This is an optimization exercise on Yosys and OpenROAD, whose aim is small area and a short achievable clock period, not a production implementation.
RTL that was checked went through simulation tests only; none was proved equivalent to the original.
Not every run is shown, and edits may drop behaviour that the tests do not exercise.
Only the layout flow was run in runs 2, 3 and 11; the RTL was not checked for function there.

==> config.mk <==
export PLATFORM = sky130hd
export DESIGN_NAME = bitmanip_pipe
export DESIGN_NICKNAME = bitmanip_pipe
export VERILOG_FILES = /design/flow/design.v
export SDC_FILE = /design/flow/constraint.sdc
export NUM_CORES = 8
export LEC_CHECK = 0
export CAP_MARGIN = 30
export CORE_MARGIN = 2
export CORE_UTILIZATION = 40
export SLEW_MARGIN = 30
==> constraint.sdc <==
create_clock -name core_clock -period 26.0 [get_ports {CLK}]
set_input_delay 5.2000 -clock core_clock [delete_from_list [all_inputs] [get_ports {CLK}]]
set_output_delay 5.2000 -clock core_clock [all_outputs]
set_load 0.01 [all_outputs]
==> design.v <==
module mkbitmanip(CLK,
		  RST_N,
		  mav_putvalue_instr,
		  mav_putvalue_src1,
		  mav_putvalue_src2,
		  mav_putvalue_src3,
		  EN_mav_putvalue,
		  mav_putvalue,
		  RDY_mav_putvalue,
		  mv_scopbusy,
		  RDY_mv_scopbusy);
  input  CLK;
  input  RST_N;
  input  [31 : 0] mav_putvalue_instr;
  input  [31 : 0] mav_putvalue_src1;
  input  [31 : 0] mav_putvalue_src2;
  input  [31 : 0] mav_putvalue_src3;
  input  EN_mav_putvalue;
  output [32 : 0] mav_putvalue;
  output RDY_mav_putvalue;
  output mv_scopbusy;
  output RDY_mv_scopbusy;
  assign RDY_mav_putvalue = 1'b1;
  assign mv_scopbusy      = 1'b0;
  assign RDY_mv_scopbusy  = 1'b1;
  wire [31:0] in = mav_putvalue_instr;
  wire [31:0] a  = mav_putvalue_src1;
  wire [31:0] b  = mav_putvalue_src2;
  wire [31:0] c  = mav_putvalue_src3;
  wire [2:0] f3 = in[14:12];
  wire [6:0] f7 = in[31:25];
  wire isOP  = in[6:0] == 7'b0110011;
  wire isIMM = in[6:0] == 7'b0010011;
  wire f3_001 = f3 == 3'b001;
  wire f3_101 = f3 == 3'b101;
  wire d_andn   = isOP & f7 == 7'b0100000 & f3 == 3'b111;
  wire d_orn    = isOP & f7 == 7'b0100000 & f3 == 3'b110;
  wire d_xnor   = isOP & f7 == 7'b0100000 & f3 == 3'b100;
  wire d_slo    = isOP & f7 == 7'b0010000 & f3_001;
  wire d_sro    = isOP & f7 == 7'b0010000 & f3_101;
  wire d_shadd  = isOP & f7 == 7'b0010000 & (f3 == 3'b010 | f3 == 3'b100 | f3 == 3'b110);
  wire d_rol    = isOP & f7 == 7'b0110000 & f3_001;
  wire d_ror    = isOP & f7 == 7'b0110000 & f3_101;
  wire d_pack   = isOP & f7 == 7'b0000100 & f3 == 3'b100;
  wire d_bext   = isOP & f7 == 7'b0000100 & f3 == 3'b110;
  wire d_packh  = isOP & f7 == 7'b0000100 & f3 == 3'b111;
  wire d_shfl   = isOP & f7 == 7'b0000100 & f3_001;
  wire d_unshfl = isOP & f7 == 7'b0000100 & f3_101;
  wire d_packu  = isOP & f7 == 7'b0100100 & f3 == 3'b100;
  wire d_sbclr  = isOP & f7 == 7'b0100100 & f3_001;
  wire d_sbext  = isOP & f7 == 7'b0100100 & f3_101;
  wire d_bdep   = isOP & f7 == 7'b0100100 & f3 == 3'b110;
  wire d_bfp    = isOP & f7 == 7'b0100100 & f3 == 3'b111;
  wire d_minmax = isOP & f7 == 7'b0000101 & f3[2];
  wire d_clmul  = isOP & f7 == 7'b0000101 & (f3 == 3'b001 | f3 == 3'b010 | f3 == 3'b011);
  wire d_sbinv  = isOP & f7 == 7'b0110100 & f3_001;
  wire d_grev   = isOP & f7 == 7'b0110100 & f3_101;
  wire d_sbset  = isOP & f7 == 7'b0010100 & f3_001;
  wire d_gorc   = isOP & f7 == 7'b0010100 & f3_101;
  wire d_cmix   = isOP & in[26:25] == 2'b11 & f3_001;
  wire d_cmov   = isOP & in[26:25] == 2'b11 & f3_101;
  wire d_fsl    = isOP & in[26:25] == 2'b10 & f3_001;
  wire d_fsr    = isOP & in[26:25] == 2'b10 & f3_101;
  wire d_sloi    = isIMM & in[31:27] == 5'b00100 & f3_001;
  wire d_sroi    = isIMM & in[31:27] == 5'b00100 & f3_101;
  wire d_rori    = isIMM & in[31:27] == 5'b01100 & f3_101;
  wire d_sbclri  = isIMM & in[31:27] == 5'b01001 & f3_001;
  wire d_sbexti  = isIMM & in[31:27] == 5'b01001 & f3_101;
  wire d_sbinvi  = isIMM & in[31:27] == 5'b01101 & f3_001;
  wire d_sbseti  = isIMM & in[31:27] == 5'b00101 & f3_001;
  wire d_grevi   = isIMM & in[31:26] == 6'b011010 & f3_101;
  wire d_gorci   = isIMM & in[31:26] == 6'b001010 & f3_101;
  wire d_shfli   = isIMM & in[31:26] == 6'b000010 & f3_001;
  wire d_unshfli = isIMM & in[31:26] == 6'b000010 & f3_101;
  wire d_fsri    = isIMM & in[26] & f3_101;
  wire [11:0] u12 = in[31:20];
  wire s_cnt  = isIMM & f3_001 & (u12 == 12'h600 | u12 == 12'h601 | u12 == 12'h602);
  wire s_sext = isIMM & f3_001 & (u12 == 12'h604 | u12 == 12'h605);
  wire s_crc  = isIMM & f3_001 & (u12 == 12'h610 | u12 == 12'h611 | u12 == 12'h612 |
                                  u12 == 12'h618 | u12 == 12'h619 | u12 == 12'h61a);
  wire d_sbx   = d_sbclr | d_sbset | d_sbinv | d_sbclri | d_sbseti | d_sbinvi;
  wire d_sbe   = d_sbext | d_sbexti;
  wire d_grv   = d_grev | d_grevi;
  wire d_gor   = d_gorc | d_gorci;
  wire d_shf   = d_shfl | d_unshfl | d_shfli | d_unshfli;
  wire d_fun_r = (d_fsl | d_fsr) & ~(d_sbclr | d_sbset | d_sbinv | d_sbext |
                                     d_grev | d_gorc | d_shfl | d_unshfl);
  wire d_shift = d_slo | d_sro | d_rol | d_ror | d_sloi | d_sroi | d_rori |
                 d_fun_r | (d_fsri & ~d_sbexti);
  wire valid = d_andn | d_orn | d_xnor | d_slo | d_sro | d_shadd | d_rol | d_ror |
               d_pack | d_bext | d_packh | d_shfl | d_unshfl | d_packu | d_sbclr |
               d_sbext | d_bdep | d_bfp | d_minmax | d_clmul | d_sbinv | d_grev |
               d_sbset | d_gorc | d_cmix | d_cmov | d_fsl | d_fsr |
               d_sloi | d_sroi | d_rori | d_sbclri | d_sbexti | d_sbinvi | d_sbseti |
               d_grevi | d_gorci | d_shfli | d_unshfli | d_fsri | s_cnt | s_sext | s_crc;
  wire [5:0] amt = in[5] ? b[5:0] : in[25:20];
  wire [31:0] pu_y;
  bm_pu u_pu(.a(a), .b(b), .c(c), .in(in), .amt(amt),
             .d_bfp(d_bfp), .d_bext(d_bext), .d_bdep(d_bdep),
             .d_plain(d_sbe | d_grv | d_gor), .d_grv(d_grv), .d_gor(d_gor),
             .y(pu_y));
  wire [31:0] shf;
  bm_shf u_shf(.a(a), .amt(amt[3:0]), .un(in[14]), .y(shf));
  wire [5:0] cnt;
  bm_cnt u_cnt(.a(a), .sel(in[21:20]), .y(cnt));
  wire [31:0] crc;
  bm_crc u_crc(.a(a), .sel({in[23], in[21:20]}), .y(crc));
  wire [31:0] clm;
  bm_clm u_clm(.a(a), .b(b), .f3(f3[1:0]), .y(clm));
  wire [31:0] shadd;
  bm_add u_add(.a(a), .b(b), .sh(in[14:13]), .y(shadd));
  wire [31:0] minmax;
  bm_minmax u_mm(.a(a), .b(b), .f3(f3[1:0]), .y(minmax));
  wire [31:0] sbx;
  bm_sbx u_sbx(.a(a), .sa(amt[4:0]), .op(in[30:29]), .y(sbx));
  wire [31:0] logic_r = (f3 == 3'b111) ? (a & ~b) : (f3 == 3'b110) ? (a | ~b) : ~(a ^ b);
  wire [31:0] cmix = (a & b) | (c & ~b);
  wire [31:0] cmov = (b == 32'd0) ? c : a;
  wire [31:0] pack  = {b[15:0], a[15:0]};
  wire [31:0] packu = {b[31:16], a[31:16]};
  wire [31:0] packh = {16'd0, b[7:0], a[7:0]};
  wire [31:0] sext  = in[20] ? {{16{a[15]}}, a[15:0]} : {{24{a[7]}}, a[7:0]};
  wire [31:0] res =
      ({32{d_andn | d_orn | d_xnor}} & logic_r) |
      ({32{d_shift | d_grv | d_gor | d_bext | d_bdep | d_bfp}} & pu_y) |
      ({32{d_sbe}} & {31'd0, pu_y[0]}) |
      ({32{d_shf}} & shf) |
      ({32{s_cnt}} & {26'd0, cnt}) |
      ({32{s_crc}} & crc) |
      ({32{s_sext}} & sext) |
      ({32{d_clmul}} & clm) |
      ({32{d_shadd}} & shadd) |
      ({32{d_minmax}} & minmax) |
      ({32{d_sbx}} & sbx) |
      ({32{d_cmix}} & cmix) |
      ({32{d_cmov}} & cmov) |
      ({32{d_pack}} & pack) |
      ({32{d_packu}} & packu) |
      ({32{d_packh}} & packh);
  assign mav_putvalue = {res, valid};
endmodule
module bm_pu(input [31:0] a, input [31:0] b, input [31:0] c, input [31:0] in,
             input [5:0] amt, input d_bfp, input d_bext, input d_bdep,
             input d_plain, input d_grv, input d_gor, output [31:0] y);
  integer q;
  wire [4:0] sa = amt[4:0];
  wire [79:0] ns;
  bm_pfx u_pfx(.m(b), .ns(ns));
  wire funnel = in[5] ? (in[26:25] == 2'b10) : (in[26] & in[14]);
  wire left   = ~in[14];
  wire a5 = funnel & amt[5];
  wire [31:0] R = funnel ? c : (in[30] ? a : 32'hFFFFFFFF);
  reg  [31:0] th, w;
  always @* begin
    for (q = 0; q < 32; q = q + 1) th[q] = q >= sa;
    for (q = 0; q < 32; q = q + 1)
      w[q] = ((left ? th[31-q] : th[q]) ^ a5) ? a[q] : R[q];
  end
  wire [31:0] a_rho;
  assign a_rho = {a[31], a[15], a[23], a[7], a[27], a[11], a[19], a[3], a[29], a[13], a[21], a[5], a[25], a[9], a[17], a[1], a[30], a[14], a[22], a[6], a[26], a[10], a[18], a[2], a[28], a[12], a[20], a[4], a[24], a[8], a[16], a[0]};
  wire [31:0] z = d_bfp ? b : d_bext ? (a & b) : d_bdep ? a_rho : d_plain ? a : w;
  wire [4:0] r = d_bfp ? b[20:16] : (left ? sa : (5'd0 - sa));
  wire [3:0] md = {d_gor, d_grv, d_bdep, d_bext};
  wire [191:0] st;
  assign st[31:0] = z;
  bm_pu_cell #(.J(1), .P(0)) u_s1_0(.l(st[0]), .h(st[1]), .xb(ns[0]), .xd(ns[64]), .r(r), .sa(sa), .md(md), .yl(st[32]), .yh(st[33]));
  bm_pu_cell #(.J(1), .P(0)) u_s1_1(.l(st[2]), .h(st[3]), .xb(ns[1]), .xd(ns[72]), .r(r), .sa(sa), .md(md), .yl(st[34]), .yh(st[35]));
  bm_pu_cell #(.J(1), .P(0)) u_s1_2(.l(st[4]), .h(st[5]), .xb(ns[2]), .xd(ns[68]), .r(r), .sa(sa), .md(md), .yl(st[36]), .yh(st[37]));
  bm_pu_cell #(.J(1), .P(0)) u_s1_3(.l(st[6]), .h(st[7]), .xb(ns[3]), .xd(ns[76]), .r(r), .sa(sa), .md(md), .yl(st[38]), .yh(st[39]));
  bm_pu_cell #(.J(1), .P(0)) u_s1_4(.l(st[8]), .h(st[9]), .xb(ns[4]), .xd(ns[66]), .r(r), .sa(sa), .md(md), .yl(st[40]), .yh(st[41]));
  bm_pu_cell #(.J(1), .P(0)) u_s1_5(.l(st[10]), .h(st[11]), .xb(ns[5]), .xd(ns[74]), .r(r), .sa(sa), .md(md), .yl(st[42]), .yh(st[43]));
  bm_pu_cell #(.J(1), .P(0)) u_s1_6(.l(st[12]), .h(st[13]), .xb(ns[6]), .xd(ns[70]), .r(r), .sa(sa), .md(md), .yl(st[44]), .yh(st[45]));
  bm_pu_cell #(.J(1), .P(0)) u_s1_7(.l(st[14]), .h(st[15]), .xb(ns[7]), .xd(ns[78]), .r(r), .sa(sa), .md(md), .yl(st[46]), .yh(st[47]));
  bm_pu_cell #(.J(1), .P(0)) u_s1_8(.l(st[16]), .h(st[17]), .xb(ns[8]), .xd(ns[65]), .r(r), .sa(sa), .md(md), .yl(st[48]), .yh(st[49]));
  bm_pu_cell #(.J(1), .P(0)) u_s1_9(.l(st[18]), .h(st[19]), .xb(ns[9]), .xd(ns[73]), .r(r), .sa(sa), .md(md), .yl(st[50]), .yh(st[51]));
  bm_pu_cell #(.J(1), .P(0)) u_s1_10(.l(st[20]), .h(st[21]), .xb(ns[10]), .xd(ns[69]), .r(r), .sa(sa), .md(md), .yl(st[52]), .yh(st[53]));
  bm_pu_cell #(.J(1), .P(0)) u_s1_11(.l(st[22]), .h(st[23]), .xb(ns[11]), .xd(ns[77]), .r(r), .sa(sa), .md(md), .yl(st[54]), .yh(st[55]));
  bm_pu_cell #(.J(1), .P(0)) u_s1_12(.l(st[24]), .h(st[25]), .xb(ns[12]), .xd(ns[67]), .r(r), .sa(sa), .md(md), .yl(st[56]), .yh(st[57]));
  bm_pu_cell #(.J(1), .P(0)) u_s1_13(.l(st[26]), .h(st[27]), .xb(ns[13]), .xd(ns[75]), .r(r), .sa(sa), .md(md), .yl(st[58]), .yh(st[59]));
  bm_pu_cell #(.J(1), .P(0)) u_s1_14(.l(st[28]), .h(st[29]), .xb(ns[14]), .xd(ns[71]), .r(r), .sa(sa), .md(md), .yl(st[60]), .yh(st[61]));
  bm_pu_cell #(.J(1), .P(0)) u_s1_15(.l(st[30]), .h(st[31]), .xb(ns[15]), .xd(ns[79]), .r(r), .sa(sa), .md(md), .yl(st[62]), .yh(st[63]));
  bm_pu_cell #(.J(2), .P(0)) u_s2_0(.l(st[32]), .h(st[34]), .xb(ns[16]), .xd(ns[48]), .r(r), .sa(sa), .md(md), .yl(st[64]), .yh(st[66]));
  bm_pu_cell #(.J(2), .P(1)) u_s2_1(.l(st[33]), .h(st[35]), .xb(ns[17]), .xd(ns[56]), .r(r), .sa(sa), .md(md), .yl(st[65]), .yh(st[67]));
  bm_pu_cell #(.J(2), .P(0)) u_s2_2(.l(st[36]), .h(st[38]), .xb(ns[18]), .xd(ns[52]), .r(r), .sa(sa), .md(md), .yl(st[68]), .yh(st[70]));
  bm_pu_cell #(.J(2), .P(1)) u_s2_3(.l(st[37]), .h(st[39]), .xb(ns[19]), .xd(ns[60]), .r(r), .sa(sa), .md(md), .yl(st[69]), .yh(st[71]));
  bm_pu_cell #(.J(2), .P(0)) u_s2_4(.l(st[40]), .h(st[42]), .xb(ns[20]), .xd(ns[50]), .r(r), .sa(sa), .md(md), .yl(st[72]), .yh(st[74]));
  bm_pu_cell #(.J(2), .P(1)) u_s2_5(.l(st[41]), .h(st[43]), .xb(ns[21]), .xd(ns[58]), .r(r), .sa(sa), .md(md), .yl(st[73]), .yh(st[75]));
  bm_pu_cell #(.J(2), .P(0)) u_s2_6(.l(st[44]), .h(st[46]), .xb(ns[22]), .xd(ns[54]), .r(r), .sa(sa), .md(md), .yl(st[76]), .yh(st[78]));
  bm_pu_cell #(.J(2), .P(1)) u_s2_7(.l(st[45]), .h(st[47]), .xb(ns[23]), .xd(ns[62]), .r(r), .sa(sa), .md(md), .yl(st[77]), .yh(st[79]));
  bm_pu_cell #(.J(2), .P(0)) u_s2_8(.l(st[48]), .h(st[50]), .xb(ns[24]), .xd(ns[49]), .r(r), .sa(sa), .md(md), .yl(st[80]), .yh(st[82]));
  bm_pu_cell #(.J(2), .P(1)) u_s2_9(.l(st[49]), .h(st[51]), .xb(ns[25]), .xd(ns[57]), .r(r), .sa(sa), .md(md), .yl(st[81]), .yh(st[83]));
  bm_pu_cell #(.J(2), .P(0)) u_s2_10(.l(st[52]), .h(st[54]), .xb(ns[26]), .xd(ns[53]), .r(r), .sa(sa), .md(md), .yl(st[84]), .yh(st[86]));
  bm_pu_cell #(.J(2), .P(1)) u_s2_11(.l(st[53]), .h(st[55]), .xb(ns[27]), .xd(ns[61]), .r(r), .sa(sa), .md(md), .yl(st[85]), .yh(st[87]));
  bm_pu_cell #(.J(2), .P(0)) u_s2_12(.l(st[56]), .h(st[58]), .xb(ns[28]), .xd(ns[51]), .r(r), .sa(sa), .md(md), .yl(st[88]), .yh(st[90]));
  bm_pu_cell #(.J(2), .P(1)) u_s2_13(.l(st[57]), .h(st[59]), .xb(ns[29]), .xd(ns[59]), .r(r), .sa(sa), .md(md), .yl(st[89]), .yh(st[91]));
  bm_pu_cell #(.J(2), .P(0)) u_s2_14(.l(st[60]), .h(st[62]), .xb(ns[30]), .xd(ns[55]), .r(r), .sa(sa), .md(md), .yl(st[92]), .yh(st[94]));
  bm_pu_cell #(.J(2), .P(1)) u_s2_15(.l(st[61]), .h(st[63]), .xb(ns[31]), .xd(ns[63]), .r(r), .sa(sa), .md(md), .yl(st[93]), .yh(st[95]));
  bm_pu_cell #(.J(3), .P(0)) u_s3_0(.l(st[64]), .h(st[68]), .xb(ns[32]), .xd(ns[32]), .r(r), .sa(sa), .md(md), .yl(st[96]), .yh(st[100]));
  bm_pu_cell #(.J(3), .P(1)) u_s3_1(.l(st[65]), .h(st[69]), .xb(ns[33]), .xd(ns[40]), .r(r), .sa(sa), .md(md), .yl(st[97]), .yh(st[101]));
  bm_pu_cell #(.J(3), .P(2)) u_s3_2(.l(st[66]), .h(st[70]), .xb(ns[34]), .xd(ns[36]), .r(r), .sa(sa), .md(md), .yl(st[98]), .yh(st[102]));
  bm_pu_cell #(.J(3), .P(3)) u_s3_3(.l(st[67]), .h(st[71]), .xb(ns[35]), .xd(ns[44]), .r(r), .sa(sa), .md(md), .yl(st[99]), .yh(st[103]));
  bm_pu_cell #(.J(3), .P(0)) u_s3_4(.l(st[72]), .h(st[76]), .xb(ns[36]), .xd(ns[34]), .r(r), .sa(sa), .md(md), .yl(st[104]), .yh(st[108]));
  bm_pu_cell #(.J(3), .P(1)) u_s3_5(.l(st[73]), .h(st[77]), .xb(ns[37]), .xd(ns[42]), .r(r), .sa(sa), .md(md), .yl(st[105]), .yh(st[109]));
  bm_pu_cell #(.J(3), .P(2)) u_s3_6(.l(st[74]), .h(st[78]), .xb(ns[38]), .xd(ns[38]), .r(r), .sa(sa), .md(md), .yl(st[106]), .yh(st[110]));
  bm_pu_cell #(.J(3), .P(3)) u_s3_7(.l(st[75]), .h(st[79]), .xb(ns[39]), .xd(ns[46]), .r(r), .sa(sa), .md(md), .yl(st[107]), .yh(st[111]));
  bm_pu_cell #(.J(3), .P(0)) u_s3_8(.l(st[80]), .h(st[84]), .xb(ns[40]), .xd(ns[33]), .r(r), .sa(sa), .md(md), .yl(st[112]), .yh(st[116]));
  bm_pu_cell #(.J(3), .P(1)) u_s3_9(.l(st[81]), .h(st[85]), .xb(ns[41]), .xd(ns[41]), .r(r), .sa(sa), .md(md), .yl(st[113]), .yh(st[117]));
  bm_pu_cell #(.J(3), .P(2)) u_s3_10(.l(st[82]), .h(st[86]), .xb(ns[42]), .xd(ns[37]), .r(r), .sa(sa), .md(md), .yl(st[114]), .yh(st[118]));
  bm_pu_cell #(.J(3), .P(3)) u_s3_11(.l(st[83]), .h(st[87]), .xb(ns[43]), .xd(ns[45]), .r(r), .sa(sa), .md(md), .yl(st[115]), .yh(st[119]));
  bm_pu_cell #(.J(3), .P(0)) u_s3_12(.l(st[88]), .h(st[92]), .xb(ns[44]), .xd(ns[35]), .r(r), .sa(sa), .md(md), .yl(st[120]), .yh(st[124]));
  bm_pu_cell #(.J(3), .P(1)) u_s3_13(.l(st[89]), .h(st[93]), .xb(ns[45]), .xd(ns[43]), .r(r), .sa(sa), .md(md), .yl(st[121]), .yh(st[125]));
  bm_pu_cell #(.J(3), .P(2)) u_s3_14(.l(st[90]), .h(st[94]), .xb(ns[46]), .xd(ns[39]), .r(r), .sa(sa), .md(md), .yl(st[122]), .yh(st[126]));
  bm_pu_cell #(.J(3), .P(3)) u_s3_15(.l(st[91]), .h(st[95]), .xb(ns[47]), .xd(ns[47]), .r(r), .sa(sa), .md(md), .yl(st[123]), .yh(st[127]));
  bm_pu_cell #(.J(4), .P(0)) u_s4_0(.l(st[96]), .h(st[104]), .xb(ns[48]), .xd(ns[16]), .r(r), .sa(sa), .md(md), .yl(st[128]), .yh(st[136]));
  bm_pu_cell #(.J(4), .P(1)) u_s4_1(.l(st[97]), .h(st[105]), .xb(ns[49]), .xd(ns[24]), .r(r), .sa(sa), .md(md), .yl(st[129]), .yh(st[137]));
  bm_pu_cell #(.J(4), .P(2)) u_s4_2(.l(st[98]), .h(st[106]), .xb(ns[50]), .xd(ns[20]), .r(r), .sa(sa), .md(md), .yl(st[130]), .yh(st[138]));
  bm_pu_cell #(.J(4), .P(3)) u_s4_3(.l(st[99]), .h(st[107]), .xb(ns[51]), .xd(ns[28]), .r(r), .sa(sa), .md(md), .yl(st[131]), .yh(st[139]));
  bm_pu_cell #(.J(4), .P(4)) u_s4_4(.l(st[100]), .h(st[108]), .xb(ns[52]), .xd(ns[18]), .r(r), .sa(sa), .md(md), .yl(st[132]), .yh(st[140]));
  bm_pu_cell #(.J(4), .P(5)) u_s4_5(.l(st[101]), .h(st[109]), .xb(ns[53]), .xd(ns[26]), .r(r), .sa(sa), .md(md), .yl(st[133]), .yh(st[141]));
  bm_pu_cell #(.J(4), .P(6)) u_s4_6(.l(st[102]), .h(st[110]), .xb(ns[54]), .xd(ns[22]), .r(r), .sa(sa), .md(md), .yl(st[134]), .yh(st[142]));
  bm_pu_cell #(.J(4), .P(7)) u_s4_7(.l(st[103]), .h(st[111]), .xb(ns[55]), .xd(ns[30]), .r(r), .sa(sa), .md(md), .yl(st[135]), .yh(st[143]));
  bm_pu_cell #(.J(4), .P(0)) u_s4_8(.l(st[112]), .h(st[120]), .xb(ns[56]), .xd(ns[17]), .r(r), .sa(sa), .md(md), .yl(st[144]), .yh(st[152]));
  bm_pu_cell #(.J(4), .P(1)) u_s4_9(.l(st[113]), .h(st[121]), .xb(ns[57]), .xd(ns[25]), .r(r), .sa(sa), .md(md), .yl(st[145]), .yh(st[153]));
  bm_pu_cell #(.J(4), .P(2)) u_s4_10(.l(st[114]), .h(st[122]), .xb(ns[58]), .xd(ns[21]), .r(r), .sa(sa), .md(md), .yl(st[146]), .yh(st[154]));
  bm_pu_cell #(.J(4), .P(3)) u_s4_11(.l(st[115]), .h(st[123]), .xb(ns[59]), .xd(ns[29]), .r(r), .sa(sa), .md(md), .yl(st[147]), .yh(st[155]));
  bm_pu_cell #(.J(4), .P(4)) u_s4_12(.l(st[116]), .h(st[124]), .xb(ns[60]), .xd(ns[19]), .r(r), .sa(sa), .md(md), .yl(st[148]), .yh(st[156]));
  bm_pu_cell #(.J(4), .P(5)) u_s4_13(.l(st[117]), .h(st[125]), .xb(ns[61]), .xd(ns[27]), .r(r), .sa(sa), .md(md), .yl(st[149]), .yh(st[157]));
  bm_pu_cell #(.J(4), .P(6)) u_s4_14(.l(st[118]), .h(st[126]), .xb(ns[62]), .xd(ns[23]), .r(r), .sa(sa), .md(md), .yl(st[150]), .yh(st[158]));
  bm_pu_cell #(.J(4), .P(7)) u_s4_15(.l(st[119]), .h(st[127]), .xb(ns[63]), .xd(ns[31]), .r(r), .sa(sa), .md(md), .yl(st[151]), .yh(st[159]));
  bm_pu_cell #(.J(5), .P(0)) u_s5_0(.l(st[128]), .h(st[144]), .xb(ns[64]), .xd(ns[0]), .r(r), .sa(sa), .md(md), .yl(st[160]), .yh(st[176]));
  bm_pu_cell #(.J(5), .P(1)) u_s5_1(.l(st[129]), .h(st[145]), .xb(ns[65]), .xd(ns[8]), .r(r), .sa(sa), .md(md), .yl(st[161]), .yh(st[177]));
  bm_pu_cell #(.J(5), .P(2)) u_s5_2(.l(st[130]), .h(st[146]), .xb(ns[66]), .xd(ns[4]), .r(r), .sa(sa), .md(md), .yl(st[162]), .yh(st[178]));
  bm_pu_cell #(.J(5), .P(3)) u_s5_3(.l(st[131]), .h(st[147]), .xb(ns[67]), .xd(ns[12]), .r(r), .sa(sa), .md(md), .yl(st[163]), .yh(st[179]));
  bm_pu_cell #(.J(5), .P(4)) u_s5_4(.l(st[132]), .h(st[148]), .xb(ns[68]), .xd(ns[2]), .r(r), .sa(sa), .md(md), .yl(st[164]), .yh(st[180]));
  bm_pu_cell #(.J(5), .P(5)) u_s5_5(.l(st[133]), .h(st[149]), .xb(ns[69]), .xd(ns[10]), .r(r), .sa(sa), .md(md), .yl(st[165]), .yh(st[181]));
  bm_pu_cell #(.J(5), .P(6)) u_s5_6(.l(st[134]), .h(st[150]), .xb(ns[70]), .xd(ns[6]), .r(r), .sa(sa), .md(md), .yl(st[166]), .yh(st[182]));
  bm_pu_cell #(.J(5), .P(7)) u_s5_7(.l(st[135]), .h(st[151]), .xb(ns[71]), .xd(ns[14]), .r(r), .sa(sa), .md(md), .yl(st[167]), .yh(st[183]));
  bm_pu_cell #(.J(5), .P(8)) u_s5_8(.l(st[136]), .h(st[152]), .xb(ns[72]), .xd(ns[1]), .r(r), .sa(sa), .md(md), .yl(st[168]), .yh(st[184]));
  bm_pu_cell #(.J(5), .P(9)) u_s5_9(.l(st[137]), .h(st[153]), .xb(ns[73]), .xd(ns[9]), .r(r), .sa(sa), .md(md), .yl(st[169]), .yh(st[185]));
  bm_pu_cell #(.J(5), .P(10)) u_s5_10(.l(st[138]), .h(st[154]), .xb(ns[74]), .xd(ns[5]), .r(r), .sa(sa), .md(md), .yl(st[170]), .yh(st[186]));
  bm_pu_cell #(.J(5), .P(11)) u_s5_11(.l(st[139]), .h(st[155]), .xb(ns[75]), .xd(ns[13]), .r(r), .sa(sa), .md(md), .yl(st[171]), .yh(st[187]));
  bm_pu_cell #(.J(5), .P(12)) u_s5_12(.l(st[140]), .h(st[156]), .xb(ns[76]), .xd(ns[3]), .r(r), .sa(sa), .md(md), .yl(st[172]), .yh(st[188]));
  bm_pu_cell #(.J(5), .P(13)) u_s5_13(.l(st[141]), .h(st[157]), .xb(ns[77]), .xd(ns[11]), .r(r), .sa(sa), .md(md), .yl(st[173]), .yh(st[189]));
  bm_pu_cell #(.J(5), .P(14)) u_s5_14(.l(st[142]), .h(st[158]), .xb(ns[78]), .xd(ns[7]), .r(r), .sa(sa), .md(md), .yl(st[174]), .yh(st[190]));
  bm_pu_cell #(.J(5), .P(15)) u_s5_15(.l(st[143]), .h(st[159]), .xb(ns[79]), .xd(ns[15]), .r(r), .sa(sa), .md(md), .yl(st[175]), .yh(st[191]));
  wire [31:0] net = st[191:160];
  wire [31:0] net_rho;
  assign net_rho = {net[31], net[15], net[23], net[7], net[27], net[11], net[19], net[3], net[29], net[13], net[21], net[5], net[25], net[9], net[17], net[1], net[30], net[14], net[22], net[6], net[26], net[10], net[18], net[2], net[28], net[12], net[20], net[4], net[24], net[8], net[16], net[0]};
  wire [4:0] off = b[20:16];
  wire [4:0] len = (b[27:24] == 4'd0) ? 5'd16 : {1'b0, b[27:24]};
  wire [5:0] eoff = off + len;
  reg  [31:0] bmask;
  always @* for (q = 0; q < 32; q = q + 1) bmask[q] = (q >= off) & (q < eoff);
  assign y = d_bdep ? (net_rho & b) : d_bfp ? ((net & bmask) | (a & ~bmask)) : net;
endmodule
module bm_pu_cell #(parameter integer J = 1, parameter integer P = 0)
  (input l, input h, input xb, input xd, input [4:0] r, input [4:0] sa,
   input [3:0] md, output yl, output yh);
  localparam integer K = 1 << (J - 1);
  wire rns = ~r[J-1] ^ (P < (r & (K - 1)));
  wire nsw = md[0] ? xb : md[1] ? xd : rns;
  wire kp  = md[3] ? 1'b1 : md[2] ? ~sa[J-1] : nsw;
  wire xc  = (md[3] | md[2]) ? sa[J-1] : ~nsw;
  assign yl = (l & kp) | (h & xc);
  assign yh = (h & kp) | (l & xc);
endmodule
module bm_shf(input [31:0] a, input [3:0] amt, input un, output [31:0] y);
  function [31:0] shst;
    input [31:0] x;
    input [31:0] ml;
    input [31:0] mr;
    input integer n;
    shst = (x & ~(ml | mr)) | ((x << n) & ml) | ((x >> n) & mr);
  endfunction
  wire [31:0] sh1 = amt[3] ? shst(a,   32'h00ff0000, 32'h0000ff00, 8) : a;
  wire [31:0] sh2 = amt[2] ? shst(sh1, 32'h0f000f00, 32'h00f000f0, 4) : sh1;
  wire [31:0] sh3 = amt[1] ? shst(sh2, 32'h30303030, 32'h0c0c0c0c, 2) : sh2;
  wire [31:0] sh4 = amt[0] ? shst(sh3, 32'h44444444, 32'h22222222, 1) : sh3;
  wire [31:0] us1 = amt[0] ? shst(a,   32'h44444444, 32'h22222222, 1) : a;
  wire [31:0] us2 = amt[1] ? shst(us1, 32'h30303030, 32'h0c0c0c0c, 2) : us1;
  wire [31:0] us3 = amt[2] ? shst(us2, 32'h0f000f00, 32'h00f000f0, 4) : us2;
  wire [31:0] us4 = amt[3] ? shst(us3, 32'h00ff0000, 32'h0000ff00, 8) : us3;
  assign y = un ? us4 : sh4;
endmodule
module bm_cnt(input [31:0] a, input [1:0] sel, output [5:0] y);
  function [5:0] lzc32;
    input [31:0] x;
    reg [7:0] v4;
    reg [15:0] c4;
    reg [3:0] v8;
    reg [11:0] c8;
    reg [1:0] v16;
    reg [7:0] c16;
    integer i;
    begin
      for (i = 0; i < 8; i = i + 1) begin
        v4[i] = |x[4*i +: 4];
        c4[2*i +: 2] = x[4*i+3] ? 2'd0 : x[4*i+2] ? 2'd1 : x[4*i+1] ? 2'd2 : 2'd3;
      end
      for (i = 0; i < 4; i = i + 1) begin
        v8[i] = v4[2*i+1] | v4[2*i];
        c8[3*i +: 3] = v4[2*i+1] ? {1'b0, c4[2*(2*i+1) +: 2]} : {1'b1, c4[2*(2*i) +: 2]};
      end
      for (i = 0; i < 2; i = i + 1) begin
        v16[i] = v8[2*i+1] | v8[2*i];
        c16[4*i +: 4] = v8[2*i+1] ? {1'b0, c8[3*(2*i+1) +: 3]} : {1'b1, c8[3*(2*i) +: 3]};
      end
      lzc32 = ~(v16[1] | v16[0]) ? 6'd32 :
              v16[1] ? {2'b00, c16[7:4]} : {2'b01, c16[3:0]};
    end
  endfunction
  integer q;
  reg [31:0] arev;
  always @* for (q = 0; q < 32; q = q + 1) arev[q] = a[31-q];
  wire [5:0] clz = lzc32(a);
  wire [5:0] ctz = lzc32(arev);
  wire [5:0] pcnt;
  bm_pop32 u_pop(.x(a), .y(pcnt));
  assign y = sel[1] ? pcnt : sel[0] ? ctz : clz;
endmodule
module bm_crc(input [31:0] a, input [2:0] sel, output [31:0] y);
  function [31:0] crcf;
    input [31:0] x;
    input [31:0] poly;
    integer i;
    begin
      crcf = x;
      for (i = 0; i < 32; i = i + 1)
        crcf = (crcf >> 1) ^ (crcf[0] ? poly : 32'd0);
    end
  endfunction
  wire [31:0] cv = sel[1] ? a : (sel[0] ? {a[15:0], 16'd0} : {a[7:0], 24'd0});
  wire [31:0] cs = sel[1] ? 32'd0 : (sel[0] ? {16'd0, a[31:16]} : {8'd0, a[31:8]});
  assign y = cs ^ (sel[2] ? crcf(cv, 32'h82F63B78) : crcf(cv, 32'hEDB88320));
endmodule
module bm_clm(input [31:0] a, input [31:0] b, input [1:0] f3, output [31:0] y);
  integer q, j;
  wire rv = f3[1];
  reg [31:0] ca, cb, cl, clr;
  always @* begin
    for (q = 0; q < 32; q = q + 1) begin
      ca[q] = rv ? a[31-q] : a[q];
      cb[q] = rv ? b[31-q] : b[q];
    end
    for (q = 0; q < 32; q = q + 1) begin
      cl[q] = 1'b0;
      for (j = 0; j <= q; j = j + 1) cl[q] = cl[q] ^ (ca[j] & cb[q-j]);
    end
    for (q = 0; q < 32; q = q + 1) clr[q] = cl[31-q];
  end
  assign y = ~rv ? cl : (f3[0] ? {1'b0, clr[31:1]} : clr);
endmodule
module bm_add(input [31:0] a, input [31:0] b, input [1:0] sh, output [31:0] y);
  assign y = (a << sh) + b;
endmodule
module bm_minmax(input [31:0] a, input [31:0] b, input [1:0] f3, output [31:0] y);
  wire lt = {a[31] ^ ~f3[1], a[30:0]} < {b[31] ^ ~f3[1], b[30:0]};
  assign y = (lt ^ f3[0]) ? a : b;
endmodule
module bm_sbx(input [31:0] a, input [4:0] sa, input [1:0] op, output [31:0] y);
  wire [31:0] oh = 32'd1 << sa;
  assign y = op[1] ? (op[0] ? (a ^ oh) : (a & ~oh)) : (a | oh);
endmodule
module bm_pfx(input [31:0] m, output [79:0] ns);
  wire q1 = m[0] ^ m[1];
  wire q2 = m[0] & m[1];
  wire q3 = m[2] ^ m[3];
  wire q4 = m[2] & m[3];
  wire q5 = m[4] ^ m[5];
  wire q6 = m[4] & m[5];
  wire q7 = m[6] ^ m[7];
  wire q8 = m[6] & m[7];
  wire q9 = m[8] ^ m[9];
  wire q10 = m[8] & m[9];
  wire q11 = m[10] ^ m[11];
  wire q12 = m[10] & m[11];
  wire q13 = m[12] ^ m[13];
  wire q14 = m[12] & m[13];
  wire q15 = m[14] ^ m[15];
  wire q16 = m[14] & m[15];
  wire q17 = m[16] ^ m[17];
  wire q18 = m[16] & m[17];
  wire q19 = m[18] ^ m[19];
  wire q20 = m[18] & m[19];
  wire q21 = m[20] ^ m[21];
  wire q22 = m[20] & m[21];
  wire q23 = m[22] ^ m[23];
  wire q24 = m[22] & m[23];
  wire q25 = m[24] ^ m[25];
  wire q26 = m[24] & m[25];
  wire q27 = m[26] ^ m[27];
  wire q28 = m[26] & m[27];
  wire q29 = m[28] ^ m[29];
  wire q30 = m[28] & m[29];
  wire q31 = m[30] ^ m[31];
  wire q32 = m[30] & m[31];
  wire q33 = q1 ^ q3;
  wire q34 = q1 & q3;
  wire q35 = q2 ^ q4 ^ q34;
  wire q36 = (q2 & q4) | (q34 & (q2 ^ q4));
  wire q37 = q5 ^ q7;
  wire q38 = q5 & q7;
  wire q39 = q6 ^ q8 ^ q38;
  wire q40 = (q6 & q8) | (q38 & (q6 ^ q8));
  wire q41 = q11 ^ q9;
  wire q42 = q11 & q9;
  wire q43 = q10 ^ q12 ^ q42;
  wire q44 = (q10 & q12) | (q42 & (q10 ^ q12));
  wire q45 = q13 ^ q15;
  wire q46 = q13 & q15;
  wire q47 = q14 ^ q16 ^ q46;
  wire q48 = (q14 & q16) | (q46 & (q14 ^ q16));
  wire q49 = q17 ^ q19;
  wire q50 = q17 & q19;
  wire q51 = q18 ^ q20 ^ q50;
  wire q52 = (q18 & q20) | (q50 & (q18 ^ q20));
  wire q53 = q21 ^ q23;
  wire q54 = q21 & q23;
  wire q55 = q22 ^ q24 ^ q54;
  wire q56 = (q22 & q24) | (q54 & (q22 ^ q24));
  wire q57 = q25 ^ q27;
  wire q58 = q25 & q27;
  wire q59 = q26 ^ q28 ^ q58;
  wire q60 = (q26 & q28) | (q58 & (q26 ^ q28));
  wire q61 = q29 ^ q31;
  wire q62 = q29 & q31;
  wire q63 = q30 ^ q32 ^ q62;
  wire q64 = (q30 & q32) | (q62 & (q30 ^ q32));
  wire q65 = q33 ^ q37;
  wire q66 = q33 & q37;
  wire q67 = q66 ^ q35 ^ q39;
  wire q68 = (q66 & q35) | (q39 & (q66 ^ q35));
  wire q69 = q36 ^ q40 ^ q68;
  wire q70 = (q36 & q40) | (q68 & (q36 ^ q40));
  wire q71 = q41 ^ q45;
  wire q72 = q41 & q45;
  wire q73 = q72 ^ q43 ^ q47;
  wire q74 = (q72 & q43) | (q47 & (q72 ^ q43));
  wire q75 = q44 ^ q48 ^ q74;
  wire q76 = (q44 & q48) | (q74 & (q44 ^ q48));
  wire q77 = q49 ^ q53;
  wire q78 = q49 & q53;
  wire q79 = q78 ^ q51 ^ q55;
  wire q80 = (q78 & q51) | (q55 & (q78 ^ q51));
  wire q81 = q52 ^ q56 ^ q80;
  wire q82 = (q52 & q56) | (q80 & (q52 ^ q56));
  wire q83 = q57 ^ q61;
  wire q84 = q57 & q61;
  wire q85 = q84 ^ q59 ^ q63;
  wire q86 = (q84 & q59) | (q63 & (q84 ^ q59));
  wire q87 = q60 ^ q64 ^ q86;
  wire q88 = (q60 & q64) | (q86 & (q60 ^ q64));
  wire q89 = q65 ^ q71;
  wire q90 = q65 & q71;
  wire q91 = q90 ^ q67 ^ q73;
  wire q92 = (q90 & q67) | (q73 & (q90 ^ q67));
  wire q93 = q69 ^ q75 ^ q92;
  wire q94 = (q69 & q75) | (q92 & (q69 ^ q75));
  wire q95 = q70 ^ q76 ^ q94;
  wire q96 = (q70 & q76) | (q94 & (q70 ^ q76));
  wire q97 = m[2] ^ q1;
  wire q98 = m[4] ^ q33;
  wire q99 = q5 ^ q33;
  wire q100 = q5 & q33;
  wire q101 = q6 ^ q100 ^ q35;
  wire q102 = m[6] ^ q5 ^ q33;
  wire q103 = m[8] ^ q65;
  wire q104 = q9 ^ q65;
  wire q105 = q9 & q65;
  wire q106 = q10 ^ q105 ^ q67;
  wire q107 = m[10] ^ q9 ^ q65;
  wire q108 = q41 ^ q65;
  wire q109 = q41 & q65;
  wire q110 = q109 ^ q43 ^ q67;
  wire q111 = (q109 & q43) | (q67 & (q109 ^ q43));
  wire q112 = q44 ^ q111 ^ q69;
  wire q113 = m[12] ^ q41 ^ q65;
  wire q114 = q13 ^ q41 ^ q65;
  wire q115 = (q13 & q41) | (q65 & (q13 ^ q41));
  wire q116 = q14 ^ q43 ^ q115;
  wire q117 = q67 ^ q116;
  wire q118 = m[14] ^ q13 ^ q41;
  wire q119 = q65 ^ q118;
  wire q120 = m[16] ^ q89;
  wire q121 = q17 ^ q89;
  wire q122 = q17 & q89;
  wire q123 = q18 ^ q122 ^ q91;
  wire q124 = m[18] ^ q17 ^ q89;
  wire q125 = q49 ^ q89;
  wire q126 = q49 & q89;
  wire q127 = q51 ^ q126 ^ q91;
  wire q128 = (q51 & q126) | (q91 & (q51 ^ q126));
  wire q129 = q52 ^ q128 ^ q93;
  wire q130 = m[20] ^ q49 ^ q89;
  wire q131 = q21 ^ q49 ^ q89;
  wire q132 = (q21 & q49) | (q89 & (q21 ^ q49));
  wire q133 = q22 ^ q51 ^ q132;
  wire q134 = q133 ^ q91;
  wire q135 = m[22] ^ q21 ^ q49;
  wire q136 = q135 ^ q89;
  wire q137 = q77 ^ q89;
  wire q138 = q77 & q89;
  wire q139 = q138 ^ q79 ^ q91;
  wire q140 = (q138 & q79) | (q91 & (q138 ^ q79));
  wire q141 = q81 ^ q140 ^ q93;
  wire q142 = (q81 & q140) | (q93 & (q81 ^ q140));
  wire q143 = q82 ^ q142 ^ q95;
  wire q144 = m[24] ^ q77 ^ q89;
  wire q145 = q25 ^ q77 ^ q89;
  wire q146 = (q25 & q77) | (q89 & (q25 ^ q77));
  wire q147 = q26 ^ q146 ^ q79;
  wire q148 = q147 ^ q91;
  wire q149 = m[26] ^ q25 ^ q77;
  wire q150 = q89 ^ q149;
  wire q151 = q57 ^ q77 ^ q89;
  wire q152 = (q57 & q77) | (q89 & (q57 ^ q77));
  wire q153 = q59 ^ q152 ^ q79;
  wire q154 = (q59 & q152) | (q79 & (q59 ^ q152));
  wire q155 = q153 ^ q91;
  wire q156 = q153 & q91;
  wire q157 = q60 ^ q154 ^ q81;
  wire q158 = q156 ^ q157 ^ q93;
  wire q159 = m[28] ^ q57 ^ q77;
  wire q160 = q89 ^ q159;
  wire q161 = q29 ^ q57 ^ q77;
  wire q162 = (q29 & q57) | (q77 & (q29 ^ q57));
  wire q163 = q89 ^ q161;
  wire q164 = q89 & q161;
  wire q165 = q30 ^ q59 ^ q162;
  wire q166 = q164 ^ q79 ^ q165;
  wire q167 = q91 ^ q166;
  wire q168 = m[30] ^ q29 ^ q57;
  wire q169 = q77 ^ q168 ^ q89;
  wire [0:0] M1_0 = {m[0]};
  wire [0:0] M1_1 = {q97};
  wire [0:0] M1_2 = {q98};
  wire [0:0] M1_3 = {q102};
  wire [0:0] M1_4 = {q103};
  wire [0:0] M1_5 = {q107};
  wire [0:0] M1_6 = {q113};
  wire [0:0] M1_7 = {q119};
  wire [0:0] M1_8 = {q120};
  wire [0:0] M1_9 = {q124};
  wire [0:0] M1_10 = {q130};
  wire [0:0] M1_11 = {q136};
  wire [0:0] M1_12 = {q144};
  wire [0:0] M1_13 = {q150};
  wire [0:0] M1_14 = {q160};
  wire [0:0] M1_15 = {q169};
  wire [1:0] M2_0 = {q2, q1};
  wire [1:0] M2_1 = {q101, q99};
  wire [1:0] M2_2 = {q106, q104};
  wire [1:0] M2_3 = {q117, q114};
  wire [1:0] M2_4 = {q123, q121};
  wire [1:0] M2_5 = {q134, q131};
  wire [1:0] M2_6 = {q148, q145};
  wire [1:0] M2_7 = {q167, q163};
  wire [2:0] M3_0 = {q36, q35, q33};
  wire [2:0] M3_1 = {q112, q110, q108};
  wire [2:0] M3_2 = {q129, q127, q125};
  wire [2:0] M3_3 = {q158, q155, q151};
  wire [3:0] M4_0 = {q70, q69, q67, q65};
  wire [3:0] M4_1 = {q143, q141, q139, q137};
  wire [4:0] M5_0 = {q96, q95, q93, q91, q89};
  assign ns[0] = M1_0[0];
  assign ns[1] = M1_1[0];
  assign ns[2] = M1_2[0];
  assign ns[3] = M1_3[0];
  assign ns[4] = M1_4[0];
  assign ns[5] = M1_5[0];
  assign ns[6] = M1_6[0];
  assign ns[7] = M1_7[0];
  assign ns[8] = M1_8[0];
  assign ns[9] = M1_9[0];
  assign ns[10] = M1_10[0];
  assign ns[11] = M1_11[0];
  assign ns[12] = M1_12[0];
  assign ns[13] = M1_13[0];
  assign ns[14] = M1_14[0];
  assign ns[15] = M1_15[0];
  assign ns[16] = M2_0[1] ^ (0 < M2_0[0:0]);
  assign ns[17] = M2_0[1] ^ (1 < M2_0[0:0]);
  assign ns[18] = M2_1[1] ^ (0 < M2_1[0:0]);
  assign ns[19] = M2_1[1] ^ (1 < M2_1[0:0]);
  assign ns[20] = M2_2[1] ^ (0 < M2_2[0:0]);
  assign ns[21] = M2_2[1] ^ (1 < M2_2[0:0]);
  assign ns[22] = M2_3[1] ^ (0 < M2_3[0:0]);
  assign ns[23] = M2_3[1] ^ (1 < M2_3[0:0]);
  assign ns[24] = M2_4[1] ^ (0 < M2_4[0:0]);
  assign ns[25] = M2_4[1] ^ (1 < M2_4[0:0]);
  assign ns[26] = M2_5[1] ^ (0 < M2_5[0:0]);
  assign ns[27] = M2_5[1] ^ (1 < M2_5[0:0]);
  assign ns[28] = M2_6[1] ^ (0 < M2_6[0:0]);
  assign ns[29] = M2_6[1] ^ (1 < M2_6[0:0]);
  assign ns[30] = M2_7[1] ^ (0 < M2_7[0:0]);
  assign ns[31] = M2_7[1] ^ (1 < M2_7[0:0]);
  assign ns[32] = M3_0[2] ^ (0 < M3_0[1:0]);
  assign ns[33] = M3_0[2] ^ (1 < M3_0[1:0]);
  assign ns[34] = M3_0[2] ^ (2 < M3_0[1:0]);
  assign ns[35] = M3_0[2] ^ (3 < M3_0[1:0]);
  assign ns[36] = M3_1[2] ^ (0 < M3_1[1:0]);
  assign ns[37] = M3_1[2] ^ (1 < M3_1[1:0]);
  assign ns[38] = M3_1[2] ^ (2 < M3_1[1:0]);
  assign ns[39] = M3_1[2] ^ (3 < M3_1[1:0]);
  assign ns[40] = M3_2[2] ^ (0 < M3_2[1:0]);
  assign ns[41] = M3_2[2] ^ (1 < M3_2[1:0]);
  assign ns[42] = M3_2[2] ^ (2 < M3_2[1:0]);
  assign ns[43] = M3_2[2] ^ (3 < M3_2[1:0]);
  assign ns[44] = M3_3[2] ^ (0 < M3_3[1:0]);
  assign ns[45] = M3_3[2] ^ (1 < M3_3[1:0]);
  assign ns[46] = M3_3[2] ^ (2 < M3_3[1:0]);
  assign ns[47] = M3_3[2] ^ (3 < M3_3[1:0]);
  assign ns[48] = M4_0[3] ^ (0 < M4_0[2:0]);
  assign ns[49] = M4_0[3] ^ (1 < M4_0[2:0]);
  assign ns[50] = M4_0[3] ^ (2 < M4_0[2:0]);
  assign ns[51] = M4_0[3] ^ (3 < M4_0[2:0]);
  assign ns[52] = M4_0[3] ^ (4 < M4_0[2:0]);
  assign ns[53] = M4_0[3] ^ (5 < M4_0[2:0]);
  assign ns[54] = M4_0[3] ^ (6 < M4_0[2:0]);
  assign ns[55] = M4_0[3] ^ (7 < M4_0[2:0]);
  assign ns[56] = M4_1[3] ^ (0 < M4_1[2:0]);
  assign ns[57] = M4_1[3] ^ (1 < M4_1[2:0]);
  assign ns[58] = M4_1[3] ^ (2 < M4_1[2:0]);
  assign ns[59] = M4_1[3] ^ (3 < M4_1[2:0]);
  assign ns[60] = M4_1[3] ^ (4 < M4_1[2:0]);
  assign ns[61] = M4_1[3] ^ (5 < M4_1[2:0]);
  assign ns[62] = M4_1[3] ^ (6 < M4_1[2:0]);
  assign ns[63] = M4_1[3] ^ (7 < M4_1[2:0]);
  assign ns[64] = M5_0[4] ^ (0 < M5_0[3:0]);
  assign ns[65] = M5_0[4] ^ (1 < M5_0[3:0]);
  assign ns[66] = M5_0[4] ^ (2 < M5_0[3:0]);
  assign ns[67] = M5_0[4] ^ (3 < M5_0[3:0]);
  assign ns[68] = M5_0[4] ^ (4 < M5_0[3:0]);
  assign ns[69] = M5_0[4] ^ (5 < M5_0[3:0]);
  assign ns[70] = M5_0[4] ^ (6 < M5_0[3:0]);
  assign ns[71] = M5_0[4] ^ (7 < M5_0[3:0]);
  assign ns[72] = M5_0[4] ^ (8 < M5_0[3:0]);
  assign ns[73] = M5_0[4] ^ (9 < M5_0[3:0]);
  assign ns[74] = M5_0[4] ^ (10 < M5_0[3:0]);
  assign ns[75] = M5_0[4] ^ (11 < M5_0[3:0]);
  assign ns[76] = M5_0[4] ^ (12 < M5_0[3:0]);
  assign ns[77] = M5_0[4] ^ (13 < M5_0[3:0]);
  assign ns[78] = M5_0[4] ^ (14 < M5_0[3:0]);
  assign ns[79] = M5_0[4] ^ (15 < M5_0[3:0]);
endmodule
module bm_pop32(input [31:0] x, output [5:0] y);
  wire t1 = x[0] ^ x[10] ^ x[11];
  wire t2 = (x[0] & x[10]) | (x[11] & (x[0] ^ x[10]));
  wire t3 = x[12] ^ x[13] ^ x[14];
  wire t4 = (x[12] & x[13]) | (x[14] & (x[12] ^ x[13]));
  wire t5 = x[15] ^ x[16] ^ x[17];
  wire t6 = (x[15] & x[16]) | (x[17] & (x[15] ^ x[16]));
  wire t7 = x[18] ^ x[19] ^ x[1];
  wire t8 = (x[18] & x[19]) | (x[1] & (x[18] ^ x[19]));
  wire t9 = x[20] ^ x[21] ^ x[22];
  wire t10 = (x[20] & x[21]) | (x[22] & (x[20] ^ x[21]));
  wire t11 = x[23] ^ x[24] ^ x[25];
  wire t12 = (x[23] & x[24]) | (x[25] & (x[23] ^ x[24]));
  wire t13 = x[26] ^ x[27] ^ x[28];
  wire t14 = (x[26] & x[27]) | (x[28] & (x[26] ^ x[27]));
  wire t15 = x[29] ^ x[2] ^ x[30];
  wire t16 = (x[29] & x[2]) | (x[30] & (x[29] ^ x[2]));
  wire t17 = x[31] ^ x[3] ^ x[4];
  wire t18 = (x[31] & x[3]) | (x[4] & (x[31] ^ x[3]));
  wire t19 = x[5] ^ x[6] ^ x[7];
  wire t20 = (x[5] & x[6]) | (x[7] & (x[5] ^ x[6]));
  wire t21 = x[8] ^ x[9] ^ t1;
  wire t22 = (x[8] & x[9]) | (t1 & (x[8] ^ x[9]));
  wire t23 = t11 ^ t13 ^ t15;
  wire t24 = (t11 & t13) | (t15 & (t11 ^ t13));
  wire t25 = t17 ^ t19 ^ t3;
  wire t26 = (t17 & t19) | (t3 & (t17 ^ t19));
  wire t27 = t5 ^ t7 ^ t9;
  wire t28 = (t5 & t7) | (t9 & (t5 ^ t7));
  wire t29 = t21 ^ t23 ^ t25;
  wire t30 = (t21 & t23) | (t25 & (t21 ^ t23));
  wire t31 = t27 ^ t29;
  wire t32 = t27 & t29;
  wire t33 = t10 ^ t12 ^ t14;
  wire t34 = (t10 & t12) | (t14 & (t10 ^ t12));
  wire t35 = t16 ^ t18 ^ t2;
  wire t36 = (t16 & t18) | (t2 & (t16 ^ t18));
  wire t37 = t20 ^ t4 ^ t6;
  wire t38 = (t20 & t4) | (t6 & (t20 ^ t4));
  wire t39 = t8 ^ t22 ^ t24;
  wire t40 = (t8 & t22) | (t24 & (t8 ^ t22));
  wire t41 = t26 ^ t28 ^ t33;
  wire t42 = (t26 & t28) | (t33 & (t26 ^ t28));
  wire t43 = t35 ^ t37 ^ t30;
  wire t44 = (t35 & t37) | (t30 & (t35 ^ t37));
  wire t45 = t39 ^ t41 ^ t32;
  wire t46 = (t39 & t41) | (t32 & (t39 ^ t41));
  wire t47 = t43 ^ t45;
  wire t48 = t43 & t45;
  wire t49 = t34 ^ t36 ^ t38;
  wire t50 = (t34 & t36) | (t38 & (t34 ^ t36));
  wire t51 = t40 ^ t42 ^ t49;
  wire t52 = (t40 & t42) | (t49 & (t40 ^ t42));
  wire t53 = t44 ^ t51 ^ t46;
  wire t54 = (t44 & t51) | (t46 & (t44 ^ t51));
  wire t55 = t48 ^ t53;
  wire t56 = t48 & t53;
  wire t57 = t50 ^ t52 ^ t54;
  wire t58 = (t50 & t52) | (t54 & (t50 ^ t52));
  wire t59 = t56 ^ t57;
  wire t60 = t56 & t57;
  wire t61 = t58 ^ t60;
  wire t62 = t58 & t60;
  assign y = {t62, t61, t59, t55, t47, t31};
endmodule
module bitmanip_pipe(CLK,
                     RST_N,
                     mav_putvalue_instr,
                     mav_putvalue_src1,
                     mav_putvalue_src2,
                     mav_putvalue_src3,
                     EN_mav_putvalue,
                     mav_putvalue,
                     RDY_mav_putvalue,
                     mv_scopbusy,
                     RDY_mv_scopbusy);
  input  CLK;
  input  RST_N;
  input  [31 : 0] mav_putvalue_instr;
  input  [31 : 0] mav_putvalue_src1;
  input  [31 : 0] mav_putvalue_src2;
  input  [31 : 0] mav_putvalue_src3;
  input  EN_mav_putvalue;
  output [32 : 0] mav_putvalue;
  output RDY_mav_putvalue;
  output mv_scopbusy;
  output RDY_mv_scopbusy;
  reg [32 : 0] result_q;
  wire [32 : 0] result_d;
  wire rdy_put, busy, rdy_busy;
  mkbitmanip u_bitmanip(.CLK(CLK),
                        .RST_N(RST_N),
                        .mav_putvalue_instr(mav_putvalue_instr),
                        .mav_putvalue_src1(mav_putvalue_src1),
                        .mav_putvalue_src2(mav_putvalue_src2),
                        .mav_putvalue_src3(mav_putvalue_src3),
                        .EN_mav_putvalue(EN_mav_putvalue),
                        .mav_putvalue(result_d),
                        .RDY_mav_putvalue(rdy_put),
                        .mv_scopbusy(busy),
                        .RDY_mv_scopbusy(rdy_busy));
  always @(posedge CLK) begin
    result_q <= result_d;
  end
  assign mav_putvalue     = result_q;
  assign RDY_mav_putvalue = rdy_put;
  assign mv_scopbusy      = busy;
  assign RDY_mv_scopbusy  = rdy_busy;
endmodule
==> run.sh <==
#!/bin/bash
# synth_recipe.tcl (not shown) runs the flow's synth.tcl, then flattens the netlist and writes it again
# the make line also repeats each setting of config.mk as NAME=value (left out here)
make -C /OpenROAD-flow-scripts/flow DESIGN_CONFIG=/design/flow/config.mk WORK_HOME=/design/flow/orfs CLKGATE_MAP_FILE= SYNTH_SCRIPT=/design/flow/synth_recipe.tcl finish
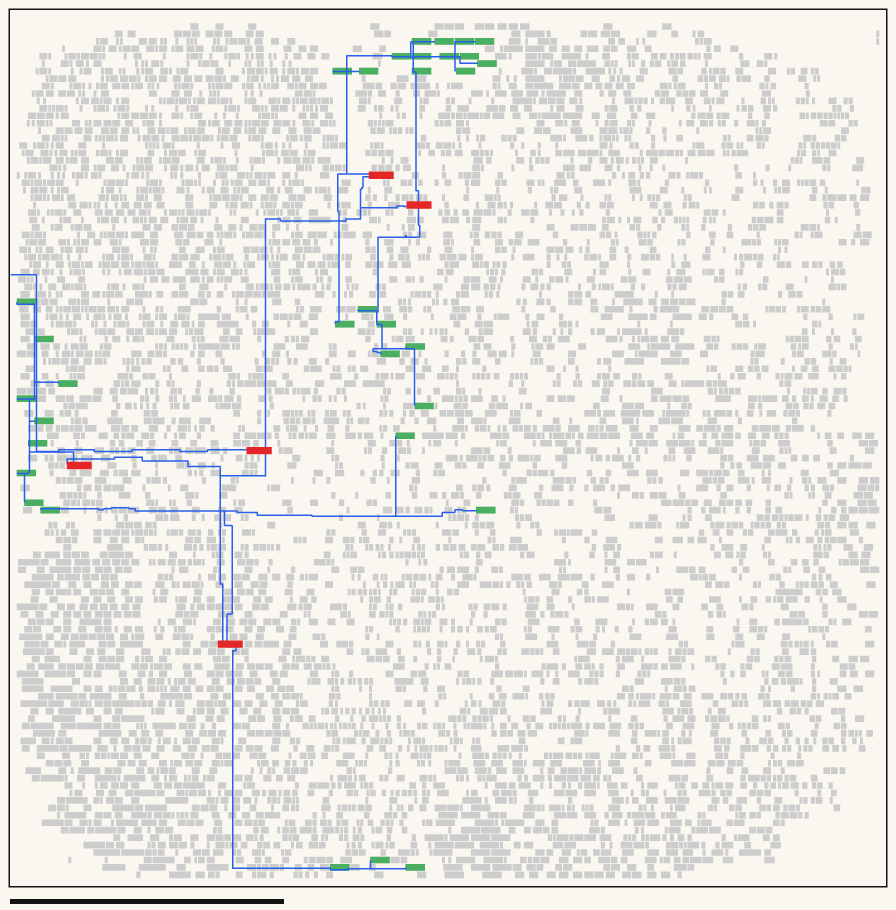
Fig. 1. Routed clock nets over the placement (run 1).
Bar = 100 um.
[blue] clock wires | length: 1390 um
[green] flip-flops | count: 33
[red] clock drivers | count: 5
routed clock nets: 6

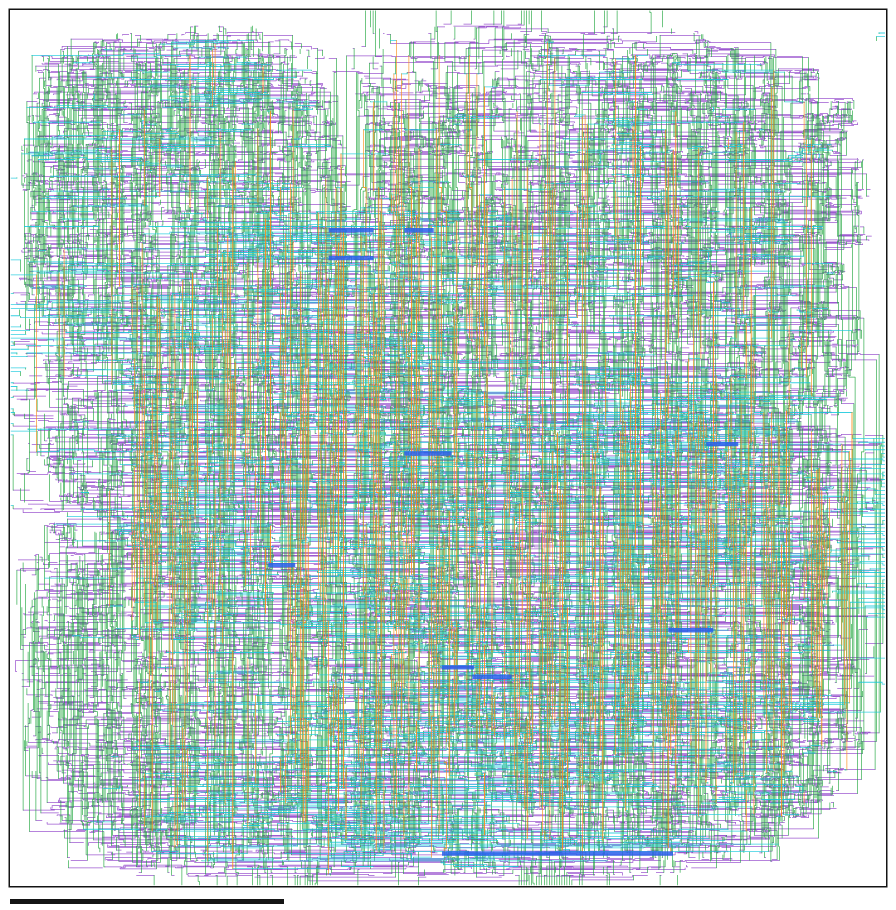
Fig. 2. Metal layers overlaid (run 1).
Bar = 100 um.
| colour | layer | wire length |
|---|---|---|
| green | metal 2 | 102 mm |
| orange | metal 4 | 22.8 mm |
| purple | metal 1 | 95.1 mm |
| cyan | metal 3 | 34.2 mm |
| blue | metal 5 | 193 um |

==> metrics.sh, run 1 <==
SH_SEQ_AREA=0.0152
DPL_CELL_AREA_SQ_UM=43200
ANT_NETS=0
SYNTH_CELLS=5942
MAX-SLEW-MARGIN-REL=0.222
NETLIST-CELL-TYPE-COUNT=97
AREA.SEQUENTIAL_SQ_UM=661
WORST_HOLD_STARTPOINT='mav_putvalue_src1[6]'
WORST_PATH_ARRIVAL_NS=15.20
DIE_HEIGHT_UM=320
SYNTHTOPCELLSBYCOUNT='962 x sky130_fd_sc_hd__nor2_1, 871 x sky130_fd_sc_hd__xnor2_1, 504 x sky130_fd_sc_hd__a21oi_1'
CTS_RESIZED=0
TIMING.CRITICAL_PATH.MAX_DELAY_FAMILY='compound AO/OA/AOI/OAI gates'
MIN_PERIOD_OVER_PERIOD=0.579
MAX_AREA_CELL_CLASS='multi-input combinational cells'
FINAL-NONCLK-BUF-SHARE=0.0745
AREA_OF_THE_MULTI_INPUT_GATES_SQ_UM=37200
NUMBER_OF_SEQUENTIAL_CELLS=33
END_KIND='register'
LAYOUT_COMMON_CELLS='960 x sky130_fd_sc_hd__nor2_1, 871 x sky130_fd_sc_hd__xnor2_1, 487 x sky130_fd_sc_hd__a21oi_1, 449 x sky130_fd_sc_hd__nand2_1, 351 x sky130_fd_sc_hd__o21ai_0'
SETUP.WORST_PATH.CLASS='primary input to register'
POSTSYNTHAREAPERCELL_SQ_UM=6.73
MET3_LENGTH_UM=34200
POST_SYNTH_AND_OR_NAND_NOR_AREA_FRACTION=0.204
CTS_NUM_SINKS=33
FILLERS=10400
HOLDPATHEND='result_q[7]$_DFF_P_'
NETLIST.AREA_LEADER.SHARE=0.191
POST_SYNTH_INSTANCE_AREA_SQ_UM=40000
CTS-ROOT-TO-SINK-BUFFERS=2
CAP_VIOLATIONS=0
SYNTH.MOST_COMMON_CELL='sky130_fd_sc_hd__nor2_1'
FINAL_COMMON_CELL='sky130_fd_sc_hd__nor2_1'
DRT_PRE_ANTENNA_ITERS=7
START_UTIL=0.405
WORSTPATHBUFFERINVERTERCOUNT=6
COUNT_OF_PLACED_STANDARD_CELLS_IN_THE_FINAL_LAYOUT_FILLERS_LEFT_OUT=7161
FIRST_GLOBAL_VIAS=44100
SYNTH-ADDER-AREA-SHARE=0.116
REG_TOP3='result_q x33'
VIAS_PER_CELL=6.78
STATUS='no timing/DRC/antenna violations'
MULTIINPUTCOMBCELLCOUNT=5286
FINISHED_LAYOUT_CELL_AREA_SQ_UM=43500
M1WIRELENGTH_UM=95100
ACHIEVABLE-FREQUENCY_MHz=66.4
FINAL_WORST_SETUP_SLACK_NS=10.95
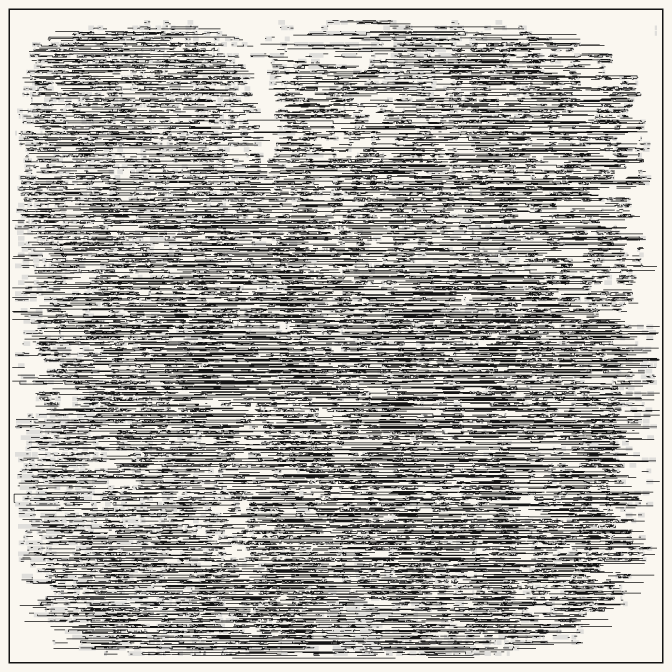
Fig. 3. The metal 1 layer (run 1).
Cells faint in the background.
nets with wire on the layer: 5780
share of all routed wire: 37%
met1 routing resource usage after global routing: 0.600
DRT Wirelength: 254000 um
total via count in the routed design: 48500

## Run 2: files that changed since run 1, shown whole
==> design.v <==
module mkbitmanip(CLK,
		  RST_N,
		  mav_putvalue_instr,
		  mav_putvalue_src1,
		  mav_putvalue_src2,
		  mav_putvalue_src3,
		  EN_mav_putvalue,
		  mav_putvalue,
		  RDY_mav_putvalue,
		  mv_scopbusy,
		  RDY_mv_scopbusy);
  input  CLK;
  input  RST_N;
  input  [31 : 0] mav_putvalue_instr;
  input  [31 : 0] mav_putvalue_src1;
  input  [31 : 0] mav_putvalue_src2;
  input  [31 : 0] mav_putvalue_src3;
  input  EN_mav_putvalue;
  output [32 : 0] mav_putvalue;
  output RDY_mav_putvalue;
  output mv_scopbusy;
  output RDY_mv_scopbusy;
  assign RDY_mav_putvalue = 1'b1;
  assign mv_scopbusy      = 1'b0;
  assign RDY_mv_scopbusy  = 1'b1;
  wire [31:0] in = mav_putvalue_instr;
  wire [31:0] a  = mav_putvalue_src1;
  wire [31:0] b  = mav_putvalue_src2;
  wire [31:0] c  = mav_putvalue_src3;
  integer q, j;
  wire [2:0] f3 = in[14:12];
  wire [6:0] f7 = in[31:25];
  wire isOP  = in[6:0] == 7'b0110011;
  wire isIMM = in[6:0] == 7'b0010011;
  wire f3_001 = f3 == 3'b001;
  wire f3_101 = f3 == 3'b101;
  wire d_andn   = isOP & f7 == 7'b0100000 & f3 == 3'b111;
  wire d_orn    = isOP & f7 == 7'b0100000 & f3 == 3'b110;
  wire d_xnor   = isOP & f7 == 7'b0100000 & f3 == 3'b100;
  wire d_slo    = isOP & f7 == 7'b0010000 & f3_001;
  wire d_sro    = isOP & f7 == 7'b0010000 & f3_101;
  wire d_shadd  = isOP & f7 == 7'b0010000 & (f3 == 3'b010 | f3 == 3'b100 | f3 == 3'b110);
  wire d_rol    = isOP & f7 == 7'b0110000 & f3_001;
  wire d_ror    = isOP & f7 == 7'b0110000 & f3_101;
  wire d_pack   = isOP & f7 == 7'b0000100 & f3 == 3'b100;
  wire d_bext   = isOP & f7 == 7'b0000100 & f3 == 3'b110;
  wire d_packh  = isOP & f7 == 7'b0000100 & f3 == 3'b111;
  wire d_shfl   = isOP & f7 == 7'b0000100 & f3_001;
  wire d_unshfl = isOP & f7 == 7'b0000100 & f3_101;
  wire d_packu  = isOP & f7 == 7'b0100100 & f3 == 3'b100;
  wire d_sbclr  = isOP & f7 == 7'b0100100 & f3_001;
  wire d_sbext  = isOP & f7 == 7'b0100100 & f3_101;
  wire d_bdep   = isOP & f7 == 7'b0100100 & f3 == 3'b110;
  wire d_bfp    = isOP & f7 == 7'b0100100 & f3 == 3'b111;
  wire d_minmax = isOP & f7 == 7'b0000101 & f3[2];
  wire d_clmul  = isOP & f7 == 7'b0000101 & (f3 == 3'b001 | f3 == 3'b010 | f3 == 3'b011);
  wire d_sbinv  = isOP & f7 == 7'b0110100 & f3_001;
  wire d_grev   = isOP & f7 == 7'b0110100 & f3_101;
  wire d_sbset  = isOP & f7 == 7'b0010100 & f3_001;
  wire d_gorc   = isOP & f7 == 7'b0010100 & f3_101;
  wire d_cmix   = isOP & in[26:25] == 2'b11 & f3_001;
  wire d_cmov   = isOP & in[26:25] == 2'b11 & f3_101;
  wire d_fsl    = isOP & in[26:25] == 2'b10 & f3_001;
  wire d_fsr    = isOP & in[26:25] == 2'b10 & f3_101;
  wire d_sloi    = isIMM & in[31:27] == 5'b00100 & f3_001;
  wire d_sroi    = isIMM & in[31:27] == 5'b00100 & f3_101;
  wire d_rori    = isIMM & in[31:27] == 5'b01100 & f3_101;
  wire d_sbclri  = isIMM & in[31:27] == 5'b01001 & f3_001;
  wire d_sbexti  = isIMM & in[31:27] == 5'b01001 & f3_101;
  wire d_sbinvi  = isIMM & in[31:27] == 5'b01101 & f3_001;
  wire d_sbseti  = isIMM & in[31:27] == 5'b00101 & f3_001;
  wire d_grevi   = isIMM & in[31:26] == 6'b011010 & f3_101;
  wire d_gorci   = isIMM & in[31:26] == 6'b001010 & f3_101;
  wire d_shfli   = isIMM & in[31:26] == 6'b000010 & f3_001;
  wire d_unshfli = isIMM & in[31:26] == 6'b000010 & f3_101;
  wire d_fsri    = isIMM & in[26] & f3_101;
  wire [11:0] u12 = in[31:20];
  wire d_unary_ok = isIMM & f3_001 &
       (u12 == 12'h600 | u12 == 12'h601 | u12 == 12'h602 |
        u12 == 12'h604 | u12 == 12'h605 |
        u12 == 12'h610 | u12 == 12'h611 | u12 == 12'h612 |
        u12 == 12'h618 | u12 == 12'h619 | u12 == 12'h61a);
  wire s_cnt  = isIMM & f3_001 & (u12 == 12'h600 | u12 == 12'h601 | u12 == 12'h602);
  wire s_sext = isIMM & f3_001 & (u12 == 12'h604 | u12 == 12'h605);
  wire s_crc  = isIMM & f3_001 & (u12 == 12'h610 | u12 == 12'h611 | u12 == 12'h612 |
                                  u12 == 12'h618 | u12 == 12'h619 | u12 == 12'h61a);
  wire d_sbx   = d_sbclr | d_sbset | d_sbinv | d_sbclri | d_sbseti | d_sbinvi;
  wire d_sbe   = d_sbext | d_sbexti;
  wire d_grv   = d_grev | d_grevi;
  wire d_gor   = d_gorc | d_gorci;
  wire d_shf   = d_shfl | d_unshfl | d_shfli | d_unshfli;
  wire d_fun_r = (d_fsl | d_fsr) & ~(d_sbclr | d_sbset | d_sbinv | d_sbext |
                                     d_grev | d_gorc | d_shfl | d_unshfl);
  wire d_shift = d_slo | d_sro | d_rol | d_ror | d_sloi | d_sroi | d_rori |
                 d_fun_r | (d_fsri & ~d_sbexti);
  wire valid = d_andn | d_orn | d_xnor | d_slo | d_sro | d_shadd | d_rol | d_ror |
               d_pack | d_bext | d_packh | d_shfl | d_unshfl | d_packu | d_sbclr |
               d_sbext | d_bdep | d_bfp | d_minmax | d_clmul | d_sbinv | d_grev |
               d_sbset | d_gorc | d_cmix | d_cmov | d_fsl | d_fsr |
               d_sloi | d_sroi | d_rori | d_sbclri | d_sbexti | d_sbinvi | d_sbseti |
               d_grevi | d_gorci | d_shfli | d_unshfli | d_fsri | d_unary_ok;
  wire [5:0] amt = in[5] ? b[5:0] : in[25:20];
  reg [1:0] c2 [0:15];
  reg [2:0] c4 [0:7];
  reg [3:0] c8 [0:3];
  reg [4:0] c16;
  reg [4:0] P [0:31];     
  always @* begin
    for (q = 0; q < 16; q = q + 1) c2[q] = b[2*q] + b[2*q+1];
    for (q = 0; q < 8; q = q + 1)  c4[q] = c2[2*q] + c2[2*q+1];
    for (q = 0; q < 4; q = q + 1)  c8[q] = c4[2*q] + c4[2*q+1];
    c16 = c8[0] + c8[1];
    for (q = 0; q < 32; q = q + 1) P[q] = 5'd0;
    P[2]  = c2[0];
    P[4]  = c4[0];
    P[6]  = c4[0] + c2[2];
    P[8]  = c8[0];
    P[10] = c8[0] + c2[4];
    P[12] = c8[0] + c4[2];
    P[14] = P[12] + c2[6];
    P[16] = c16;
    P[18] = c16 + c2[8];
    P[20] = c16 + c4[4];
    P[22] = P[20] + c2[10];
    P[24] = c16 + c8[2];
    P[26] = P[24] + c2[12];
    P[28] = P[24] + c4[6];
    P[30] = P[28] + c2[14];
    for (q = 0; q < 16; q = q + 1) P[2*q+1] = P[2*q] + b[2*q];
  end
  wire [79:0] xns;    
  genvar gj, gn;
  generate
    for (gj = 1; gj <= 5; gj = gj + 1) begin : g_xns
      localparam integer K = 1 << (gj - 1);
      for (gn = 0; gn < 16; gn = gn + 1) begin : g_n
        localparam integer BB = gn / K;
        localparam integer PP = gn % K;
        wire [4:0] Mv = P[BB * 2 * K + K] & (2 * K - 1);
        assign xns[(gj-1)*16 + gn] = Mv[gj-1] ^ (PP < (Mv & (K - 1)));
      end
    end
  endgenerate
  wire funnel = in[5] ? (in[26:25] == 2'b10) : (in[26] & in[14]);
  wire left   = ~in[14];
  wire [4:0] sa = amt[4:0];
  wire a5 = funnel & amt[5];
  wire [31:0] R = funnel ? c : (in[30] ? a : 32'hFFFFFFFF);
  reg  [31:0] th, w;
  always @* begin
    for (q = 0; q < 32; q = q + 1) th[q] = q >= sa;
    for (q = 0; q < 32; q = q + 1)
      w[q] = ((left ? th[31-q] : th[q]) ^ a5) ? a[q] : R[q];
  end
  wire m_bext = d_bext;
  wire m_bfp  = d_bfp;
  wire m_grev = d_grv;
  wire m_gorc = d_gor;
  wire m_plain = d_sbe | d_grv | d_gor;
  wire [31:0] z = m_bfp ? b : m_bext ? (a & b) : m_plain ? a : w;
  wire [4:0] r = m_bfp ? b[20:16] : (left ? sa : (5'd0 - sa));
  wire [191:0] st;
  assign st[31:0] = z;
  generate
    for (gj = 1; gj <= 5; gj = gj + 1) begin : g_pu
      localparam integer K = 1 << (gj - 1);
      for (gn = 0; gn < 16; gn = gn + 1) begin : g_n
        localparam integer BB = gn / K;
        localparam integer PP = gn % K;
        localparam integer LO = BB * 2 * K + PP;
        localparam integer HI = LO + K;
        wire rns = ~r[gj-1] ^ (PP < (r & (K - 1)));
        wire xb  = xns[(gj-1)*16 + gn];
        wire kp  = m_gorc ? 1'b1 : m_grev ? ~sa[gj-1] : m_bext ? xb : rns;
        wire xc  = (m_gorc | m_grev) ? sa[gj-1] : m_bext ? ~xb : ~rns;
        assign st[gj*32 + LO] = (st[(gj-1)*32 + LO] & kp) | (st[(gj-1)*32 + HI] & xc);
        assign st[gj*32 + HI] = (st[(gj-1)*32 + HI] & kp) | (st[(gj-1)*32 + LO] & xc);
      end
    end
  endgenerate
  wire [31:0] net = st[191:160];
  wire [4:0] off = b[20:16];
  wire [4:0] len = (b[27:24] == 4'd0) ? 5'd16 : {1'b0, b[27:24]};
  wire [5:0] eoff = off + len;
  reg  [31:0] bmask;
  always @* for (q = 0; q < 32; q = q + 1) bmask[q] = (q >= off) & (q < eoff);
  wire [191:0] dt;
  assign dt[191:160] = a;
  generate
    for (gj = 5; gj >= 1; gj = gj - 1) begin : g_dep
      localparam integer K = 1 << (gj - 1);
      for (gn = 0; gn < 16; gn = gn + 1) begin : g_n
        localparam integer BB = gn / K;
        localparam integer PP = gn % K;
        localparam integer LO = BB * 2 * K + PP;
        localparam integer HI = LO + K;
        wire xb = xns[(gj-1)*16 + gn];
        assign dt[(gj-1)*32 + LO] = xb ? dt[gj*32 + LO] : dt[gj*32 + HI];
        assign dt[(gj-1)*32 + HI] = xb ? dt[gj*32 + HI] : dt[gj*32 + LO];
      end
    end
  endgenerate
  wire [31:0] bdep = dt[31:0] & b;
  function [31:0] shst;
    input [31:0] x;
    input [31:0] ml;
    input [31:0] mr;
    input integer n;
    shst = (x & ~(ml | mr)) | ((x << n) & ml) | ((x >> n) & mr);
  endfunction
  wire [31:0] sh0 = a;
  wire [31:0] sh1 = amt[3] ? shst(sh0, 32'h00ff0000, 32'h0000ff00, 8) : sh0;
  wire [31:0] sh2 = amt[2] ? shst(sh1, 32'h0f000f00, 32'h00f000f0, 4) : sh1;
  wire [31:0] sh3 = amt[1] ? shst(sh2, 32'h30303030, 32'h0c0c0c0c, 2) : sh2;
  wire [31:0] sh4 = amt[0] ? shst(sh3, 32'h44444444, 32'h22222222, 1) : sh3;
  wire [31:0] us1 = amt[0] ? shst(a,   32'h44444444, 32'h22222222, 1) : a;
  wire [31:0] us2 = amt[1] ? shst(us1, 32'h30303030, 32'h0c0c0c0c, 2) : us1;
  wire [31:0] us3 = amt[2] ? shst(us2, 32'h0f000f00, 32'h00f000f0, 4) : us2;
  wire [31:0] us4 = amt[3] ? shst(us3, 32'h00ff0000, 32'h0000ff00, 8) : us3;
  wire [31:0] shf = in[14] ? us4 : sh4;
  reg [31:0] pre, suf, t;
  reg [5:0] cnt;
  always @* begin
    pre[0] = a[0];
    for (q = 1; q < 32; q = q + 1) pre[q] = pre[q-1] | a[q];
    suf[31] = a[31];
    for (q = 30; q >= 0; q = q - 1) suf[q] = suf[q+1] | a[q];
    t = in[21] ? a : (in[20] ? ~pre : ~suf);
    cnt = 6'd0;
    for (q = 0; q < 32; q = q + 1) cnt = cnt + t[q];
  end
  function [31:0] crcf;
    input [31:0] x;
    input [31:0] poly;
    integer i;
    begin
      crcf = x;
      for (i = 0; i < 32; i = i + 1)
        crcf = (crcf >> 1) ^ (crcf[0] ? poly : 32'd0);
    end
  endfunction
  wire [31:0] cv = in[21] ? a : (in[20] ? {a[15:0], 16'd0} : {a[7:0], 24'd0});
  wire [31:0] cs = in[21] ? 32'd0 : (in[20] ? {16'd0, a[31:16]} : {8'd0, a[31:8]});
  wire [31:0] crc = cs ^ (in[23] ? crcf(cv, 32'h82F63B78) : crcf(cv, 32'hEDB88320));
  wire rv = f3[1];
  reg [31:0] ca, cb, cl, clr;
  always @* begin
    for (q = 0; q < 32; q = q + 1) begin
      ca[q] = rv ? a[31-q] : a[q];
      cb[q] = rv ? b[31-q] : b[q];
    end
    for (q = 0; q < 32; q = q + 1) begin
      cl[q] = 1'b0;
      for (j = 0; j <= q; j = j + 1) cl[q] = cl[q] ^ (ca[j] & cb[q-j]);
    end
    for (q = 0; q < 32; q = q + 1) clr[q] = cl[31-q];
  end
  wire [31:0] clm = ~rv ? cl : (f3[0] ? {1'b0, clr[31:1]} : clr);
  wire [31:0] shadd = (a << in[14:13]) + b;
  wire lt = {a[31] ^ ~in[13], a[30:0]} < {b[31] ^ ~in[13], b[30:0]};
  wire [31:0] minmax = (lt ^ in[12]) ? a : b;
  wire [31:0] oh = 32'd1 << sa;
  wire [31:0] sbx = in[30] ? (in[29] ? (a ^ oh) : (a & ~oh)) : (a | oh);
  wire [31:0] logic_r = (f3 == 3'b111) ? (a & ~b) : (f3 == 3'b110) ? (a | ~b) : ~(a ^ b);
  wire [31:0] cmix = (a & b) | (c & ~b);
  wire [31:0] cmov = (b == 32'd0) ? c : a;
  wire [31:0] pack  = {b[15:0], a[15:0]};
  wire [31:0] packu = {b[31:16], a[31:16]};
  wire [31:0] packh = {16'd0, b[7:0], a[7:0]};
  wire [31:0] sext  = in[20] ? {{16{a[15]}}, a[15:0]} : {{24{a[7]}}, a[7:0]};
  wire [31:0] res =
      ({32{d_andn | d_orn | d_xnor}} & logic_r) |
      ({32{d_shift | d_grv | d_gor | d_bext}} & net) |
      ({32{d_sbe}} & {31'd0, net[0]}) |
      ({32{d_bfp}} & ((net & bmask) | (a & ~bmask))) |
      ({32{d_bdep}} & bdep) |
      ({32{d_shf}} & shf) |
      ({32{s_cnt}} & {26'd0, cnt}) |
      ({32{s_crc}} & crc) |
      ({32{s_sext}} & sext) |
      ({32{d_clmul}} & clm) |
      ({32{d_shadd}} & shadd) |
      ({32{d_minmax}} & minmax) |
      ({32{d_sbx}} & sbx) |
      ({32{d_cmix}} & cmix) |
      ({32{d_cmov}} & cmov) |
      ({32{d_pack}} & pack) |
      ({32{d_packu}} & packu) |
      ({32{d_packh}} & packh);
  assign mav_putvalue = {res, valid};
endmodule
module bitmanip_pipe(CLK,
                     RST_N,
                     mav_putvalue_instr,
                     mav_putvalue_src1,
                     mav_putvalue_src2,
                     mav_putvalue_src3,
                     EN_mav_putvalue,
                     mav_putvalue,
                     RDY_mav_putvalue,
                     mv_scopbusy,
                     RDY_mv_scopbusy);
  input  CLK;
  input  RST_N;
  input  [31 : 0] mav_putvalue_instr;
  input  [31 : 0] mav_putvalue_src1;
  input  [31 : 0] mav_putvalue_src2;
  input  [31 : 0] mav_putvalue_src3;
  input  EN_mav_putvalue;
  output [32 : 0] mav_putvalue;
  output RDY_mav_putvalue;
  output mv_scopbusy;
  output RDY_mv_scopbusy;
  reg [32 : 0] result_q;
  wire [32 : 0] result_d;
  wire rdy_put, busy, rdy_busy;
  mkbitmanip u_bitmanip(.CLK(CLK),
                        .RST_N(RST_N),
                        .mav_putvalue_instr(mav_putvalue_instr),
                        .mav_putvalue_src1(mav_putvalue_src1),
                        .mav_putvalue_src2(mav_putvalue_src2),
                        .mav_putvalue_src3(mav_putvalue_src3),
                        .EN_mav_putvalue(EN_mav_putvalue),
                        .mav_putvalue(result_d),
                        .RDY_mav_putvalue(rdy_put),
                        .mv_scopbusy(busy),
                        .RDY_mv_scopbusy(rdy_busy));
  always @(posedge CLK) begin
    result_q <= result_d;
  end
  assign mav_putvalue     = result_q;
  assign RDY_mav_putvalue = rdy_put;
  assign mv_scopbusy      = busy;
  assign RDY_mv_scopbusy  = rdy_busy;
endmodule
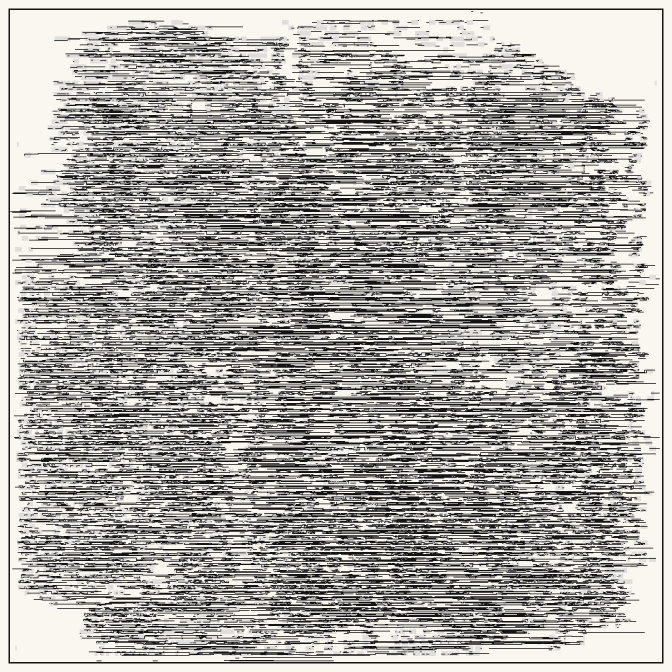
Fig. 4. The metal 1 layer (run 2).
Cells faint in the background.
wire length on this layer: 96.2 mm
nets with wire on the layer: 5719
main direction: horizontal
longest straight run: 106 um
share of all routed wire: 37%
met1 routing resource usage after global routing: 0.602
DRT Wirelength: 263000 um
total via count in the routed design: 49400

==> run 2 against run 1 <==
Effect of this change: still clean; setup slack worse by 1.3 ns; count of clock-buffer cells in the layout unchanged; first-iteration DRC count is 9.0% higher; sequential cell count is the same; critical path depth increased by 1; critical path type unchanged; highest routed layer unchanged.
==> metrics.sh, run 2 <==
STATUS='no timing/DRC/antenna violations'
NETLIST.AREA_LEADER.SHARE=0.185  # -0.00592
POSTSYNTHAREAPERCELL_SQ_UM=6.78  # +0.77%
WORSTPATHBUFFERINVERTERCOUNT=8  # +2
CAP_VIOLATIONS=0  # unchanged
VIAS_PER_CELL=6.93  # +2.3%
FILLERS=10300  # -0.33%
HOLDPATHEND='result_q[8]$_DFF_P_'
LAYOUT_COMMON_CELLS='912 x sky130_fd_sc_hd__nor2_1, 842 x sky130_fd_sc_hd__xnor2_1, 431 x sky130_fd_sc_hd__a21oi_1, 427 x sky130_fd_sc_hd__nand2_1, 399 x sky130_fd_sc_hd__o21ai_0'
FINAL_WORST_SETUP_SLACK_NS=9.68  # -1.27 ns
AREA.SEQUENTIAL_SQ_UM=661  # unchanged
COUNT_OF_PLACED_STANDARD_CELLS_IN_THE_FINAL_LAYOUT_FILLERS_LEFT_OUT=7130  # -0.43%
START_UTIL=0.405  # about the same
SYNTH_CELLS=5897  # -0.76%
ANT_NETS=0  # unchanged
MULTIINPUTCOMBCELLCOUNT=5214  # -1.4%
SYNTHTOPCELLSBYCOUNT='914 x sky130_fd_sc_hd__nor2_1, 844 x sky130_fd_sc_hd__xnor2_1, 450 x sky130_fd_sc_hd__a21oi_1'
M1WIRELENGTH_UM=96200  # +1.2%
ACHIEVABLE-FREQUENCY_MHz=61.3  # -7.8%
MIN_PERIOD_OVER_PERIOD=0.628  # +0.0487
SYNTH-ADDER-AREA-SHARE=0.108  # -0.00789
REG_TOP3='result_q x33'
MAX_AREA_CELL_CLASS='multi-input combinational cells'
MAX-SLEW-MARGIN-REL=0.177  # -0.0445
FIRST_GLOBAL_VIAS=44300  # +0.47%
NUMBER_OF_SEQUENTIAL_CELLS=33  # unchanged
TIMING.CRITICAL_PATH.MAX_DELAY_FAMILY='adder cells'
END_KIND='register'
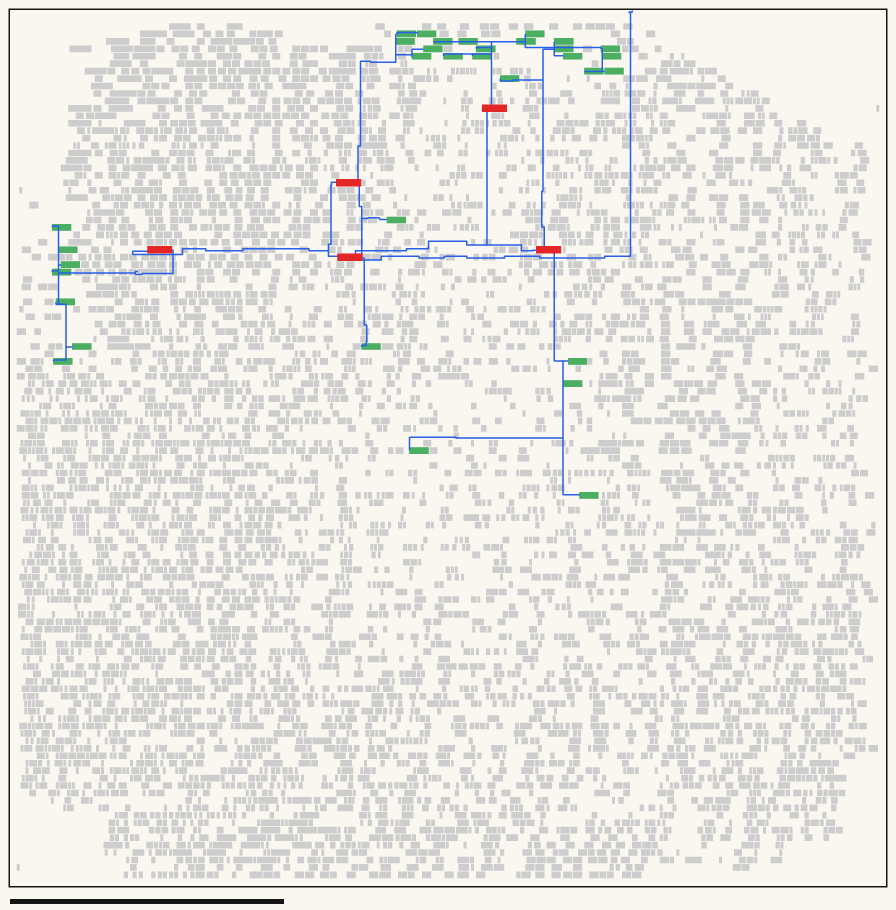
Fig. 5. Routed clock nets over the placement (run 2).
Bar = 100 um.
[green] flip-flops | count: 33
[blue] clock wires | length: 1150 um
[red] clock drivers | count: 5
routed clock nets: 6

==> run 2 -> run 3 <==
--- a/config.mk
+++ b/config.mk
@@ -5,6 +5,7 @@
 export SDC_FILE = /design/flow/constraint.sdc
 export NUM_CORES = 8
 export LEC_CHECK = 0
+export ABC_AREA = 1
 export CAP_MARGIN = 30
 export CORE_MARGIN = 2
 export CORE_UTILIZATION = 40
==> run 3 against run 2 <==
Effect of this change: synthesized area grew 6.4%; first-iteration DRC count grew 15%; sequential share of layout area shrank 0.088 points; sequential cell count is the same; still clean; global-route usage grew 1.4 points; non-clock buffer count shrank 8; synthesized cell count grew 29%; critical path depth grew 16; highest routed layer unchanged.
==> metrics.sh, run 3 <==
MULTIINPUTCOMBCELLCOUNT=6526  # +25%
STATUS='no timing/DRC/antenna violations'
CRITPATHMAXFANOUT=20
START_UTIL=0.404  # -0.00133
FP.DIEAREA_SQ_UM=109000
GROUTE.LAYER.MET3.USAGE=0.221
NUM-NETS-FINAL=8023
END_KIND='register'
FINAL_WORST_SETUP_SLACK_NS=9.96  # +0.285 ns
LAYOUT_OVERHEAD_ON_THE_SYNTHESIZED_AREA_PCT=8.52
TIMING.CRITICAL_PATH.MAX_DELAY_FAMILY='adder cells'
SETUP_TNS_NS=0
WORST_PATH_ARRIVAL_NS=16.16
MAX_AREA_CELL_CLASS='multi-input combinational cells'
AREA.SEQUENTIAL_SQ_UM=661  # unchanged
NETLIST.AREA_LEADER.SHARE=0.219  # +0.0346
ASYNC_FLOP_SHARE=0
POSTSYNTHAREAPERCELL_SQ_UM=5.60  # -17%
NUMBER_OF_SEQUENTIAL_CELLS=33  # unchanged
MAX-SLEW-MARGIN-REL=0.217  # +0.0395
HOLDPATHEND='result_q[19]$_DFF_P_'
FILLERS=11600  # +12%
LAYOUT_COMMON_CELLS='2488 x sky130_fd_sc_hd__nand2_1, 757 x sky130_fd_sc_hd__o21ai_0, 580 x sky130_fd_sc_hd__inv_1, 514 x sky130_fd_sc_hd__xor2_1, 409 x sky130_fd_sc_hd__xnor2_1'
REQUIRED_NS=26.12
FIRST_GLOBAL_VIAS=48400  # +9.4%
ROUTE.DETAILED.DRC=0
POST_SYNTH_INSTANCE_AREA_SQ_UM=42600
SYNTH_CELLS=7602  # +29%
SH_SEQ_AREA=0.0143
SYNTH-ADDER-AREA-SHARE=0.101  # -0.00652
FINISHED_LAYOUT_CELL_AREA_SQ_UM=46200
VIA_COUNT=57200  # +16%
SYNTH.MOST_COMMON_CELL='sky130_fd_sc_hd__nand2_1'
SYNTHTOPCELLSBYCOUNT='2489 x sky130_fd_sc_hd__nand2_1, 777 x sky130_fd_sc_hd__o21ai_0, 582 x sky130_fd_sc_hd__inv_1'
GLOBALROUTEMET1UTIL=0.687  # +0.0852
VIAS_PER_CELL=6.36  # -8.2%
REG_TOP3='result_q x33'
WORSTPATHBUFFERINVERTERCOUNT=6  # -2
M1WIRELENGTH_UM=114000  # +19%
ANT_NETS=0  # unchanged
CAP_VIOLATIONS=0  # unchanged
NETLIST-CELL-TYPE-COUNT=86
MIN_PERIOD_OVER_PERIOD=0.617  # -0.0110
ROUTED_WIRELENGTH_UM=289000  # +9.5%
POST_SYNTH_MUX_AREA_SHARE=0.00423
ACHIEVABLE-FREQUENCY_MHz=62.4  # +1.8%
COUNT_OF_PLACED_STANDARD_CELLS_IN_THE_FINAL_LAYOUT_FILLERS_LEFT_OUT=8987  # +26%
CRITPATHCAPTURE='result_q[5]$_DFF_P_'
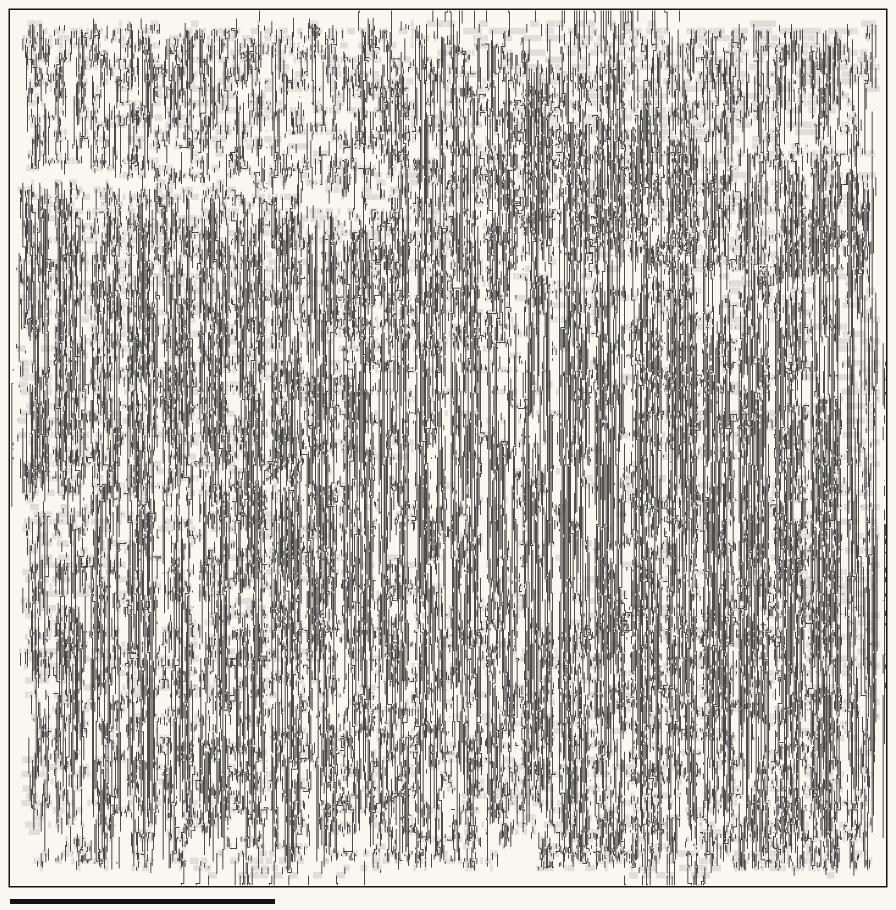
Fig. 6. Signal wires on met2 (run 3).
Bar = 100 um. Cells faint in the background.
longest straight run: 114 um
wire length on this layer: 104 mm
share of all routed wire: 36%

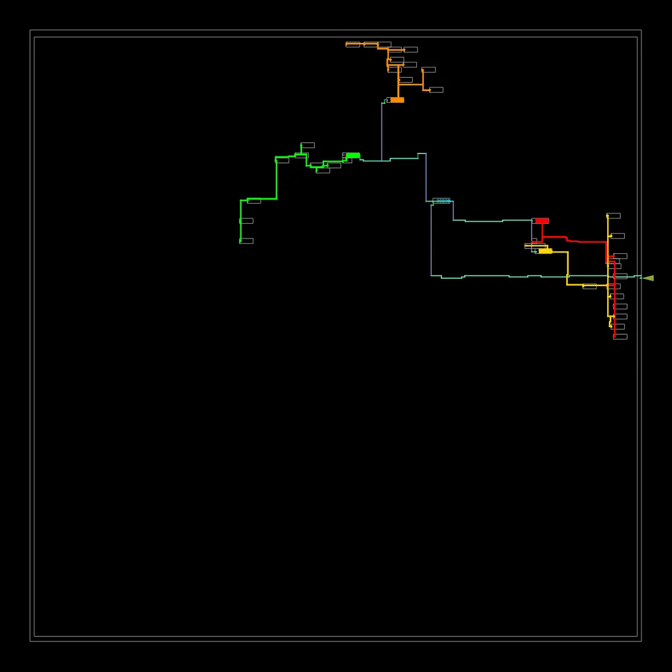
Fig. 7. CTS result over the die (run 3).
maximum level of the CTS H-tree: 2
number of sinks handled by clock tree synthesis: 33
cell at the root of the clock tree: sky130_fd_sc_hd__clkbuf_16
Num CTS Buffers: 5

==> run 4: a larger rewrite; changed files in full <==
removed: run.sh
==> design.v <==
module mkbitmanip(CLK,
		  RST_N,
		  mav_putvalue_instr,
		  mav_putvalue_src1,
		  mav_putvalue_src2,
		  mav_putvalue_src3,
		  EN_mav_putvalue,
		  mav_putvalue,
		  RDY_mav_putvalue,
		  mv_scopbusy,
		  RDY_mv_scopbusy);
  input  CLK;
  input  RST_N;
  input  [31 : 0] mav_putvalue_instr;
  input  [31 : 0] mav_putvalue_src1;
  input  [31 : 0] mav_putvalue_src2;
  input  [31 : 0] mav_putvalue_src3;
  input  EN_mav_putvalue;
  output [32 : 0] mav_putvalue;
  output RDY_mav_putvalue;
  output mv_scopbusy;
  output RDY_mv_scopbusy;
  assign RDY_mav_putvalue = 1'b1;
  assign mv_scopbusy      = 1'b0;
  assign RDY_mv_scopbusy  = 1'b1;
  wire [31:0] in = mav_putvalue_instr;
  wire [31:0] a  = mav_putvalue_src1;
  wire [31:0] b  = mav_putvalue_src2;
  wire [31:0] c  = mav_putvalue_src3;
  wire [2:0] f3 = in[14:12];
  wire [6:0] f7 = in[31:25];
  wire isOP  = in[6:0] == 7'b0110011;
  wire isIMM = in[6:0] == 7'b0010011;
  wire f3_001 = f3 == 3'b001;
  wire f3_101 = f3 == 3'b101;
  wire d_andn   = isOP & f7 == 7'b0100000 & f3 == 3'b111;
  wire d_orn    = isOP & f7 == 7'b0100000 & f3 == 3'b110;
  wire d_xnor   = isOP & f7 == 7'b0100000 & f3 == 3'b100;
  wire d_slo    = isOP & f7 == 7'b0010000 & f3_001;
  wire d_sro    = isOP & f7 == 7'b0010000 & f3_101;
  wire d_shadd  = isOP & f7 == 7'b0010000 & (f3 == 3'b010 | f3 == 3'b100 | f3 == 3'b110);
  wire d_rol    = isOP & f7 == 7'b0110000 & f3_001;
  wire d_ror    = isOP & f7 == 7'b0110000 & f3_101;
  wire d_pack   = isOP & f7 == 7'b0000100 & f3 == 3'b100;
  wire d_bext   = isOP & f7 == 7'b0000100 & f3 == 3'b110;
  wire d_packh  = isOP & f7 == 7'b0000100 & f3 == 3'b111;
  wire d_shfl   = isOP & f7 == 7'b0000100 & f3_001;
  wire d_unshfl = isOP & f7 == 7'b0000100 & f3_101;
  wire d_packu  = isOP & f7 == 7'b0100100 & f3 == 3'b100;
  wire d_sbclr  = isOP & f7 == 7'b0100100 & f3_001;
  wire d_sbext  = isOP & f7 == 7'b0100100 & f3_101;
  wire d_bdep   = isOP & f7 == 7'b0100100 & f3 == 3'b110;
  wire d_bfp    = isOP & f7 == 7'b0100100 & f3 == 3'b111;
  wire d_minmax = isOP & f7 == 7'b0000101 & f3[2];
  wire d_clmul  = isOP & f7 == 7'b0000101 & (f3 == 3'b001 | f3 == 3'b010 | f3 == 3'b011);
  wire d_sbinv  = isOP & f7 == 7'b0110100 & f3_001;
  wire d_grev   = isOP & f7 == 7'b0110100 & f3_101;
  wire d_sbset  = isOP & f7 == 7'b0010100 & f3_001;
  wire d_gorc   = isOP & f7 == 7'b0010100 & f3_101;
  wire d_cmix   = isOP & in[26:25] == 2'b11 & f3_001;
  wire d_cmov   = isOP & in[26:25] == 2'b11 & f3_101;
  wire d_fsl    = isOP & in[26:25] == 2'b10 & f3_001;
  wire d_fsr    = isOP & in[26:25] == 2'b10 & f3_101;
  wire d_sloi    = isIMM & in[31:27] == 5'b00100 & f3_001;
  wire d_sroi    = isIMM & in[31:27] == 5'b00100 & f3_101;
  wire d_rori    = isIMM & in[31:27] == 5'b01100 & f3_101;
  wire d_sbclri  = isIMM & in[31:27] == 5'b01001 & f3_001;
  wire d_sbexti  = isIMM & in[31:27] == 5'b01001 & f3_101;
  wire d_sbinvi  = isIMM & in[31:27] == 5'b01101 & f3_001;
  wire d_sbseti  = isIMM & in[31:27] == 5'b00101 & f3_001;
  wire d_grevi   = isIMM & in[31:26] == 6'b011010 & f3_101;
  wire d_gorci   = isIMM & in[31:26] == 6'b001010 & f3_101;
  wire d_shfli   = isIMM & in[31:26] == 6'b000010 & f3_001;
  wire d_unshfli = isIMM & in[31:26] == 6'b000010 & f3_101;
  wire d_fsri    = isIMM & in[26] & f3_101;
  wire [11:0] u12 = in[31:20];
  wire s_cnt  = isIMM & f3_001 & (u12 == 12'h600 | u12 == 12'h601 | u12 == 12'h602);
  wire s_sext = isIMM & f3_001 & (u12 == 12'h604 | u12 == 12'h605);
  wire s_crc  = isIMM & f3_001 & (u12 == 12'h610 | u12 == 12'h611 | u12 == 12'h612 |
                                  u12 == 12'h618 | u12 == 12'h619 | u12 == 12'h61a);
  wire d_sbx   = d_sbclr | d_sbset | d_sbinv | d_sbclri | d_sbseti | d_sbinvi;
  wire d_sbe   = d_sbext | d_sbexti;
  wire d_grv   = d_grev | d_grevi;
  wire d_gor   = d_gorc | d_gorci;
  wire d_shf   = d_shfl | d_unshfl | d_shfli | d_unshfli;
  wire d_fun_r = (d_fsl | d_fsr) & ~(d_sbclr | d_sbset | d_sbinv | d_sbext |
                                     d_grev | d_gorc | d_shfl | d_unshfl);
  wire d_shift = d_slo | d_sro | d_rol | d_ror | d_sloi | d_sroi | d_rori |
                 d_fun_r | (d_fsri & ~d_sbexti);
  wire valid = d_andn | d_orn | d_xnor | d_slo | d_sro | d_shadd | d_rol | d_ror |
               d_pack | d_bext | d_packh | d_shfl | d_unshfl | d_packu | d_sbclr |
               d_sbext | d_bdep | d_bfp | d_minmax | d_clmul | d_sbinv | d_grev |
               d_sbset | d_gorc | d_cmix | d_cmov | d_fsl | d_fsr |
               d_sloi | d_sroi | d_rori | d_sbclri | d_sbexti | d_sbinvi | d_sbseti |
               d_grevi | d_gorci | d_shfli | d_unshfli | d_fsri | s_cnt | s_sext | s_crc;
  wire [5:0] amt = in[5] ? b[5:0] : in[25:20];
  wire [31:0] pu_y;
  bm_pu u_pu(.a(a), .b(b), .c(c), .in(in), .amt(amt),
             .d_bfp(d_bfp), .d_bext(d_bext), .d_bdep(d_bdep),
             .d_plain(d_sbe | d_grv | d_gor), .d_grv(d_grv), .d_gor(d_gor),
             .y(pu_y));
  wire [31:0] shf;
  bm_shf u_shf(.a(a), .amt(amt[3:0]), .un(in[14]), .y(shf));
  wire [5:0] cnt;
  bm_cnt u_cnt(.a(a), .sel(in[21:20]), .y(cnt));
  wire [31:0] crc;
  bm_crc u_crc(.a(a), .sel({in[23], in[21:20]}), .y(crc));
  wire [31:0] clm;
  bm_clm u_clm(.a(a), .b(b), .f3(f3[1:0]), .y(clm));
  wire [31:0] shadd;
  bm_add u_add(.a(a), .b(b), .sh(in[14:13]), .y(shadd));
  wire [31:0] minmax;
  bm_minmax u_mm(.a(a), .b(b), .f3(f3[1:0]), .y(minmax));
  wire [31:0] sbx;
  bm_sbx u_sbx(.a(a), .sa(amt[4:0]), .op(in[30:29]), .y(sbx));
  wire [31:0] logic_r = (f3 == 3'b111) ? (a & ~b) : (f3 == 3'b110) ? (a | ~b) : ~(a ^ b);
  wire [31:0] cmix = (a & b) | (c & ~b);
  wire [31:0] cmov = (b == 32'd0) ? c : a;
  wire [31:0] pack  = {b[15:0], a[15:0]};
  wire [31:0] packu = {b[31:16], a[31:16]};
  wire [31:0] packh = {16'd0, b[7:0], a[7:0]};
  wire [31:0] sext  = in[20] ? {{16{a[15]}}, a[15:0]} : {{24{a[7]}}, a[7:0]};
  wire [31:0] res =
      ({32{d_andn | d_orn | d_xnor}} & logic_r) |
      ({32{d_shift | d_grv | d_gor | d_bext | d_bdep | d_bfp}} & pu_y) |
      ({32{d_sbe}} & {31'd0, pu_y[0]}) |
      ({32{d_shf}} & shf) |
      ({32{s_cnt}} & {26'd0, cnt}) |
      ({32{s_crc}} & crc) |
      ({32{s_sext}} & sext) |
      ({32{d_clmul}} & clm) |
      ({32{d_shadd}} & shadd) |
      ({32{d_minmax}} & minmax) |
      ({32{d_sbx}} & sbx) |
      ({32{d_cmix}} & cmix) |
      ({32{d_cmov}} & cmov) |
      ({32{d_pack}} & pack) |
      ({32{d_packu}} & packu) |
      ({32{d_packh}} & packh);
  assign mav_putvalue = {res, valid};
endmodule
module bm_pu(input [31:0] a, input [31:0] b, input [31:0] c, input [31:0] in,
             input [5:0] amt, input d_bfp, input d_bext, input d_bdep,
             input d_plain, input d_grv, input d_gor, output [31:0] y);
  function geqc;
    input [5:0] x;
    input integer C;
    integer i;
    begin
      geqc = 1'b1;
      for (i = 0; i < 6; i = i + 1)
        geqc = ((C >> i) & 1) ? (x[i] & geqc) : (x[i] | geqc);
    end
  endfunction
  integer q;
  wire [4:0] sa = amt[4:0];
  wire [79:0] ns;
  bm_pfx u_pfx(.m(b), .ns(ns));
  wire funnel = in[5] ? (in[26:25] == 2'b10) : (in[26] & in[14]);
  wire left   = ~in[14];
  wire a5 = funnel & amt[5];
  wire [31:0] R = funnel ? c : (in[30] ? a : 32'hFFFFFFFF);
  reg  [31:0] th, w;
  always @* begin
    for (q = 0; q < 32; q = q + 1) th[q] = ~geqc({1'b0, sa}, q + 1);
    for (q = 0; q < 32; q = q + 1)
      w[q] = ((left ? th[31-q] : th[q]) ^ a5) ? a[q] : R[q];
  end
  wire [31:0] a_rho;
  assign a_rho = {a[31], a[15], a[23], a[7], a[27], a[11], a[19], a[3], a[29], a[13], a[21], a[5], a[25], a[9], a[17], a[1], a[30], a[14], a[22], a[6], a[26], a[10], a[18], a[2], a[28], a[12], a[20], a[4], a[24], a[8], a[16], a[0]};
  wire [31:0] z = d_bfp ? b : d_bext ? (a & b) : d_bdep ? a_rho : d_plain ? a : w;
  wire [4:0] nsa = {sa[4] ^ |sa[3:0], sa[3] ^ |sa[2:0], sa[2] ^ |sa[1:0], sa[1] ^ sa[0], sa[0]};
  wire [4:0] r = d_bfp ? b[20:16] : (left ? sa : nsa);
  wire gg = d_grv | d_gor;
  wire [30:0] rc;    
  genvar gj, gp;
  generate
    for (gj = 1; gj <= 5; gj = gj + 1) begin : g_rc
      localparam integer K = 1 << (gj - 1);
      for (gp = 0; gp < K; gp = gp + 1) begin : g_p
        wire [5:0] rm = {1'b0, r} & (K - 1);
        wire rns = ~r[gj-1] ^ geqc(rm, gp + 1);
        assign rc[K - 1 + gp] = gg ? ~sa[gj-1] : rns;
      end
    end
  endgenerate
  wire [1:0] md = {d_bdep, d_bext};
  wire [191:0] st;
  assign st[31:0] = z;
  bm_pu_cell u_s1_0(.l(st[0]), .h(st[1]), .xb(ns[0]), .xd(ns[64]), .rc(rc[0]), .md(md), .gor(d_gor), .yl(st[32]), .yh(st[33]));
  bm_pu_cell u_s1_1(.l(st[2]), .h(st[3]), .xb(ns[1]), .xd(ns[72]), .rc(rc[0]), .md(md), .gor(d_gor), .yl(st[34]), .yh(st[35]));
  bm_pu_cell u_s1_2(.l(st[4]), .h(st[5]), .xb(ns[2]), .xd(ns[68]), .rc(rc[0]), .md(md), .gor(d_gor), .yl(st[36]), .yh(st[37]));
  bm_pu_cell u_s1_3(.l(st[6]), .h(st[7]), .xb(ns[3]), .xd(ns[76]), .rc(rc[0]), .md(md), .gor(d_gor), .yl(st[38]), .yh(st[39]));
  bm_pu_cell u_s1_4(.l(st[8]), .h(st[9]), .xb(ns[4]), .xd(ns[66]), .rc(rc[0]), .md(md), .gor(d_gor), .yl(st[40]), .yh(st[41]));
  bm_pu_cell u_s1_5(.l(st[10]), .h(st[11]), .xb(ns[5]), .xd(ns[74]), .rc(rc[0]), .md(md), .gor(d_gor), .yl(st[42]), .yh(st[43]));
  bm_pu_cell u_s1_6(.l(st[12]), .h(st[13]), .xb(ns[6]), .xd(ns[70]), .rc(rc[0]), .md(md), .gor(d_gor), .yl(st[44]), .yh(st[45]));
  bm_pu_cell u_s1_7(.l(st[14]), .h(st[15]), .xb(ns[7]), .xd(ns[78]), .rc(rc[0]), .md(md), .gor(d_gor), .yl(st[46]), .yh(st[47]));
  bm_pu_cell u_s1_8(.l(st[16]), .h(st[17]), .xb(ns[8]), .xd(ns[65]), .rc(rc[0]), .md(md), .gor(d_gor), .yl(st[48]), .yh(st[49]));
  bm_pu_cell u_s1_9(.l(st[18]), .h(st[19]), .xb(ns[9]), .xd(ns[73]), .rc(rc[0]), .md(md), .gor(d_gor), .yl(st[50]), .yh(st[51]));
  bm_pu_cell u_s1_10(.l(st[20]), .h(st[21]), .xb(ns[10]), .xd(ns[69]), .rc(rc[0]), .md(md), .gor(d_gor), .yl(st[52]), .yh(st[53]));
  bm_pu_cell u_s1_11(.l(st[22]), .h(st[23]), .xb(ns[11]), .xd(ns[77]), .rc(rc[0]), .md(md), .gor(d_gor), .yl(st[54]), .yh(st[55]));
  bm_pu_cell u_s1_12(.l(st[24]), .h(st[25]), .xb(ns[12]), .xd(ns[67]), .rc(rc[0]), .md(md), .gor(d_gor), .yl(st[56]), .yh(st[57]));
  bm_pu_cell u_s1_13(.l(st[26]), .h(st[27]), .xb(ns[13]), .xd(ns[75]), .rc(rc[0]), .md(md), .gor(d_gor), .yl(st[58]), .yh(st[59]));
  bm_pu_cell u_s1_14(.l(st[28]), .h(st[29]), .xb(ns[14]), .xd(ns[71]), .rc(rc[0]), .md(md), .gor(d_gor), .yl(st[60]), .yh(st[61]));
  bm_pu_cell u_s1_15(.l(st[30]), .h(st[31]), .xb(ns[15]), .xd(ns[79]), .rc(rc[0]), .md(md), .gor(d_gor), .yl(st[62]), .yh(st[63]));
  bm_pu_cell u_s2_0(.l(st[32]), .h(st[34]), .xb(ns[16]), .xd(ns[48]), .rc(rc[1]), .md(md), .gor(d_gor), .yl(st[64]), .yh(st[66]));
  bm_pu_cell u_s2_1(.l(st[33]), .h(st[35]), .xb(ns[17]), .xd(ns[56]), .rc(rc[2]), .md(md), .gor(d_gor), .yl(st[65]), .yh(st[67]));
  bm_pu_cell u_s2_2(.l(st[36]), .h(st[38]), .xb(ns[18]), .xd(ns[52]), .rc(rc[1]), .md(md), .gor(d_gor), .yl(st[68]), .yh(st[70]));
  bm_pu_cell u_s2_3(.l(st[37]), .h(st[39]), .xb(ns[19]), .xd(ns[60]), .rc(rc[2]), .md(md), .gor(d_gor), .yl(st[69]), .yh(st[71]));
  bm_pu_cell u_s2_4(.l(st[40]), .h(st[42]), .xb(ns[20]), .xd(ns[50]), .rc(rc[1]), .md(md), .gor(d_gor), .yl(st[72]), .yh(st[74]));
  bm_pu_cell u_s2_5(.l(st[41]), .h(st[43]), .xb(ns[21]), .xd(ns[58]), .rc(rc[2]), .md(md), .gor(d_gor), .yl(st[73]), .yh(st[75]));
  bm_pu_cell u_s2_6(.l(st[44]), .h(st[46]), .xb(ns[22]), .xd(ns[54]), .rc(rc[1]), .md(md), .gor(d_gor), .yl(st[76]), .yh(st[78]));
  bm_pu_cell u_s2_7(.l(st[45]), .h(st[47]), .xb(ns[23]), .xd(ns[62]), .rc(rc[2]), .md(md), .gor(d_gor), .yl(st[77]), .yh(st[79]));
  bm_pu_cell u_s2_8(.l(st[48]), .h(st[50]), .xb(ns[24]), .xd(ns[49]), .rc(rc[1]), .md(md), .gor(d_gor), .yl(st[80]), .yh(st[82]));
  bm_pu_cell u_s2_9(.l(st[49]), .h(st[51]), .xb(ns[25]), .xd(ns[57]), .rc(rc[2]), .md(md), .gor(d_gor), .yl(st[81]), .yh(st[83]));
  bm_pu_cell u_s2_10(.l(st[52]), .h(st[54]), .xb(ns[26]), .xd(ns[53]), .rc(rc[1]), .md(md), .gor(d_gor), .yl(st[84]), .yh(st[86]));
  bm_pu_cell u_s2_11(.l(st[53]), .h(st[55]), .xb(ns[27]), .xd(ns[61]), .rc(rc[2]), .md(md), .gor(d_gor), .yl(st[85]), .yh(st[87]));
  bm_pu_cell u_s2_12(.l(st[56]), .h(st[58]), .xb(ns[28]), .xd(ns[51]), .rc(rc[1]), .md(md), .gor(d_gor), .yl(st[88]), .yh(st[90]));
  bm_pu_cell u_s2_13(.l(st[57]), .h(st[59]), .xb(ns[29]), .xd(ns[59]), .rc(rc[2]), .md(md), .gor(d_gor), .yl(st[89]), .yh(st[91]));
  bm_pu_cell u_s2_14(.l(st[60]), .h(st[62]), .xb(ns[30]), .xd(ns[55]), .rc(rc[1]), .md(md), .gor(d_gor), .yl(st[92]), .yh(st[94]));
  bm_pu_cell u_s2_15(.l(st[61]), .h(st[63]), .xb(ns[31]), .xd(ns[63]), .rc(rc[2]), .md(md), .gor(d_gor), .yl(st[93]), .yh(st[95]));
  bm_pu_cell u_s3_0(.l(st[64]), .h(st[68]), .xb(ns[32]), .xd(ns[32]), .rc(rc[3]), .md(md), .gor(d_gor), .yl(st[96]), .yh(st[100]));
  bm_pu_cell u_s3_1(.l(st[65]), .h(st[69]), .xb(ns[33]), .xd(ns[40]), .rc(rc[4]), .md(md), .gor(d_gor), .yl(st[97]), .yh(st[101]));
  bm_pu_cell u_s3_2(.l(st[66]), .h(st[70]), .xb(ns[34]), .xd(ns[36]), .rc(rc[5]), .md(md), .gor(d_gor), .yl(st[98]), .yh(st[102]));
  bm_pu_cell u_s3_3(.l(st[67]), .h(st[71]), .xb(ns[35]), .xd(ns[44]), .rc(rc[6]), .md(md), .gor(d_gor), .yl(st[99]), .yh(st[103]));
  bm_pu_cell u_s3_4(.l(st[72]), .h(st[76]), .xb(ns[36]), .xd(ns[34]), .rc(rc[3]), .md(md), .gor(d_gor), .yl(st[104]), .yh(st[108]));
  bm_pu_cell u_s3_5(.l(st[73]), .h(st[77]), .xb(ns[37]), .xd(ns[42]), .rc(rc[4]), .md(md), .gor(d_gor), .yl(st[105]), .yh(st[109]));
  bm_pu_cell u_s3_6(.l(st[74]), .h(st[78]), .xb(ns[38]), .xd(ns[38]), .rc(rc[5]), .md(md), .gor(d_gor), .yl(st[106]), .yh(st[110]));
  bm_pu_cell u_s3_7(.l(st[75]), .h(st[79]), .xb(ns[39]), .xd(ns[46]), .rc(rc[6]), .md(md), .gor(d_gor), .yl(st[107]), .yh(st[111]));
  bm_pu_cell u_s3_8(.l(st[80]), .h(st[84]), .xb(ns[40]), .xd(ns[33]), .rc(rc[3]), .md(md), .gor(d_gor), .yl(st[112]), .yh(st[116]));
  bm_pu_cell u_s3_9(.l(st[81]), .h(st[85]), .xb(ns[41]), .xd(ns[41]), .rc(rc[4]), .md(md), .gor(d_gor), .yl(st[113]), .yh(st[117]));
  bm_pu_cell u_s3_10(.l(st[82]), .h(st[86]), .xb(ns[42]), .xd(ns[37]), .rc(rc[5]), .md(md), .gor(d_gor), .yl(st[114]), .yh(st[118]));
  bm_pu_cell u_s3_11(.l(st[83]), .h(st[87]), .xb(ns[43]), .xd(ns[45]), .rc(rc[6]), .md(md), .gor(d_gor), .yl(st[115]), .yh(st[119]));
  bm_pu_cell u_s3_12(.l(st[88]), .h(st[92]), .xb(ns[44]), .xd(ns[35]), .rc(rc[3]), .md(md), .gor(d_gor), .yl(st[120]), .yh(st[124]));
  bm_pu_cell u_s3_13(.l(st[89]), .h(st[93]), .xb(ns[45]), .xd(ns[43]), .rc(rc[4]), .md(md), .gor(d_gor), .yl(st[121]), .yh(st[125]));
  bm_pu_cell u_s3_14(.l(st[90]), .h(st[94]), .xb(ns[46]), .xd(ns[39]), .rc(rc[5]), .md(md), .gor(d_gor), .yl(st[122]), .yh(st[126]));
  bm_pu_cell u_s3_15(.l(st[91]), .h(st[95]), .xb(ns[47]), .xd(ns[47]), .rc(rc[6]), .md(md), .gor(d_gor), .yl(st[123]), .yh(st[127]));
  bm_pu_cell u_s4_0(.l(st[96]), .h(st[104]), .xb(ns[48]), .xd(ns[16]), .rc(rc[7]), .md(md), .gor(d_gor), .yl(st[128]), .yh(st[136]));
  bm_pu_cell u_s4_1(.l(st[97]), .h(st[105]), .xb(ns[49]), .xd(ns[24]), .rc(rc[8]), .md(md), .gor(d_gor), .yl(st[129]), .yh(st[137]));
  bm_pu_cell u_s4_2(.l(st[98]), .h(st[106]), .xb(ns[50]), .xd(ns[20]), .rc(rc[9]), .md(md), .gor(d_gor), .yl(st[130]), .yh(st[138]));
  bm_pu_cell u_s4_3(.l(st[99]), .h(st[107]), .xb(ns[51]), .xd(ns[28]), .rc(rc[10]), .md(md), .gor(d_gor), .yl(st[131]), .yh(st[139]));
  bm_pu_cell u_s4_4(.l(st[100]), .h(st[108]), .xb(ns[52]), .xd(ns[18]), .rc(rc[11]), .md(md), .gor(d_gor), .yl(st[132]), .yh(st[140]));
  bm_pu_cell u_s4_5(.l(st[101]), .h(st[109]), .xb(ns[53]), .xd(ns[26]), .rc(rc[12]), .md(md), .gor(d_gor), .yl(st[133]), .yh(st[141]));
  bm_pu_cell u_s4_6(.l(st[102]), .h(st[110]), .xb(ns[54]), .xd(ns[22]), .rc(rc[13]), .md(md), .gor(d_gor), .yl(st[134]), .yh(st[142]));
  bm_pu_cell u_s4_7(.l(st[103]), .h(st[111]), .xb(ns[55]), .xd(ns[30]), .rc(rc[14]), .md(md), .gor(d_gor), .yl(st[135]), .yh(st[143]));
  bm_pu_cell u_s4_8(.l(st[112]), .h(st[120]), .xb(ns[56]), .xd(ns[17]), .rc(rc[7]), .md(md), .gor(d_gor), .yl(st[144]), .yh(st[152]));
  bm_pu_cell u_s4_9(.l(st[113]), .h(st[121]), .xb(ns[57]), .xd(ns[25]), .rc(rc[8]), .md(md), .gor(d_gor), .yl(st[145]), .yh(st[153]));
  bm_pu_cell u_s4_10(.l(st[114]), .h(st[122]), .xb(ns[58]), .xd(ns[21]), .rc(rc[9]), .md(md), .gor(d_gor), .yl(st[146]), .yh(st[154]));
  bm_pu_cell u_s4_11(.l(st[115]), .h(st[123]), .xb(ns[59]), .xd(ns[29]), .rc(rc[10]), .md(md), .gor(d_gor), .yl(st[147]), .yh(st[155]));
  bm_pu_cell u_s4_12(.l(st[116]), .h(st[124]), .xb(ns[60]), .xd(ns[19]), .rc(rc[11]), .md(md), .gor(d_gor), .yl(st[148]), .yh(st[156]));
  bm_pu_cell u_s4_13(.l(st[117]), .h(st[125]), .xb(ns[61]), .xd(ns[27]), .rc(rc[12]), .md(md), .gor(d_gor), .yl(st[149]), .yh(st[157]));
  bm_pu_cell u_s4_14(.l(st[118]), .h(st[126]), .xb(ns[62]), .xd(ns[23]), .rc(rc[13]), .md(md), .gor(d_gor), .yl(st[150]), .yh(st[158]));
  bm_pu_cell u_s4_15(.l(st[119]), .h(st[127]), .xb(ns[63]), .xd(ns[31]), .rc(rc[14]), .md(md), .gor(d_gor), .yl(st[151]), .yh(st[159]));
  bm_pu_cell u_s5_0(.l(st[128]), .h(st[144]), .xb(ns[64]), .xd(ns[0]), .rc(rc[15]), .md(md), .gor(d_gor), .yl(st[160]), .yh(st[176]));
  bm_pu_cell u_s5_1(.l(st[129]), .h(st[145]), .xb(ns[65]), .xd(ns[8]), .rc(rc[16]), .md(md), .gor(d_gor), .yl(st[161]), .yh(st[177]));
  bm_pu_cell u_s5_2(.l(st[130]), .h(st[146]), .xb(ns[66]), .xd(ns[4]), .rc(rc[17]), .md(md), .gor(d_gor), .yl(st[162]), .yh(st[178]));
  bm_pu_cell u_s5_3(.l(st[131]), .h(st[147]), .xb(ns[67]), .xd(ns[12]), .rc(rc[18]), .md(md), .gor(d_gor), .yl(st[163]), .yh(st[179]));
  bm_pu_cell u_s5_4(.l(st[132]), .h(st[148]), .xb(ns[68]), .xd(ns[2]), .rc(rc[19]), .md(md), .gor(d_gor), .yl(st[164]), .yh(st[180]));
  bm_pu_cell u_s5_5(.l(st[133]), .h(st[149]), .xb(ns[69]), .xd(ns[10]), .rc(rc[20]), .md(md), .gor(d_gor), .yl(st[165]), .yh(st[181]));
  bm_pu_cell u_s5_6(.l(st[134]), .h(st[150]), .xb(ns[70]), .xd(ns[6]), .rc(rc[21]), .md(md), .gor(d_gor), .yl(st[166]), .yh(st[182]));
  bm_pu_cell u_s5_7(.l(st[135]), .h(st[151]), .xb(ns[71]), .xd(ns[14]), .rc(rc[22]), .md(md), .gor(d_gor), .yl(st[167]), .yh(st[183]));
  bm_pu_cell u_s5_8(.l(st[136]), .h(st[152]), .xb(ns[72]), .xd(ns[1]), .rc(rc[23]), .md(md), .gor(d_gor), .yl(st[168]), .yh(st[184]));
  bm_pu_cell u_s5_9(.l(st[137]), .h(st[153]), .xb(ns[73]), .xd(ns[9]), .rc(rc[24]), .md(md), .gor(d_gor), .yl(st[169]), .yh(st[185]));
  bm_pu_cell u_s5_10(.l(st[138]), .h(st[154]), .xb(ns[74]), .xd(ns[5]), .rc(rc[25]), .md(md), .gor(d_gor), .yl(st[170]), .yh(st[186]));
  bm_pu_cell u_s5_11(.l(st[139]), .h(st[155]), .xb(ns[75]), .xd(ns[13]), .rc(rc[26]), .md(md), .gor(d_gor), .yl(st[171]), .yh(st[187]));
  bm_pu_cell u_s5_12(.l(st[140]), .h(st[156]), .xb(ns[76]), .xd(ns[3]), .rc(rc[27]), .md(md), .gor(d_gor), .yl(st[172]), .yh(st[188]));
  bm_pu_cell u_s5_13(.l(st[141]), .h(st[157]), .xb(ns[77]), .xd(ns[11]), .rc(rc[28]), .md(md), .gor(d_gor), .yl(st[173]), .yh(st[189]));
  bm_pu_cell u_s5_14(.l(st[142]), .h(st[158]), .xb(ns[78]), .xd(ns[7]), .rc(rc[29]), .md(md), .gor(d_gor), .yl(st[174]), .yh(st[190]));
  bm_pu_cell u_s5_15(.l(st[143]), .h(st[159]), .xb(ns[79]), .xd(ns[15]), .rc(rc[30]), .md(md), .gor(d_gor), .yl(st[175]), .yh(st[191]));
  wire [31:0] net = st[191:160];
  wire [31:0] net_rho;
  assign net_rho = {net[31], net[15], net[23], net[7], net[27], net[11], net[19], net[3], net[29], net[13], net[21], net[5], net[25], net[9], net[17], net[1], net[30], net[14], net[22], net[6], net[26], net[10], net[18], net[2], net[28], net[12], net[20], net[4], net[24], net[8], net[16], net[0]};
  wire [4:0] off = b[20:16];
  wire [4:0] len = (b[27:24] == 4'd0) ? 5'd16 : {1'b0, b[27:24]};
  wire [5:0] eoff = off + len;
  reg  [31:0] bmask;
  always @* for (q = 0; q < 32; q = q + 1) bmask[q] = ~geqc({1'b0, off}, q + 1) & geqc(eoff, q + 1);
  assign y = d_bdep ? (net_rho & b) : d_bfp ? ((net & bmask) | (a & ~bmask)) : net;
endmodule
module bm_pu_cell(input l, input h, input xb, input xd, input rc,
                  input [1:0] md, input gor, output yl, output yh);
  wire nsw = md[0] ? xb : md[1] ? xd : rc;
  wire kp  = nsw | gor;
  wire xc  = ~nsw;
  assign yl = (l & kp) | (h & xc);
  assign yh = (h & kp) | (l & xc);
endmodule
module bm_shf(input [31:0] a, input [3:0] amt, input un, output [31:0] y);
  function [31:0] shst;
    input [31:0] x;
    input [31:0] ml;
    input [31:0] mr;
    input integer n;
    shst = (x & ~(ml | mr)) | ((x << n) & ml) | ((x >> n) & mr);
  endfunction
  wire [31:0] sh1 = amt[3] ? shst(a,   32'h00ff0000, 32'h0000ff00, 8) : a;
  wire [31:0] sh2 = amt[2] ? shst(sh1, 32'h0f000f00, 32'h00f000f0, 4) : sh1;
  wire [31:0] sh3 = amt[1] ? shst(sh2, 32'h30303030, 32'h0c0c0c0c, 2) : sh2;
  wire [31:0] sh4 = amt[0] ? shst(sh3, 32'h44444444, 32'h22222222, 1) : sh3;
  wire [31:0] us1 = amt[0] ? shst(a,   32'h44444444, 32'h22222222, 1) : a;
  wire [31:0] us2 = amt[1] ? shst(us1, 32'h30303030, 32'h0c0c0c0c, 2) : us1;
  wire [31:0] us3 = amt[2] ? shst(us2, 32'h0f000f00, 32'h00f000f0, 4) : us2;
  wire [31:0] us4 = amt[3] ? shst(us3, 32'h00ff0000, 32'h0000ff00, 8) : us3;
  assign y = un ? us4 : sh4;
endmodule
module bm_cnt(input [31:0] a, input [1:0] sel, output [5:0] y);
  function [5:0] lzc32;
    input [31:0] x;
    reg [7:0] v4;
    reg [15:0] c4;
    reg [3:0] v8;
    reg [11:0] c8;
    reg [1:0] v16;
    reg [7:0] c16;
    integer i;
    begin
      for (i = 0; i < 8; i = i + 1) begin
        v4[i] = |x[4*i +: 4];
        c4[2*i +: 2] = x[4*i+3] ? 2'd0 : x[4*i+2] ? 2'd1 : x[4*i+1] ? 2'd2 : 2'd3;
      end
      for (i = 0; i < 4; i = i + 1) begin
        v8[i] = v4[2*i+1] | v4[2*i];
        c8[3*i +: 3] = v4[2*i+1] ? {1'b0, c4[2*(2*i+1) +: 2]} : {1'b1, c4[2*(2*i) +: 2]};
      end
      for (i = 0; i < 2; i = i + 1) begin
        v16[i] = v8[2*i+1] | v8[2*i];
        c16[4*i +: 4] = v8[2*i+1] ? {1'b0, c8[3*(2*i+1) +: 3]} : {1'b1, c8[3*(2*i) +: 3]};
      end
      lzc32 = ~(v16[1] | v16[0]) ? 6'd32 :
              v16[1] ? {2'b00, c16[7:4]} : {2'b01, c16[3:0]};
    end
  endfunction
  integer q;
  reg [31:0] arev;
  always @* for (q = 0; q < 32; q = q + 1) arev[q] = a[31-q];
  wire [5:0] clz = lzc32(a);
  wire [5:0] ctz = lzc32(arev);
  wire [5:0] pcnt;
  bm_pop32 u_pop(.x(a), .y(pcnt));
  assign y = sel[1] ? pcnt : sel[0] ? ctz : clz;
endmodule
module bm_crc(input [31:0] a, input [2:0] sel, output [31:0] y);
  function [31:0] crcf;
    input [31:0] x;
    input [31:0] poly;
    integer i;
    begin
      crcf = x;
      for (i = 0; i < 32; i = i + 1)
        crcf = (crcf >> 1) ^ (crcf[0] ? poly : 32'd0);
    end
  endfunction
  wire [31:0] cv = sel[1] ? a : (sel[0] ? {a[15:0], 16'd0} : {a[7:0], 24'd0});
  wire [31:0] cs = sel[1] ? 32'd0 : (sel[0] ? {16'd0, a[31:16]} : {8'd0, a[31:8]});
  assign y = cs ^ (sel[2] ? crcf(cv, 32'h82F63B78) : crcf(cv, 32'hEDB88320));
endmodule
module bm_clm(input [31:0] a, input [31:0] b, input [1:0] f3, output [31:0] y);
  integer q, j;
  wire rv = f3[1];
  reg [31:0] ca, cb, cl, clr;
  always @* begin
    for (q = 0; q < 32; q = q + 1) begin
      ca[q] = rv ? a[31-q] : a[q];
      cb[q] = rv ? b[31-q] : b[q];
    end
    for (q = 0; q < 32; q = q + 1) begin
      cl[q] = 1'b0;
      for (j = 0; j <= q; j = j + 1) cl[q] = cl[q] ^ (ca[j] & cb[q-j]);
    end
    for (q = 0; q < 32; q = q + 1) clr[q] = cl[31-q];
  end
  assign y = ~rv ? cl : (f3[0] ? {1'b0, clr[31:1]} : clr);
endmodule
module bm_add(input [31:0] a, input [31:0] b, input [1:0] sh, output [31:0] y);
  assign y = (a << sh) + b;
endmodule
module bm_minmax(input [31:0] a, input [31:0] b, input [1:0] f3, output [31:0] y);
  wire lt = {a[31] ^ ~f3[1], a[30:0]} < {b[31] ^ ~f3[1], b[30:0]};
  assign y = (lt ^ f3[0]) ? a : b;
endmodule
module bm_sbx(input [31:0] a, input [4:0] sa, input [1:0] op, output [31:0] y);
  wire [31:0] oh = 32'd1 << sa;
  assign y = op[1] ? (op[0] ? (a ^ oh) : (a & ~oh)) : (a | oh);
endmodule
module bm_pfx(input [31:0] m, output [79:0] ns);
  wire s1 = m[0] | m[1];
  wire s2 = m[0] & m[1];
  wire s3 = m[2] | m[3];
  wire s4 = m[2] & m[3];
  wire s5 = s1 | s3;
  wire s6 = s1 & s3;
  wire s7 = s2 | s4;
  wire s8 = s2 & s4;
  wire s9 = s7 | s6;
  wire s10 = s7 & s6;
  wire s11 = m[4] | m[5];
  wire s12 = m[4] & m[5];
  wire s13 = m[6] | m[7];
  wire s14 = m[6] & m[7];
  wire s15 = s11 | s13;
  wire s16 = s11 & s13;
  wire s17 = s12 | s14;
  wire s18 = s12 & s14;
  wire s19 = s17 | s16;
  wire s20 = s17 & s16;
  wire s21 = m[8] | m[9];
  wire s22 = m[8] & m[9];
  wire s23 = m[10] | m[11];
  wire s24 = m[10] & m[11];
  wire s25 = s21 | s23;
  wire s26 = s21 & s23;
  wire s27 = s22 | s24;
  wire s28 = s22 & s24;
  wire s29 = s27 | s26;
  wire s30 = s27 & s26;
  wire s31 = m[12] | m[13];
  wire s32 = m[12] & m[13];
  wire s33 = m[14] | m[15];
  wire s34 = m[14] & m[15];
  wire s35 = s31 | s33;
  wire s36 = s31 & s33;
  wire s37 = s32 | s34;
  wire s38 = s32 & s34;
  wire s39 = s37 | s36;
  wire s40 = s37 & s36;
  wire s41 = m[16] | m[17];
  wire s42 = m[16] & m[17];
  wire s43 = m[18] | m[19];
  wire s44 = m[18] & m[19];
  wire s45 = s41 | s43;
  wire s46 = s41 & s43;
  wire s47 = s42 | s44;
  wire s48 = s42 & s44;
  wire s49 = s47 | s46;
  wire s50 = s47 & s46;
  wire s51 = m[20] | m[21];
  wire s52 = m[20] & m[21];
  wire s53 = m[22] | m[23];
  wire s54 = m[22] & m[23];
  wire s55 = s51 | s53;
  wire s56 = s51 & s53;
  wire s57 = s52 | s54;
  wire s58 = s52 & s54;
  wire s59 = s57 | s56;
  wire s60 = s57 & s56;
  wire s61 = m[24] | m[25];
  wire s62 = m[24] & m[25];
  wire s63 = m[26] | m[27];
  wire s64 = m[26] & m[27];
  wire s65 = s61 | s63;
  wire s66 = s61 & s63;
  wire s67 = s62 | s64;
  wire s68 = s62 & s64;
  wire s69 = s67 | s66;
  wire s70 = s67 & s66;
  wire s71 = s5 | s15;
  wire s72 = s5 & s15;
  wire s73 = s10 | s20;
  wire s74 = s10 & s20;
  wire s75 = s73 | s72;
  wire s76 = s73 & s72;
  wire s77 = s9 | s19;
  wire s78 = s9 & s19;
  wire s79 = s8 | s18;
  wire s80 = s8 & s18;
  wire s81 = s79 | s78;
  wire s82 = s79 & s78;
  wire s83 = s77 | s75;
  wire s84 = s77 & s75;
  wire s85 = s81 | s76;
  wire s86 = s81 & s76;
  wire s87 = s82 | s74;
  wire s88 = s82 & s74;
  wire s89 = s25 | s35;
  wire s90 = s25 & s35;
  wire s91 = s30 | s40;
  wire s92 = s30 & s40;
  wire s93 = s91 | s90;
  wire s94 = s91 & s90;
  wire s95 = s29 | s39;
  wire s96 = s29 & s39;
  wire s97 = s28 | s38;
  wire s98 = s28 & s38;
  wire s99 = s97 | s96;
  wire s100 = s97 & s96;
  wire s101 = s95 | s93;
  wire s102 = s95 & s93;
  wire s103 = s99 | s94;
  wire s104 = s99 & s94;
  wire s105 = s100 | s92;
  wire s106 = s100 & s92;
  wire s107 = s71 | s89;
  wire s108 = s71 & s89;
  wire s109 = s86 | s104;
  wire s110 = s86 & s104;
  wire s111 = s109 | s108;
  wire s112 = s109 & s108;
  wire s113 = s84 | s102;
  wire s114 = s84 & s102;
  wire s115 = s88 | s106;
  wire s116 = s88 & s106;
  wire s117 = s115 | s114;
  wire s118 = s115 & s114;
  wire s119 = s113 | s111;
  wire s120 = s113 & s111;
  wire s121 = s117 | s112;
  wire s122 = s117 & s112;
  wire s123 = s118 | s110;
  wire s124 = s118 & s110;
  wire s125 = s83 | s101;
  wire s126 = s83 & s101;
  wire s127 = s87 | s105;
  wire s128 = s87 & s105;
  wire s129 = s127 | s126;
  wire s130 = s127 & s126;
  wire s131 = s85 | s103;
  wire s132 = s85 & s103;
  wire s133 = s80 | s98;
  wire s134 = s80 & s98;
  wire s135 = s133 | s132;
  wire s136 = s133 & s132;
  wire s137 = s131 | s129;
  wire s138 = s131 & s129;
  wire s139 = s135 | s130;
  wire s140 = s135 & s130;
  wire s141 = s136 | s128;
  wire s142 = s136 & s128;
  wire s143 = s125 | s119;
  wire s144 = s125 & s119;
  wire s145 = s137 | s120;
  wire s146 = s137 & s120;
  wire s147 = s138 | s121;
  wire s148 = s138 & s121;
  wire s149 = s139 | s122;
  wire s150 = s139 & s122;
  wire s151 = s140 | s123;
  wire s152 = s140 & s123;
  wire s153 = s141 | s124;
  wire s154 = s141 & s124;
  wire s155 = s142 | s116;
  wire s156 = s142 & s116;
  wire s157 = s45 | s55;
  wire s158 = s45 & s55;
  wire s159 = s50 | s60;
  wire s160 = s50 & s60;
  wire s161 = s159 | s158;
  wire s162 = s159 & s158;
  wire s163 = s49 | s59;
  wire s164 = s49 & s59;
  wire s165 = s48 | s58;
  wire s166 = s48 & s58;
  wire s167 = s165 | s164;
  wire s168 = s165 & s164;
  wire s169 = s163 | s161;
  wire s170 = s163 & s161;
  wire s171 = s167 | s162;
  wire s172 = s167 & s162;
  wire s173 = s168 | s160;
  wire s174 = s168 & s160;
  wire s175 = s107 | s157;
  wire s176 = s107 & s157;
  wire s177 = s150 | s176;
  wire s178 = s150 & s176;
  wire s179 = s146 | s172;
  wire s180 = s146 & s172;
  wire s181 = s154 | s180;
  wire s182 = s154 & s180;
  wire s183 = s179 | s177;
  wire s184 = s179 & s177;
  wire s185 = s181 | s178;
  wire s186 = s181 & s178;
  wire s187 = s144 | s170;
  wire s188 = s144 & s170;
  wire s189 = s152 | s188;
  wire s190 = s152 & s188;
  wire s191 = s148 | s174;
  wire s192 = s148 & s174;
  wire s193 = s156 | s192;
  wire s194 = s156 & s192;
  wire s195 = s191 | s189;
  wire s196 = s191 & s189;
  wire s197 = s193 | s190;
  wire s198 = s193 & s190;
  wire s199 = s187 | s183;
  wire s200 = s187 & s183;
  wire s201 = s195 | s184;
  wire s202 = s195 & s184;
  wire s203 = s196 | s185;
  wire s204 = s196 & s185;
  wire s205 = s197 | s186;
  wire s206 = s197 & s186;
  wire s207 = s198 | s182;
  wire s208 = s198 & s182;
  wire s209 = s143 | s169;
  wire s210 = s143 & s169;
  wire s211 = s151 | s210;
  wire s212 = s151 & s210;
  wire s213 = s147 | s173;
  wire s214 = s147 & s173;
  wire s215 = s155 | s214;
  wire s216 = s155 & s214;
  wire s217 = s213 | s211;
  wire s218 = s213 & s211;
  wire s219 = s215 | s212;
  wire s220 = s215 & s212;
  wire s221 = s145 | s171;
  wire s222 = s145 & s171;
  wire s223 = s153 | s222;
  wire s224 = s153 & s222;
  wire s225 = s149 | s166;
  wire s226 = s149 & s166;
  wire s227 = s134 | s226;
  wire s228 = s134 & s226;
  wire s229 = s225 | s223;
  wire s230 = s225 & s223;
  wire s231 = s227 | s224;
  wire s232 = s227 & s224;
  wire s233 = s221 | s217;
  wire s234 = s221 & s217;
  wire s235 = s229 | s218;
  wire s236 = s229 & s218;
  wire s237 = s230 | s219;
  wire s238 = s230 & s219;
  wire s239 = s231 | s220;
  wire s240 = s231 & s220;
  wire s241 = s232 | s216;
  wire s242 = s232 & s216;
  wire s243 = s209 | s199;
  wire s244 = s209 & s199;
  wire s245 = s233 | s200;
  wire s246 = s233 & s200;
  wire s247 = s234 | s201;
  wire s248 = s234 & s201;
  wire s249 = s235 | s202;
  wire s250 = s235 & s202;
  wire s251 = s236 | s203;
  wire s252 = s236 & s203;
  wire s253 = s237 | s204;
  wire s254 = s237 & s204;
  wire s255 = s238 | s205;
  wire s256 = s238 & s205;
  wire s257 = s239 | s206;
  wire s258 = s239 & s206;
  wire s259 = s240 | s207;
  wire s260 = s240 & s207;
  wire s261 = s241 | s208;
  wire s262 = s241 & s208;
  wire s263 = s242 | s194;
  wire s264 = s242 & s194;
  wire s265 = s71 | s25;
  wire s266 = s71 & s25;
  wire s267 = s86 | s266;
  wire s268 = s86 & s266;
  wire s269 = s84 | s30;
  wire s270 = s84 & s30;
  wire s271 = s88 | s270;
  wire s272 = s88 & s270;
  wire s273 = s269 | s267;
  wire s274 = s269 & s267;
  wire s275 = s271 | s268;
  wire s276 = s271 & s268;
  wire s277 = s83 | s29;
  wire s278 = s83 & s29;
  wire s279 = s87 | s278;
  wire s280 = s87 & s278;
  wire s281 = s85 | s28;
  wire s282 = s85 & s28;
  wire s283 = s80 | s282;
  wire s284 = s80 & s282;
  wire s285 = s281 | s279;
  wire s286 = s281 & s279;
  wire s287 = s283 | s280;
  wire s288 = s283 & s280;
  wire s289 = s277 | s273;
  wire s290 = s277 & s273;
  wire s291 = s285 | s274;
  wire s292 = s285 & s274;
  wire s293 = s286 | s275;
  wire s294 = s286 & s275;
  wire s295 = s287 | s276;
  wire s296 = s287 & s276;
  wire s297 = s288 | s272;
  wire s298 = s288 & s272;
  wire s299 = s107 | s45;
  wire s300 = s107 & s45;
  wire s301 = s150 | s300;
  wire s302 = s150 & s300;
  wire s303 = s146 | s301;
  wire s304 = s146 & s301;
  wire s305 = s154 | s302;
  wire s306 = s154 & s302;
  wire s307 = s144 | s50;
  wire s308 = s144 & s50;
  wire s309 = s152 | s308;
  wire s310 = s152 & s308;
  wire s311 = s148 | s309;
  wire s312 = s148 & s309;
  wire s313 = s156 | s310;
  wire s314 = s156 & s310;
  wire s315 = s307 | s303;
  wire s316 = s307 & s303;
  wire s317 = s311 | s304;
  wire s318 = s311 & s304;
  wire s319 = s312 | s305;
  wire s320 = s312 & s305;
  wire s321 = s313 | s306;
  wire s322 = s313 & s306;
  wire s323 = s143 | s49;
  wire s324 = s143 & s49;
  wire s325 = s151 | s324;
  wire s326 = s151 & s324;
  wire s327 = s147 | s325;
  wire s328 = s147 & s325;
  wire s329 = s155 | s326;
  wire s330 = s155 & s326;
  wire s331 = s145 | s48;
  wire s332 = s145 & s48;
  wire s333 = s153 | s332;
  wire s334 = s153 & s332;
  wire s335 = s149 | s333;
  wire s336 = s149 & s333;
  wire s337 = s134 | s334;
  wire s338 = s134 & s334;
  wire s339 = s331 | s327;
  wire s340 = s331 & s327;
  wire s341 = s335 | s328;
  wire s342 = s335 & s328;
  wire s343 = s336 | s329;
  wire s344 = s336 & s329;
  wire s345 = s337 | s330;
  wire s346 = s337 & s330;
  wire s347 = s323 | s315;
  wire s348 = s323 & s315;
  wire s349 = s339 | s316;
  wire s350 = s339 & s316;
  wire s351 = s340 | s317;
  wire s352 = s340 & s317;
  wire s353 = s341 | s318;
  wire s354 = s341 & s318;
  wire s355 = s342 | s319;
  wire s356 = s342 & s319;
  wire s357 = s343 | s320;
  wire s358 = s343 & s320;
  wire s359 = s344 | s321;
  wire s360 = s344 & s321;
  wire s361 = s345 | s322;
  wire s362 = s345 & s322;
  wire s363 = s346 | s314;
  wire s364 = s346 & s314;
  wire s365 = s175 | s65;
  wire s366 = s175 & s65;
  wire s367 = s258 | s366;
  wire s368 = s258 & s366;
  wire s369 = s250 | s367;
  wire s370 = s250 & s367;
  wire s371 = s246 | s369;
  wire s372 = s246 & s369;
  wire s373 = s254 | s370;
  wire s374 = s254 & s370;
  wire s375 = s262 | s368;
  wire s376 = s262 & s368;
  wire s377 = s244 | s70;
  wire s378 = s244 & s70;
  wire s379 = s260 | s378;
  wire s380 = s260 & s378;
  wire s381 = s252 | s379;
  wire s382 = s252 & s379;
  wire s383 = s248 | s381;
  wire s384 = s248 & s381;
  wire s385 = s256 | s382;
  wire s386 = s256 & s382;
  wire s387 = s264 | s380;
  wire s388 = s264 & s380;
  wire s389 = s377 | s371;
  wire s390 = s377 & s371;
  wire s391 = s383 | s372;
  wire s392 = s383 & s372;
  wire s393 = s384 | s373;
  wire s394 = s384 & s373;
  wire s395 = s385 | s374;
  wire s396 = s385 & s374;
  wire s397 = s386 | s375;
  wire s398 = s386 & s375;
  wire s399 = s387 | s376;
  wire s400 = s387 & s376;
  wire s401 = s243 | s69;
  wire s402 = s243 & s69;
  wire s403 = s259 | s402;
  wire s404 = s259 & s402;
  wire s405 = s251 | s403;
  wire s406 = s251 & s403;
  wire s407 = s247 | s405;
  wire s408 = s247 & s405;
  wire s409 = s255 | s406;
  wire s410 = s255 & s406;
  wire s411 = s263 | s404;
  wire s412 = s263 & s404;
  wire s413 = s245 | s68;
  wire s414 = s245 & s68;
  wire s415 = s261 | s414;
  wire s416 = s261 & s414;
  wire s417 = s253 | s415;
  wire s418 = s253 & s415;
  wire s419 = s249 | s417;
  wire s420 = s249 & s417;
  wire s421 = s257 | s418;
  wire s422 = s257 & s418;
  wire s423 = s228 | s416;
  wire s424 = s228 & s416;
  wire s425 = s413 | s407;
  wire s426 = s413 & s407;
  wire s427 = s419 | s408;
  wire s428 = s419 & s408;
  wire s429 = s420 | s409;
  wire s430 = s420 & s409;
  wire s431 = s421 | s410;
  wire s432 = s421 & s410;
  wire s433 = s422 | s411;
  wire s434 = s422 & s411;
  wire s435 = s423 | s412;
  wire s436 = s423 & s412;
  wire s437 = s401 | s389;
  wire s438 = s401 & s389;
  wire s439 = s425 | s390;
  wire s440 = s425 & s390;
  wire s441 = s426 | s391;
  wire s442 = s426 & s391;
  wire s443 = s427 | s392;
  wire s444 = s427 & s392;
  wire s445 = s428 | s393;
  wire s446 = s428 & s393;
  wire s447 = s429 | s394;
  wire s448 = s429 & s394;
  wire s449 = s430 | s395;
  wire s450 = s430 & s395;
  wire s451 = s431 | s396;
  wire s452 = s431 & s396;
  wire s453 = s432 | s397;
  wire s454 = s432 & s397;
  wire s455 = s433 | s398;
  wire s456 = s433 & s398;
  wire s457 = s434 | s399;
  wire s458 = s434 & s399;
  wire s459 = s435 | s400;
  wire s460 = s435 & s400;
  wire s461 = s436 | s388;
  wire s462 = s436 & s388;
  wire pa0_0 = (m[0] ^ m[1]);
  wire pb0_0 = (m[0] & m[1]);
  wire pa1_0 = (m[2] ^ m[3]);
  wire pb1_0 = (m[2] & m[3]);
  wire pa2_0 = (m[4] ^ m[5]);
  wire pb2_0 = (m[4] & m[5]);
  wire pa3_0 = (m[6] ^ m[7]);
  wire pb3_0 = (m[6] & m[7]);
  wire pa4_0 = (m[8] ^ m[9]);
  wire pb4_0 = (m[8] & m[9]);
  wire pa5_0 = (m[10] ^ m[11]);
  wire pb5_0 = (m[10] & m[11]);
  wire pa6_0 = (m[12] ^ m[13]);
  wire pb6_0 = (m[12] & m[13]);
  wire pa7_0 = (m[14] ^ m[15]);
  wire pb7_0 = (m[14] & m[15]);
  wire pa8_0 = (m[16] ^ m[17]);
  wire pb8_0 = (m[16] & m[17]);
  wire pa9_0 = (m[18] ^ m[19]);
  wire pb9_0 = (m[18] & m[19]);
  wire pa10_0 = (m[20] ^ m[21]);
  wire pb10_0 = (m[20] & m[21]);
  wire pa11_0 = (m[22] ^ m[23]);
  wire pb11_0 = (m[22] & m[23]);
  wire pa12_0 = (m[24] ^ m[25]);
  wire pb12_0 = (m[24] & m[25]);
  wire pa13_0 = (m[26] ^ m[27]);
  wire pb13_0 = (m[26] & m[27]);
  wire pa14_0 = (m[28] ^ m[29]);
  wire pb14_0 = (m[28] & m[29]);
  wire pa15_0 = (m[30] ^ m[31]);
  wire pb15_0 = (m[30] & m[31]);
  wire pa1_1 = pa0_0 ^ pa1_0;
  wire pb1_1 = pb0_0 ^ pb1_0 ^ (pa0_0 & pa1_0);
  wire pa3_1 = pa2_0 ^ pa3_0;
  wire pb3_1 = pb2_0 ^ pb3_0 ^ (pa2_0 & pa3_0);
  wire pa5_1 = pa4_0 ^ pa5_0;
  wire pb5_1 = pb4_0 ^ pb5_0 ^ (pa4_0 & pa5_0);
  wire pa7_1 = pa6_0 ^ pa7_0;
  wire pb7_1 = pb6_0 ^ pb7_0 ^ (pa6_0 & pa7_0);
  wire pa9_1 = pa8_0 ^ pa9_0;
  wire pb9_1 = pb8_0 ^ pb9_0 ^ (pa8_0 & pa9_0);
  wire pa11_1 = pa10_0 ^ pa11_0;
  wire pb11_1 = pb10_0 ^ pb11_0 ^ (pa10_0 & pa11_0);
  wire pa13_1 = pa12_0 ^ pa13_0;
  wire pb13_1 = pb12_0 ^ pb13_0 ^ (pa12_0 & pa13_0);
  wire pa15_1 = pa14_0 ^ pa15_0;
  wire pb15_1 = pb14_0 ^ pb15_0 ^ (pa14_0 & pa15_0);
  wire pa2_2 = pa1_1 ^ pa2_0;
  wire pb2_2 = pb1_1 ^ pb2_0 ^ (pa1_1 & pa2_0);
  wire pa3_2 = pa1_1 ^ pa3_1;
  wire pb3_2 = pb1_1 ^ pb3_1 ^ (pa1_1 & pa3_1);
  wire pa6_2 = pa5_1 ^ pa6_0;
  wire pb6_2 = pb5_1 ^ pb6_0 ^ (pa5_1 & pa6_0);
  wire pa7_2 = pa5_1 ^ pa7_1;
  wire pb7_2 = pb5_1 ^ pb7_1 ^ (pa5_1 & pa7_1);
  wire pa10_2 = pa9_1 ^ pa10_0;
  wire pb10_2 = pb9_1 ^ pb10_0 ^ (pa9_1 & pa10_0);
  wire pa11_2 = pa9_1 ^ pa11_1;
  wire pb11_2 = pb9_1 ^ pb11_1 ^ (pa9_1 & pa11_1);
  wire pa14_2 = pa13_1 ^ pa14_0;
  wire pb14_2 = pb13_1 ^ pb14_0 ^ (pa13_1 & pa14_0);
  wire pa15_2 = pa13_1 ^ pa15_1;
  wire pb15_2 = pb13_1 ^ pb15_1 ^ (pa13_1 & pa15_1);
  wire pa4_3 = pa3_2 ^ pa4_0;
  wire pb4_3 = pb3_2 ^ pb4_0 ^ (pa3_2 & pa4_0);
  wire pa5_3 = pa3_2 ^ pa5_1;
  wire pb5_3 = pb3_2 ^ pb5_1 ^ (pa3_2 & pa5_1);
  wire pa6_3 = pa3_2 ^ pa6_2;
  wire pb6_3 = pb3_2 ^ pb6_2 ^ (pa3_2 & pa6_2);
  wire pa7_3 = pa3_2 ^ pa7_2;
  wire pb7_3 = pb3_2 ^ pb7_2 ^ (pa3_2 & pa7_2);
  wire pa12_3 = pa11_2 ^ pa12_0;
  wire pb12_3 = pb11_2 ^ pb12_0 ^ (pa11_2 & pa12_0);
  wire pa13_3 = pa11_2 ^ pa13_1;
  wire pb13_3 = pb11_2 ^ pb13_1 ^ (pa11_2 & pa13_1);
  wire pa14_3 = pa11_2 ^ pa14_2;
  wire pb14_3 = pb11_2 ^ pb14_2 ^ (pa11_2 & pa14_2);
  wire pa15_3 = pa11_2 ^ pa15_2;
  wire pb15_3 = pb11_2 ^ pb15_2 ^ (pa11_2 & pa15_2);
  wire pa8_4 = pa7_3 ^ pa8_0;
  wire pb8_4 = pb7_3 ^ pb8_0 ^ (pa7_3 & pa8_0);
  wire pa9_4 = pa7_3 ^ pa9_1;
  wire pb9_4 = pb7_3 ^ pb9_1 ^ (pa7_3 & pa9_1);
  wire pa10_4 = pa7_3 ^ pa10_2;
  wire pb10_4 = pb7_3 ^ pb10_2 ^ (pa7_3 & pa10_2);
  wire pa11_4 = pa7_3 ^ pa11_2;
  wire pb11_4 = pb7_3 ^ pb11_2 ^ (pa7_3 & pa11_2);
  wire pa12_4 = pa7_3 ^ pa12_3;
  wire pb12_4 = pb7_3 ^ pb12_3 ^ (pa7_3 & pa12_3);
  wire pa13_4 = pa7_3 ^ pa13_3;
  wire pb13_4 = pb7_3 ^ pb13_3 ^ (pa7_3 & pa13_3);
  wire pa14_4 = pa7_3 ^ pa14_3;
  wire pb14_4 = pb7_3 ^ pb14_3 ^ (pa7_3 & pa14_3);
  wire pa15_4 = pa7_3 ^ pa15_3;
  wire pb15_4 = pb7_3 ^ pb15_3 ^ (pa7_3 & pa15_3);
  assign ns[0] = m[0];
  assign ns[1] = pa0_0 ^ m[2];
  assign ns[2] = pa1_1 ^ m[4];
  assign ns[3] = pa2_2 ^ m[6];
  assign ns[4] = pa3_2 ^ m[8];
  assign ns[5] = pa4_3 ^ m[10];
  assign ns[6] = pa5_3 ^ m[12];
  assign ns[7] = pa6_3 ^ m[14];
  assign ns[8] = pa7_3 ^ m[16];
  assign ns[9] = pa8_4 ^ m[18];
  assign ns[10] = pa9_4 ^ m[20];
  assign ns[11] = pa10_4 ^ m[22];
  assign ns[12] = pa11_4 ^ m[24];
  assign ns[13] = pa12_4 ^ m[26];
  assign ns[14] = pa13_4 ^ m[28];
  assign ns[15] = pa14_4 ^ m[30];
  assign ns[16] = pb0_0 ^ pa0_0;
  assign ns[17] = pb0_0;
  assign ns[18] = pb2_2 ^ pa2_2;
  assign ns[19] = pb2_2;
  assign ns[20] = pb4_3 ^ pa4_3;
  assign ns[21] = pb4_3;
  assign ns[22] = pb6_3 ^ pa6_3;
  assign ns[23] = pb6_3;
  assign ns[24] = pb8_4 ^ pa8_4;
  assign ns[25] = pb8_4;
  assign ns[26] = pb10_4 ^ pa10_4;
  assign ns[27] = pb10_4;
  assign ns[28] = pb12_4 ^ pa12_4;
  assign ns[29] = pb12_4;
  assign ns[30] = pb14_4 ^ pa14_4;
  assign ns[31] = pb14_4;
  assign ns[32] = s5;
  assign ns[33] = s9;
  assign ns[34] = s10;
  assign ns[35] = s8;
  assign ns[36] = (s265 & ~s292) | s296;
  assign ns[37] = (s289 & ~s293) | s297;
  assign ns[38] = (s290 & ~s294) | s298;
  assign ns[39] = (s291 & ~s295) | s284;
  assign ns[40] = (s299 & ~s350) | (s354 & ~s358) | s362;
  assign ns[41] = (s347 & ~s351) | (s355 & ~s359) | s363;
  assign ns[42] = (s348 & ~s352) | (s356 & ~s360) | s364;
  assign ns[43] = (s349 & ~s353) | (s357 & ~s361) | s338;
  assign ns[44] = (s365 & ~s440) | (s444 & ~s448) | (s452 & ~s456) | s460;
  assign ns[45] = (s437 & ~s441) | (s445 & ~s449) | (s453 & ~s457) | s461;
  assign ns[46] = (s438 & ~s442) | (s446 & ~s450) | (s454 & ~s458) | s462;
  assign ns[47] = (s439 & ~s443) | (s447 & ~s451) | (s455 & ~s459) | s424;
  assign ns[48] = s71;
  assign ns[49] = s83;
  assign ns[50] = s84;
  assign ns[51] = s85;
  assign ns[52] = s86;
  assign ns[53] = s87;
  assign ns[54] = s88;
  assign ns[55] = s80;
  assign ns[56] = (s175 & ~s250) | s258;
  assign ns[57] = (s243 & ~s251) | s259;
  assign ns[58] = (s244 & ~s252) | s260;
  assign ns[59] = (s245 & ~s253) | s261;
  assign ns[60] = (s246 & ~s254) | s262;
  assign ns[61] = (s247 & ~s255) | s263;
  assign ns[62] = (s248 & ~s256) | s264;
  assign ns[63] = (s249 & ~s257) | s228;
  assign ns[64] = s107;
  assign ns[65] = s143;
  assign ns[66] = s144;
  assign ns[67] = s145;
  assign ns[68] = s146;
  assign ns[69] = s147;
  assign ns[70] = s148;
  assign ns[71] = s149;
  assign ns[72] = s150;
  assign ns[73] = s151;
  assign ns[74] = s152;
  assign ns[75] = s153;
  assign ns[76] = s154;
  assign ns[77] = s155;
  assign ns[78] = s156;
  assign ns[79] = s134;
endmodule
module bm_pop32(input [31:0] x, output [5:0] y);
  wire t1 = x[0] ^ x[10] ^ x[11];
  wire t2 = (x[0] & x[10]) | (x[11] & (x[0] ^ x[10]));
  wire t3 = x[12] ^ x[13] ^ x[14];
  wire t4 = (x[12] & x[13]) | (x[14] & (x[12] ^ x[13]));
  wire t5 = x[15] ^ x[16] ^ x[17];
  wire t6 = (x[15] & x[16]) | (x[17] & (x[15] ^ x[16]));
  wire t7 = x[18] ^ x[19] ^ x[1];
  wire t8 = (x[18] & x[19]) | (x[1] & (x[18] ^ x[19]));
  wire t9 = x[20] ^ x[21] ^ x[22];
  wire t10 = (x[20] & x[21]) | (x[22] & (x[20] ^ x[21]));
  wire t11 = x[23] ^ x[24] ^ x[25];
  wire t12 = (x[23] & x[24]) | (x[25] & (x[23] ^ x[24]));
  wire t13 = x[26] ^ x[27] ^ x[28];
  wire t14 = (x[26] & x[27]) | (x[28] & (x[26] ^ x[27]));
  wire t15 = x[29] ^ x[2] ^ x[30];
  wire t16 = (x[29] & x[2]) | (x[30] & (x[29] ^ x[2]));
  wire t17 = x[31] ^ x[3] ^ x[4];
  wire t18 = (x[31] & x[3]) | (x[4] & (x[31] ^ x[3]));
  wire t19 = x[5] ^ x[6] ^ x[7];
  wire t20 = (x[5] & x[6]) | (x[7] & (x[5] ^ x[6]));
  wire t21 = x[8] ^ x[9] ^ t1;
  wire t22 = (x[8] & x[9]) | (t1 & (x[8] ^ x[9]));
  wire t23 = t11 ^ t13 ^ t15;
  wire t24 = (t11 & t13) | (t15 & (t11 ^ t13));
  wire t25 = t17 ^ t19 ^ t3;
  wire t26 = (t17 & t19) | (t3 & (t17 ^ t19));
  wire t27 = t5 ^ t7 ^ t9;
  wire t28 = (t5 & t7) | (t9 & (t5 ^ t7));
  wire t29 = t21 ^ t23 ^ t25;
  wire t30 = (t21 & t23) | (t25 & (t21 ^ t23));
  wire t31 = t27 ^ t29;
  wire t32 = t27 & t29;
  wire t33 = t10 ^ t12 ^ t14;
  wire t34 = (t10 & t12) | (t14 & (t10 ^ t12));
  wire t35 = t16 ^ t18 ^ t2;
  wire t36 = (t16 & t18) | (t2 & (t16 ^ t18));
  wire t37 = t20 ^ t4 ^ t6;
  wire t38 = (t20 & t4) | (t6 & (t20 ^ t4));
  wire t39 = t8 ^ t22 ^ t24;
  wire t40 = (t8 & t22) | (t24 & (t8 ^ t22));
  wire t41 = t26 ^ t28 ^ t33;
  wire t42 = (t26 & t28) | (t33 & (t26 ^ t28));
  wire t43 = t35 ^ t37 ^ t30;
  wire t44 = (t35 & t37) | (t30 & (t35 ^ t37));
  wire t45 = t39 ^ t41 ^ t32;
  wire t46 = (t39 & t41) | (t32 & (t39 ^ t41));
  wire t47 = t43 ^ t45;
  wire t48 = t43 & t45;
  wire t49 = t34 ^ t36 ^ t38;
  wire t50 = (t34 & t36) | (t38 & (t34 ^ t36));
  wire t51 = t40 ^ t42 ^ t49;
  wire t52 = (t40 & t42) | (t49 & (t40 ^ t42));
  wire t53 = t44 ^ t51 ^ t46;
  wire t54 = (t44 & t51) | (t46 & (t44 ^ t51));
  wire t55 = t48 ^ t53;
  wire t56 = t48 & t53;
  wire t57 = t50 ^ t52 ^ t54;
  wire t58 = (t50 & t52) | (t54 & (t50 ^ t52));
  wire t59 = t56 ^ t57;
  wire t60 = t56 & t57;
  wire t61 = t58 ^ t60;
  wire t62 = t58 & t60;
  assign y = {t62, t61, t59, t55, t47, t31};
endmodule
module bitmanip_pipe(CLK,
                     RST_N,
                     mav_putvalue_instr,
                     mav_putvalue_src1,
                     mav_putvalue_src2,
                     mav_putvalue_src3,
                     EN_mav_putvalue,
                     mav_putvalue,
                     RDY_mav_putvalue,
                     mv_scopbusy,
                     RDY_mv_scopbusy);
  input  CLK;
  input  RST_N;
  input  [31 : 0] mav_putvalue_instr;
  input  [31 : 0] mav_putvalue_src1;
  input  [31 : 0] mav_putvalue_src2;
  input  [31 : 0] mav_putvalue_src3;
  input  EN_mav_putvalue;
  output [32 : 0] mav_putvalue;
  output RDY_mav_putvalue;
  output mv_scopbusy;
  output RDY_mv_scopbusy;
  reg [32 : 0] result_q;
  wire [32 : 0] result_d;
  wire rdy_put, busy, rdy_busy;
  mkbitmanip u_bitmanip(.CLK(CLK),
                        .RST_N(RST_N),
                        .mav_putvalue_instr(mav_putvalue_instr),
                        .mav_putvalue_src1(mav_putvalue_src1),
                        .mav_putvalue_src2(mav_putvalue_src2),
                        .mav_putvalue_src3(mav_putvalue_src3),
                        .EN_mav_putvalue(EN_mav_putvalue),
                        .mav_putvalue(result_d),
                        .RDY_mav_putvalue(rdy_put),
                        .mv_scopbusy(busy),
                        .RDY_mv_scopbusy(rdy_busy));
  always @(posedge CLK) begin
    result_q <= result_d;
  end
  assign mav_putvalue     = result_q;
  assign RDY_mav_putvalue = rdy_put;
  assign mv_scopbusy      = busy;
  assign RDY_mv_scopbusy  = rdy_busy;
endmodule
==> flow/run.sh <==
#!/bin/bash
# Own layout flow: the standard ORFS flow (standard.sh, unchanged synthesis,
# floorplan, placement, CTS and routing), with the timing repair steps asked to
# reach more setup slack than the clock needs, on the worst 10% of endpoints,
# so that the achieved clock period shrinks.  The design's clock period and
# I/O constraints are used unchanged.
set -euo pipefail
bash standard.sh SETUP_SLACK_MARGIN=14 TNS_END_PERCENT=10 finish > standard_flow.log 2>&1
==> standard.sh <==
#!/bin/bash
# synth_recipe.tcl (not shown) runs the flow's synth.tcl, then flattens the netlist and writes it again
# the make line also repeats each setting of config.mk as NAME=value (left out here)
make -C /OpenROAD-flow-scripts/flow DESIGN_CONFIG=/design/flow/config.mk WORK_HOME=/design/flow/orfs CLKGATE_MAP_FILE= SYNTH_SCRIPT=/design/flow/synth_recipe.tcl "${@:-finish}"
==> config.mk <==
export PLATFORM = sky130hd
export DESIGN_NAME = bitmanip_pipe
export DESIGN_NICKNAME = bitmanip_pipe
export VERILOG_FILES = /design/flow/design.v
export SDC_FILE = /design/flow/constraint.sdc
export NUM_CORES = 8
export LEC_CHECK = 0
export CAP_MARGIN = 30
export CORE_MARGIN = 2
export CORE_UTILIZATION = 40
export SLEW_MARGIN = 30
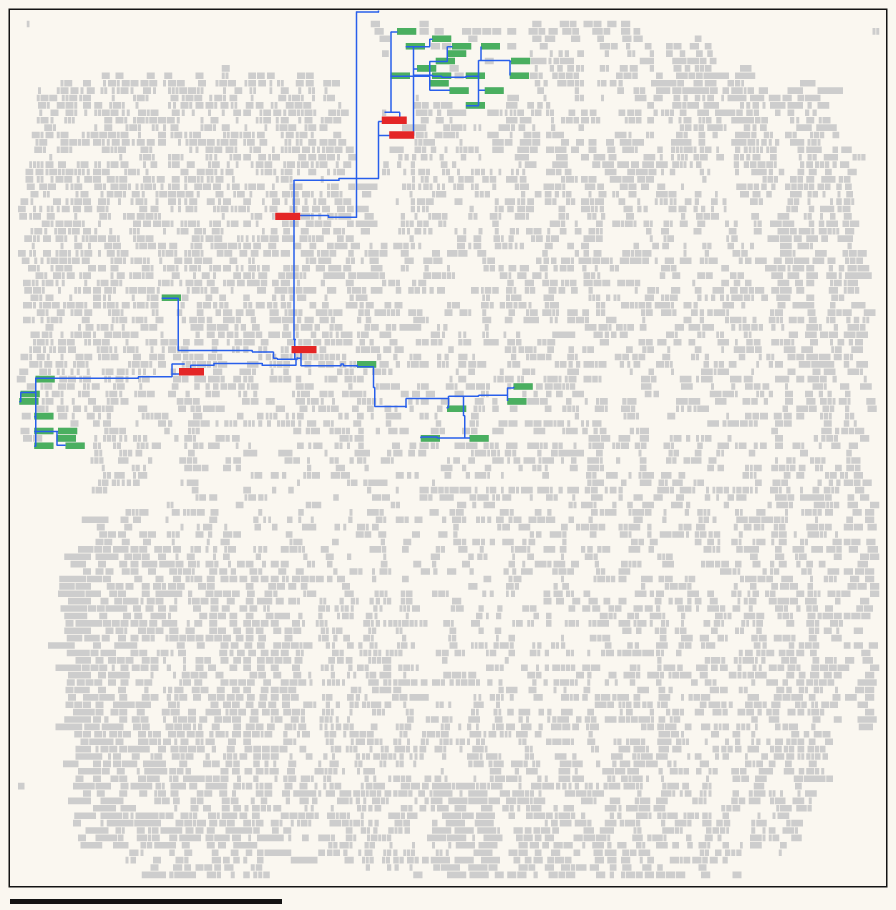
Fig. 8. Routed clock nets over the placement (run 4).
Bar = 100 um.
[red] clock drivers | count: 5
[green] flip-flops | count: 33
[blue] clock wires | length: 842 um
routed clock nets: 6

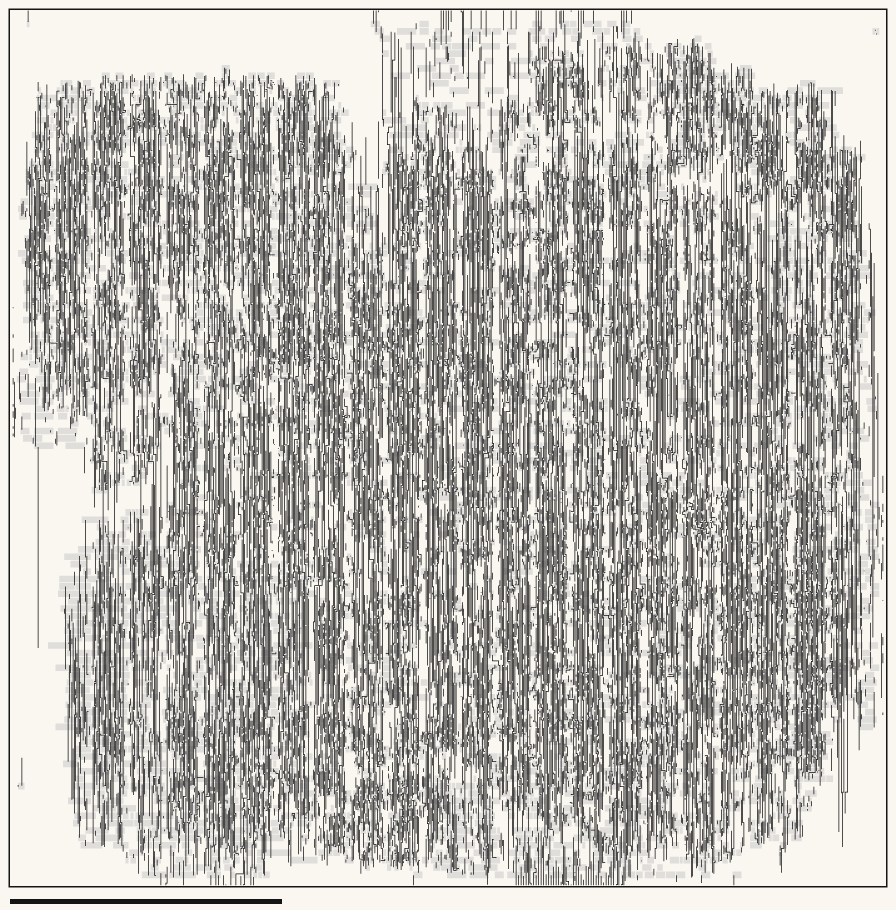
Fig. 9. Signal wires on met2 (run 4).
Bar = 100 um. Cells faint in the background.
share of all routed wire: 40%
wire length on this layer: 95.8 mm
longest straight run: 125 um

==> run 4 against run 3 <==
Effect of this change: still clean on timing, DRC and antenna; non-clock buffer count up 15; global-route usage is 6.2 points lower; critical path depth decreased by 21; synthesized area shrank 5.0%; count of clock-buffer cells in the layout stayed put; sequential cell count stayed put; core utilization up 0.91 points; critical path type unchanged; highest routed layer unchanged.
==> metrics.sh, run 4 <==
FINAL_WORST_SETUP_SLACK_NS=13.81  # +3.84 ns
MAX-SLEW-MARGIN-REL=0.201  # -0.0152
CRITPATHCAPTURE='result_q[2]$_DFF_P_'
ACHIEVABLE-FREQUENCY_MHz=82.0  # +31%
SETUP_TNS_NS=0  # unchanged
ROUTED_WIRELENGTH_UM=241000  # -16%
VIA_COUNT=49000  # -14%
STATUS='no timing/DRC/antenna violations'
GROUTE.LAYER.MET3.USAGE=0.129  # -0.0928
POST_SYNTH_INSTANCE_AREA_SQ_UM=40500  # -5.0%
NUM-NETS-FINAL=6301  # -21%
POST_SYNTH_MUX_AREA_SHARE=0.0606  # +0.0563
VIAS_PER_CELL=6.86  # +7.8%
FP.DIEAREA_SQ_UM=104000  # -4.9%
NETLIST.AREA_LEADER.SHARE=0.177  # -0.0424
CTS_ROOT_BUFFER='sky130_fd_sc_hd__clkbuf_16'
SYNTH_CELLS=5881  # -23%
SYNTHTOPCELLSBYCOUNT='937 x sky130_fd_sc_hd__nor2_1, 818 x sky130_fd_sc_hd__xnor2_1, 453 x sky130_fd_sc_hd__a21oi_1'
LAYOUT_COMMON_CELLS='925 x sky130_fd_sc_hd__nor2_1, 815 x sky130_fd_sc_hd__xnor2_1, 429 x sky130_fd_sc_hd__a21oi_1, 386 x sky130_fd_sc_hd__nand2_1, 308 x sky130_fd_sc_hd__ha_1'
WORST_PATH_ARRIVAL_NS=12.27  # -3.89 ns
ASYNC_FLOP_SHARE=0  # unchanged
START_UTIL=0.404  # about the same
TIMING.CRITICAL_PATH.MAX_DELAY_FAMILY='compound AO/OA/AOI/OAI gates'
END_KIND='register'
NUM_CTS_BUFFERS=5  # unchanged
H-TREE-DEPTH=2  # unchanged
## Run 5: large edit since run 4, in outline
design.v: 1133 -> 2310 lines; modules unchanged: 6
  mkbitmanip: edited, 141 -> 149 lines
  bm_sbx: edited, 4 -> 12 lines
  bm_pfx: edited, 640 -> 408 lines
  bm_crc: edited, 15 -> 399 lines
  bm_clm: edited, 17 -> 936 lines
  bm_add: edited, 3 -> 97 lines
  removed: bm_minmax
==> module mkbitmanip as of run 5 <==
module mkbitmanip(CLK,
		  RST_N,
		  mav_putvalue_instr,
		  mav_putvalue_src1,
		  mav_putvalue_src2,
		  mav_putvalue_src3,
		  EN_mav_putvalue,
		  mav_putvalue,
		  RDY_mav_putvalue,
		  mv_scopbusy,
		  RDY_mv_scopbusy);
  input  CLK;
  input  RST_N;
  input  [31 : 0] mav_putvalue_instr;
  input  [31 : 0] mav_putvalue_src1;
  input  [31 : 0] mav_putvalue_src2;
  input  [31 : 0] mav_putvalue_src3;
  input  EN_mav_putvalue;
  output [32 : 0] mav_putvalue;
  output RDY_mav_putvalue;
  output mv_scopbusy;
  output RDY_mv_scopbusy;
  assign RDY_mav_putvalue = 1'b1;
  assign mv_scopbusy      = 1'b0;
  assign RDY_mv_scopbusy  = 1'b1;
  wire [31:0] in = mav_putvalue_instr;
  wire [31:0] a  = mav_putvalue_src1;
  wire [31:0] b  = mav_putvalue_src2;
  wire [31:0] c  = mav_putvalue_src3;
  wire [2:0] f3 = in[14:12];
  wire [6:0] f7 = in[31:25];
  wire isOP  = in[6:0] == 7'b0110011;
  wire isIMM = in[6:0] == 7'b0010011;
  wire f3_001 = f3 == 3'b001;
  wire f3_101 = f3 == 3'b101;
  wire d_andn   = isOP & f7 == 7'b0100000 & f3 == 3'b111;
  wire d_orn    = isOP & f7 == 7'b0100000 & f3 == 3'b110;
  wire d_xnor   = isOP & f7 == 7'b0100000 & f3 == 3'b100;
  wire d_slo    = isOP & f7 == 7'b0010000 & f3_001;
  wire d_sro    = isOP & f7 == 7'b0010000 & f3_101;
  wire d_shadd  = isOP & f7 == 7'b0010000 & (f3 == 3'b010 | f3 == 3'b100 | f3 == 3'b110);
  wire d_rol    = isOP & f7 == 7'b0110000 & f3_001;
  wire d_ror    = isOP & f7 == 7'b0110000 & f3_101;
  wire d_pack   = isOP & f7 == 7'b0000100 & f3 == 3'b100;
  wire d_bext   = isOP & f7 == 7'b0000100 & f3 == 3'b110;
  wire d_packh  = isOP & f7 == 7'b0000100 & f3 == 3'b111;
  wire d_shfl   = isOP & f7 == 7'b0000100 & f3_001;
  wire d_unshfl = isOP & f7 == 7'b0000100 & f3_101;
  wire d_packu  = isOP & f7 == 7'b0100100 & f3 == 3'b100;
  wire d_sbclr  = isOP & f7 == 7'b0100100 & f3_001;
  wire d_sbext  = isOP & f7 == 7'b0100100 & f3_101;
  wire d_bdep   = isOP & f7 == 7'b0100100 & f3 == 3'b110;
  wire d_bfp    = isOP & f7 == 7'b0100100 & f3 == 3'b111;
  wire d_minmax = isOP & f7 == 7'b0000101 & f3[2];
  wire d_clmul  = isOP & f7 == 7'b0000101 & (f3 == 3'b001 | f3 == 3'b010 | f3 == 3'b011);
  wire d_sbinv  = isOP & f7 == 7'b0110100 & f3_001;
  wire d_grev   = isOP & f7 == 7'b0110100 & f3_101;
  wire d_sbset  = isOP & f7 == 7'b0010100 & f3_001;
  wire d_gorc   = isOP & f7 == 7'b0010100 & f3_101;
  wire d_cmix   = isOP & in[26:25] == 2'b11 & f3_001;
  wire d_cmov   = isOP & in[26:25] == 2'b11 & f3_101;
  wire d_fsl    = isOP & in[26:25] == 2'b10 & f3_001;
  wire d_fsr    = isOP & in[26:25] == 2'b10 & f3_101;
  wire d_sloi    = isIMM & in[31:27] == 5'b00100 & f3_001;
  wire d_sroi    = isIMM & in[31:27] == 5'b00100 & f3_101;
  wire d_rori    = isIMM & in[31:27] == 5'b01100 & f3_101;
  wire d_sbclri  = isIMM & in[31:27] == 5'b01001 & f3_001;
  wire d_sbexti  = isIMM & in[31:27] == 5'b01001 & f3_101;
  wire d_sbinvi  = isIMM & in[31:27] == 5'b01101 & f3_001;
  wire d_sbseti  = isIMM & in[31:27] == 5'b00101 & f3_001;
  wire d_grevi   = isIMM & in[31:26] == 6'b011010 & f3_101;
  wire d_gorci   = isIMM & in[31:26] == 6'b001010 & f3_101;
  wire d_shfli   = isIMM & in[31:26] == 6'b000010 & f3_001;
  wire d_unshfli = isIMM & in[31:26] == 6'b000010 & f3_101;
  wire d_fsri    = isIMM & in[26] & f3_101;
  wire [11:0] u12 = in[31:20];
  wire v_cnt  = isIMM & f3_001 & (u12 == 12'h600 | u12 == 12'h601 | u12 == 12'h602);
  wire v_sext = isIMM & f3_001 & (u12 == 12'h604 | u12 == 12'h605);
  wire v_crc  = isIMM & f3_001 & (u12 == 12'h610 | u12 == 12'h611 | u12 == 12'h612 |
                                  u12 == 12'h618 | u12 == 12'h619 | u12 == 12'h61a);
  wire valid = d_andn | d_orn | d_xnor | d_slo | d_sro | d_shadd | d_rol | d_ror |
               d_pack | d_bext | d_packh | d_shfl | d_unshfl | d_packu | d_sbclr |
               d_sbext | d_bdep | d_bfp | d_minmax | d_clmul | d_sbinv | d_grev |
               d_sbset | d_gorc | d_cmix | d_cmov | d_fsl | d_fsr |
               d_sloi | d_sroi | d_rori | d_sbclri | d_sbexti | d_sbinvi | d_sbseti |
               d_grevi | d_gorci | d_shfli | d_unshfli | d_fsri | v_cnt | v_sext | v_crc;
  wire s_pu = (in[29] & ~in[26] & in[14] & in[12]) | (~in[30] & ~in[27] & ~in[5]) | (in[26] & ~in[25] & in[5]) | (in[28] & ~in[5]) | (in[27] & ~in[25] & in[13] & ~in[12]) | (in[30] & in[27] & in[13]) | (~in[27] & ~in[26] & ~in[14] & ~in[13] & in[5]) | (in[29] & in[14] & ~in[5]) | (in[31] & ~in[5]) | (~in[27] & in[26] & ~in[5]) | (~in[30] & ~in[29] & in[26] & ~in[5]);
  wire s_sbe = (~in[31] & in[30] & ~in[29] & ~in[28] & in[27] & in[14] & ~in[5]) | (in[30] & ~in[29] & ~in[26] & in[14] & ~in[13] & in[12]);
  wire s_lg = (~in[29] & ~in[27] & ~in[26]);
  wire s_add = (in[29] & ~in[12]);
  wire s_sbx = (in[29] & in[27] & ~in[14] & ~in[5]) | (in[30] & ~in[29] & ~in[26] & ~in[14]) | (in[29] & in[27] & ~in[26] & ~in[14]) | (in[30] & ~in[29] & ~in[14] & ~in[5]);
  wire s_m3 = (in[25] & in[14] & in[5]) | (in[26] & in[25] & in[5]);
  wire s_cnt = (in[30] & ~in[27] & ~in[24] & ~in[22] & ~in[14] & ~in[5]);
  wire s_pk = (in[30] & ~in[27] & in[22] & ~in[14] & ~in[5]) | (in[27] & ~in[25] & ~in[13] & ~in[12]) | (~in[30] & ~in[25] & in[13] & in[12]);
  wire s_crc = (in[30] & ~in[27] & in[24] & ~in[14] & ~in[5]);
  wire s_clm = (~in[26] & in[25] & ~in[14] & in[5]);
  wire s_shf = (~in[30] & ~in[29] & ~in[26] & ~in[25] & ~in[13] & in[12]) | (~in[30] & ~in[29] & ~in[26] & ~in[5]);
  wire m_bfp = (in[13] & in[12]);
  wire m_bext = (~in[30] & ~in[12]);
  wire m_bdep = (in[30] & ~in[12]);
  wire m_plain = (in[27] & ~in[26] & ~in[13]) | (~in[31] & in[30] & ~in[29] & ~in[28] & in[27] & ~in[5]);
  wire m_gg = (in[29] & in[27] & ~in[26]);
  wire m_gor = (~in[30] & in[27] & ~in[26] & in[12]);
  wire [5:0] amt = in[5] ? b[5:0] : in[25:20];
  wire [31:0] pu_y;
  bm_pu u_pu(.a(a), .b(b), .c(c), .in(in), .amt(amt),
             .d_bfp(m_bfp), .d_bext(m_bext), .d_bdep(m_bdep),
             .d_plain(m_plain), .d_grv(m_gg), .d_gor(m_gor),
             .y(pu_y));
  wire [31:0] shf;
  bm_shf u_shf(.a(a), .amt(amt[3:0]), .un(in[14]), .y(shf));
  wire [5:0] cnt;
  bm_cnt u_cnt(.a(a), .sel(in[21:20]), .y(cnt));
  wire [31:0] crc;
  bm_crc u_crc(.a(a), .sel({in[23], in[21:20]}), .y(crc));
  wire [31:0] clm;
  bm_clm u_clm(.a(a), .b(b), .f3(f3[1:0]), .y(clm));
  wire [31:0] sum, minmax;
  bm_add u_add(.a(a), .b(b), .sh(in[14:13]), .cmp(in[25]), .sgn(~in[13]), .mx(in[12]),
               .sum(sum), .mm(minmax));
  wire [31:0] sbx;
  bm_sbx u_sbx(.a(a), .sa(amt[4:0]), .op(in[30:29]), .y(sbx));
  wire [31:0] lg = (f3 == 3'b111) ? (a & ~b) : (f3 == 3'b110) ? (a | ~b) : ~(a ^ b);
  wire bz = (b == 32'd0);
  wire [31:0] sA = {32{in[14] & ~bz}} | ({32{~in[14]}} & b);
  wire [31:0] m3 = ~in[26] ? minmax : ((sA & a) | (~sA & c));
  wire k_sext = ~in[5];
  wire k_packu = in[30] & in[5];
  wire k_packh = in[12] & in[5];
  wire sxb = k_sext & ~in[20];
  wire sgn = in[20] ? a[15] : a[7];
  wire [7:0]  pk0 = k_packu ? a[23:16] : a[7:0];
  wire [7:0]  pk1 = k_packu ? a[31:24] : k_packh ? b[7:0] : sxb ? {8{a[7]}} : a[15:8];
  wire [15:0] pk2 = k_packu ? b[31:16] : k_packh ? 16'd0 : k_sext ? {16{sgn}} : b[15:0];
  wire [31:0] pk = {pk2, pk1, pk0};
  wire [31:0] fast =
      ({32{s_lg}} & lg) |
      ({32{s_shf}} & shf) |
      ({32{s_add}} & sum) |
      ({32{s_m3}} & m3) |
      ({32{s_pk}} & pk) |
      ({32{s_sbx}} & sbx);
  wire [31:0] r4 = s_cnt ? {26'd0, cnt} : fast;
  wire [31:0] r3 = s_crc ? crc : r4;
  wire [31:0] r2 = s_sbe ? {31'd0, pu_y[0]} : r3;
  wire [31:0] r1 = s_pu ? pu_y : r2;
  wire [31:0] res = s_clm ? clm : r1;
  assign mav_putvalue = {res, valid};
endmodule
==> module bm_add as of run 5 <==
module bm_add(input [31:0] a, input [31:0] b, input [1:0] sh, input cmp,
              input sgn, input mx, output [31:0] sum, output [31:0] mm);
  wire [31:0] as = sh[1] ? (sh[0] ? {a[28:0], 3'd0} : {a[29:0], 2'd0})
                         : (sh[0] ? {a[30:0], 1'd0} : a);
  wire [31:0] A = cmp ? {a[31] ^ sgn, a[30:0]} : as;
  wire [31:0] B = cmp ? ~{b[31] ^ sgn, b[30:0]} : b;
  wire [31:0] pg = A ^ B;
  wire [31:0] gg = A & B;
  wire bg1 = gg[0] | (pg[0] & cmp);
  wire bg2 = gg[2] | (pg[2] & gg[1]);
  wire bp2 = pg[2] & pg[1];
  wire bg3 = gg[4] | (pg[4] & gg[3]);
  wire bp3 = pg[4] & pg[3];
  wire bg4 = gg[6] | (pg[6] & gg[5]);
  wire bp4 = pg[6] & pg[5];
  wire bg5 = gg[8] | (pg[8] & gg[7]);
  wire bp5 = pg[8] & pg[7];
  wire bg6 = gg[10] | (pg[10] & gg[9]);
  wire bp6 = pg[10] & pg[9];
  wire bg7 = gg[12] | (pg[12] & gg[11]);
  wire bp7 = pg[12] & pg[11];
  wire bg8 = gg[14] | (pg[14] & gg[13]);
  wire bp8 = pg[14] & pg[13];
  wire bg9 = gg[16] | (pg[16] & gg[15]);
  wire bp9 = pg[16] & pg[15];
  wire bg10 = gg[18] | (pg[18] & gg[17]);
  wire bp10 = pg[18] & pg[17];
  wire bg11 = gg[20] | (pg[20] & gg[19]);
  wire bp11 = pg[20] & pg[19];
  wire bg12 = gg[22] | (pg[22] & gg[21]);
  wire bp12 = pg[22] & pg[21];
  wire bg13 = gg[24] | (pg[24] & gg[23]);
  wire bp13 = pg[24] & pg[23];
  wire bg14 = gg[26] | (pg[26] & gg[25]);
  wire bp14 = pg[26] & pg[25];
  wire bg15 = gg[28] | (pg[28] & gg[27]);
  wire bp15 = pg[28] & pg[27];
  wire bg16 = gg[30] | (pg[30] & gg[29]);
  wire bp16 = pg[30] & pg[29];
  wire bg17 = bg2 | (bp2 & bg1);
  wire bg18 = bg4 | (bp4 & bg3);
  wire bp18 = bp4 & bp3;
  wire bg19 = bg6 | (bp6 & bg5);
  wire bp19 = bp6 & bp5;
  wire bg20 = bg8 | (bp8 & bg7);
  wire bp20 = bp8 & bp7;
  wire bg21 = bg10 | (bp10 & bg9);
  wire bp21 = bp10 & bp9;
  wire bg22 = bg12 | (bp12 & bg11);
  wire bp22 = bp12 & bp11;
  wire bg23 = bg14 | (bp14 & bg13);
  wire bp23 = bp14 & bp13;
  wire bg24 = bg16 | (bp16 & bg15);
  wire bp24 = bp16 & bp15;
  wire bg25 = bg18 | (bp18 & bg17);
  wire bg26 = bg20 | (bp20 & bg19);
  wire bp26 = bp20 & bp19;
  wire bg27 = bg22 | (bp22 & bg21);
  wire bp27 = bp22 & bp21;
  wire bg28 = bg24 | (bp24 & bg23);
  wire bp28 = bp24 & bp23;
  wire bg29 = bg26 | (bp26 & bg25);
  wire bg30 = bg28 | (bp28 & bg27);
  wire bp30 = bp28 & bp27;
  wire bg31 = bg30 | (bp30 & bg29);
  wire bg32 = bg27 | (bp27 & bg29);
  wire bg33 = bg19 | (bp19 & bg25);
  wire bg34 = bg21 | (bp21 & bg29);
  wire bg35 = bg23 | (bp23 & bg32);
  wire bg36 = bg3 | (bp3 & bg17);
  wire bg37 = bg5 | (bp5 & bg25);
  wire bg38 = bg7 | (bp7 & bg33);
  wire bg39 = bg9 | (bp9 & bg29);
  wire bg40 = bg11 | (bp11 & bg34);
  wire bg41 = bg13 | (bp13 & bg32);
  wire bg42 = bg15 | (bp15 & bg35);
  wire bg43 = gg[1] | (pg[1] & bg1);
  wire bg44 = gg[3] | (pg[3] & bg17);
  wire bg45 = gg[5] | (pg[5] & bg36);
  wire bg46 = gg[7] | (pg[7] & bg25);
  wire bg47 = gg[9] | (pg[9] & bg37);
  wire bg48 = gg[11] | (pg[11] & bg33);
  wire bg49 = gg[13] | (pg[13] & bg38);
  wire bg50 = gg[15] | (pg[15] & bg29);
  wire bg51 = gg[17] | (pg[17] & bg39);
  wire bg52 = gg[19] | (pg[19] & bg34);
  wire bg53 = gg[21] | (pg[21] & bg40);
  wire bg54 = gg[23] | (pg[23] & bg32);
  wire bg55 = gg[25] | (pg[25] & bg41);
  wire bg56 = gg[27] | (pg[27] & bg35);
  wire bg57 = gg[29] | (pg[29] & bg42);
  wire bg58 = gg[31] | (pg[31] & bg31);
  wire [32:0] cy = {bg58, bg31, bg57, bg42, bg56, bg35, bg55, bg41, bg54, bg32, bg53, bg40, bg52, bg34, bg51, bg39, bg50, bg29, bg49, bg38, bg48, bg33, bg47, bg37, bg46, bg25, bg45, bg36, bg44, bg17, bg43, bg1, cmp};
  assign sum = pg ^ cy[31:0];
  wire lt = ~cy[32];
  assign mm = (lt ^ mx) ? a : b;
endmodule
==> module bm_sbx as of run 5 <==
module bm_sbx(input [31:0] a, input [4:0] sa, input [1:0] op, output [31:0] y);
  wire [3:0] d0 = {sa[1:0] == 2'd3, sa[1:0] == 2'd2, sa[1:0] == 2'd1, sa[1:0] == 2'd0};
  wire [7:0] d1 = {sa[4:2] == 3'd7, sa[4:2] == 3'd6, sa[4:2] == 3'd5, sa[4:2] == 3'd4,
                   sa[4:2] == 3'd3, sa[4:2] == 3'd2, sa[4:2] == 3'd1, sa[4:2] == 3'd0};
  genvar i;
  generate
    for (i = 0; i < 32; i = i + 1) begin : g_b
      wire oh = d0[i % 4] & d1[i / 4];
      assign y[i] = oh ? (op[1] ? (op[0] & ~a[i]) : 1'b1) : a[i];
    end
  endgenerate
endmodule
==> flow/run.sh (replaced) <==
#!/bin/bash
# Own layout flow: the standard ORFS flow (standard.sh), run in two parts,
# with
#  - synthesis without full/half-adder cell extraction (ADDER_MAP_FILE empty),
#    so ABC maps the XOR/majority logic itself; registers are unchanged,
#  - port buffers of type buf_2 instead of the default delay-buffer cell,
#  - timing repair asked for more setup slack than the clock needs (17 ns up
#    to CTS, 16.6 ns after global routing), so that the achieved clock period
#    shrinks.
# The design's clock period and I/O constraints are used unchanged.
set -euo pipefail
B="BUFFER_PORTS_ARGS=-buffer_cell sky130_fd_sc_hd__buf_2"
bash standard.sh ADDER_MAP_FILE= SETUP_SLACK_MARGIN=17 "$B" cts > flow_to_cts.log 2>&1
bash standard.sh ADDER_MAP_FILE= SETUP_SLACK_MARGIN=16.6 "$B" finish > flow_finish.log 2>&1
--- a/config.mk
+++ b/config.mk
@@ -6,6 +6,8 @@
 export NUM_CORES = 8
 export LEC_CHECK = 0
-export CAP_MARGIN = 30
+export ABC_AREA = 1
+export CAP_MARGIN = 20
 export CORE_MARGIN = 2
-export CORE_UTILIZATION = 40
-export SLEW_MARGIN = 30
+export CORE_UTILIZATION = 45
+export SLEW_MARGIN = 20
+export TNS_END_PERCENT = 10
==> run 5 against run 4 <==
Effect of this change: global-route usage rose by 14 points; highest routed layer unchanged; count of clock-buffer cells in the layout fell by 1; synthesized cell count rose by 12%; die area fell by 24%; wire length fell by 0.49%; non-clock buffer count rose by 56; setup slack improved by 2.3 ns; via count rose by 4.4%; fmax rose by 24%.
==> metrics.sh, run 5 <==
STATUS='no timing/DRC/antenna violations'
NUM-NETS-FINAL=6738  # +6.9%
DPL_CELL_AREA_SQ_UM=36000
NETLIST.AREA_LEADER.SHARE=0.251  # +0.0741
ROWS=101
POSTSYNTHAREAPERCELL_SQ_UM=5.26
REQUIRED_NS=26.13
VIAS_PER_CELL=6.67  # -2.8%
TAPCELL.INSERTED=1030
NUM_CTS_BUFFERS=5  # unchanged
TIMING.CRITICAL_PATH.MAX_DELAY_FAMILY='compound AO/OA/AOI/OAI gates'
FP.DIEAREA_SQ_UM=78900  # -24%
START_UTIL=0.455  # +0.0505
DIE_HEIGHT_UM=281
FINAL_WORST_SETUP_SLACK_NS=16.15  # +2.34 ns
HOLDWS_NS=5.32
FINAL_COMMON_CELL='sky130_fd_sc_hd__nand2_1'
COUNT_OF_CELLS_ALONG_THE_WORST_HOLD_PATH=4
H-TREE-DEPTH=2  # unchanged
GROUTE.LAYER.MET3.USAGE=0.307  # +0.178
CRITPATHCAPTURE='result_q[10]$_DFF_P_'
HOLDPATHEND='result_q[0]$_DFF_P_'
POST_SYNTH_INSTANCE_AREA_SQ_UM=34500  # -15%
MAX-SLEW-MARGIN-REL=0.0922  # -0.109
SYNTH_CELLS=6569  # +12%
SYNTH_EDF_COUNT=0
NON_CLOCK_INVERTER_COUNT=455
CTS_ROOT_BUFFER='sky130_fd_sc_hd__clkbuf_16'
HIGHEST-SIGNAL-LAYER='met5'
POST_SYNTH_MUX_AREA_SHARE=0.000580  # -0.0600
ACHIEVABLE-FREQUENCY_MHz=102  # +24%
END_KIND='register'
SETUP_TNS_NS=0  # unchanged
LAYOUT_COMMON_CELLS='2238 x sky130_fd_sc_hd__nand2_1, 557 x sky130_fd_sc_hd__o21ai_0, 548 x sky130_fd_sc_hd__xor2_1, 364 x sky130_fd_sc_hd__xnor2_1, 356 x sky130_fd_sc_hd__nor2_1'
SYNTHTOPCELLSBYCOUNT='2310 x sky130_fd_sc_hd__nand2_1, 613 x sky130_fd_sc_hd__o21ai_0, 571 x sky130_fd_sc_hd__xor2_1'
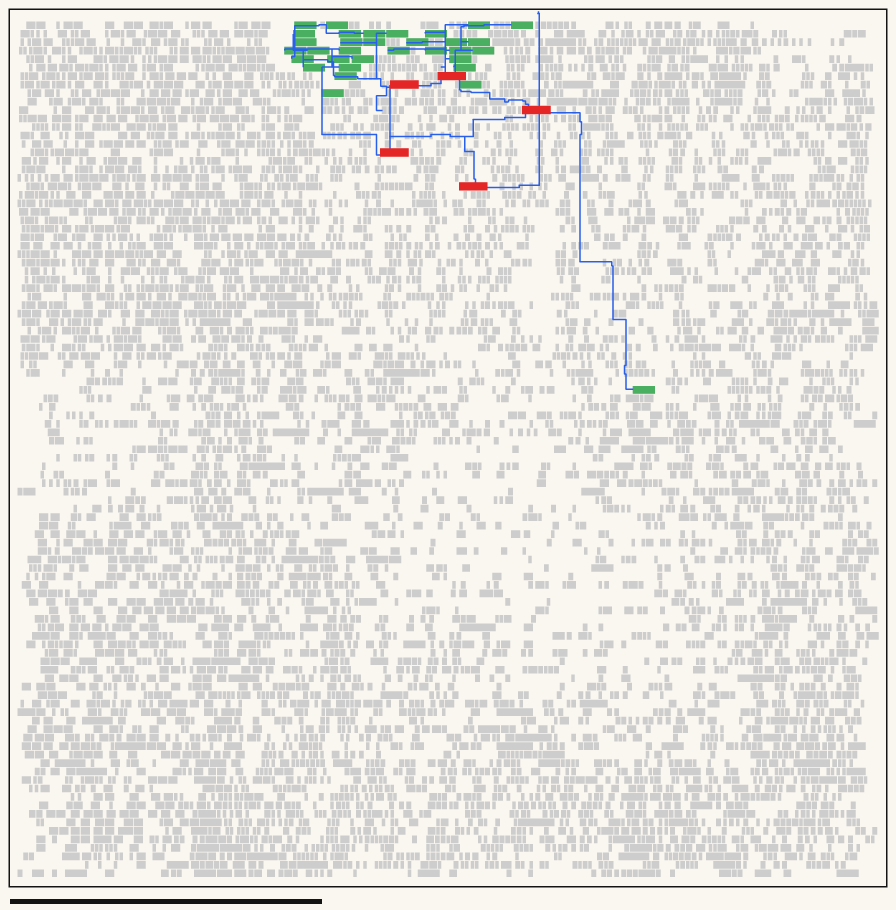
Fig. 10. Routed clock nets over the placement (run 5).
Bar = 100 um.
[green] flip-flops | count: 33
[red] clock drivers | count: 5
[blue] clock wires | length: 703 um
flops lie: north
routed clock nets: 6

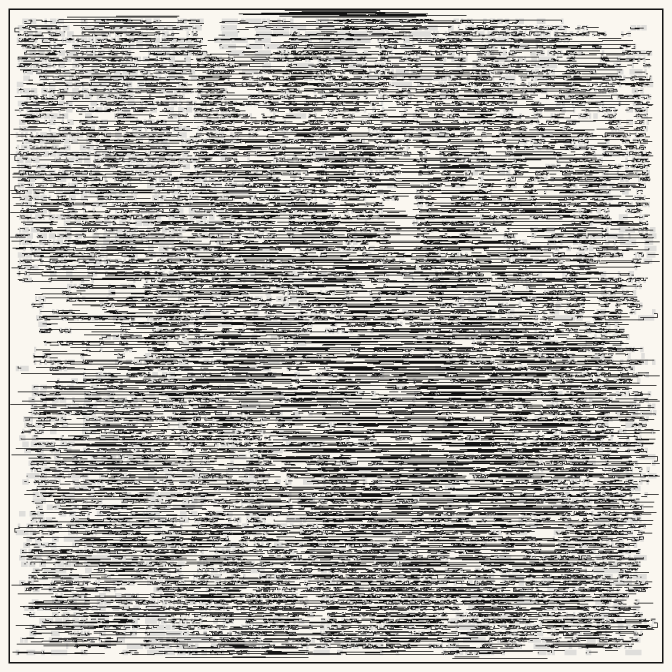
Fig. 11. The metal 1 layer (run 5).
Cells faint in the background.
longest straight run: 99.8 um
wire length on this layer: 82.1 mm
DRT Wirelength: 240000 um
met1 routing resource usage after global routing: 0.687
total via count in the routed design: 51100

Fig. 12: run 5, signal wires on met2
Bar = 100 um. Cells faint in the background.
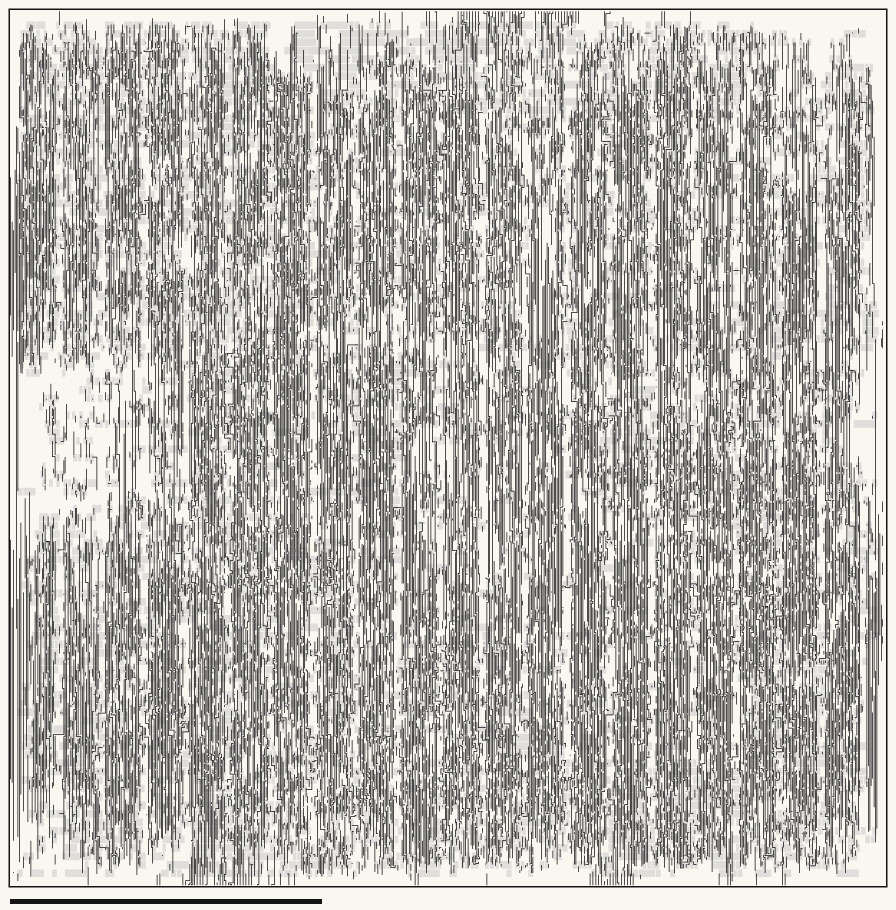

==> run 5 -> run 6 <==
--- a/design.v
+++ b/design.v
@@ -108,7 +108,9 @@
              .d_plain(m_plain), .d_grv(m_gg), .d_gor(m_gor),
              .y(pu_y));
   wire [31:0] shf;
-  bm_shf u_shf(.a(a), .amt(amt[3:0]), .un(in[14]), .y(shf));
+  wire [31:0] a_rho;
+  assign a_rho = {a[31], a[15], a[23], a[7], a[27], a[11], a[19], a[3], a[29], a[13], a[21], a[5], a[25], a[9], a[17], a[1], a[30], a[14], a[22], a[6], a[26], a[10], a[18], a[2], a[28], a[12], a[20], a[4], a[24], a[8], a[16], a[0]};
+  bm_shf u_shf(.a(a), .a_rho(a_rho), .amt(amt[3:0]), .un(in[14]), .y(shf));
   wire [5:0] cnt;
   bm_cnt u_cnt(.a(a), .sel(in[21:20]), .y(cnt));
   wire [31:0] crc;
@@ -293,7 +295,7 @@
   assign yl = (l & kp) | (h & xc);
   assign yh = (h & kp) | (l & xc);
 endmodule
-module bm_shf(input [31:0] a, input [3:0] amt, input un, output [31:0] y);
+module bm_shf(input [31:0] a, input [31:0] a_rho, input [3:0] amt, input un, output [31:0] y);
   function [31:0] shst;
     input [31:0] x;
     input [31:0] ml;
@@ -301,15 +303,15 @@
     input integer n;
     shst = (x & ~(ml | mr)) | ((x << n) & ml) | ((x >> n) & mr);
   endfunction
-  wire [31:0] sh1 = amt[3] ? shst(a,   32'h00ff0000, 32'h0000ff00, 8) : a;
-  wire [31:0] sh2 = amt[2] ? shst(sh1, 32'h0f000f00, 32'h00f000f0, 4) : sh1;
-  wire [31:0] sh3 = amt[1] ? shst(sh2, 32'h30303030, 32'h0c0c0c0c, 2) : sh2;
-  wire [31:0] sh4 = amt[0] ? shst(sh3, 32'h44444444, 32'h22222222, 1) : sh3;
-  wire [31:0] us1 = amt[0] ? shst(a,   32'h44444444, 32'h22222222, 1) : a;
-  wire [31:0] us2 = amt[1] ? shst(us1, 32'h30303030, 32'h0c0c0c0c, 2) : us1;
-  wire [31:0] us3 = amt[2] ? shst(us2, 32'h0f000f00, 32'h00f000f0, 4) : us2;
-  wire [31:0] us4 = amt[3] ? shst(us3, 32'h00ff0000, 32'h0000ff00, 8) : us3;
-  assign y = un ? us4 : sh4;
+  wire [3:0] c = un ? {amt[0], amt[1], amt[2], amt[3]} : amt;
+  wire [31:0] x0 = un ? a_rho : a;
+  wire [31:0] sh1 = c[3] ? shst(x0,  32'h00ff0000, 32'h0000ff00, 8) : x0;
+  wire [31:0] sh2 = c[2] ? shst(sh1, 32'h0f000f00, 32'h00f000f0, 4) : sh1;
+  wire [31:0] sh3 = c[1] ? shst(sh2, 32'h30303030, 32'h0c0c0c0c, 2) : sh2;
+  wire [31:0] sh4 = c[0] ? shst(sh3, 32'h44444444, 32'h22222222, 1) : sh3;
+  wire [31:0] sh4_rho;
+  assign sh4_rho = {sh4[31], sh4[15], sh4[23], sh4[7], sh4[27], sh4[11], sh4[19], sh4[3], sh4[29], sh4[13], sh4[21], sh4[5], sh4[25], sh4[9], sh4[17], sh4[1], sh4[30], sh4[14], sh4[22], sh4[6], sh4[26], sh4[10], sh4[18], sh4[2], sh4[28], sh4[12], sh4[20], sh4[4], sh4[24], sh4[8], sh4[16], sh4[0]};
+  assign y = un ? sh4_rho : sh4;
 endmodule
 module bm_cnt(input [31:0] a, input [1:0] sel, output [5:0] y);
   function [5:0] lzc32;
--- a/flow/run.sh
+++ b/flow/run.sh
@@ -7,8 +7,26 @@
 #  - timing repair asked for more setup slack than the clock needs (17 ns up
 #    to CTS, 16.6 ns after global routing), so that the achieved clock period
 #    shrinks.
+# If the detailed router leaves design-rule violations at the first core
+# utilization, the whole layout is made again at a lower one.
 # The design's clock period and I/O constraints are used unchanged.
-set -euo pipefail
+set -uo pipefail
 B="BUFFER_PORTS_ARGS=-buffer_cell sky130_fd_sc_hd__buf_2"
-bash standard.sh ADDER_MAP_FILE= SETUP_SLACK_MARGIN=17 "$B" cts > flow_to_cts.log 2>&1
-bash standard.sh ADDER_MAP_FILE= SETUP_SLACK_MARGIN=16.6 "$B" finish > flow_finish.log 2>&1
+attempt() {
+  local u=$1
+  rm -f out/final.def
+  if [ -d orfs ]; then mv orfs "orfs_before_u$u"; fi
+  bash standard.sh ADDER_MAP_FILE= SETUP_SLACK_MARGIN=17 CORE_UTILIZATION=$u "$B" cts \
+    > "flow_u${u}_to_cts.log" 2>&1 || return 1
+  bash standard.sh ADDER_MAP_FILE= SETUP_SLACK_MARGIN=16.6 CORE_UTILIZATION=$u "$B" finish \
+    > "flow_u${u}_finish.log" 2>&1 || return 1
+  python3 - > "flow_u${u}_drc_check.log" 2>&1 <<'PY' || return 1
+import glob, json, sys
+f = glob.glob("orfs/logs/*/bitmanip_pipe/base/5_2_route.json")
+n = json.load(open(f[0])).get("detailedroute__route__drc_errors", 1) if f else 1
+print("detailed route violations:", n)
+sys.exit(0 if n == 0 else 1)
+PY
+  [ -f out/final.def ]
+}
+attempt 40 || attempt 35 || attempt 30
--- a/config.mk
+++ b/config.mk
@@ -8,6 +8,6 @@
 export ABC_AREA = 1
 export CAP_MARGIN = 20
 export CORE_MARGIN = 2
-export CORE_UTILIZATION = 45
+export CORE_UTILIZATION = 40
 export SLEW_MARGIN = 20
 export TNS_END_PERCENT = 10
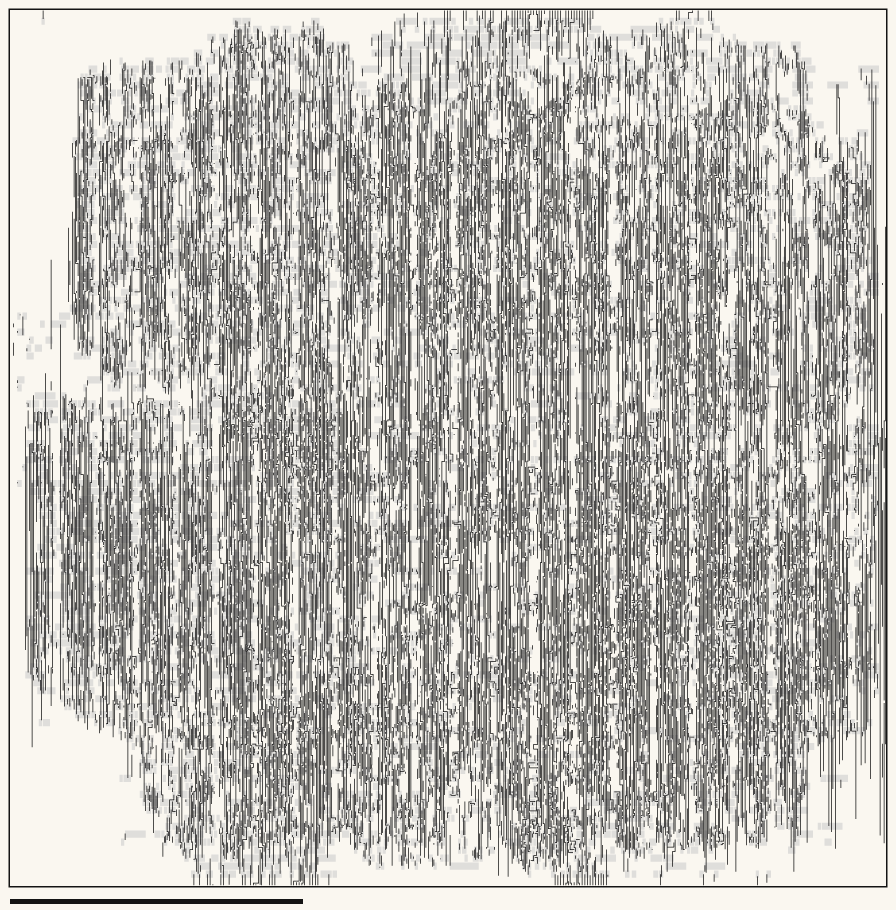
Fig. 13. Signal wires on met2 (run 6).
Bar = 100 um. Cells faint in the background.
main direction: vertical
longest straight run: 136 um
nets with wire on the layer: 5107
wire length on this layer: 87.4 mm
met2 GRT Util: 0.673
DRT Wirelength: 231000 um
total via count in the routed design: 49400

==> run 6 against run 5 <==
Effect of this change: via count fell by 3.4%; still clean; core utilization shrank 7.8 points; count of clock-buffer cells in the layout is the same; synthesized area is 0.82% higher.
==> metrics.sh, run 6 <==
START_UTIL=0.402  # -0.0521
MIN_PERIOD_OVER_PERIOD=0.367
STATUS='no timing/DRC/antenna violations'
DIE_HEIGHT_UM=299  # +6.4%
NON_CLOCK_INVERTER_COUNT=463  # +1.8%
SYNTH_EDF_COUNT=0  # unchanged
ACHIEVABLE-FREQUENCY_MHz=105  # +3.1%
MAX-SLEW-MARGIN-REL=0.101  # +0.00914
CTS_NUM_SINKS=33
ROWS=108  # +6.9%
FP.DIEAREA_SQ_UM=89400  # +13%
SYNTH_CELLS=6528  # -0.62%
FINAL_COMMON_CELL='sky130_fd_sc_hd__nand2_1'
MET3_LENGTH_UM=37100
REQUIRED_NS=26.15  # +0.02 ns
SYNTHTOPCELLSBYCOUNT='2322 x sky130_fd_sc_hd__nand2_1, 576 x sky130_fd_sc_hd__o21ai_0, 530 x sky130_fd_sc_hd__xor2_1'
POST_SYNTH_AND_OR_NAND_NOR_AREA_FRACTION=0.377
TIMING.CRITICAL_PATH.MAX_DELAY_FAMILY='compound AO/OA/AOI/OAI gates'
FIRST_GLOBAL_VIAS=42900
SYNTH.MOST_COMMON_CELL='sky130_fd_sc_hd__nand2_1'
END_KIND='register'
NUM-NETS-FINAL=6641  # -1.4%
VIAS_PER_CELL=6.43  # -3.6%
LAYOUT_COMMON_CELLS='2292 x sky130_fd_sc_hd__nand2_1, 533 x sky130_fd_sc_hd__o21ai_0, 520 x sky130_fd_sc_hd__xor2_1, 400 x sky130_fd_sc_hd__xnor2_1, 370 x sky130_fd_sc_hd__inv_1'
FILLERS=9641
SETUP_TNS_NS=0  # unchanged
GROUTE.LAYER.MET3.USAGE=0.213  # -0.0943
CTS_ROOT_BUFFER='sky130_fd_sc_hd__clkbuf_16'
CPPEAKSTAGEDELAY_NS=1.02
CRITPATHCAPTURE='result_q[26]$_DFF_P_'
FINAL_WORST_SETUP_SLACK_NS=16.45  # +0.301 ns
DPL_CELL_AREA_SQ_UM=36100  # +0.27%
POSTSYNTHAREAPERCELL_SQ_UM=5.33  # +1.5%
MAX_SLEW.WORST_PIN.SLEW_NS=1.33
COUNT_OF_CELLS_ALONG_THE_WORST_HOLD_PATH=5  # +1
CLKCELLAREAFRAC=0.00367
NUM_CTS_BUFFERS=5  # unchanged
WORST_SETUP_HOLD_PATH_CLK_SLEW_NS=0.05
NETLIST.AREA_LEADER.SHARE=0.250  # -0.000747
H-TREE-DEPTH=2  # unchanged
HOLDWS_NS=5.52  # +0.207 ns
HIGHEST-SIGNAL-LAYER='met5'
HOLDPATHEND='result_q[9]$_DFF_P_'
TAPCELL.INSERTED=1155  # +12%
AREA.SEQUENTIAL_SQ_UM=661
POST_SYNTH_INSTANCE_AREA_SQ_UM=34800  # +0.82%
FINAL-NONCLK-BUF-SHARE=0.0879
MET2_WIRELENGTH_UM=87400
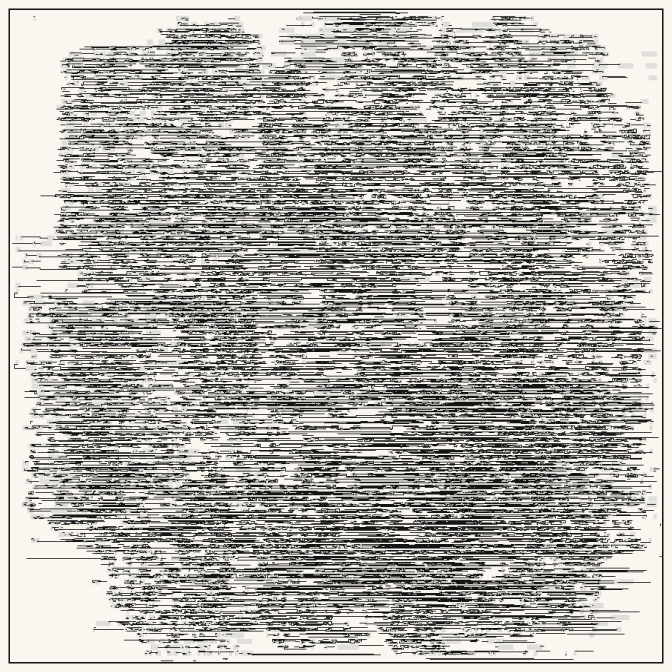
Fig. 14. The metal 1 layer (run 6).
Cells faint in the background.
main direction: horizontal
nets with wire on the layer: 6192
met1 routing resource usage after global routing: 0.588

Fig. 15: run 6, routed clock nets over the placement
Bar = 100 um.
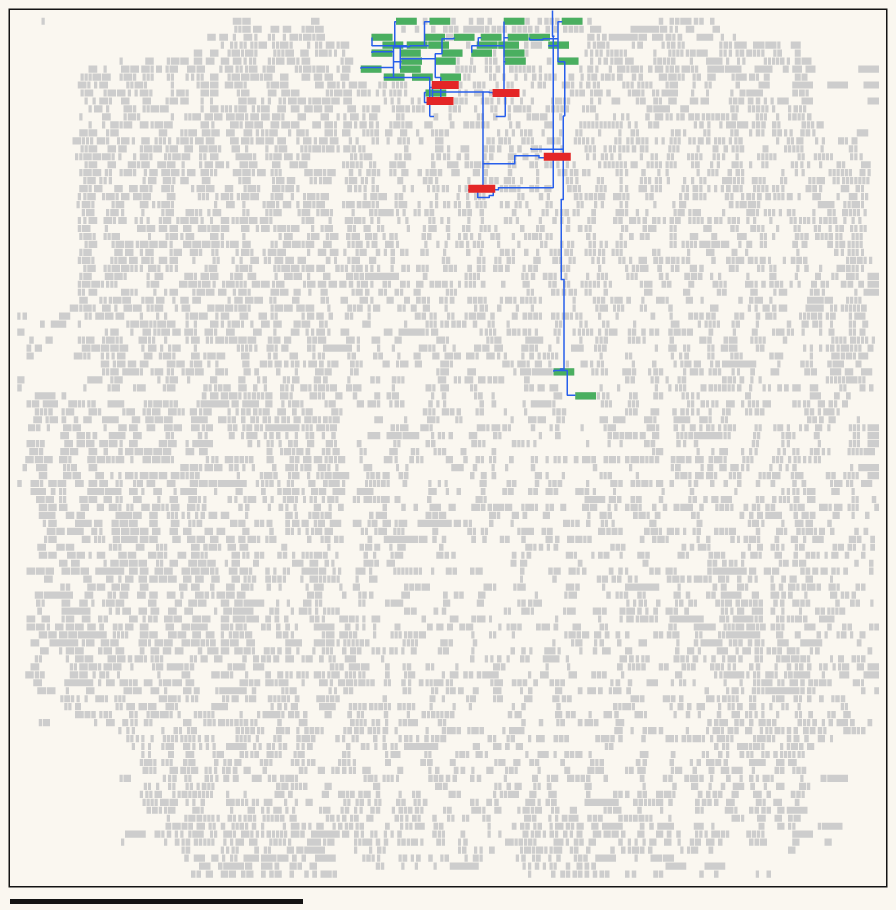

==> run 6 -> run 7 <==
--- a/design.v
+++ b/design.v
@@ -101,6 +101,20 @@
   wire m_plain = (in[27] & ~in[26] & ~in[13]) | (~in[31] & in[30] & ~in[29] & ~in[28] & in[27] & ~in[5]);
   wire m_gg = (in[29] & in[27] & ~in[26]);
   wire m_gor = (~in[30] & in[27] & ~in[26] & in[12]);
+  wire k_andn = (in[30] & in[13] & in[12]);
+  wire k_orn = (~in[25] & in[13] & ~in[12]);
+  wire k_xnor = (~in[27] & ~in[13] & ~in[12]);
+  wire k_mm = (~in[26] & in[25] & in[5]);
+  wire k_cmov = (in[26] & in[14]);
+  wire k_cmix = (in[25] & ~in[14] & in[5]);
+  wire k_pack = (~in[30] & ~in[25] & ~in[12]);
+  wire k_packu = (in[30] & in[27] & ~in[12]);
+  wire k_packh = (~in[30] & ~in[25] & in[13]);
+  wire k_sextb = (~in[27] & ~in[20] & ~in[5]);
+  wire k_sexth = (~in[27] & in[20] & ~in[5]);
+  wire k_sbset = (~in[30] & ~in[5]) | (~in[30] & in[29] & ~in[25]);
+  wire k_sbclr = (~in[29] & ~in[5]) | (~in[29] & ~in[25] & ~in[14]);
+  wire k_sbinv = (in[30] & in[29] & in[27] & ~in[5]) | (in[30] & in[29] & ~in[25] & in[5]);
   wire [5:0] amt = in[5] ? b[5:0] : in[25:20];
   wire [31:0] pu_y;
   bm_pu u_pu(.a(a), .b(b), .c(c), .in(in), .amt(amt),
@@ -117,31 +131,45 @@
   bm_crc u_crc(.a(a), .sel({in[23], in[21:20]}), .y(crc));
   wire [31:0] clm;
   bm_clm u_clm(.a(a), .b(b), .f3(f3[1:0]), .y(clm));
-  wire [31:0] sum, minmax;
-  bm_add u_add(.a(a), .b(b), .sh(in[14:13]), .cmp(in[25]), .sgn(~in[13]), .mx(in[12]),
-               .sum(sum), .mm(minmax));
-  wire [31:0] sbx;
-  bm_sbx u_sbx(.a(a), .sa(amt[4:0]), .op(in[30:29]), .y(sbx));
-  wire [31:0] lg = (f3 == 3'b111) ? (a & ~b) : (f3 == 3'b110) ? (a | ~b) : ~(a ^ b);
+  wire [31:0] sum;
+  wire lt;
+  bm_add u_add(.a(a), .b(b), .sh(in[14:13]), .cmp(in[25]), .sgn(~in[13]),
+               .sum(sum), .lt(lt));
   wire bz = (b == 32'd0);
-  wire [31:0] sA = {32{in[14] & ~bz}} | ({32{~in[14]}} & b);
-  wire [31:0] m3 = ~in[26] ? minmax : ((sA & a) | (~sA & c));
-  wire k_sext = ~in[5];
-  wire k_packu = in[30] & in[5];
-  wire k_packh = in[12] & in[5];
-  wire sxb = k_sext & ~in[20];
-  wire sgn = in[20] ? a[15] : a[7];
-  wire [7:0]  pk0 = k_packu ? a[23:16] : a[7:0];
-  wire [7:0]  pk1 = k_packu ? a[31:24] : k_packh ? b[7:0] : sxb ? {8{a[7]}} : a[15:8];
-  wire [15:0] pk2 = k_packu ? b[31:16] : k_packh ? 16'd0 : k_sext ? {16{sgn}} : b[15:0];
-  wire [31:0] pk = {pk2, pk1, pk0};
+  wire sel = lt ^ in[12];
+  wire [3:0] d0 = {amt[1:0] == 2'd3, amt[1:0] == 2'd2, amt[1:0] == 2'd1, amt[1:0] == 2'd0};
+  wire [7:0] d1 = {amt[4:2] == 3'd7, amt[4:2] == 3'd6, amt[4:2] == 3'd5, amt[4:2] == 3'd4,
+                   amt[4:2] == 3'd3, amt[4:2] == 3'd2, amt[4:2] == 3'd1, amt[4:2] == 3'd0};
+  wire k_pk = k_pack | k_packu | k_packh | k_sextb | k_sexth;
+  wire t11 = ~(k_andn | k_sbclr | k_sbinv);
+  wire T10 = k_andn | k_orn | (k_mm & sel) | (k_cmov & ~bz) | k_pk | k_sbset | k_sbclr | k_sbinv;
+  wire T01 = (k_mm & ~sel) | (k_cmov & bz) | k_sbset | k_sbinv;
+  wire t00 = k_orn | k_xnor;
+  wire k_qb = k_andn | k_orn | k_xnor | k_mm;
+  wire k_qc = k_cmov | k_cmix;
+  wire k_qo = k_sbset | k_sbclr | k_sbinv;
+  integer q;
+  reg [31:0] su;
+  reg P, Q, t10, t01;
+  always @* begin
+    for (q = 0; q < 32; q = q + 1) begin
+      if (q < 8)
+        P = k_packu ? a[q+16] : a[q];
+      else if (q < 16)
+        P = k_packu ? a[q+16] : k_packh ? b[q-8] : k_sextb ? a[7] : a[q];
+      else
+        P = k_packu ? b[q] : k_pack ? b[q-16] : k_packh ? 1'b0 :
+            k_sextb ? a[7] : k_sexth ? a[15] : a[q];
+      Q = (k_qb & b[q]) | (k_qc & c[q]) | (k_qo & d0[q % 4] & d1[q / 4]);
+      t10 = T10 | (k_cmix & b[q]);
+      t01 = T01 | (k_cmix & ~b[q]);
+      su[q] = (P & Q & t11) | (P & ~Q & t10) | (~P & Q & t01) | (~P & ~Q & t00);
+    end
+  end
   wire [31:0] fast =
-      ({32{s_lg}} & lg) |
       ({32{s_shf}} & shf) |
       ({32{s_add}} & sum) |
-      ({32{s_m3}} & m3) |
-      ({32{s_pk}} & pk) |
-      ({32{s_sbx}} & sbx);
+      ({32{s_lg | s_m3 | s_pk | s_sbx}} & su);
   wire [31:0] r4 = s_cnt ? {26'd0, cnt} : fast;
   wire [31:0] r3 = s_crc ? crc : r4;
   wire [31:0] r2 = s_sbe ? {31'd0, pu_y[0]} : r3;
@@ -349,18 +377,6 @@
   bm_pop32 u_pop(.x(a), .y(pcnt));
   assign y = sel[1] ? pcnt : sel[0] ? ctz : clz;
 endmodule
-module bm_sbx(input [31:0] a, input [4:0] sa, input [1:0] op, output [31:0] y);
-  wire [3:0] d0 = {sa[1:0] == 2'd3, sa[1:0] == 2'd2, sa[1:0] == 2'd1, sa[1:0] == 2'd0};
-  wire [7:0] d1 = {sa[4:2] == 3'd7, sa[4:2] == 3'd6, sa[4:2] == 3'd5, sa[4:2] == 3'd4,
-                   sa[4:2] == 3'd3, sa[4:2] == 3'd2, sa[4:2] == 3'd1, sa[4:2] == 3'd0};
-  genvar i;
-  generate
-    for (i = 0; i < 32; i = i + 1) begin : g_b
-      wire oh = d0[i % 4] & d1[i / 4];
-      assign y[i] = oh ? (op[1] ? (op[0] & ~a[i]) : 1'b1) : a[i];
-    end
-  endgenerate
-endmodule
 module bm_pfx(input [31:0] m, output [79:0] ns);
   function geqc;
     input [5:0] x;
@@ -2170,7 +2186,7 @@
   assign y = ~rv ? cl : (f3[0] ? {1'b0, clr[31:1]} : clr);
 endmodule
 module bm_add(input [31:0] a, input [31:0] b, input [1:0] sh, input cmp,
-              input sgn, input mx, output [31:0] sum, output [31:0] mm);
+              input sgn, output [31:0] sum, output lt);
   wire [31:0] as = sh[1] ? (sh[0] ? {a[28:0], 3'd0} : {a[29:0], 2'd0})
                          : (sh[0] ? {a[30:0], 1'd0} : a);
   wire [31:0] A = cmp ? {a[31] ^ sgn, a[30:0]} : as;
@@ -2263,8 +2279,7 @@
   wire bg58 = gg[31] | (pg[31] & bg31);
   wire [32:0] cy = {bg58, bg31, bg57, bg42, bg56, bg35, bg55, bg41, bg54, bg32, bg53, bg40, bg52, bg34, bg51, bg39, bg50, bg29, bg49, bg38, bg48, bg33, bg47, bg37, bg46, bg25, bg45, bg36, bg44, bg17, bg43, bg1, cmp};
   assign sum = pg ^ cy[31:0];
-  wire lt = ~cy[32];
-  assign mm = (lt ^ mx) ? a : b;
+  assign lt = ~cy[32];
 endmodule
 module bitmanip_pipe(CLK,
                      RST_N,
==> flow/run.sh (replaced) <==
#!/bin/bash
# Own layout flow: the standard ORFS flow (standard.sh), run in two parts,
# with
#  - synthesis without full/half-adder cell extraction (ADDER_MAP_FILE empty),
#    so ABC maps the XOR/majority logic itself; registers are unchanged,
#  - port buffers of type buf_2 instead of the default delay-buffer cell,
set -uo pipefail
B="BUFFER_PORTS_ARGS=-buffer_cell sky130_fd_sc_hd__buf_2"
attempt() {
  local u=$1
  rm -f out/final.def
  if [ -d orfs ]; then mv orfs "orfs_before_u$u"; fi
  bash standard.sh ADDER_MAP_FILE= SETUP_SLACK_MARGIN=17 SKIP_GATE_CLONING=1 CORE_UTILIZATION=$u "$B" cts \
    > "flow_u${u}_to_cts.log" 2>&1 || return 1
  bash standard.sh ADDER_MAP_FILE= SETUP_SLACK_MARGIN=16.6 SKIP_GATE_CLONING=1 CORE_UTILIZATION=$u "$B" finish \
    > "flow_u${u}_finish.log" 2>&1 || return 1
  python3 - > "flow_u${u}_drc_check.log" 2>&1 <<'PY' || return 1
import glob, json, sys
f = glob.glob("orfs/logs/*/bitmanip_pipe/base/5_2_route.json")
n = json.load(open(f[0])).get("detailedroute__route__drc_errors", 1) if f else 1
print("detailed route violations:", n)
sys.exit(0 if n == 0 else 1)
PY
  [ -f out/final.def ]
}
attempt 40 || attempt 35 || attempt 30
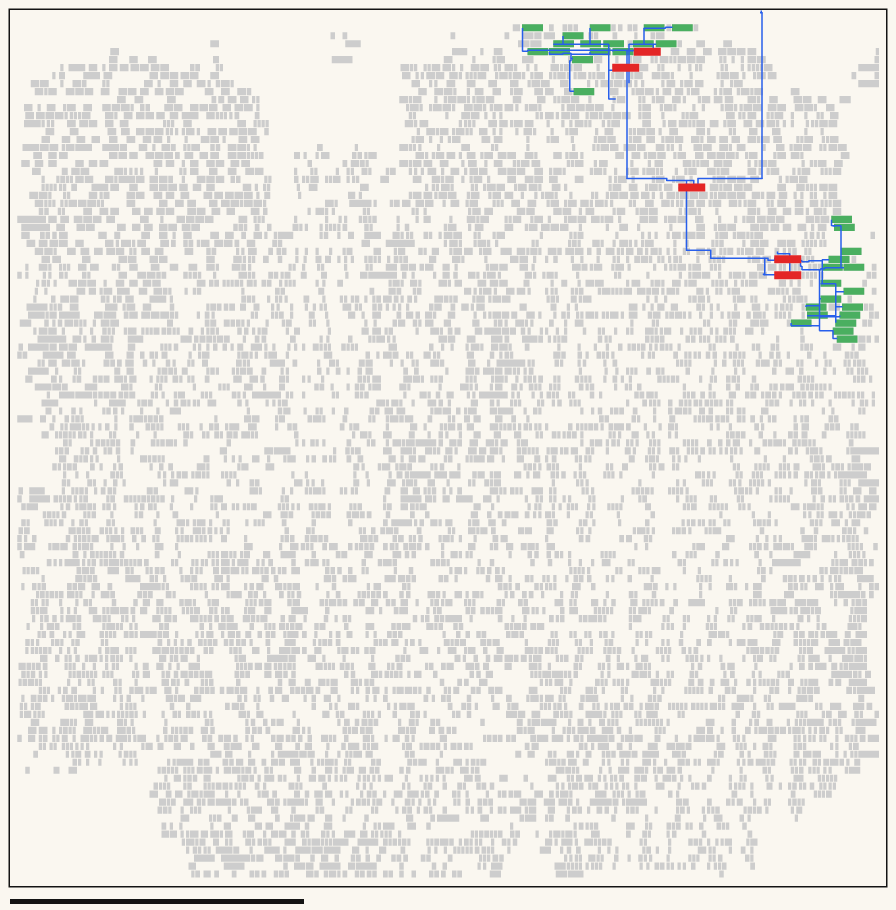
Fig. 16. Routed clock nets over the placement (run 7).
Bar = 100 um.
[green] flip-flops | count: 33
[blue] clock wires | length: 573 um
[red] clock drivers | count: 5
routed clock nets: 6

==> run 7 against run 6 <==
Effect of this change: still clean on timing, DRC and antenna; fmax is 1.7% higher; global-route usage is 3.1 points lower; first-iteration DRC count is 14% lower; setup slack better by 0.16 ns; sequential share of layout area hardly changed; via count is 3.9% lower; worst hold slack better by 0.015 ns; die area is 0.35% lower; critical path depth is 4 higher; critical path type unchanged; highest routed layer unchanged.
==> metrics.sh, run 7 <==
STATUS='no timing/DRC/antenna violations'
SYNTH.MOST_COMMON_CELL='sky130_fd_sc_hd__nand2_1'
START_UTIL=0.405  # +0.00296
HOLDWS_NS=5.54  # +0.0155 ns
LAYOUT_COMMON_CELLS='2501 x sky130_fd_sc_hd__nand2_1, 574 x sky130_fd_sc_hd__xor2_1, 561 x sky130_fd_sc_hd__o21ai_0, 375 x sky130_fd_sc_hd__inv_1, 346 x sky130_fd_sc_hd__nor2_1'
DPL_CELL_AREA_SQ_UM=36000  # -0.33%
MET3_LENGTH_UM=32000  # -14%
HIGHEST-SIGNAL-LAYER='met5'
CPPEAKSTAGEDELAY_NS=0.62  # -0.40 ns
MAX_SLEW.WORST_PIN.SLEW_NS=1.21  # -0.121 ns
SYNTH_CELLS=6580  # +0.80%
TIMING.CRITICAL_PATH.MAX_DELAY_FAMILY='buffers and inverters'
GLOBALROUTEMET1UTIL=0.556  # -0.0315
CRITPATHCAPTURE='result_q[1]$_DFF_P_'
NUM_CTS_BUFFERS=5  # unchanged
WORST_SETUP_HOLD_PATH_CLK_SLEW_NS=0.05  # about the same
GRT_USE_MET2=0.636  # -0.0372
ROWS=107  # -0.93%
REQUIRED_NS=26.15  # about the same
NON_CLOCK_INVERTER_COUNT=465  # +0.43%
SYNTH_EDF_COUNT=0  # unchanged
GROUTE.LAYER.MET3.USAGE=0.174  # -0.0387
FIRST_GLOBAL_VIAS=42400  # -1.1%
AREA.SEQUENTIAL_SQ_UM=661  # unchanged
VIAS_PER_CELL=6.13  # -4.6%
CTS_NUM_SINKS=33  # unchanged
DIE_HEIGHT_UM=298  # -0.17%
CLKCELLAREAFRAC=0.00362  # -0.0000521
FINAL_COMMON_CELL='sky130_fd_sc_hd__nand2_1'
NETLIST.AREA_LEADER.SHARE=0.278  # +0.0275
ACHIEVABLE-FREQUENCY_MHz=106  # +1.7%
FINAL_WORST_SETUP_SLACK_NS=16.61  # +0.156 ns
NUM-NETS-FINAL=6715  # +1.1%
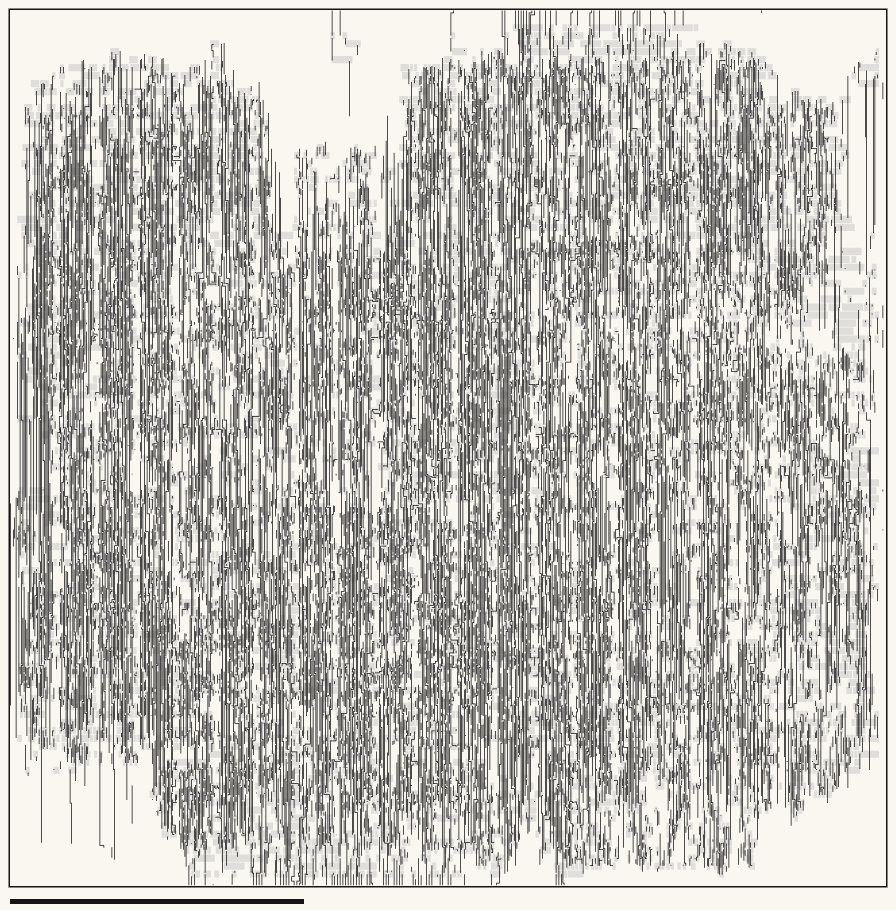
Fig. 17. Signal wires on met2 (run 7).
Bar = 100 um. Cells faint in the background.
share of all routed wire: 38%
longest straight run: 111 um
main direction: vertical
wire length on this layer: 82.3 mm
nets with wire on the layer: 5094

==> run 7 -> run 8 <==
--- a/design.v
+++ b/design.v
@@ -166,15 +166,13 @@
       su[q] = (P & Q & t11) | (P & ~Q & t10) | (~P & Q & t01) | (~P & ~Q & t00);
     end
   end
-  wire [31:0] fast =
-      ({32{s_shf}} & shf) |
-      ({32{s_add}} & sum) |
-      ({32{s_lg | s_m3 | s_pk | s_sbx}} & su);
-  wire [31:0] r4 = s_cnt ? {26'd0, cnt} : fast;
-  wire [31:0] r3 = s_crc ? crc : r4;
-  wire [31:0] r2 = s_sbe ? {31'd0, pu_y[0]} : r3;
-  wire [31:0] r1 = s_pu ? pu_y : r2;
-  wire [31:0] res = s_clm ? clm : r1;
+  wire [31:0] r6 = s_sbe ? {31'd0, pu_y[0]} : shf;
+  wire [31:0] r5 = s_cnt ? {26'd0, cnt} : r6;
+  wire [31:0] r4 = s_crc ? crc : r5;
+  wire [31:0] r3 = s_pu ? pu_y : r4;
+  wire [31:0] r2 = s_clm ? clm : r3;
+  wire [31:0] r1 = (s_lg | s_m3 | s_pk | s_sbx) ? su : r2;
+  wire [31:0] res = s_add ? sum : r1;
   assign mav_putvalue = {res, valid};
 endmodule
 module bm_pu(input [31:0] a, input [31:0] b, input [31:0] c, input [31:0] in,
==> run 8 against run 7 <==
Effect of this change: fmax shrank 0.76%; highest routed layer unchanged; sequential share of layout area hardly changed; worst hold slack lost 0.040 ns; largest cell class unchanged; via count down 2.4%.
==> metrics.sh, run 8 <==
FINAL_WORST_SETUP_SLACK_NS=16.54  # -0.0715 ns
REQUIRED_NS=26.21  # +0.06 ns
AREA.SEQUENTIAL_SQ_UM=661  # unchanged
DIE_HEIGHT_UM=295  # -1.2%
CRITPATHCAPTURE='result_q[7]$_DFF_P_'
GROUTE.LAYER.MET3.USAGE=0.183  # +0.00905
SYNTH_EDF_COUNT=0  # unchanged
GRT_USE_MET2=0.655  # +0.0186
ROWS=106  # -0.93%
ACHIEVABLE-FREQUENCY_MHz=106  # -0.76%
NUM-NETS-FINAL=6416  # -4.5%
NON_CLOCK_INVERTER_COUNT=432  # -7.1%
CTS_NUM_SINKS=33  # unchanged
STATUS='no timing/DRC/antenna violations'
CPPEAKSTAGEDELAY_NS=0.40  # -0.22 ns
SYNTH.MOST_COMMON_CELL='sky130_fd_sc_hd__nand2_1'
DPL_CELL_AREA_SQ_UM=35200  # -2.2%
WORST_SETUP_HOLD_PATH_CLK_SLEW_NS=0.06  # about the same
TIMING.CRITICAL_PATH.MAX_DELAY_FAMILY='simple AND/OR/NAND/NOR gates'
START_UTIL=0.404  # -0.00132
HIGHEST-SIGNAL-LAYER='met5'
SYNTH_CELLS=6324  # -3.9%
FIRST_GLOBAL_VIAS=40600  # -4.4%
MAX_SLEW.WORST_PIN.SLEW_NS=1.29  # +0.0790 ns
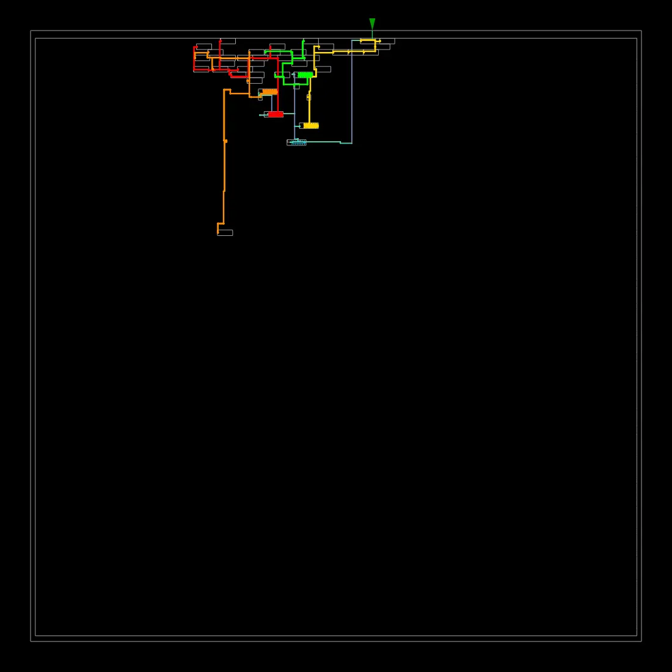
Fig. 18. CTS result over the die (run 8).
number of sequential cells: 33

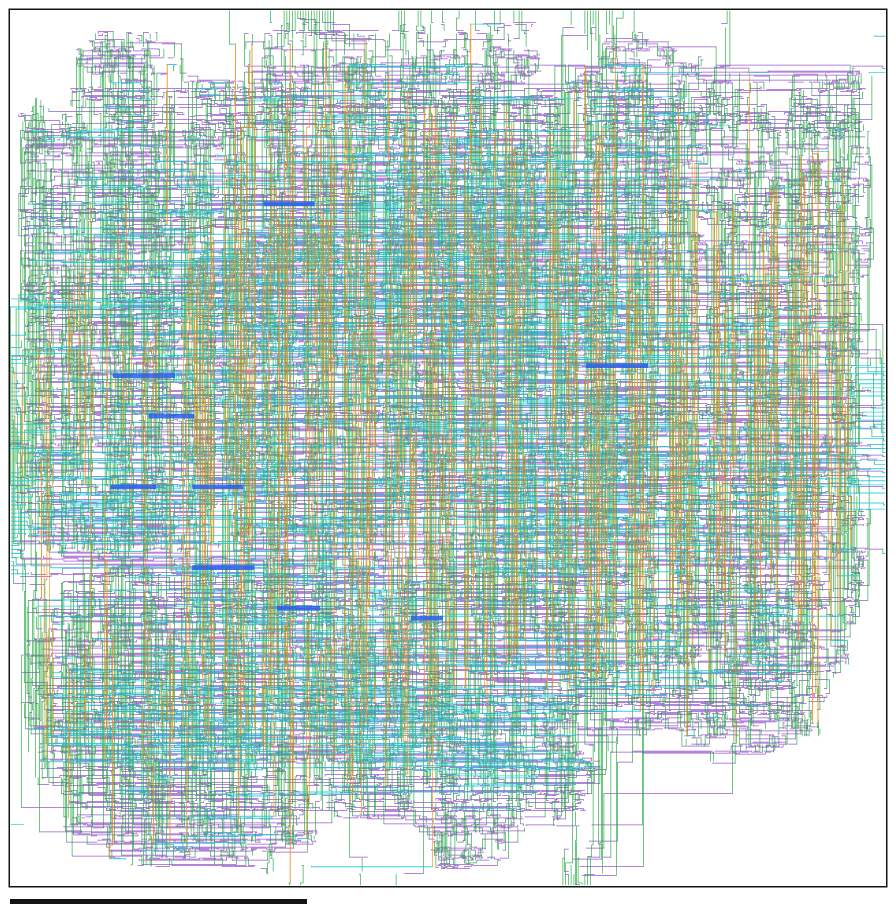
Fig. 19. Metal layers overlaid (run 8).
Bar = 100 um.
| colour | layer | wire length |
|---|---|---|
| cyan | metal 3 | 31.9 mm |
| blue | metal 5 | 139 um |
| green | metal 2 | 82.6 mm |
| purple | metal 1 | 76.4 mm |
| orange | metal 4 | 22.5 mm |
routed len/inst: 28.7 um
total via count in the routed design: 46300
GRT Util Overall: 0.470
DRT Wirelength: 214000 um

Fig. 20: run 8, signal wires on met2
Bar = 100 um. Cells faint in the background.
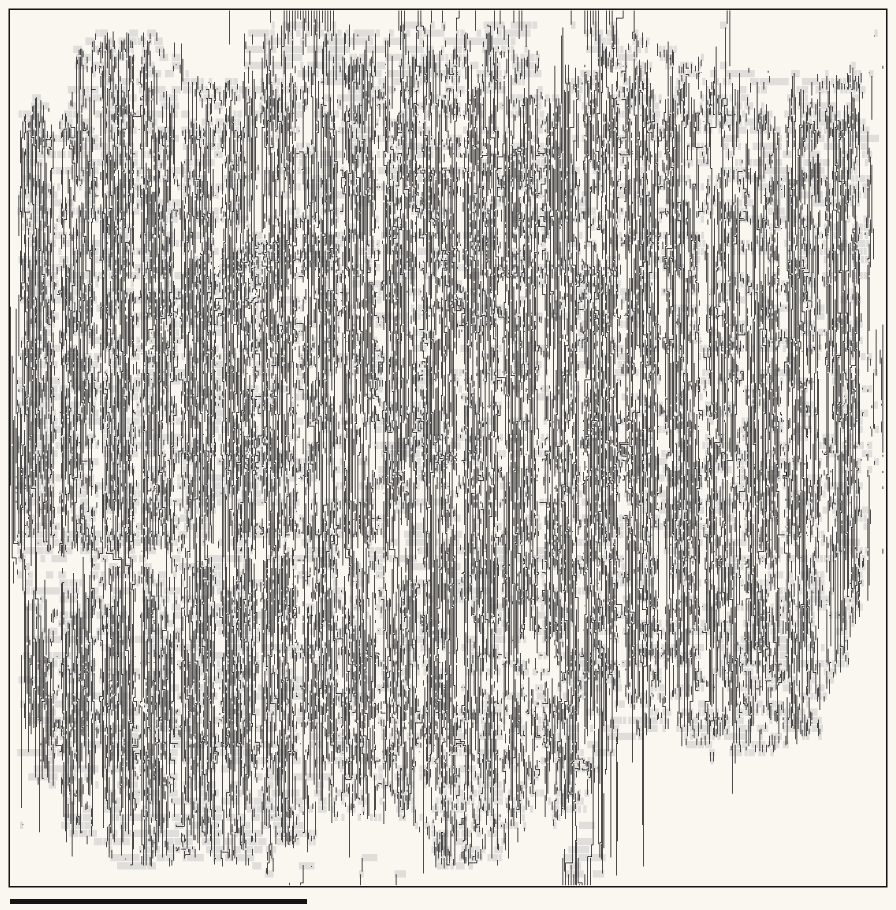

==> run 8 -> run 9 <==
==> run.sh (new file) <==
#!/bin/bash
# synth_recipe.tcl (not shown) runs the flow's synth.tcl, then flattens the netlist and writes it again
# the make line also repeats each setting of config.mk as NAME=value (left out here)
make -C /OpenROAD-flow-scripts/flow DESIGN_CONFIG=/design/flow/config.mk WORK_HOME=/design/flow/orfs CLKGATE_MAP_FILE= SYNTH_SCRIPT=/design/flow/synth_recipe.tcl finish
--- a/config.mk
+++ b/config.mk
@@ -9,5 +9,6 @@
 export CAP_MARGIN = 20
 export CORE_MARGIN = 2
 export CORE_UTILIZATION = 40
+export SETUP_SLACK_MARGIN = 5
 export SLEW_MARGIN = 20
 export TNS_END_PERCENT = 10
removed: flow/run.sh
removed: standard.sh
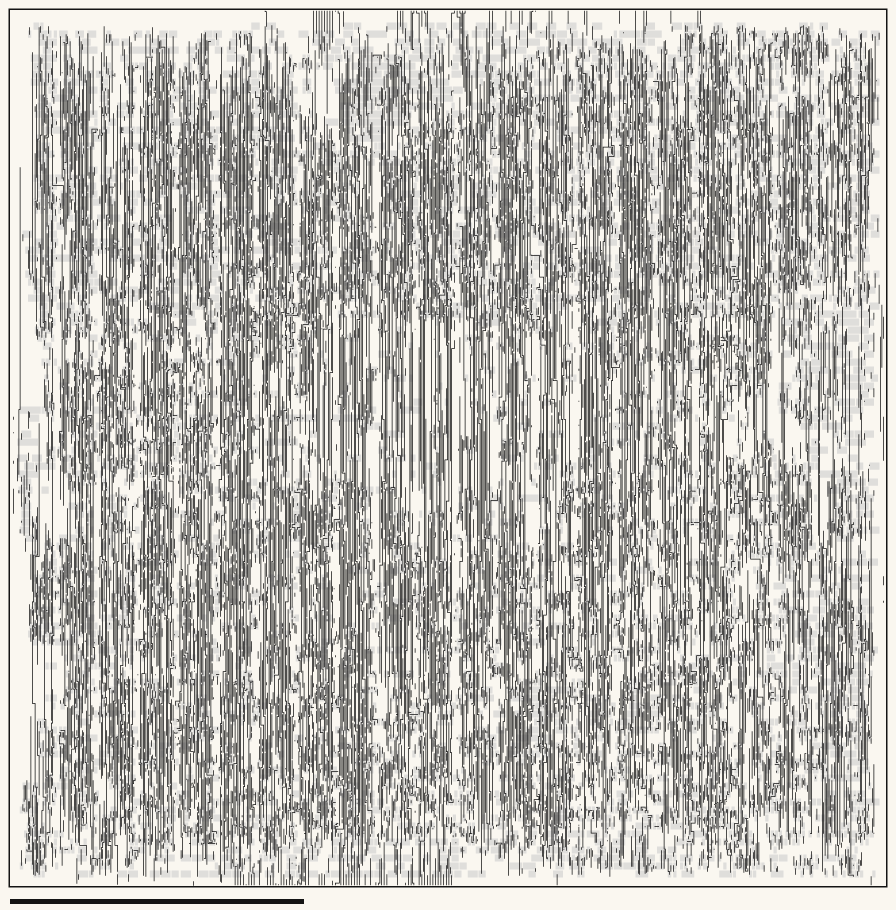
Fig. 21. Signal wires on met2 (run 9).
Bar = 100 um. Cells faint in the background.
main direction: vertical
share of all routed wire: 39%
wire length on this layer: 86.6 mm

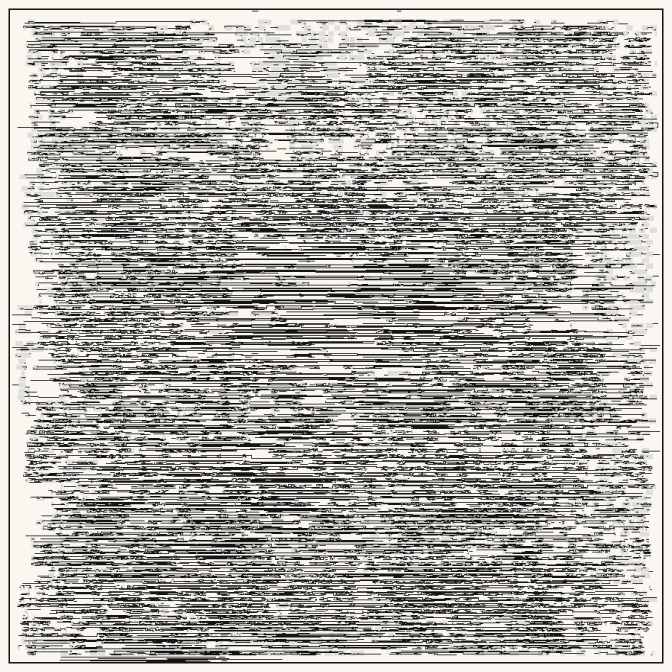
Fig. 22. The metal 1 layer (run 9).
Cells faint in the background.
main direction: horizontal
nets with wire on the layer: 6097
longest straight run: 97.1 um
wire length on this layer: 86.3 mm

==> run 9 against run 8 <==
Effect of this change: sequential share of layout area is essentially flat; final cell count fell by 0.43%; first-iteration DRC count is 2.8% lower; setup slack worse by 6.1 ns; synthesized area grew 2.1%; count of clock-buffer cells in the layout is the same; via count down 1.8%; core utilization down 0.69 points; sequential cell count unchanged; die area rose by 2.1%; non-clock buffer count grew 12; largest cell class unchanged; synthesized cell count shrank 0.96%.
==> metrics.sh, run 9 <==
SYNTHXORXNORAREAFRAC=0.247
POST-SYNTH-TOP-AREA-CELL='sky130_fd_sc_hd__nand2_1'
CPPEAKSTAGEDELAY_NS=0.89  # +0.49 ns
WORSTPATHBUFFERINVERTERCOUNT=8
FINALSETUPVIOLCOUNT=0
SYNTH_FLOP_CELL='sky130_fd_sc_hd__dfxtp_1'
FINAL.SIGNAL_BUFFER_COUNT=343
MAX_SLEW.WORST_PIN.SLEW_NS=1.20  # -0.0846 ns
AREA.SEQUENTIAL_SQ_UM=661  # unchanged
POSTSYNTHREGISTERBITS=33
FINAL_WORST_SETUP_SLACK_NS=10.39  # -6.14 ns
WORST_SETUP_HOLD_PATH_CLK_SLEW_NS=0.09  # +0.03 ns
SYNTH_CELLS=6263  # -0.96%
NETLIST-CELL-TYPE-COUNT=70
IO_PINS=167
FINISHED_LAYOUT_CELL_AREA_SQ_UM=37800
GRT_UTIL_OVERALL=0.475  # +0.00413
CAP_VIOLATIONS=0
DRT-WIRELENGTH-PER-CELL_UM=29.7  # +3.4%
ROUTED_WIRELENGTH_UM=220000  # +3.0%
END_KIND='register'
NUMBER_OF_SEQUENTIAL_CELLS=33  # unchanged
GRT_USE_MET2=0.675  # +0.0205
REQUIRED_NS=26.20  # about the same
NUM-NETS-FINAL=6579  # +2.5%
START_UTIL=0.404  # about the same
LAYOUT_COMMON_CELLS='2251 x sky130_fd_sc_hd__nand2_1, 521 x sky130_fd_sc_hd__o21ai_0, 484 x sky130_fd_sc_hd__xor2_1, 468 x sky130_fd_sc_hd__inv_1, 439 x sky130_fd_sc_hd__xnor2_1'
SYNTH_AREA_LEADERS='sky130_fd_sc_hd__nand2_1 24%, sky130_fd_sc_hd__xor2_1 12%, sky130_fd_sc_hd__xnor2_1 11%, sky130_fd_sc_hd__o21ai_0 7.8%, sky130_fd_sc_hd__ha_1 5.4%'
HIGHEST-SIGNAL-LAYER='met5'
ROUTE.DETAILED.DRC=0
ROWS=107  # +0.94%
CRITPATHCAPTURE='result_q[6]$_DFF_P_'
DPL_CELL_AREA_SQ_UM=37600  # +6.7%
SYNTH_TOP_FAMILY_BY_AREA='simple AND/OR/NAND/NOR gates'
STATUS='no timing/DRC/antenna violations'
SYNTH-ADDER-AREA-SHARE=0.0818
VIA_COUNT=45500  # -1.8%
CTS_NUM_SINKS=33  # unchanged
SYNTH.MOST_COMMON_CELL='sky130_fd_sc_hd__nand2_1'
WORSTHOLDPATHTYPE='primary input to register'
NON_CLOCK_INVERTER_COUNT=502  # +16%
CORE_AREA_SQ_UM=85400
FIRST_GLOBAL_VIAS=39900  # -1.8%
DIE_HEIGHT_UM=298  # +1.1%
TIMING.CRITICAL_PATH.MAX_DELAY_FAMILY='compound AO/OA/AOI/OAI gates'
ACHIEVABLE-FREQUENCY_MHz=64.1  # -39%
MET3_LENGTH_UM=29600
==> run 9 -> run 10 <==
--- a/config.mk
+++ b/config.mk
@@ -5,7 +5,7 @@
 export SDC_FILE = /design/flow/constraint.sdc
 export NUM_CORES = 8
 export LEC_CHECK = 0
-export ABC_AREA = 1
+export ABC_AREA = 0
 export CAP_MARGIN = 20
 export CORE_MARGIN = 2
 export CORE_UTILIZATION = 40
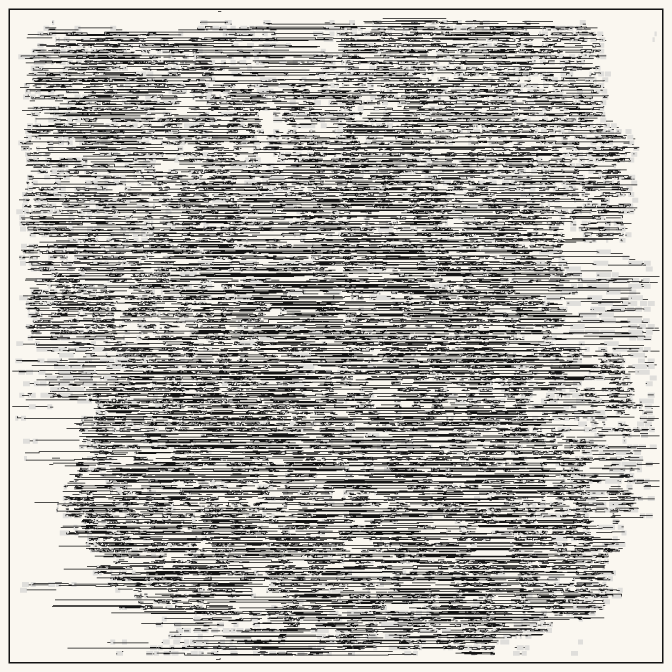
Fig. 23. The metal 1 layer (run 10).
Cells faint in the background.
wire length on this layer: 85.5 mm
main direction: horizontal
share of all routed wire: 38%
nets with wire on the layer: 5405
longest straight run: 112 um
total via count in the routed design: 45900
DRT Wirelength: 223000 um
met1 routing resource usage after global routing: 0.584

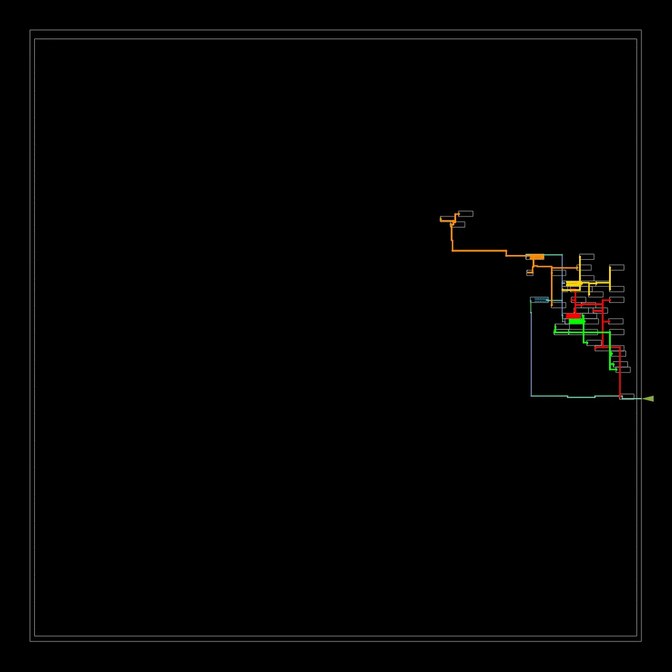
Fig. 24. CTS result over the die (run 10).

==> run 10 against run 9 <==
Effect of this change: the layout now fails its checks (capacitance limit, slew limit); core utilization shrank 0.32 points; global-route usage fell by 2.6 points; first-iteration DRC count up 3.2%.
==> metrics.sh, run 10 <==
STATUS='failed layout checks'
FAILED_CHECKS='capacitance limit, slew limit'
NUM-NETS-FINAL=5863  # -11%
NUMBER_OF_SEQUENTIAL_CELLS=33  # unchanged
SYNTH_FLOP_CELL='sky130_fd_sc_hd__dfxtp_1'
IO_PINS=167  # unchanged
FINAL_MAX_SLEW_VIOL_COUNT=1
LAYOUT_COMMON_CELLS='855 x sky130_fd_sc_hd__nor2_1, 775 x sky130_fd_sc_hd__xnor2_1, 494 x sky130_fd_sc_hd__nand2_1, 407 x sky130_fd_sc_hd__a21oi_1, 373 x sky130_fd_sc_hd__o21ai_0'
MET3_LENGTH_UM=33700  # +14%
POSTSYNTHREGISTERBITS=33  # unchanged
SYNTH_CELLS=5630  # -10%
WORSTPATHBUFFERINVERTERCOUNT=5  # -3
DRT-WIRELENGTH-PER-CELL_UM=32.9  # +11%
CTS_NUM_SINKS=33  # unchanged
FINISHED_LAYOUT_CELL_AREA_SQ_UM=40400  # +6.9%
SYNTH.MOST_COMMON_CELL='sky130_fd_sc_hd__nor2_1'
FINAL.SIGNAL_BUFFER_COUNT=374  # +9.0%
WORSTHOLDPATHTYPE='primary input to register'
SYNTH-ADDER-AREA-SHARE=0.0766  # -0.00514
GRT_UTIL_OVERALL=0.449  # -0.0259
SYNTH_AREA_LEADERS='sky130_fd_sc_hd__xnor2_1 18%, sky130_fd_sc_hd__nor2_1 8.7%, sky130_fd_sc_hd__xor2_1 6.4%, sky130_fd_sc_hd__a21oi_1 5.5%, sky130_fd_sc_hd__o21ai_0 5.1%'
CPPEAKSTAGEDELAY_NS=0.74  # -0.15 ns
MAX_SLEW.WORST_PIN.SLEW_NS=1.49  # +0.286 ns
ROWS=111  # +3.7%
CORE_AREA_SQ_UM=91900  # +7.6%
DPL_CELL_AREA_SQ_UM=40100  # +6.9%
END_KIND='register'
FINAL_WORST_SETUP_SLACK_NS=10.49  # +0.0975 ns
NETLIST-CELL-TYPE-COUNT=124  # +77%
ACHIEVABLE-FREQUENCY_MHz=64.5  # +0.63%
SYNTH_TOP_FAMILY_BY_AREA='compound AO/OA/AOI/OAI gates'
CAP_VIOLATIONS=1  # +1
START_UTIL=0.405  # +0.000756
POST-SYNTH-TOP-AREA-CELL='sky130_fd_sc_hd__xnor2_1'
TIMING.CRITICAL_PATH.MAX_DELAY_FAMILY='compound AO/OA/AOI/OAI gates'
GRT_USE_MET2=0.625  # -0.0504
CRITPATHCAPTURE='result_q[6]$_DFF_P_'
DIE_HEIGHT_UM=309  # +3.8%
NON_CLOCK_INVERTER_COUNT=159  # -68%
## Run 11: large edit since run 10, in outline
design.v: 2325 -> 4490 lines; modules unchanged: 1
  mkbitmanip: edited, 177 -> 4446 lines
  removed: bm_pu, bm_pu_cell, bm_shf, bm_cnt, bm_pfx, bm_pop32, bm_crc, bm_clm, bm_add
--- a/config.mk
+++ b/config.mk
@@ -6,9 +6,6 @@
 export NUM_CORES = 8
 export LEC_CHECK = 0
-export ABC_AREA = 0
-export CAP_MARGIN = 20
+export CAP_MARGIN = 30
 export CORE_MARGIN = 2
 export CORE_UTILIZATION = 40
-export SETUP_SLACK_MARGIN = 5
-export SLEW_MARGIN = 20
-export TNS_END_PERCENT = 10
+export SLEW_MARGIN = 30
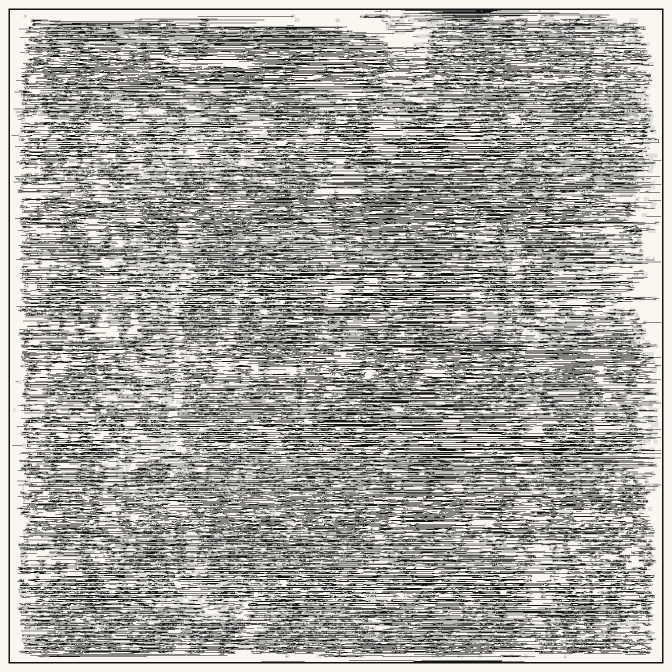
Fig. 25. The metal 1 layer (run 11).
Cells faint in the background.
nets with wire on the layer: 11071
share of all routed wire: 36%
main direction: horizontal
wire length on this layer: 204 mm

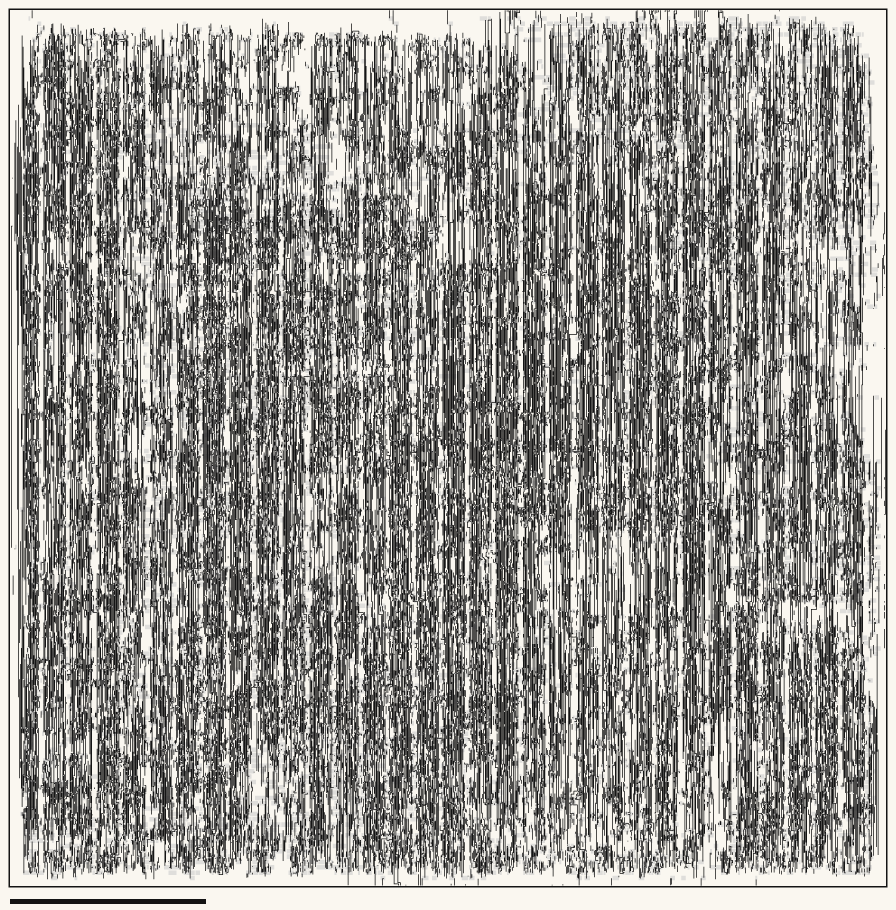
Fig. 26. Signal wires on met2 (run 11).
Bar = 100 um. Cells faint in the background.
main direction: vertical
wire length on this layer: 218 mm
share of all routed wire: 39%
longest straight run: 164 um
nets with wire on the layer: 9710
total via count in the routed design: 107000
DRT Wirelength: 565000 um

==> run 11 against run 10 <==
Effect of this change: the run now finishes clean; non-clock buffer count rose by 291; critical path depth increased by 69; wire length grew to 2.5 times the previous value; sequential cell count is the same; synthesized cell count up 120%.
==> metrics.sh, run 11 <==
SYNTH_AREA_LEADERS='sky130_fd_sc_hd__xnor2_1 13%, sky130_fd_sc_hd__nand2_1 11%, sky130_fd_sc_hd__mux2i_1 6.8%, sky130_fd_sc_hd__mux4_2 5.9%, sky130_fd_sc_hd__o21ai_0 5.6%'
FINISHED_LAYOUT_CELL_AREA_SQ_UM=83600  # +110%
ROWS=162  # +46%
MAX_SLEW.WORST_PIN.SLEW_NS=1.29  # -0.204 ns
NETLIST-CELL-TYPE-COUNT=121  # -2.4%
POSTSYNTHREGISTERBITS=33  # unchanged
FINAL.SIGNAL_BUFFER_COUNT=665  # +78%
ANTENNA_FOUND_INITIAL=103
SYNTH.MOST_COMMON_CELL='sky130_fd_sc_hd__nand2_1'
MET3_LENGTH_UM=89200  # +160%
CAP_VIOLATIONS=0  # -1
TIMING.CRITICAL_PATH.MAX_DELAY_FAMILY='adder cells'
STATUS='no timing/DRC/antenna violations'
DPL_CELL_AREA_SQ_UM=82800  # +110%
SYNTH_FLOP_CELL='sky130_fd_sc_hd__dfxtp_1'
GLOBALROUTEMET1UTIL=0.667  # +0.0832
CORE_AREA_SQ_UM=195000  # +110%
CLOCK_PERIOD_MINUS_FINAL_WORST_SETUP_SLACK_NS=25.33
DRT-WIRELENGTH-PER-CELL_UM=39.6  # +20%
LAYOUT_COMMON_CELLS='2245 x sky130_fd_sc_hd__nand2_1, 1179 x sky130_fd_sc_hd__xnor2_1, 930 x sky130_fd_sc_hd__nor2_1, 855 x sky130_fd_sc_hd__o21ai_0, 849 x sky130_fd_sc_hd__a21oi_1'
SYNTH_CELLS=12200  # +120%
DIE_HEIGHT_UM=446  # +44%
WORSTHOLDPATHTYPE='primary input to register'
SYNTH-ADDER-AREA-SHARE=0.0498  # -0.0268
MET2_WIRELENGTH_UM=218000
NON_CLOCK_INVERTER_COUNT=234  # +47%
NUMBER_OF_SEQUENTIAL_CELLS=33  # unchanged
CPPEAKSTAGEDELAY_NS=0.43  # -0.31 ns
FINAL_WORST_SETUP_SLACK_NS=0.668  # -9.82 ns
GRT_UTIL_OVERALL=0.538  # +0.0893
GRT_USE_MET2=0.741  # +0.117
ACHIEVABLE-FREQUENCY_MHz=39.5  # -39%
NUM-NETS-FINAL=12000  # +110%
POST-SYNTH-TOP-AREA-CELL='sky130_fd_sc_hd__xnor2_1'
START_UTIL=0.402  # -0.00296
HOLDWS_NS=5.58
FP.DIEAREA_SQ_UM=199000
NUM_CTS_BUFFERS=5
IO_PINS=167  # unchanged
FINAL_MAX_SLEW_VIOL_COUNT=0  # -1
END_KIND='register'
WORSTPATHBUFFERINVERTERCOUNT=10  # +5
CTS_NUM_SINKS=33  # unchanged
HOLDPATHEND='result_q[8]$_DFF_P_'
SYNTH_TOP_FAMILY_BY_AREA='compound AO/OA/AOI/OAI gates'
POST_ROUTE_CELLS_DRIVE_ABOVE_1_SHARE=0.105
CRITPATHCAPTURE='result_q[32]$_DFF_P_'
FILLERS=20700

==> gallery <==
Routed clock nets over the placement.
Bar = 100 um.
image #1
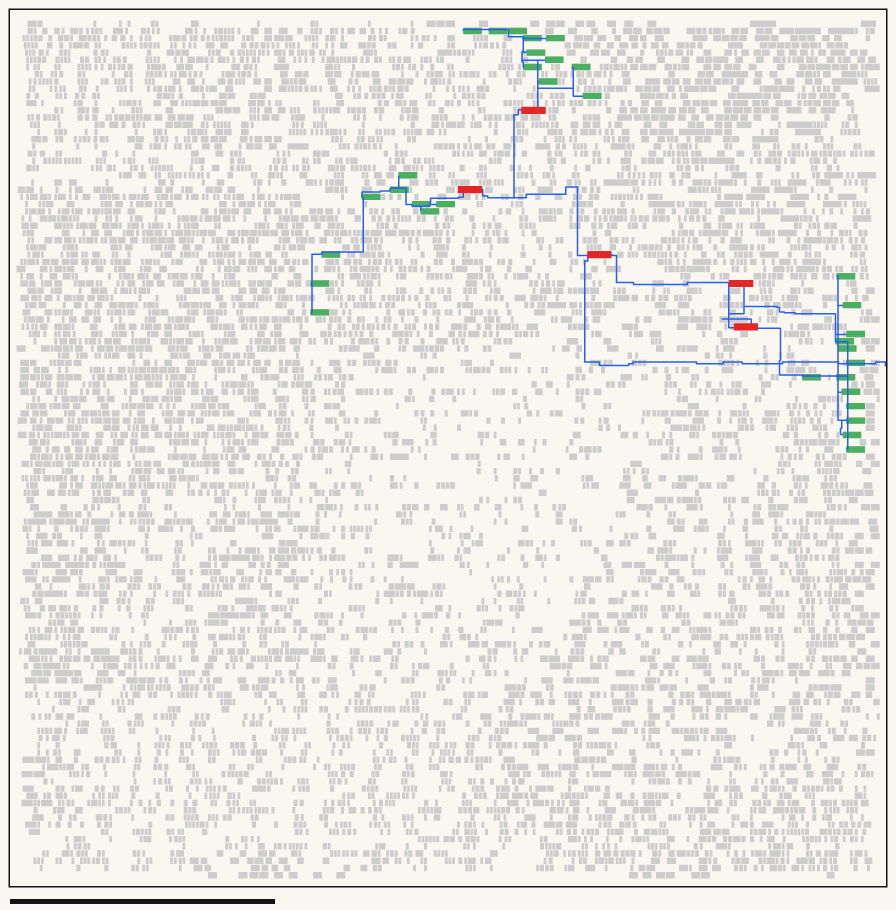
image #2
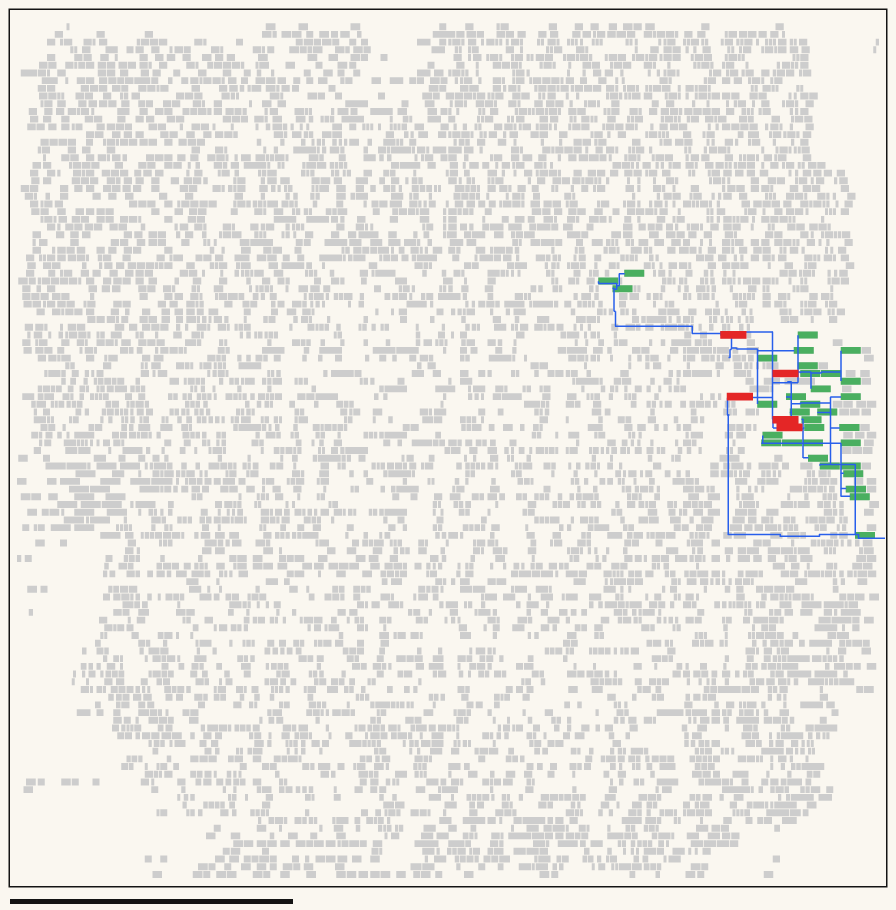
image #3
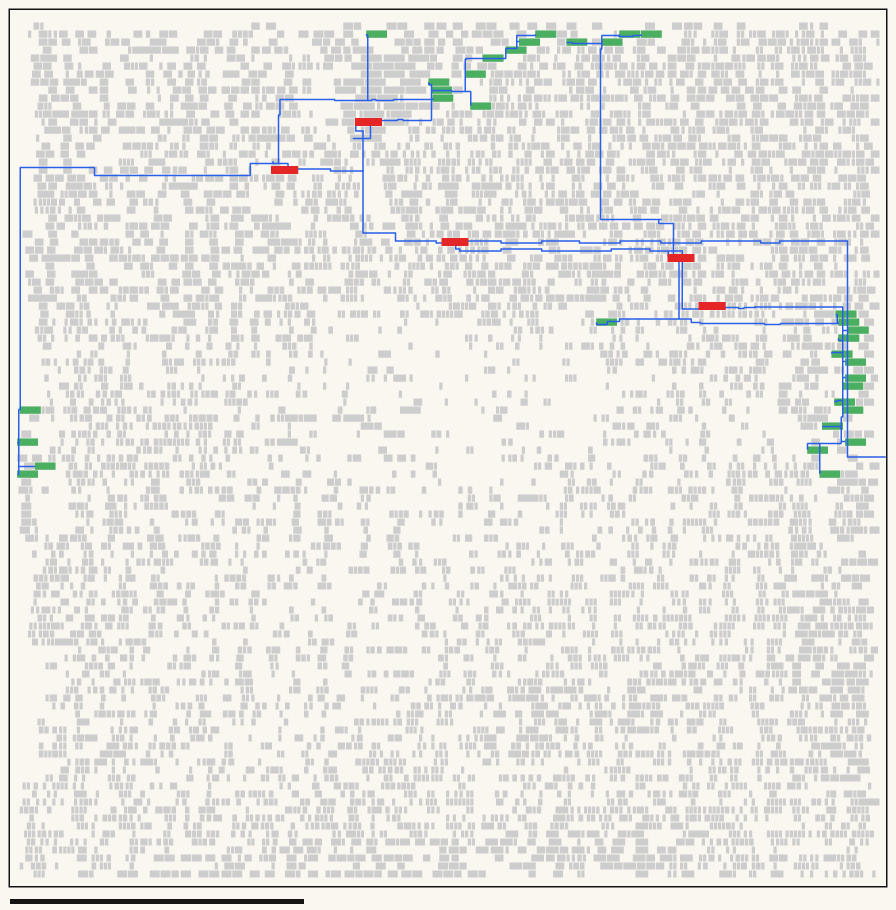
image #4
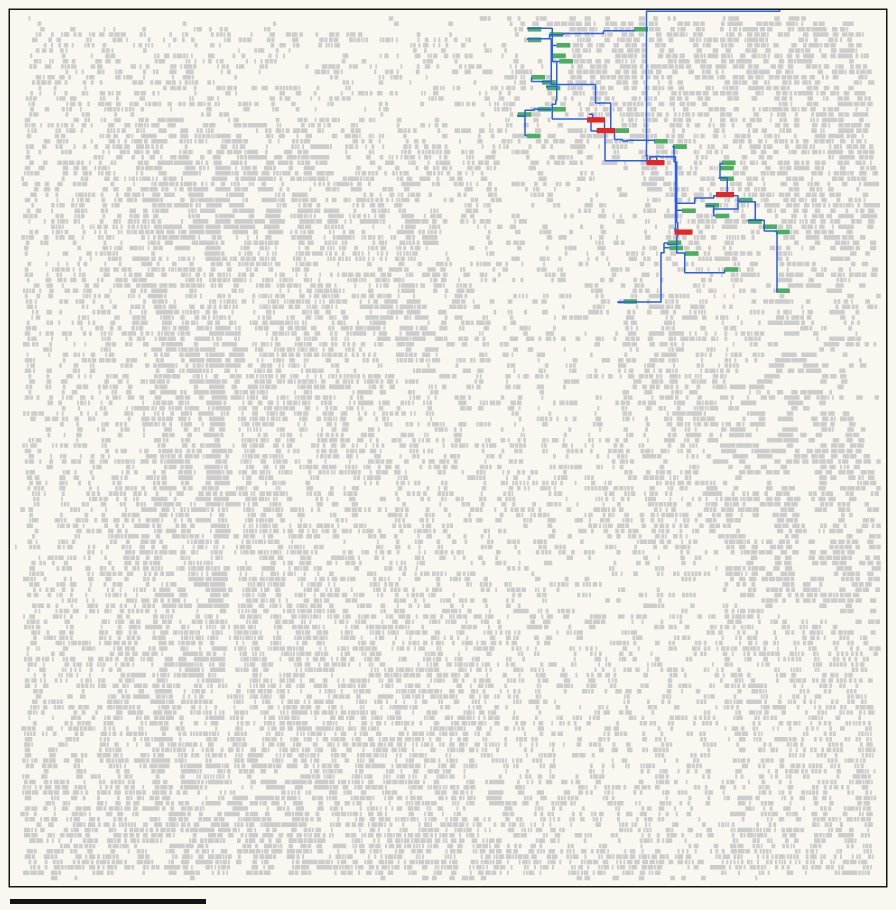
image #5
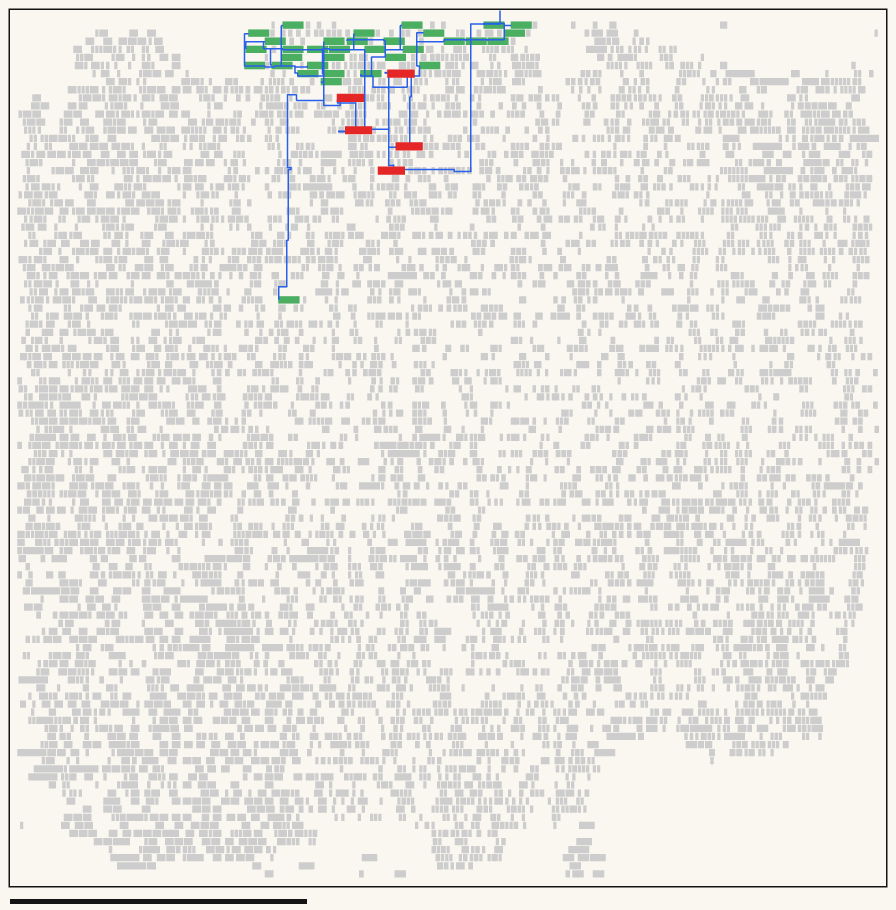
- largest die: image #4
For run 3, see image #1.
For run 11, see image #4.
For run 10, see image #2.
For run 8, see image #5.
For run 9, see image #3.

Key to image #2:
[green] flip-flops | count: 33
[blue] clock wires | length: 534 um
[red] clock drivers | count: 5
routed clock nets: 6
flops lie: east


==> layout pictures side by side <==
Signal wires on met2.
Bar = 100 um. Cells faint in the background.
picture 1
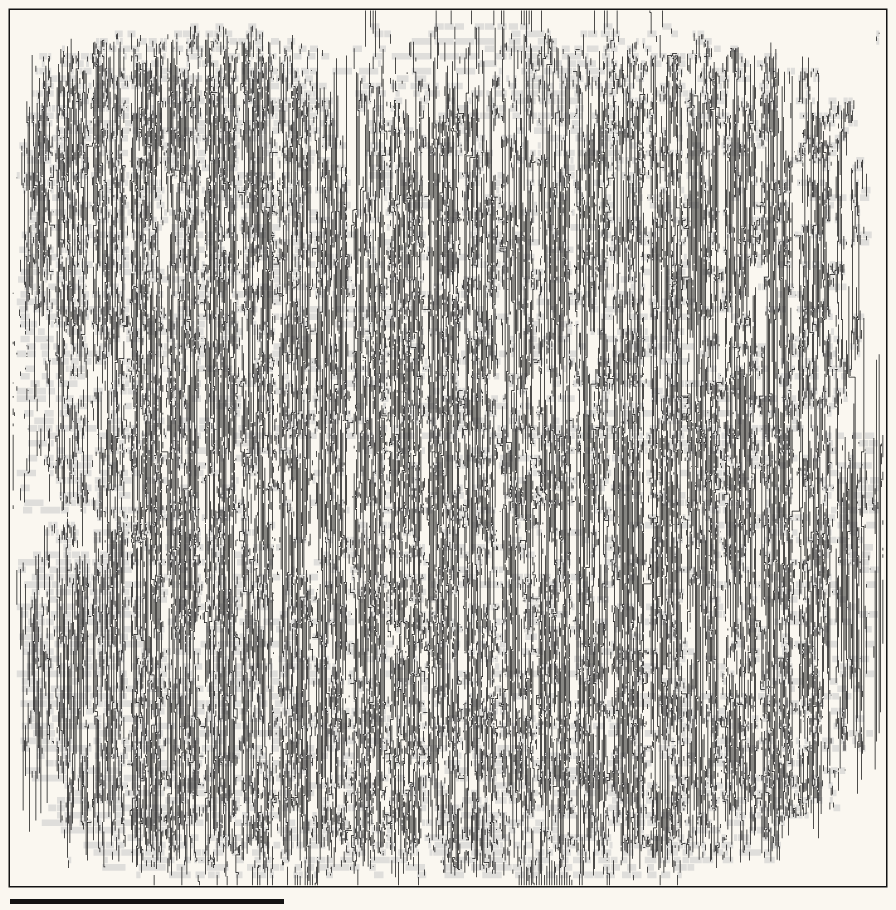
picture 2
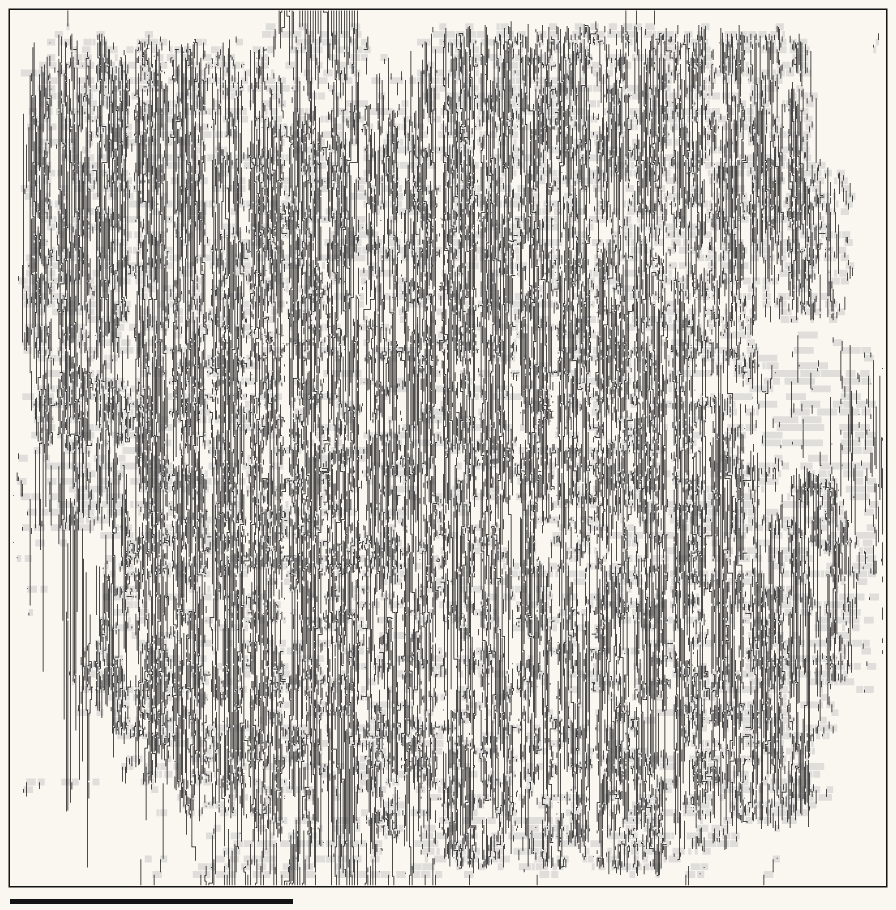
Picture 2 comes from run 10.
Picture 1 comes from run 1.

Key to picture 1:
share of all routed wire: 40%
nets with wire on the layer: 4831
main direction: vertical
longest straight run: 139 um
wire length on this layer: 102 mm

-- re-timing with driven ports --
The flow's constraints put no driver on any port. The routed layouts listed below were extracted and timed again, unchanged, in two steps. Step 1 assumes that a clkbuf_16 drives the clock port and a buf_2 every other input. Step 2 adds t to the input delays and takes it off the output delays; t is the mean of the earliest and latest rising clock arrival at the registers after step 1. Input paths then give back, and output paths get back, about the clock's delay inside the block. Three values: ideal ports, drivers, drivers and shift; two values: the first two.
run	shift t [ns]	setup slack, ns	worst setup path at the end	worst data-port slew with drivers (ns)
run 1	0.400	10.947 / 10.975 / 10.575	input to register	0.07
run 2	0.392	9.680 / 9.708 / 9.317	input to register	0.06
run 3	0.364	9.965 / 10.000 / 9.635	input to register	0.09
run 4	0.345	13.806 / 13.821 / 13.476	input to register	0.07
run 5	0.333	16.149 / 16.168 / 15.835	input to register	0.33
run 6	0.327	16.450 / 16.446 / 16.119	input to register	0.15
run 7	0.327	16.607 / 16.584 / 16.257	input to register	0.11
run 8	0.324	16.535 / 16.451 / 16.127	input to register	0.18
run 9	0.387	10.394 / 10.433 / 10.046	input to register	0.09
run 10	0.317	10.492 / 10.495 / 10.178	input to register	0.07
run 11	0.346	0.668 / 0.638 / 0.292	input to register	0.49
The setup slack of run 8, which loses most, moves by -0.084 ns with the drivers and by -0.408 ns with both steps.
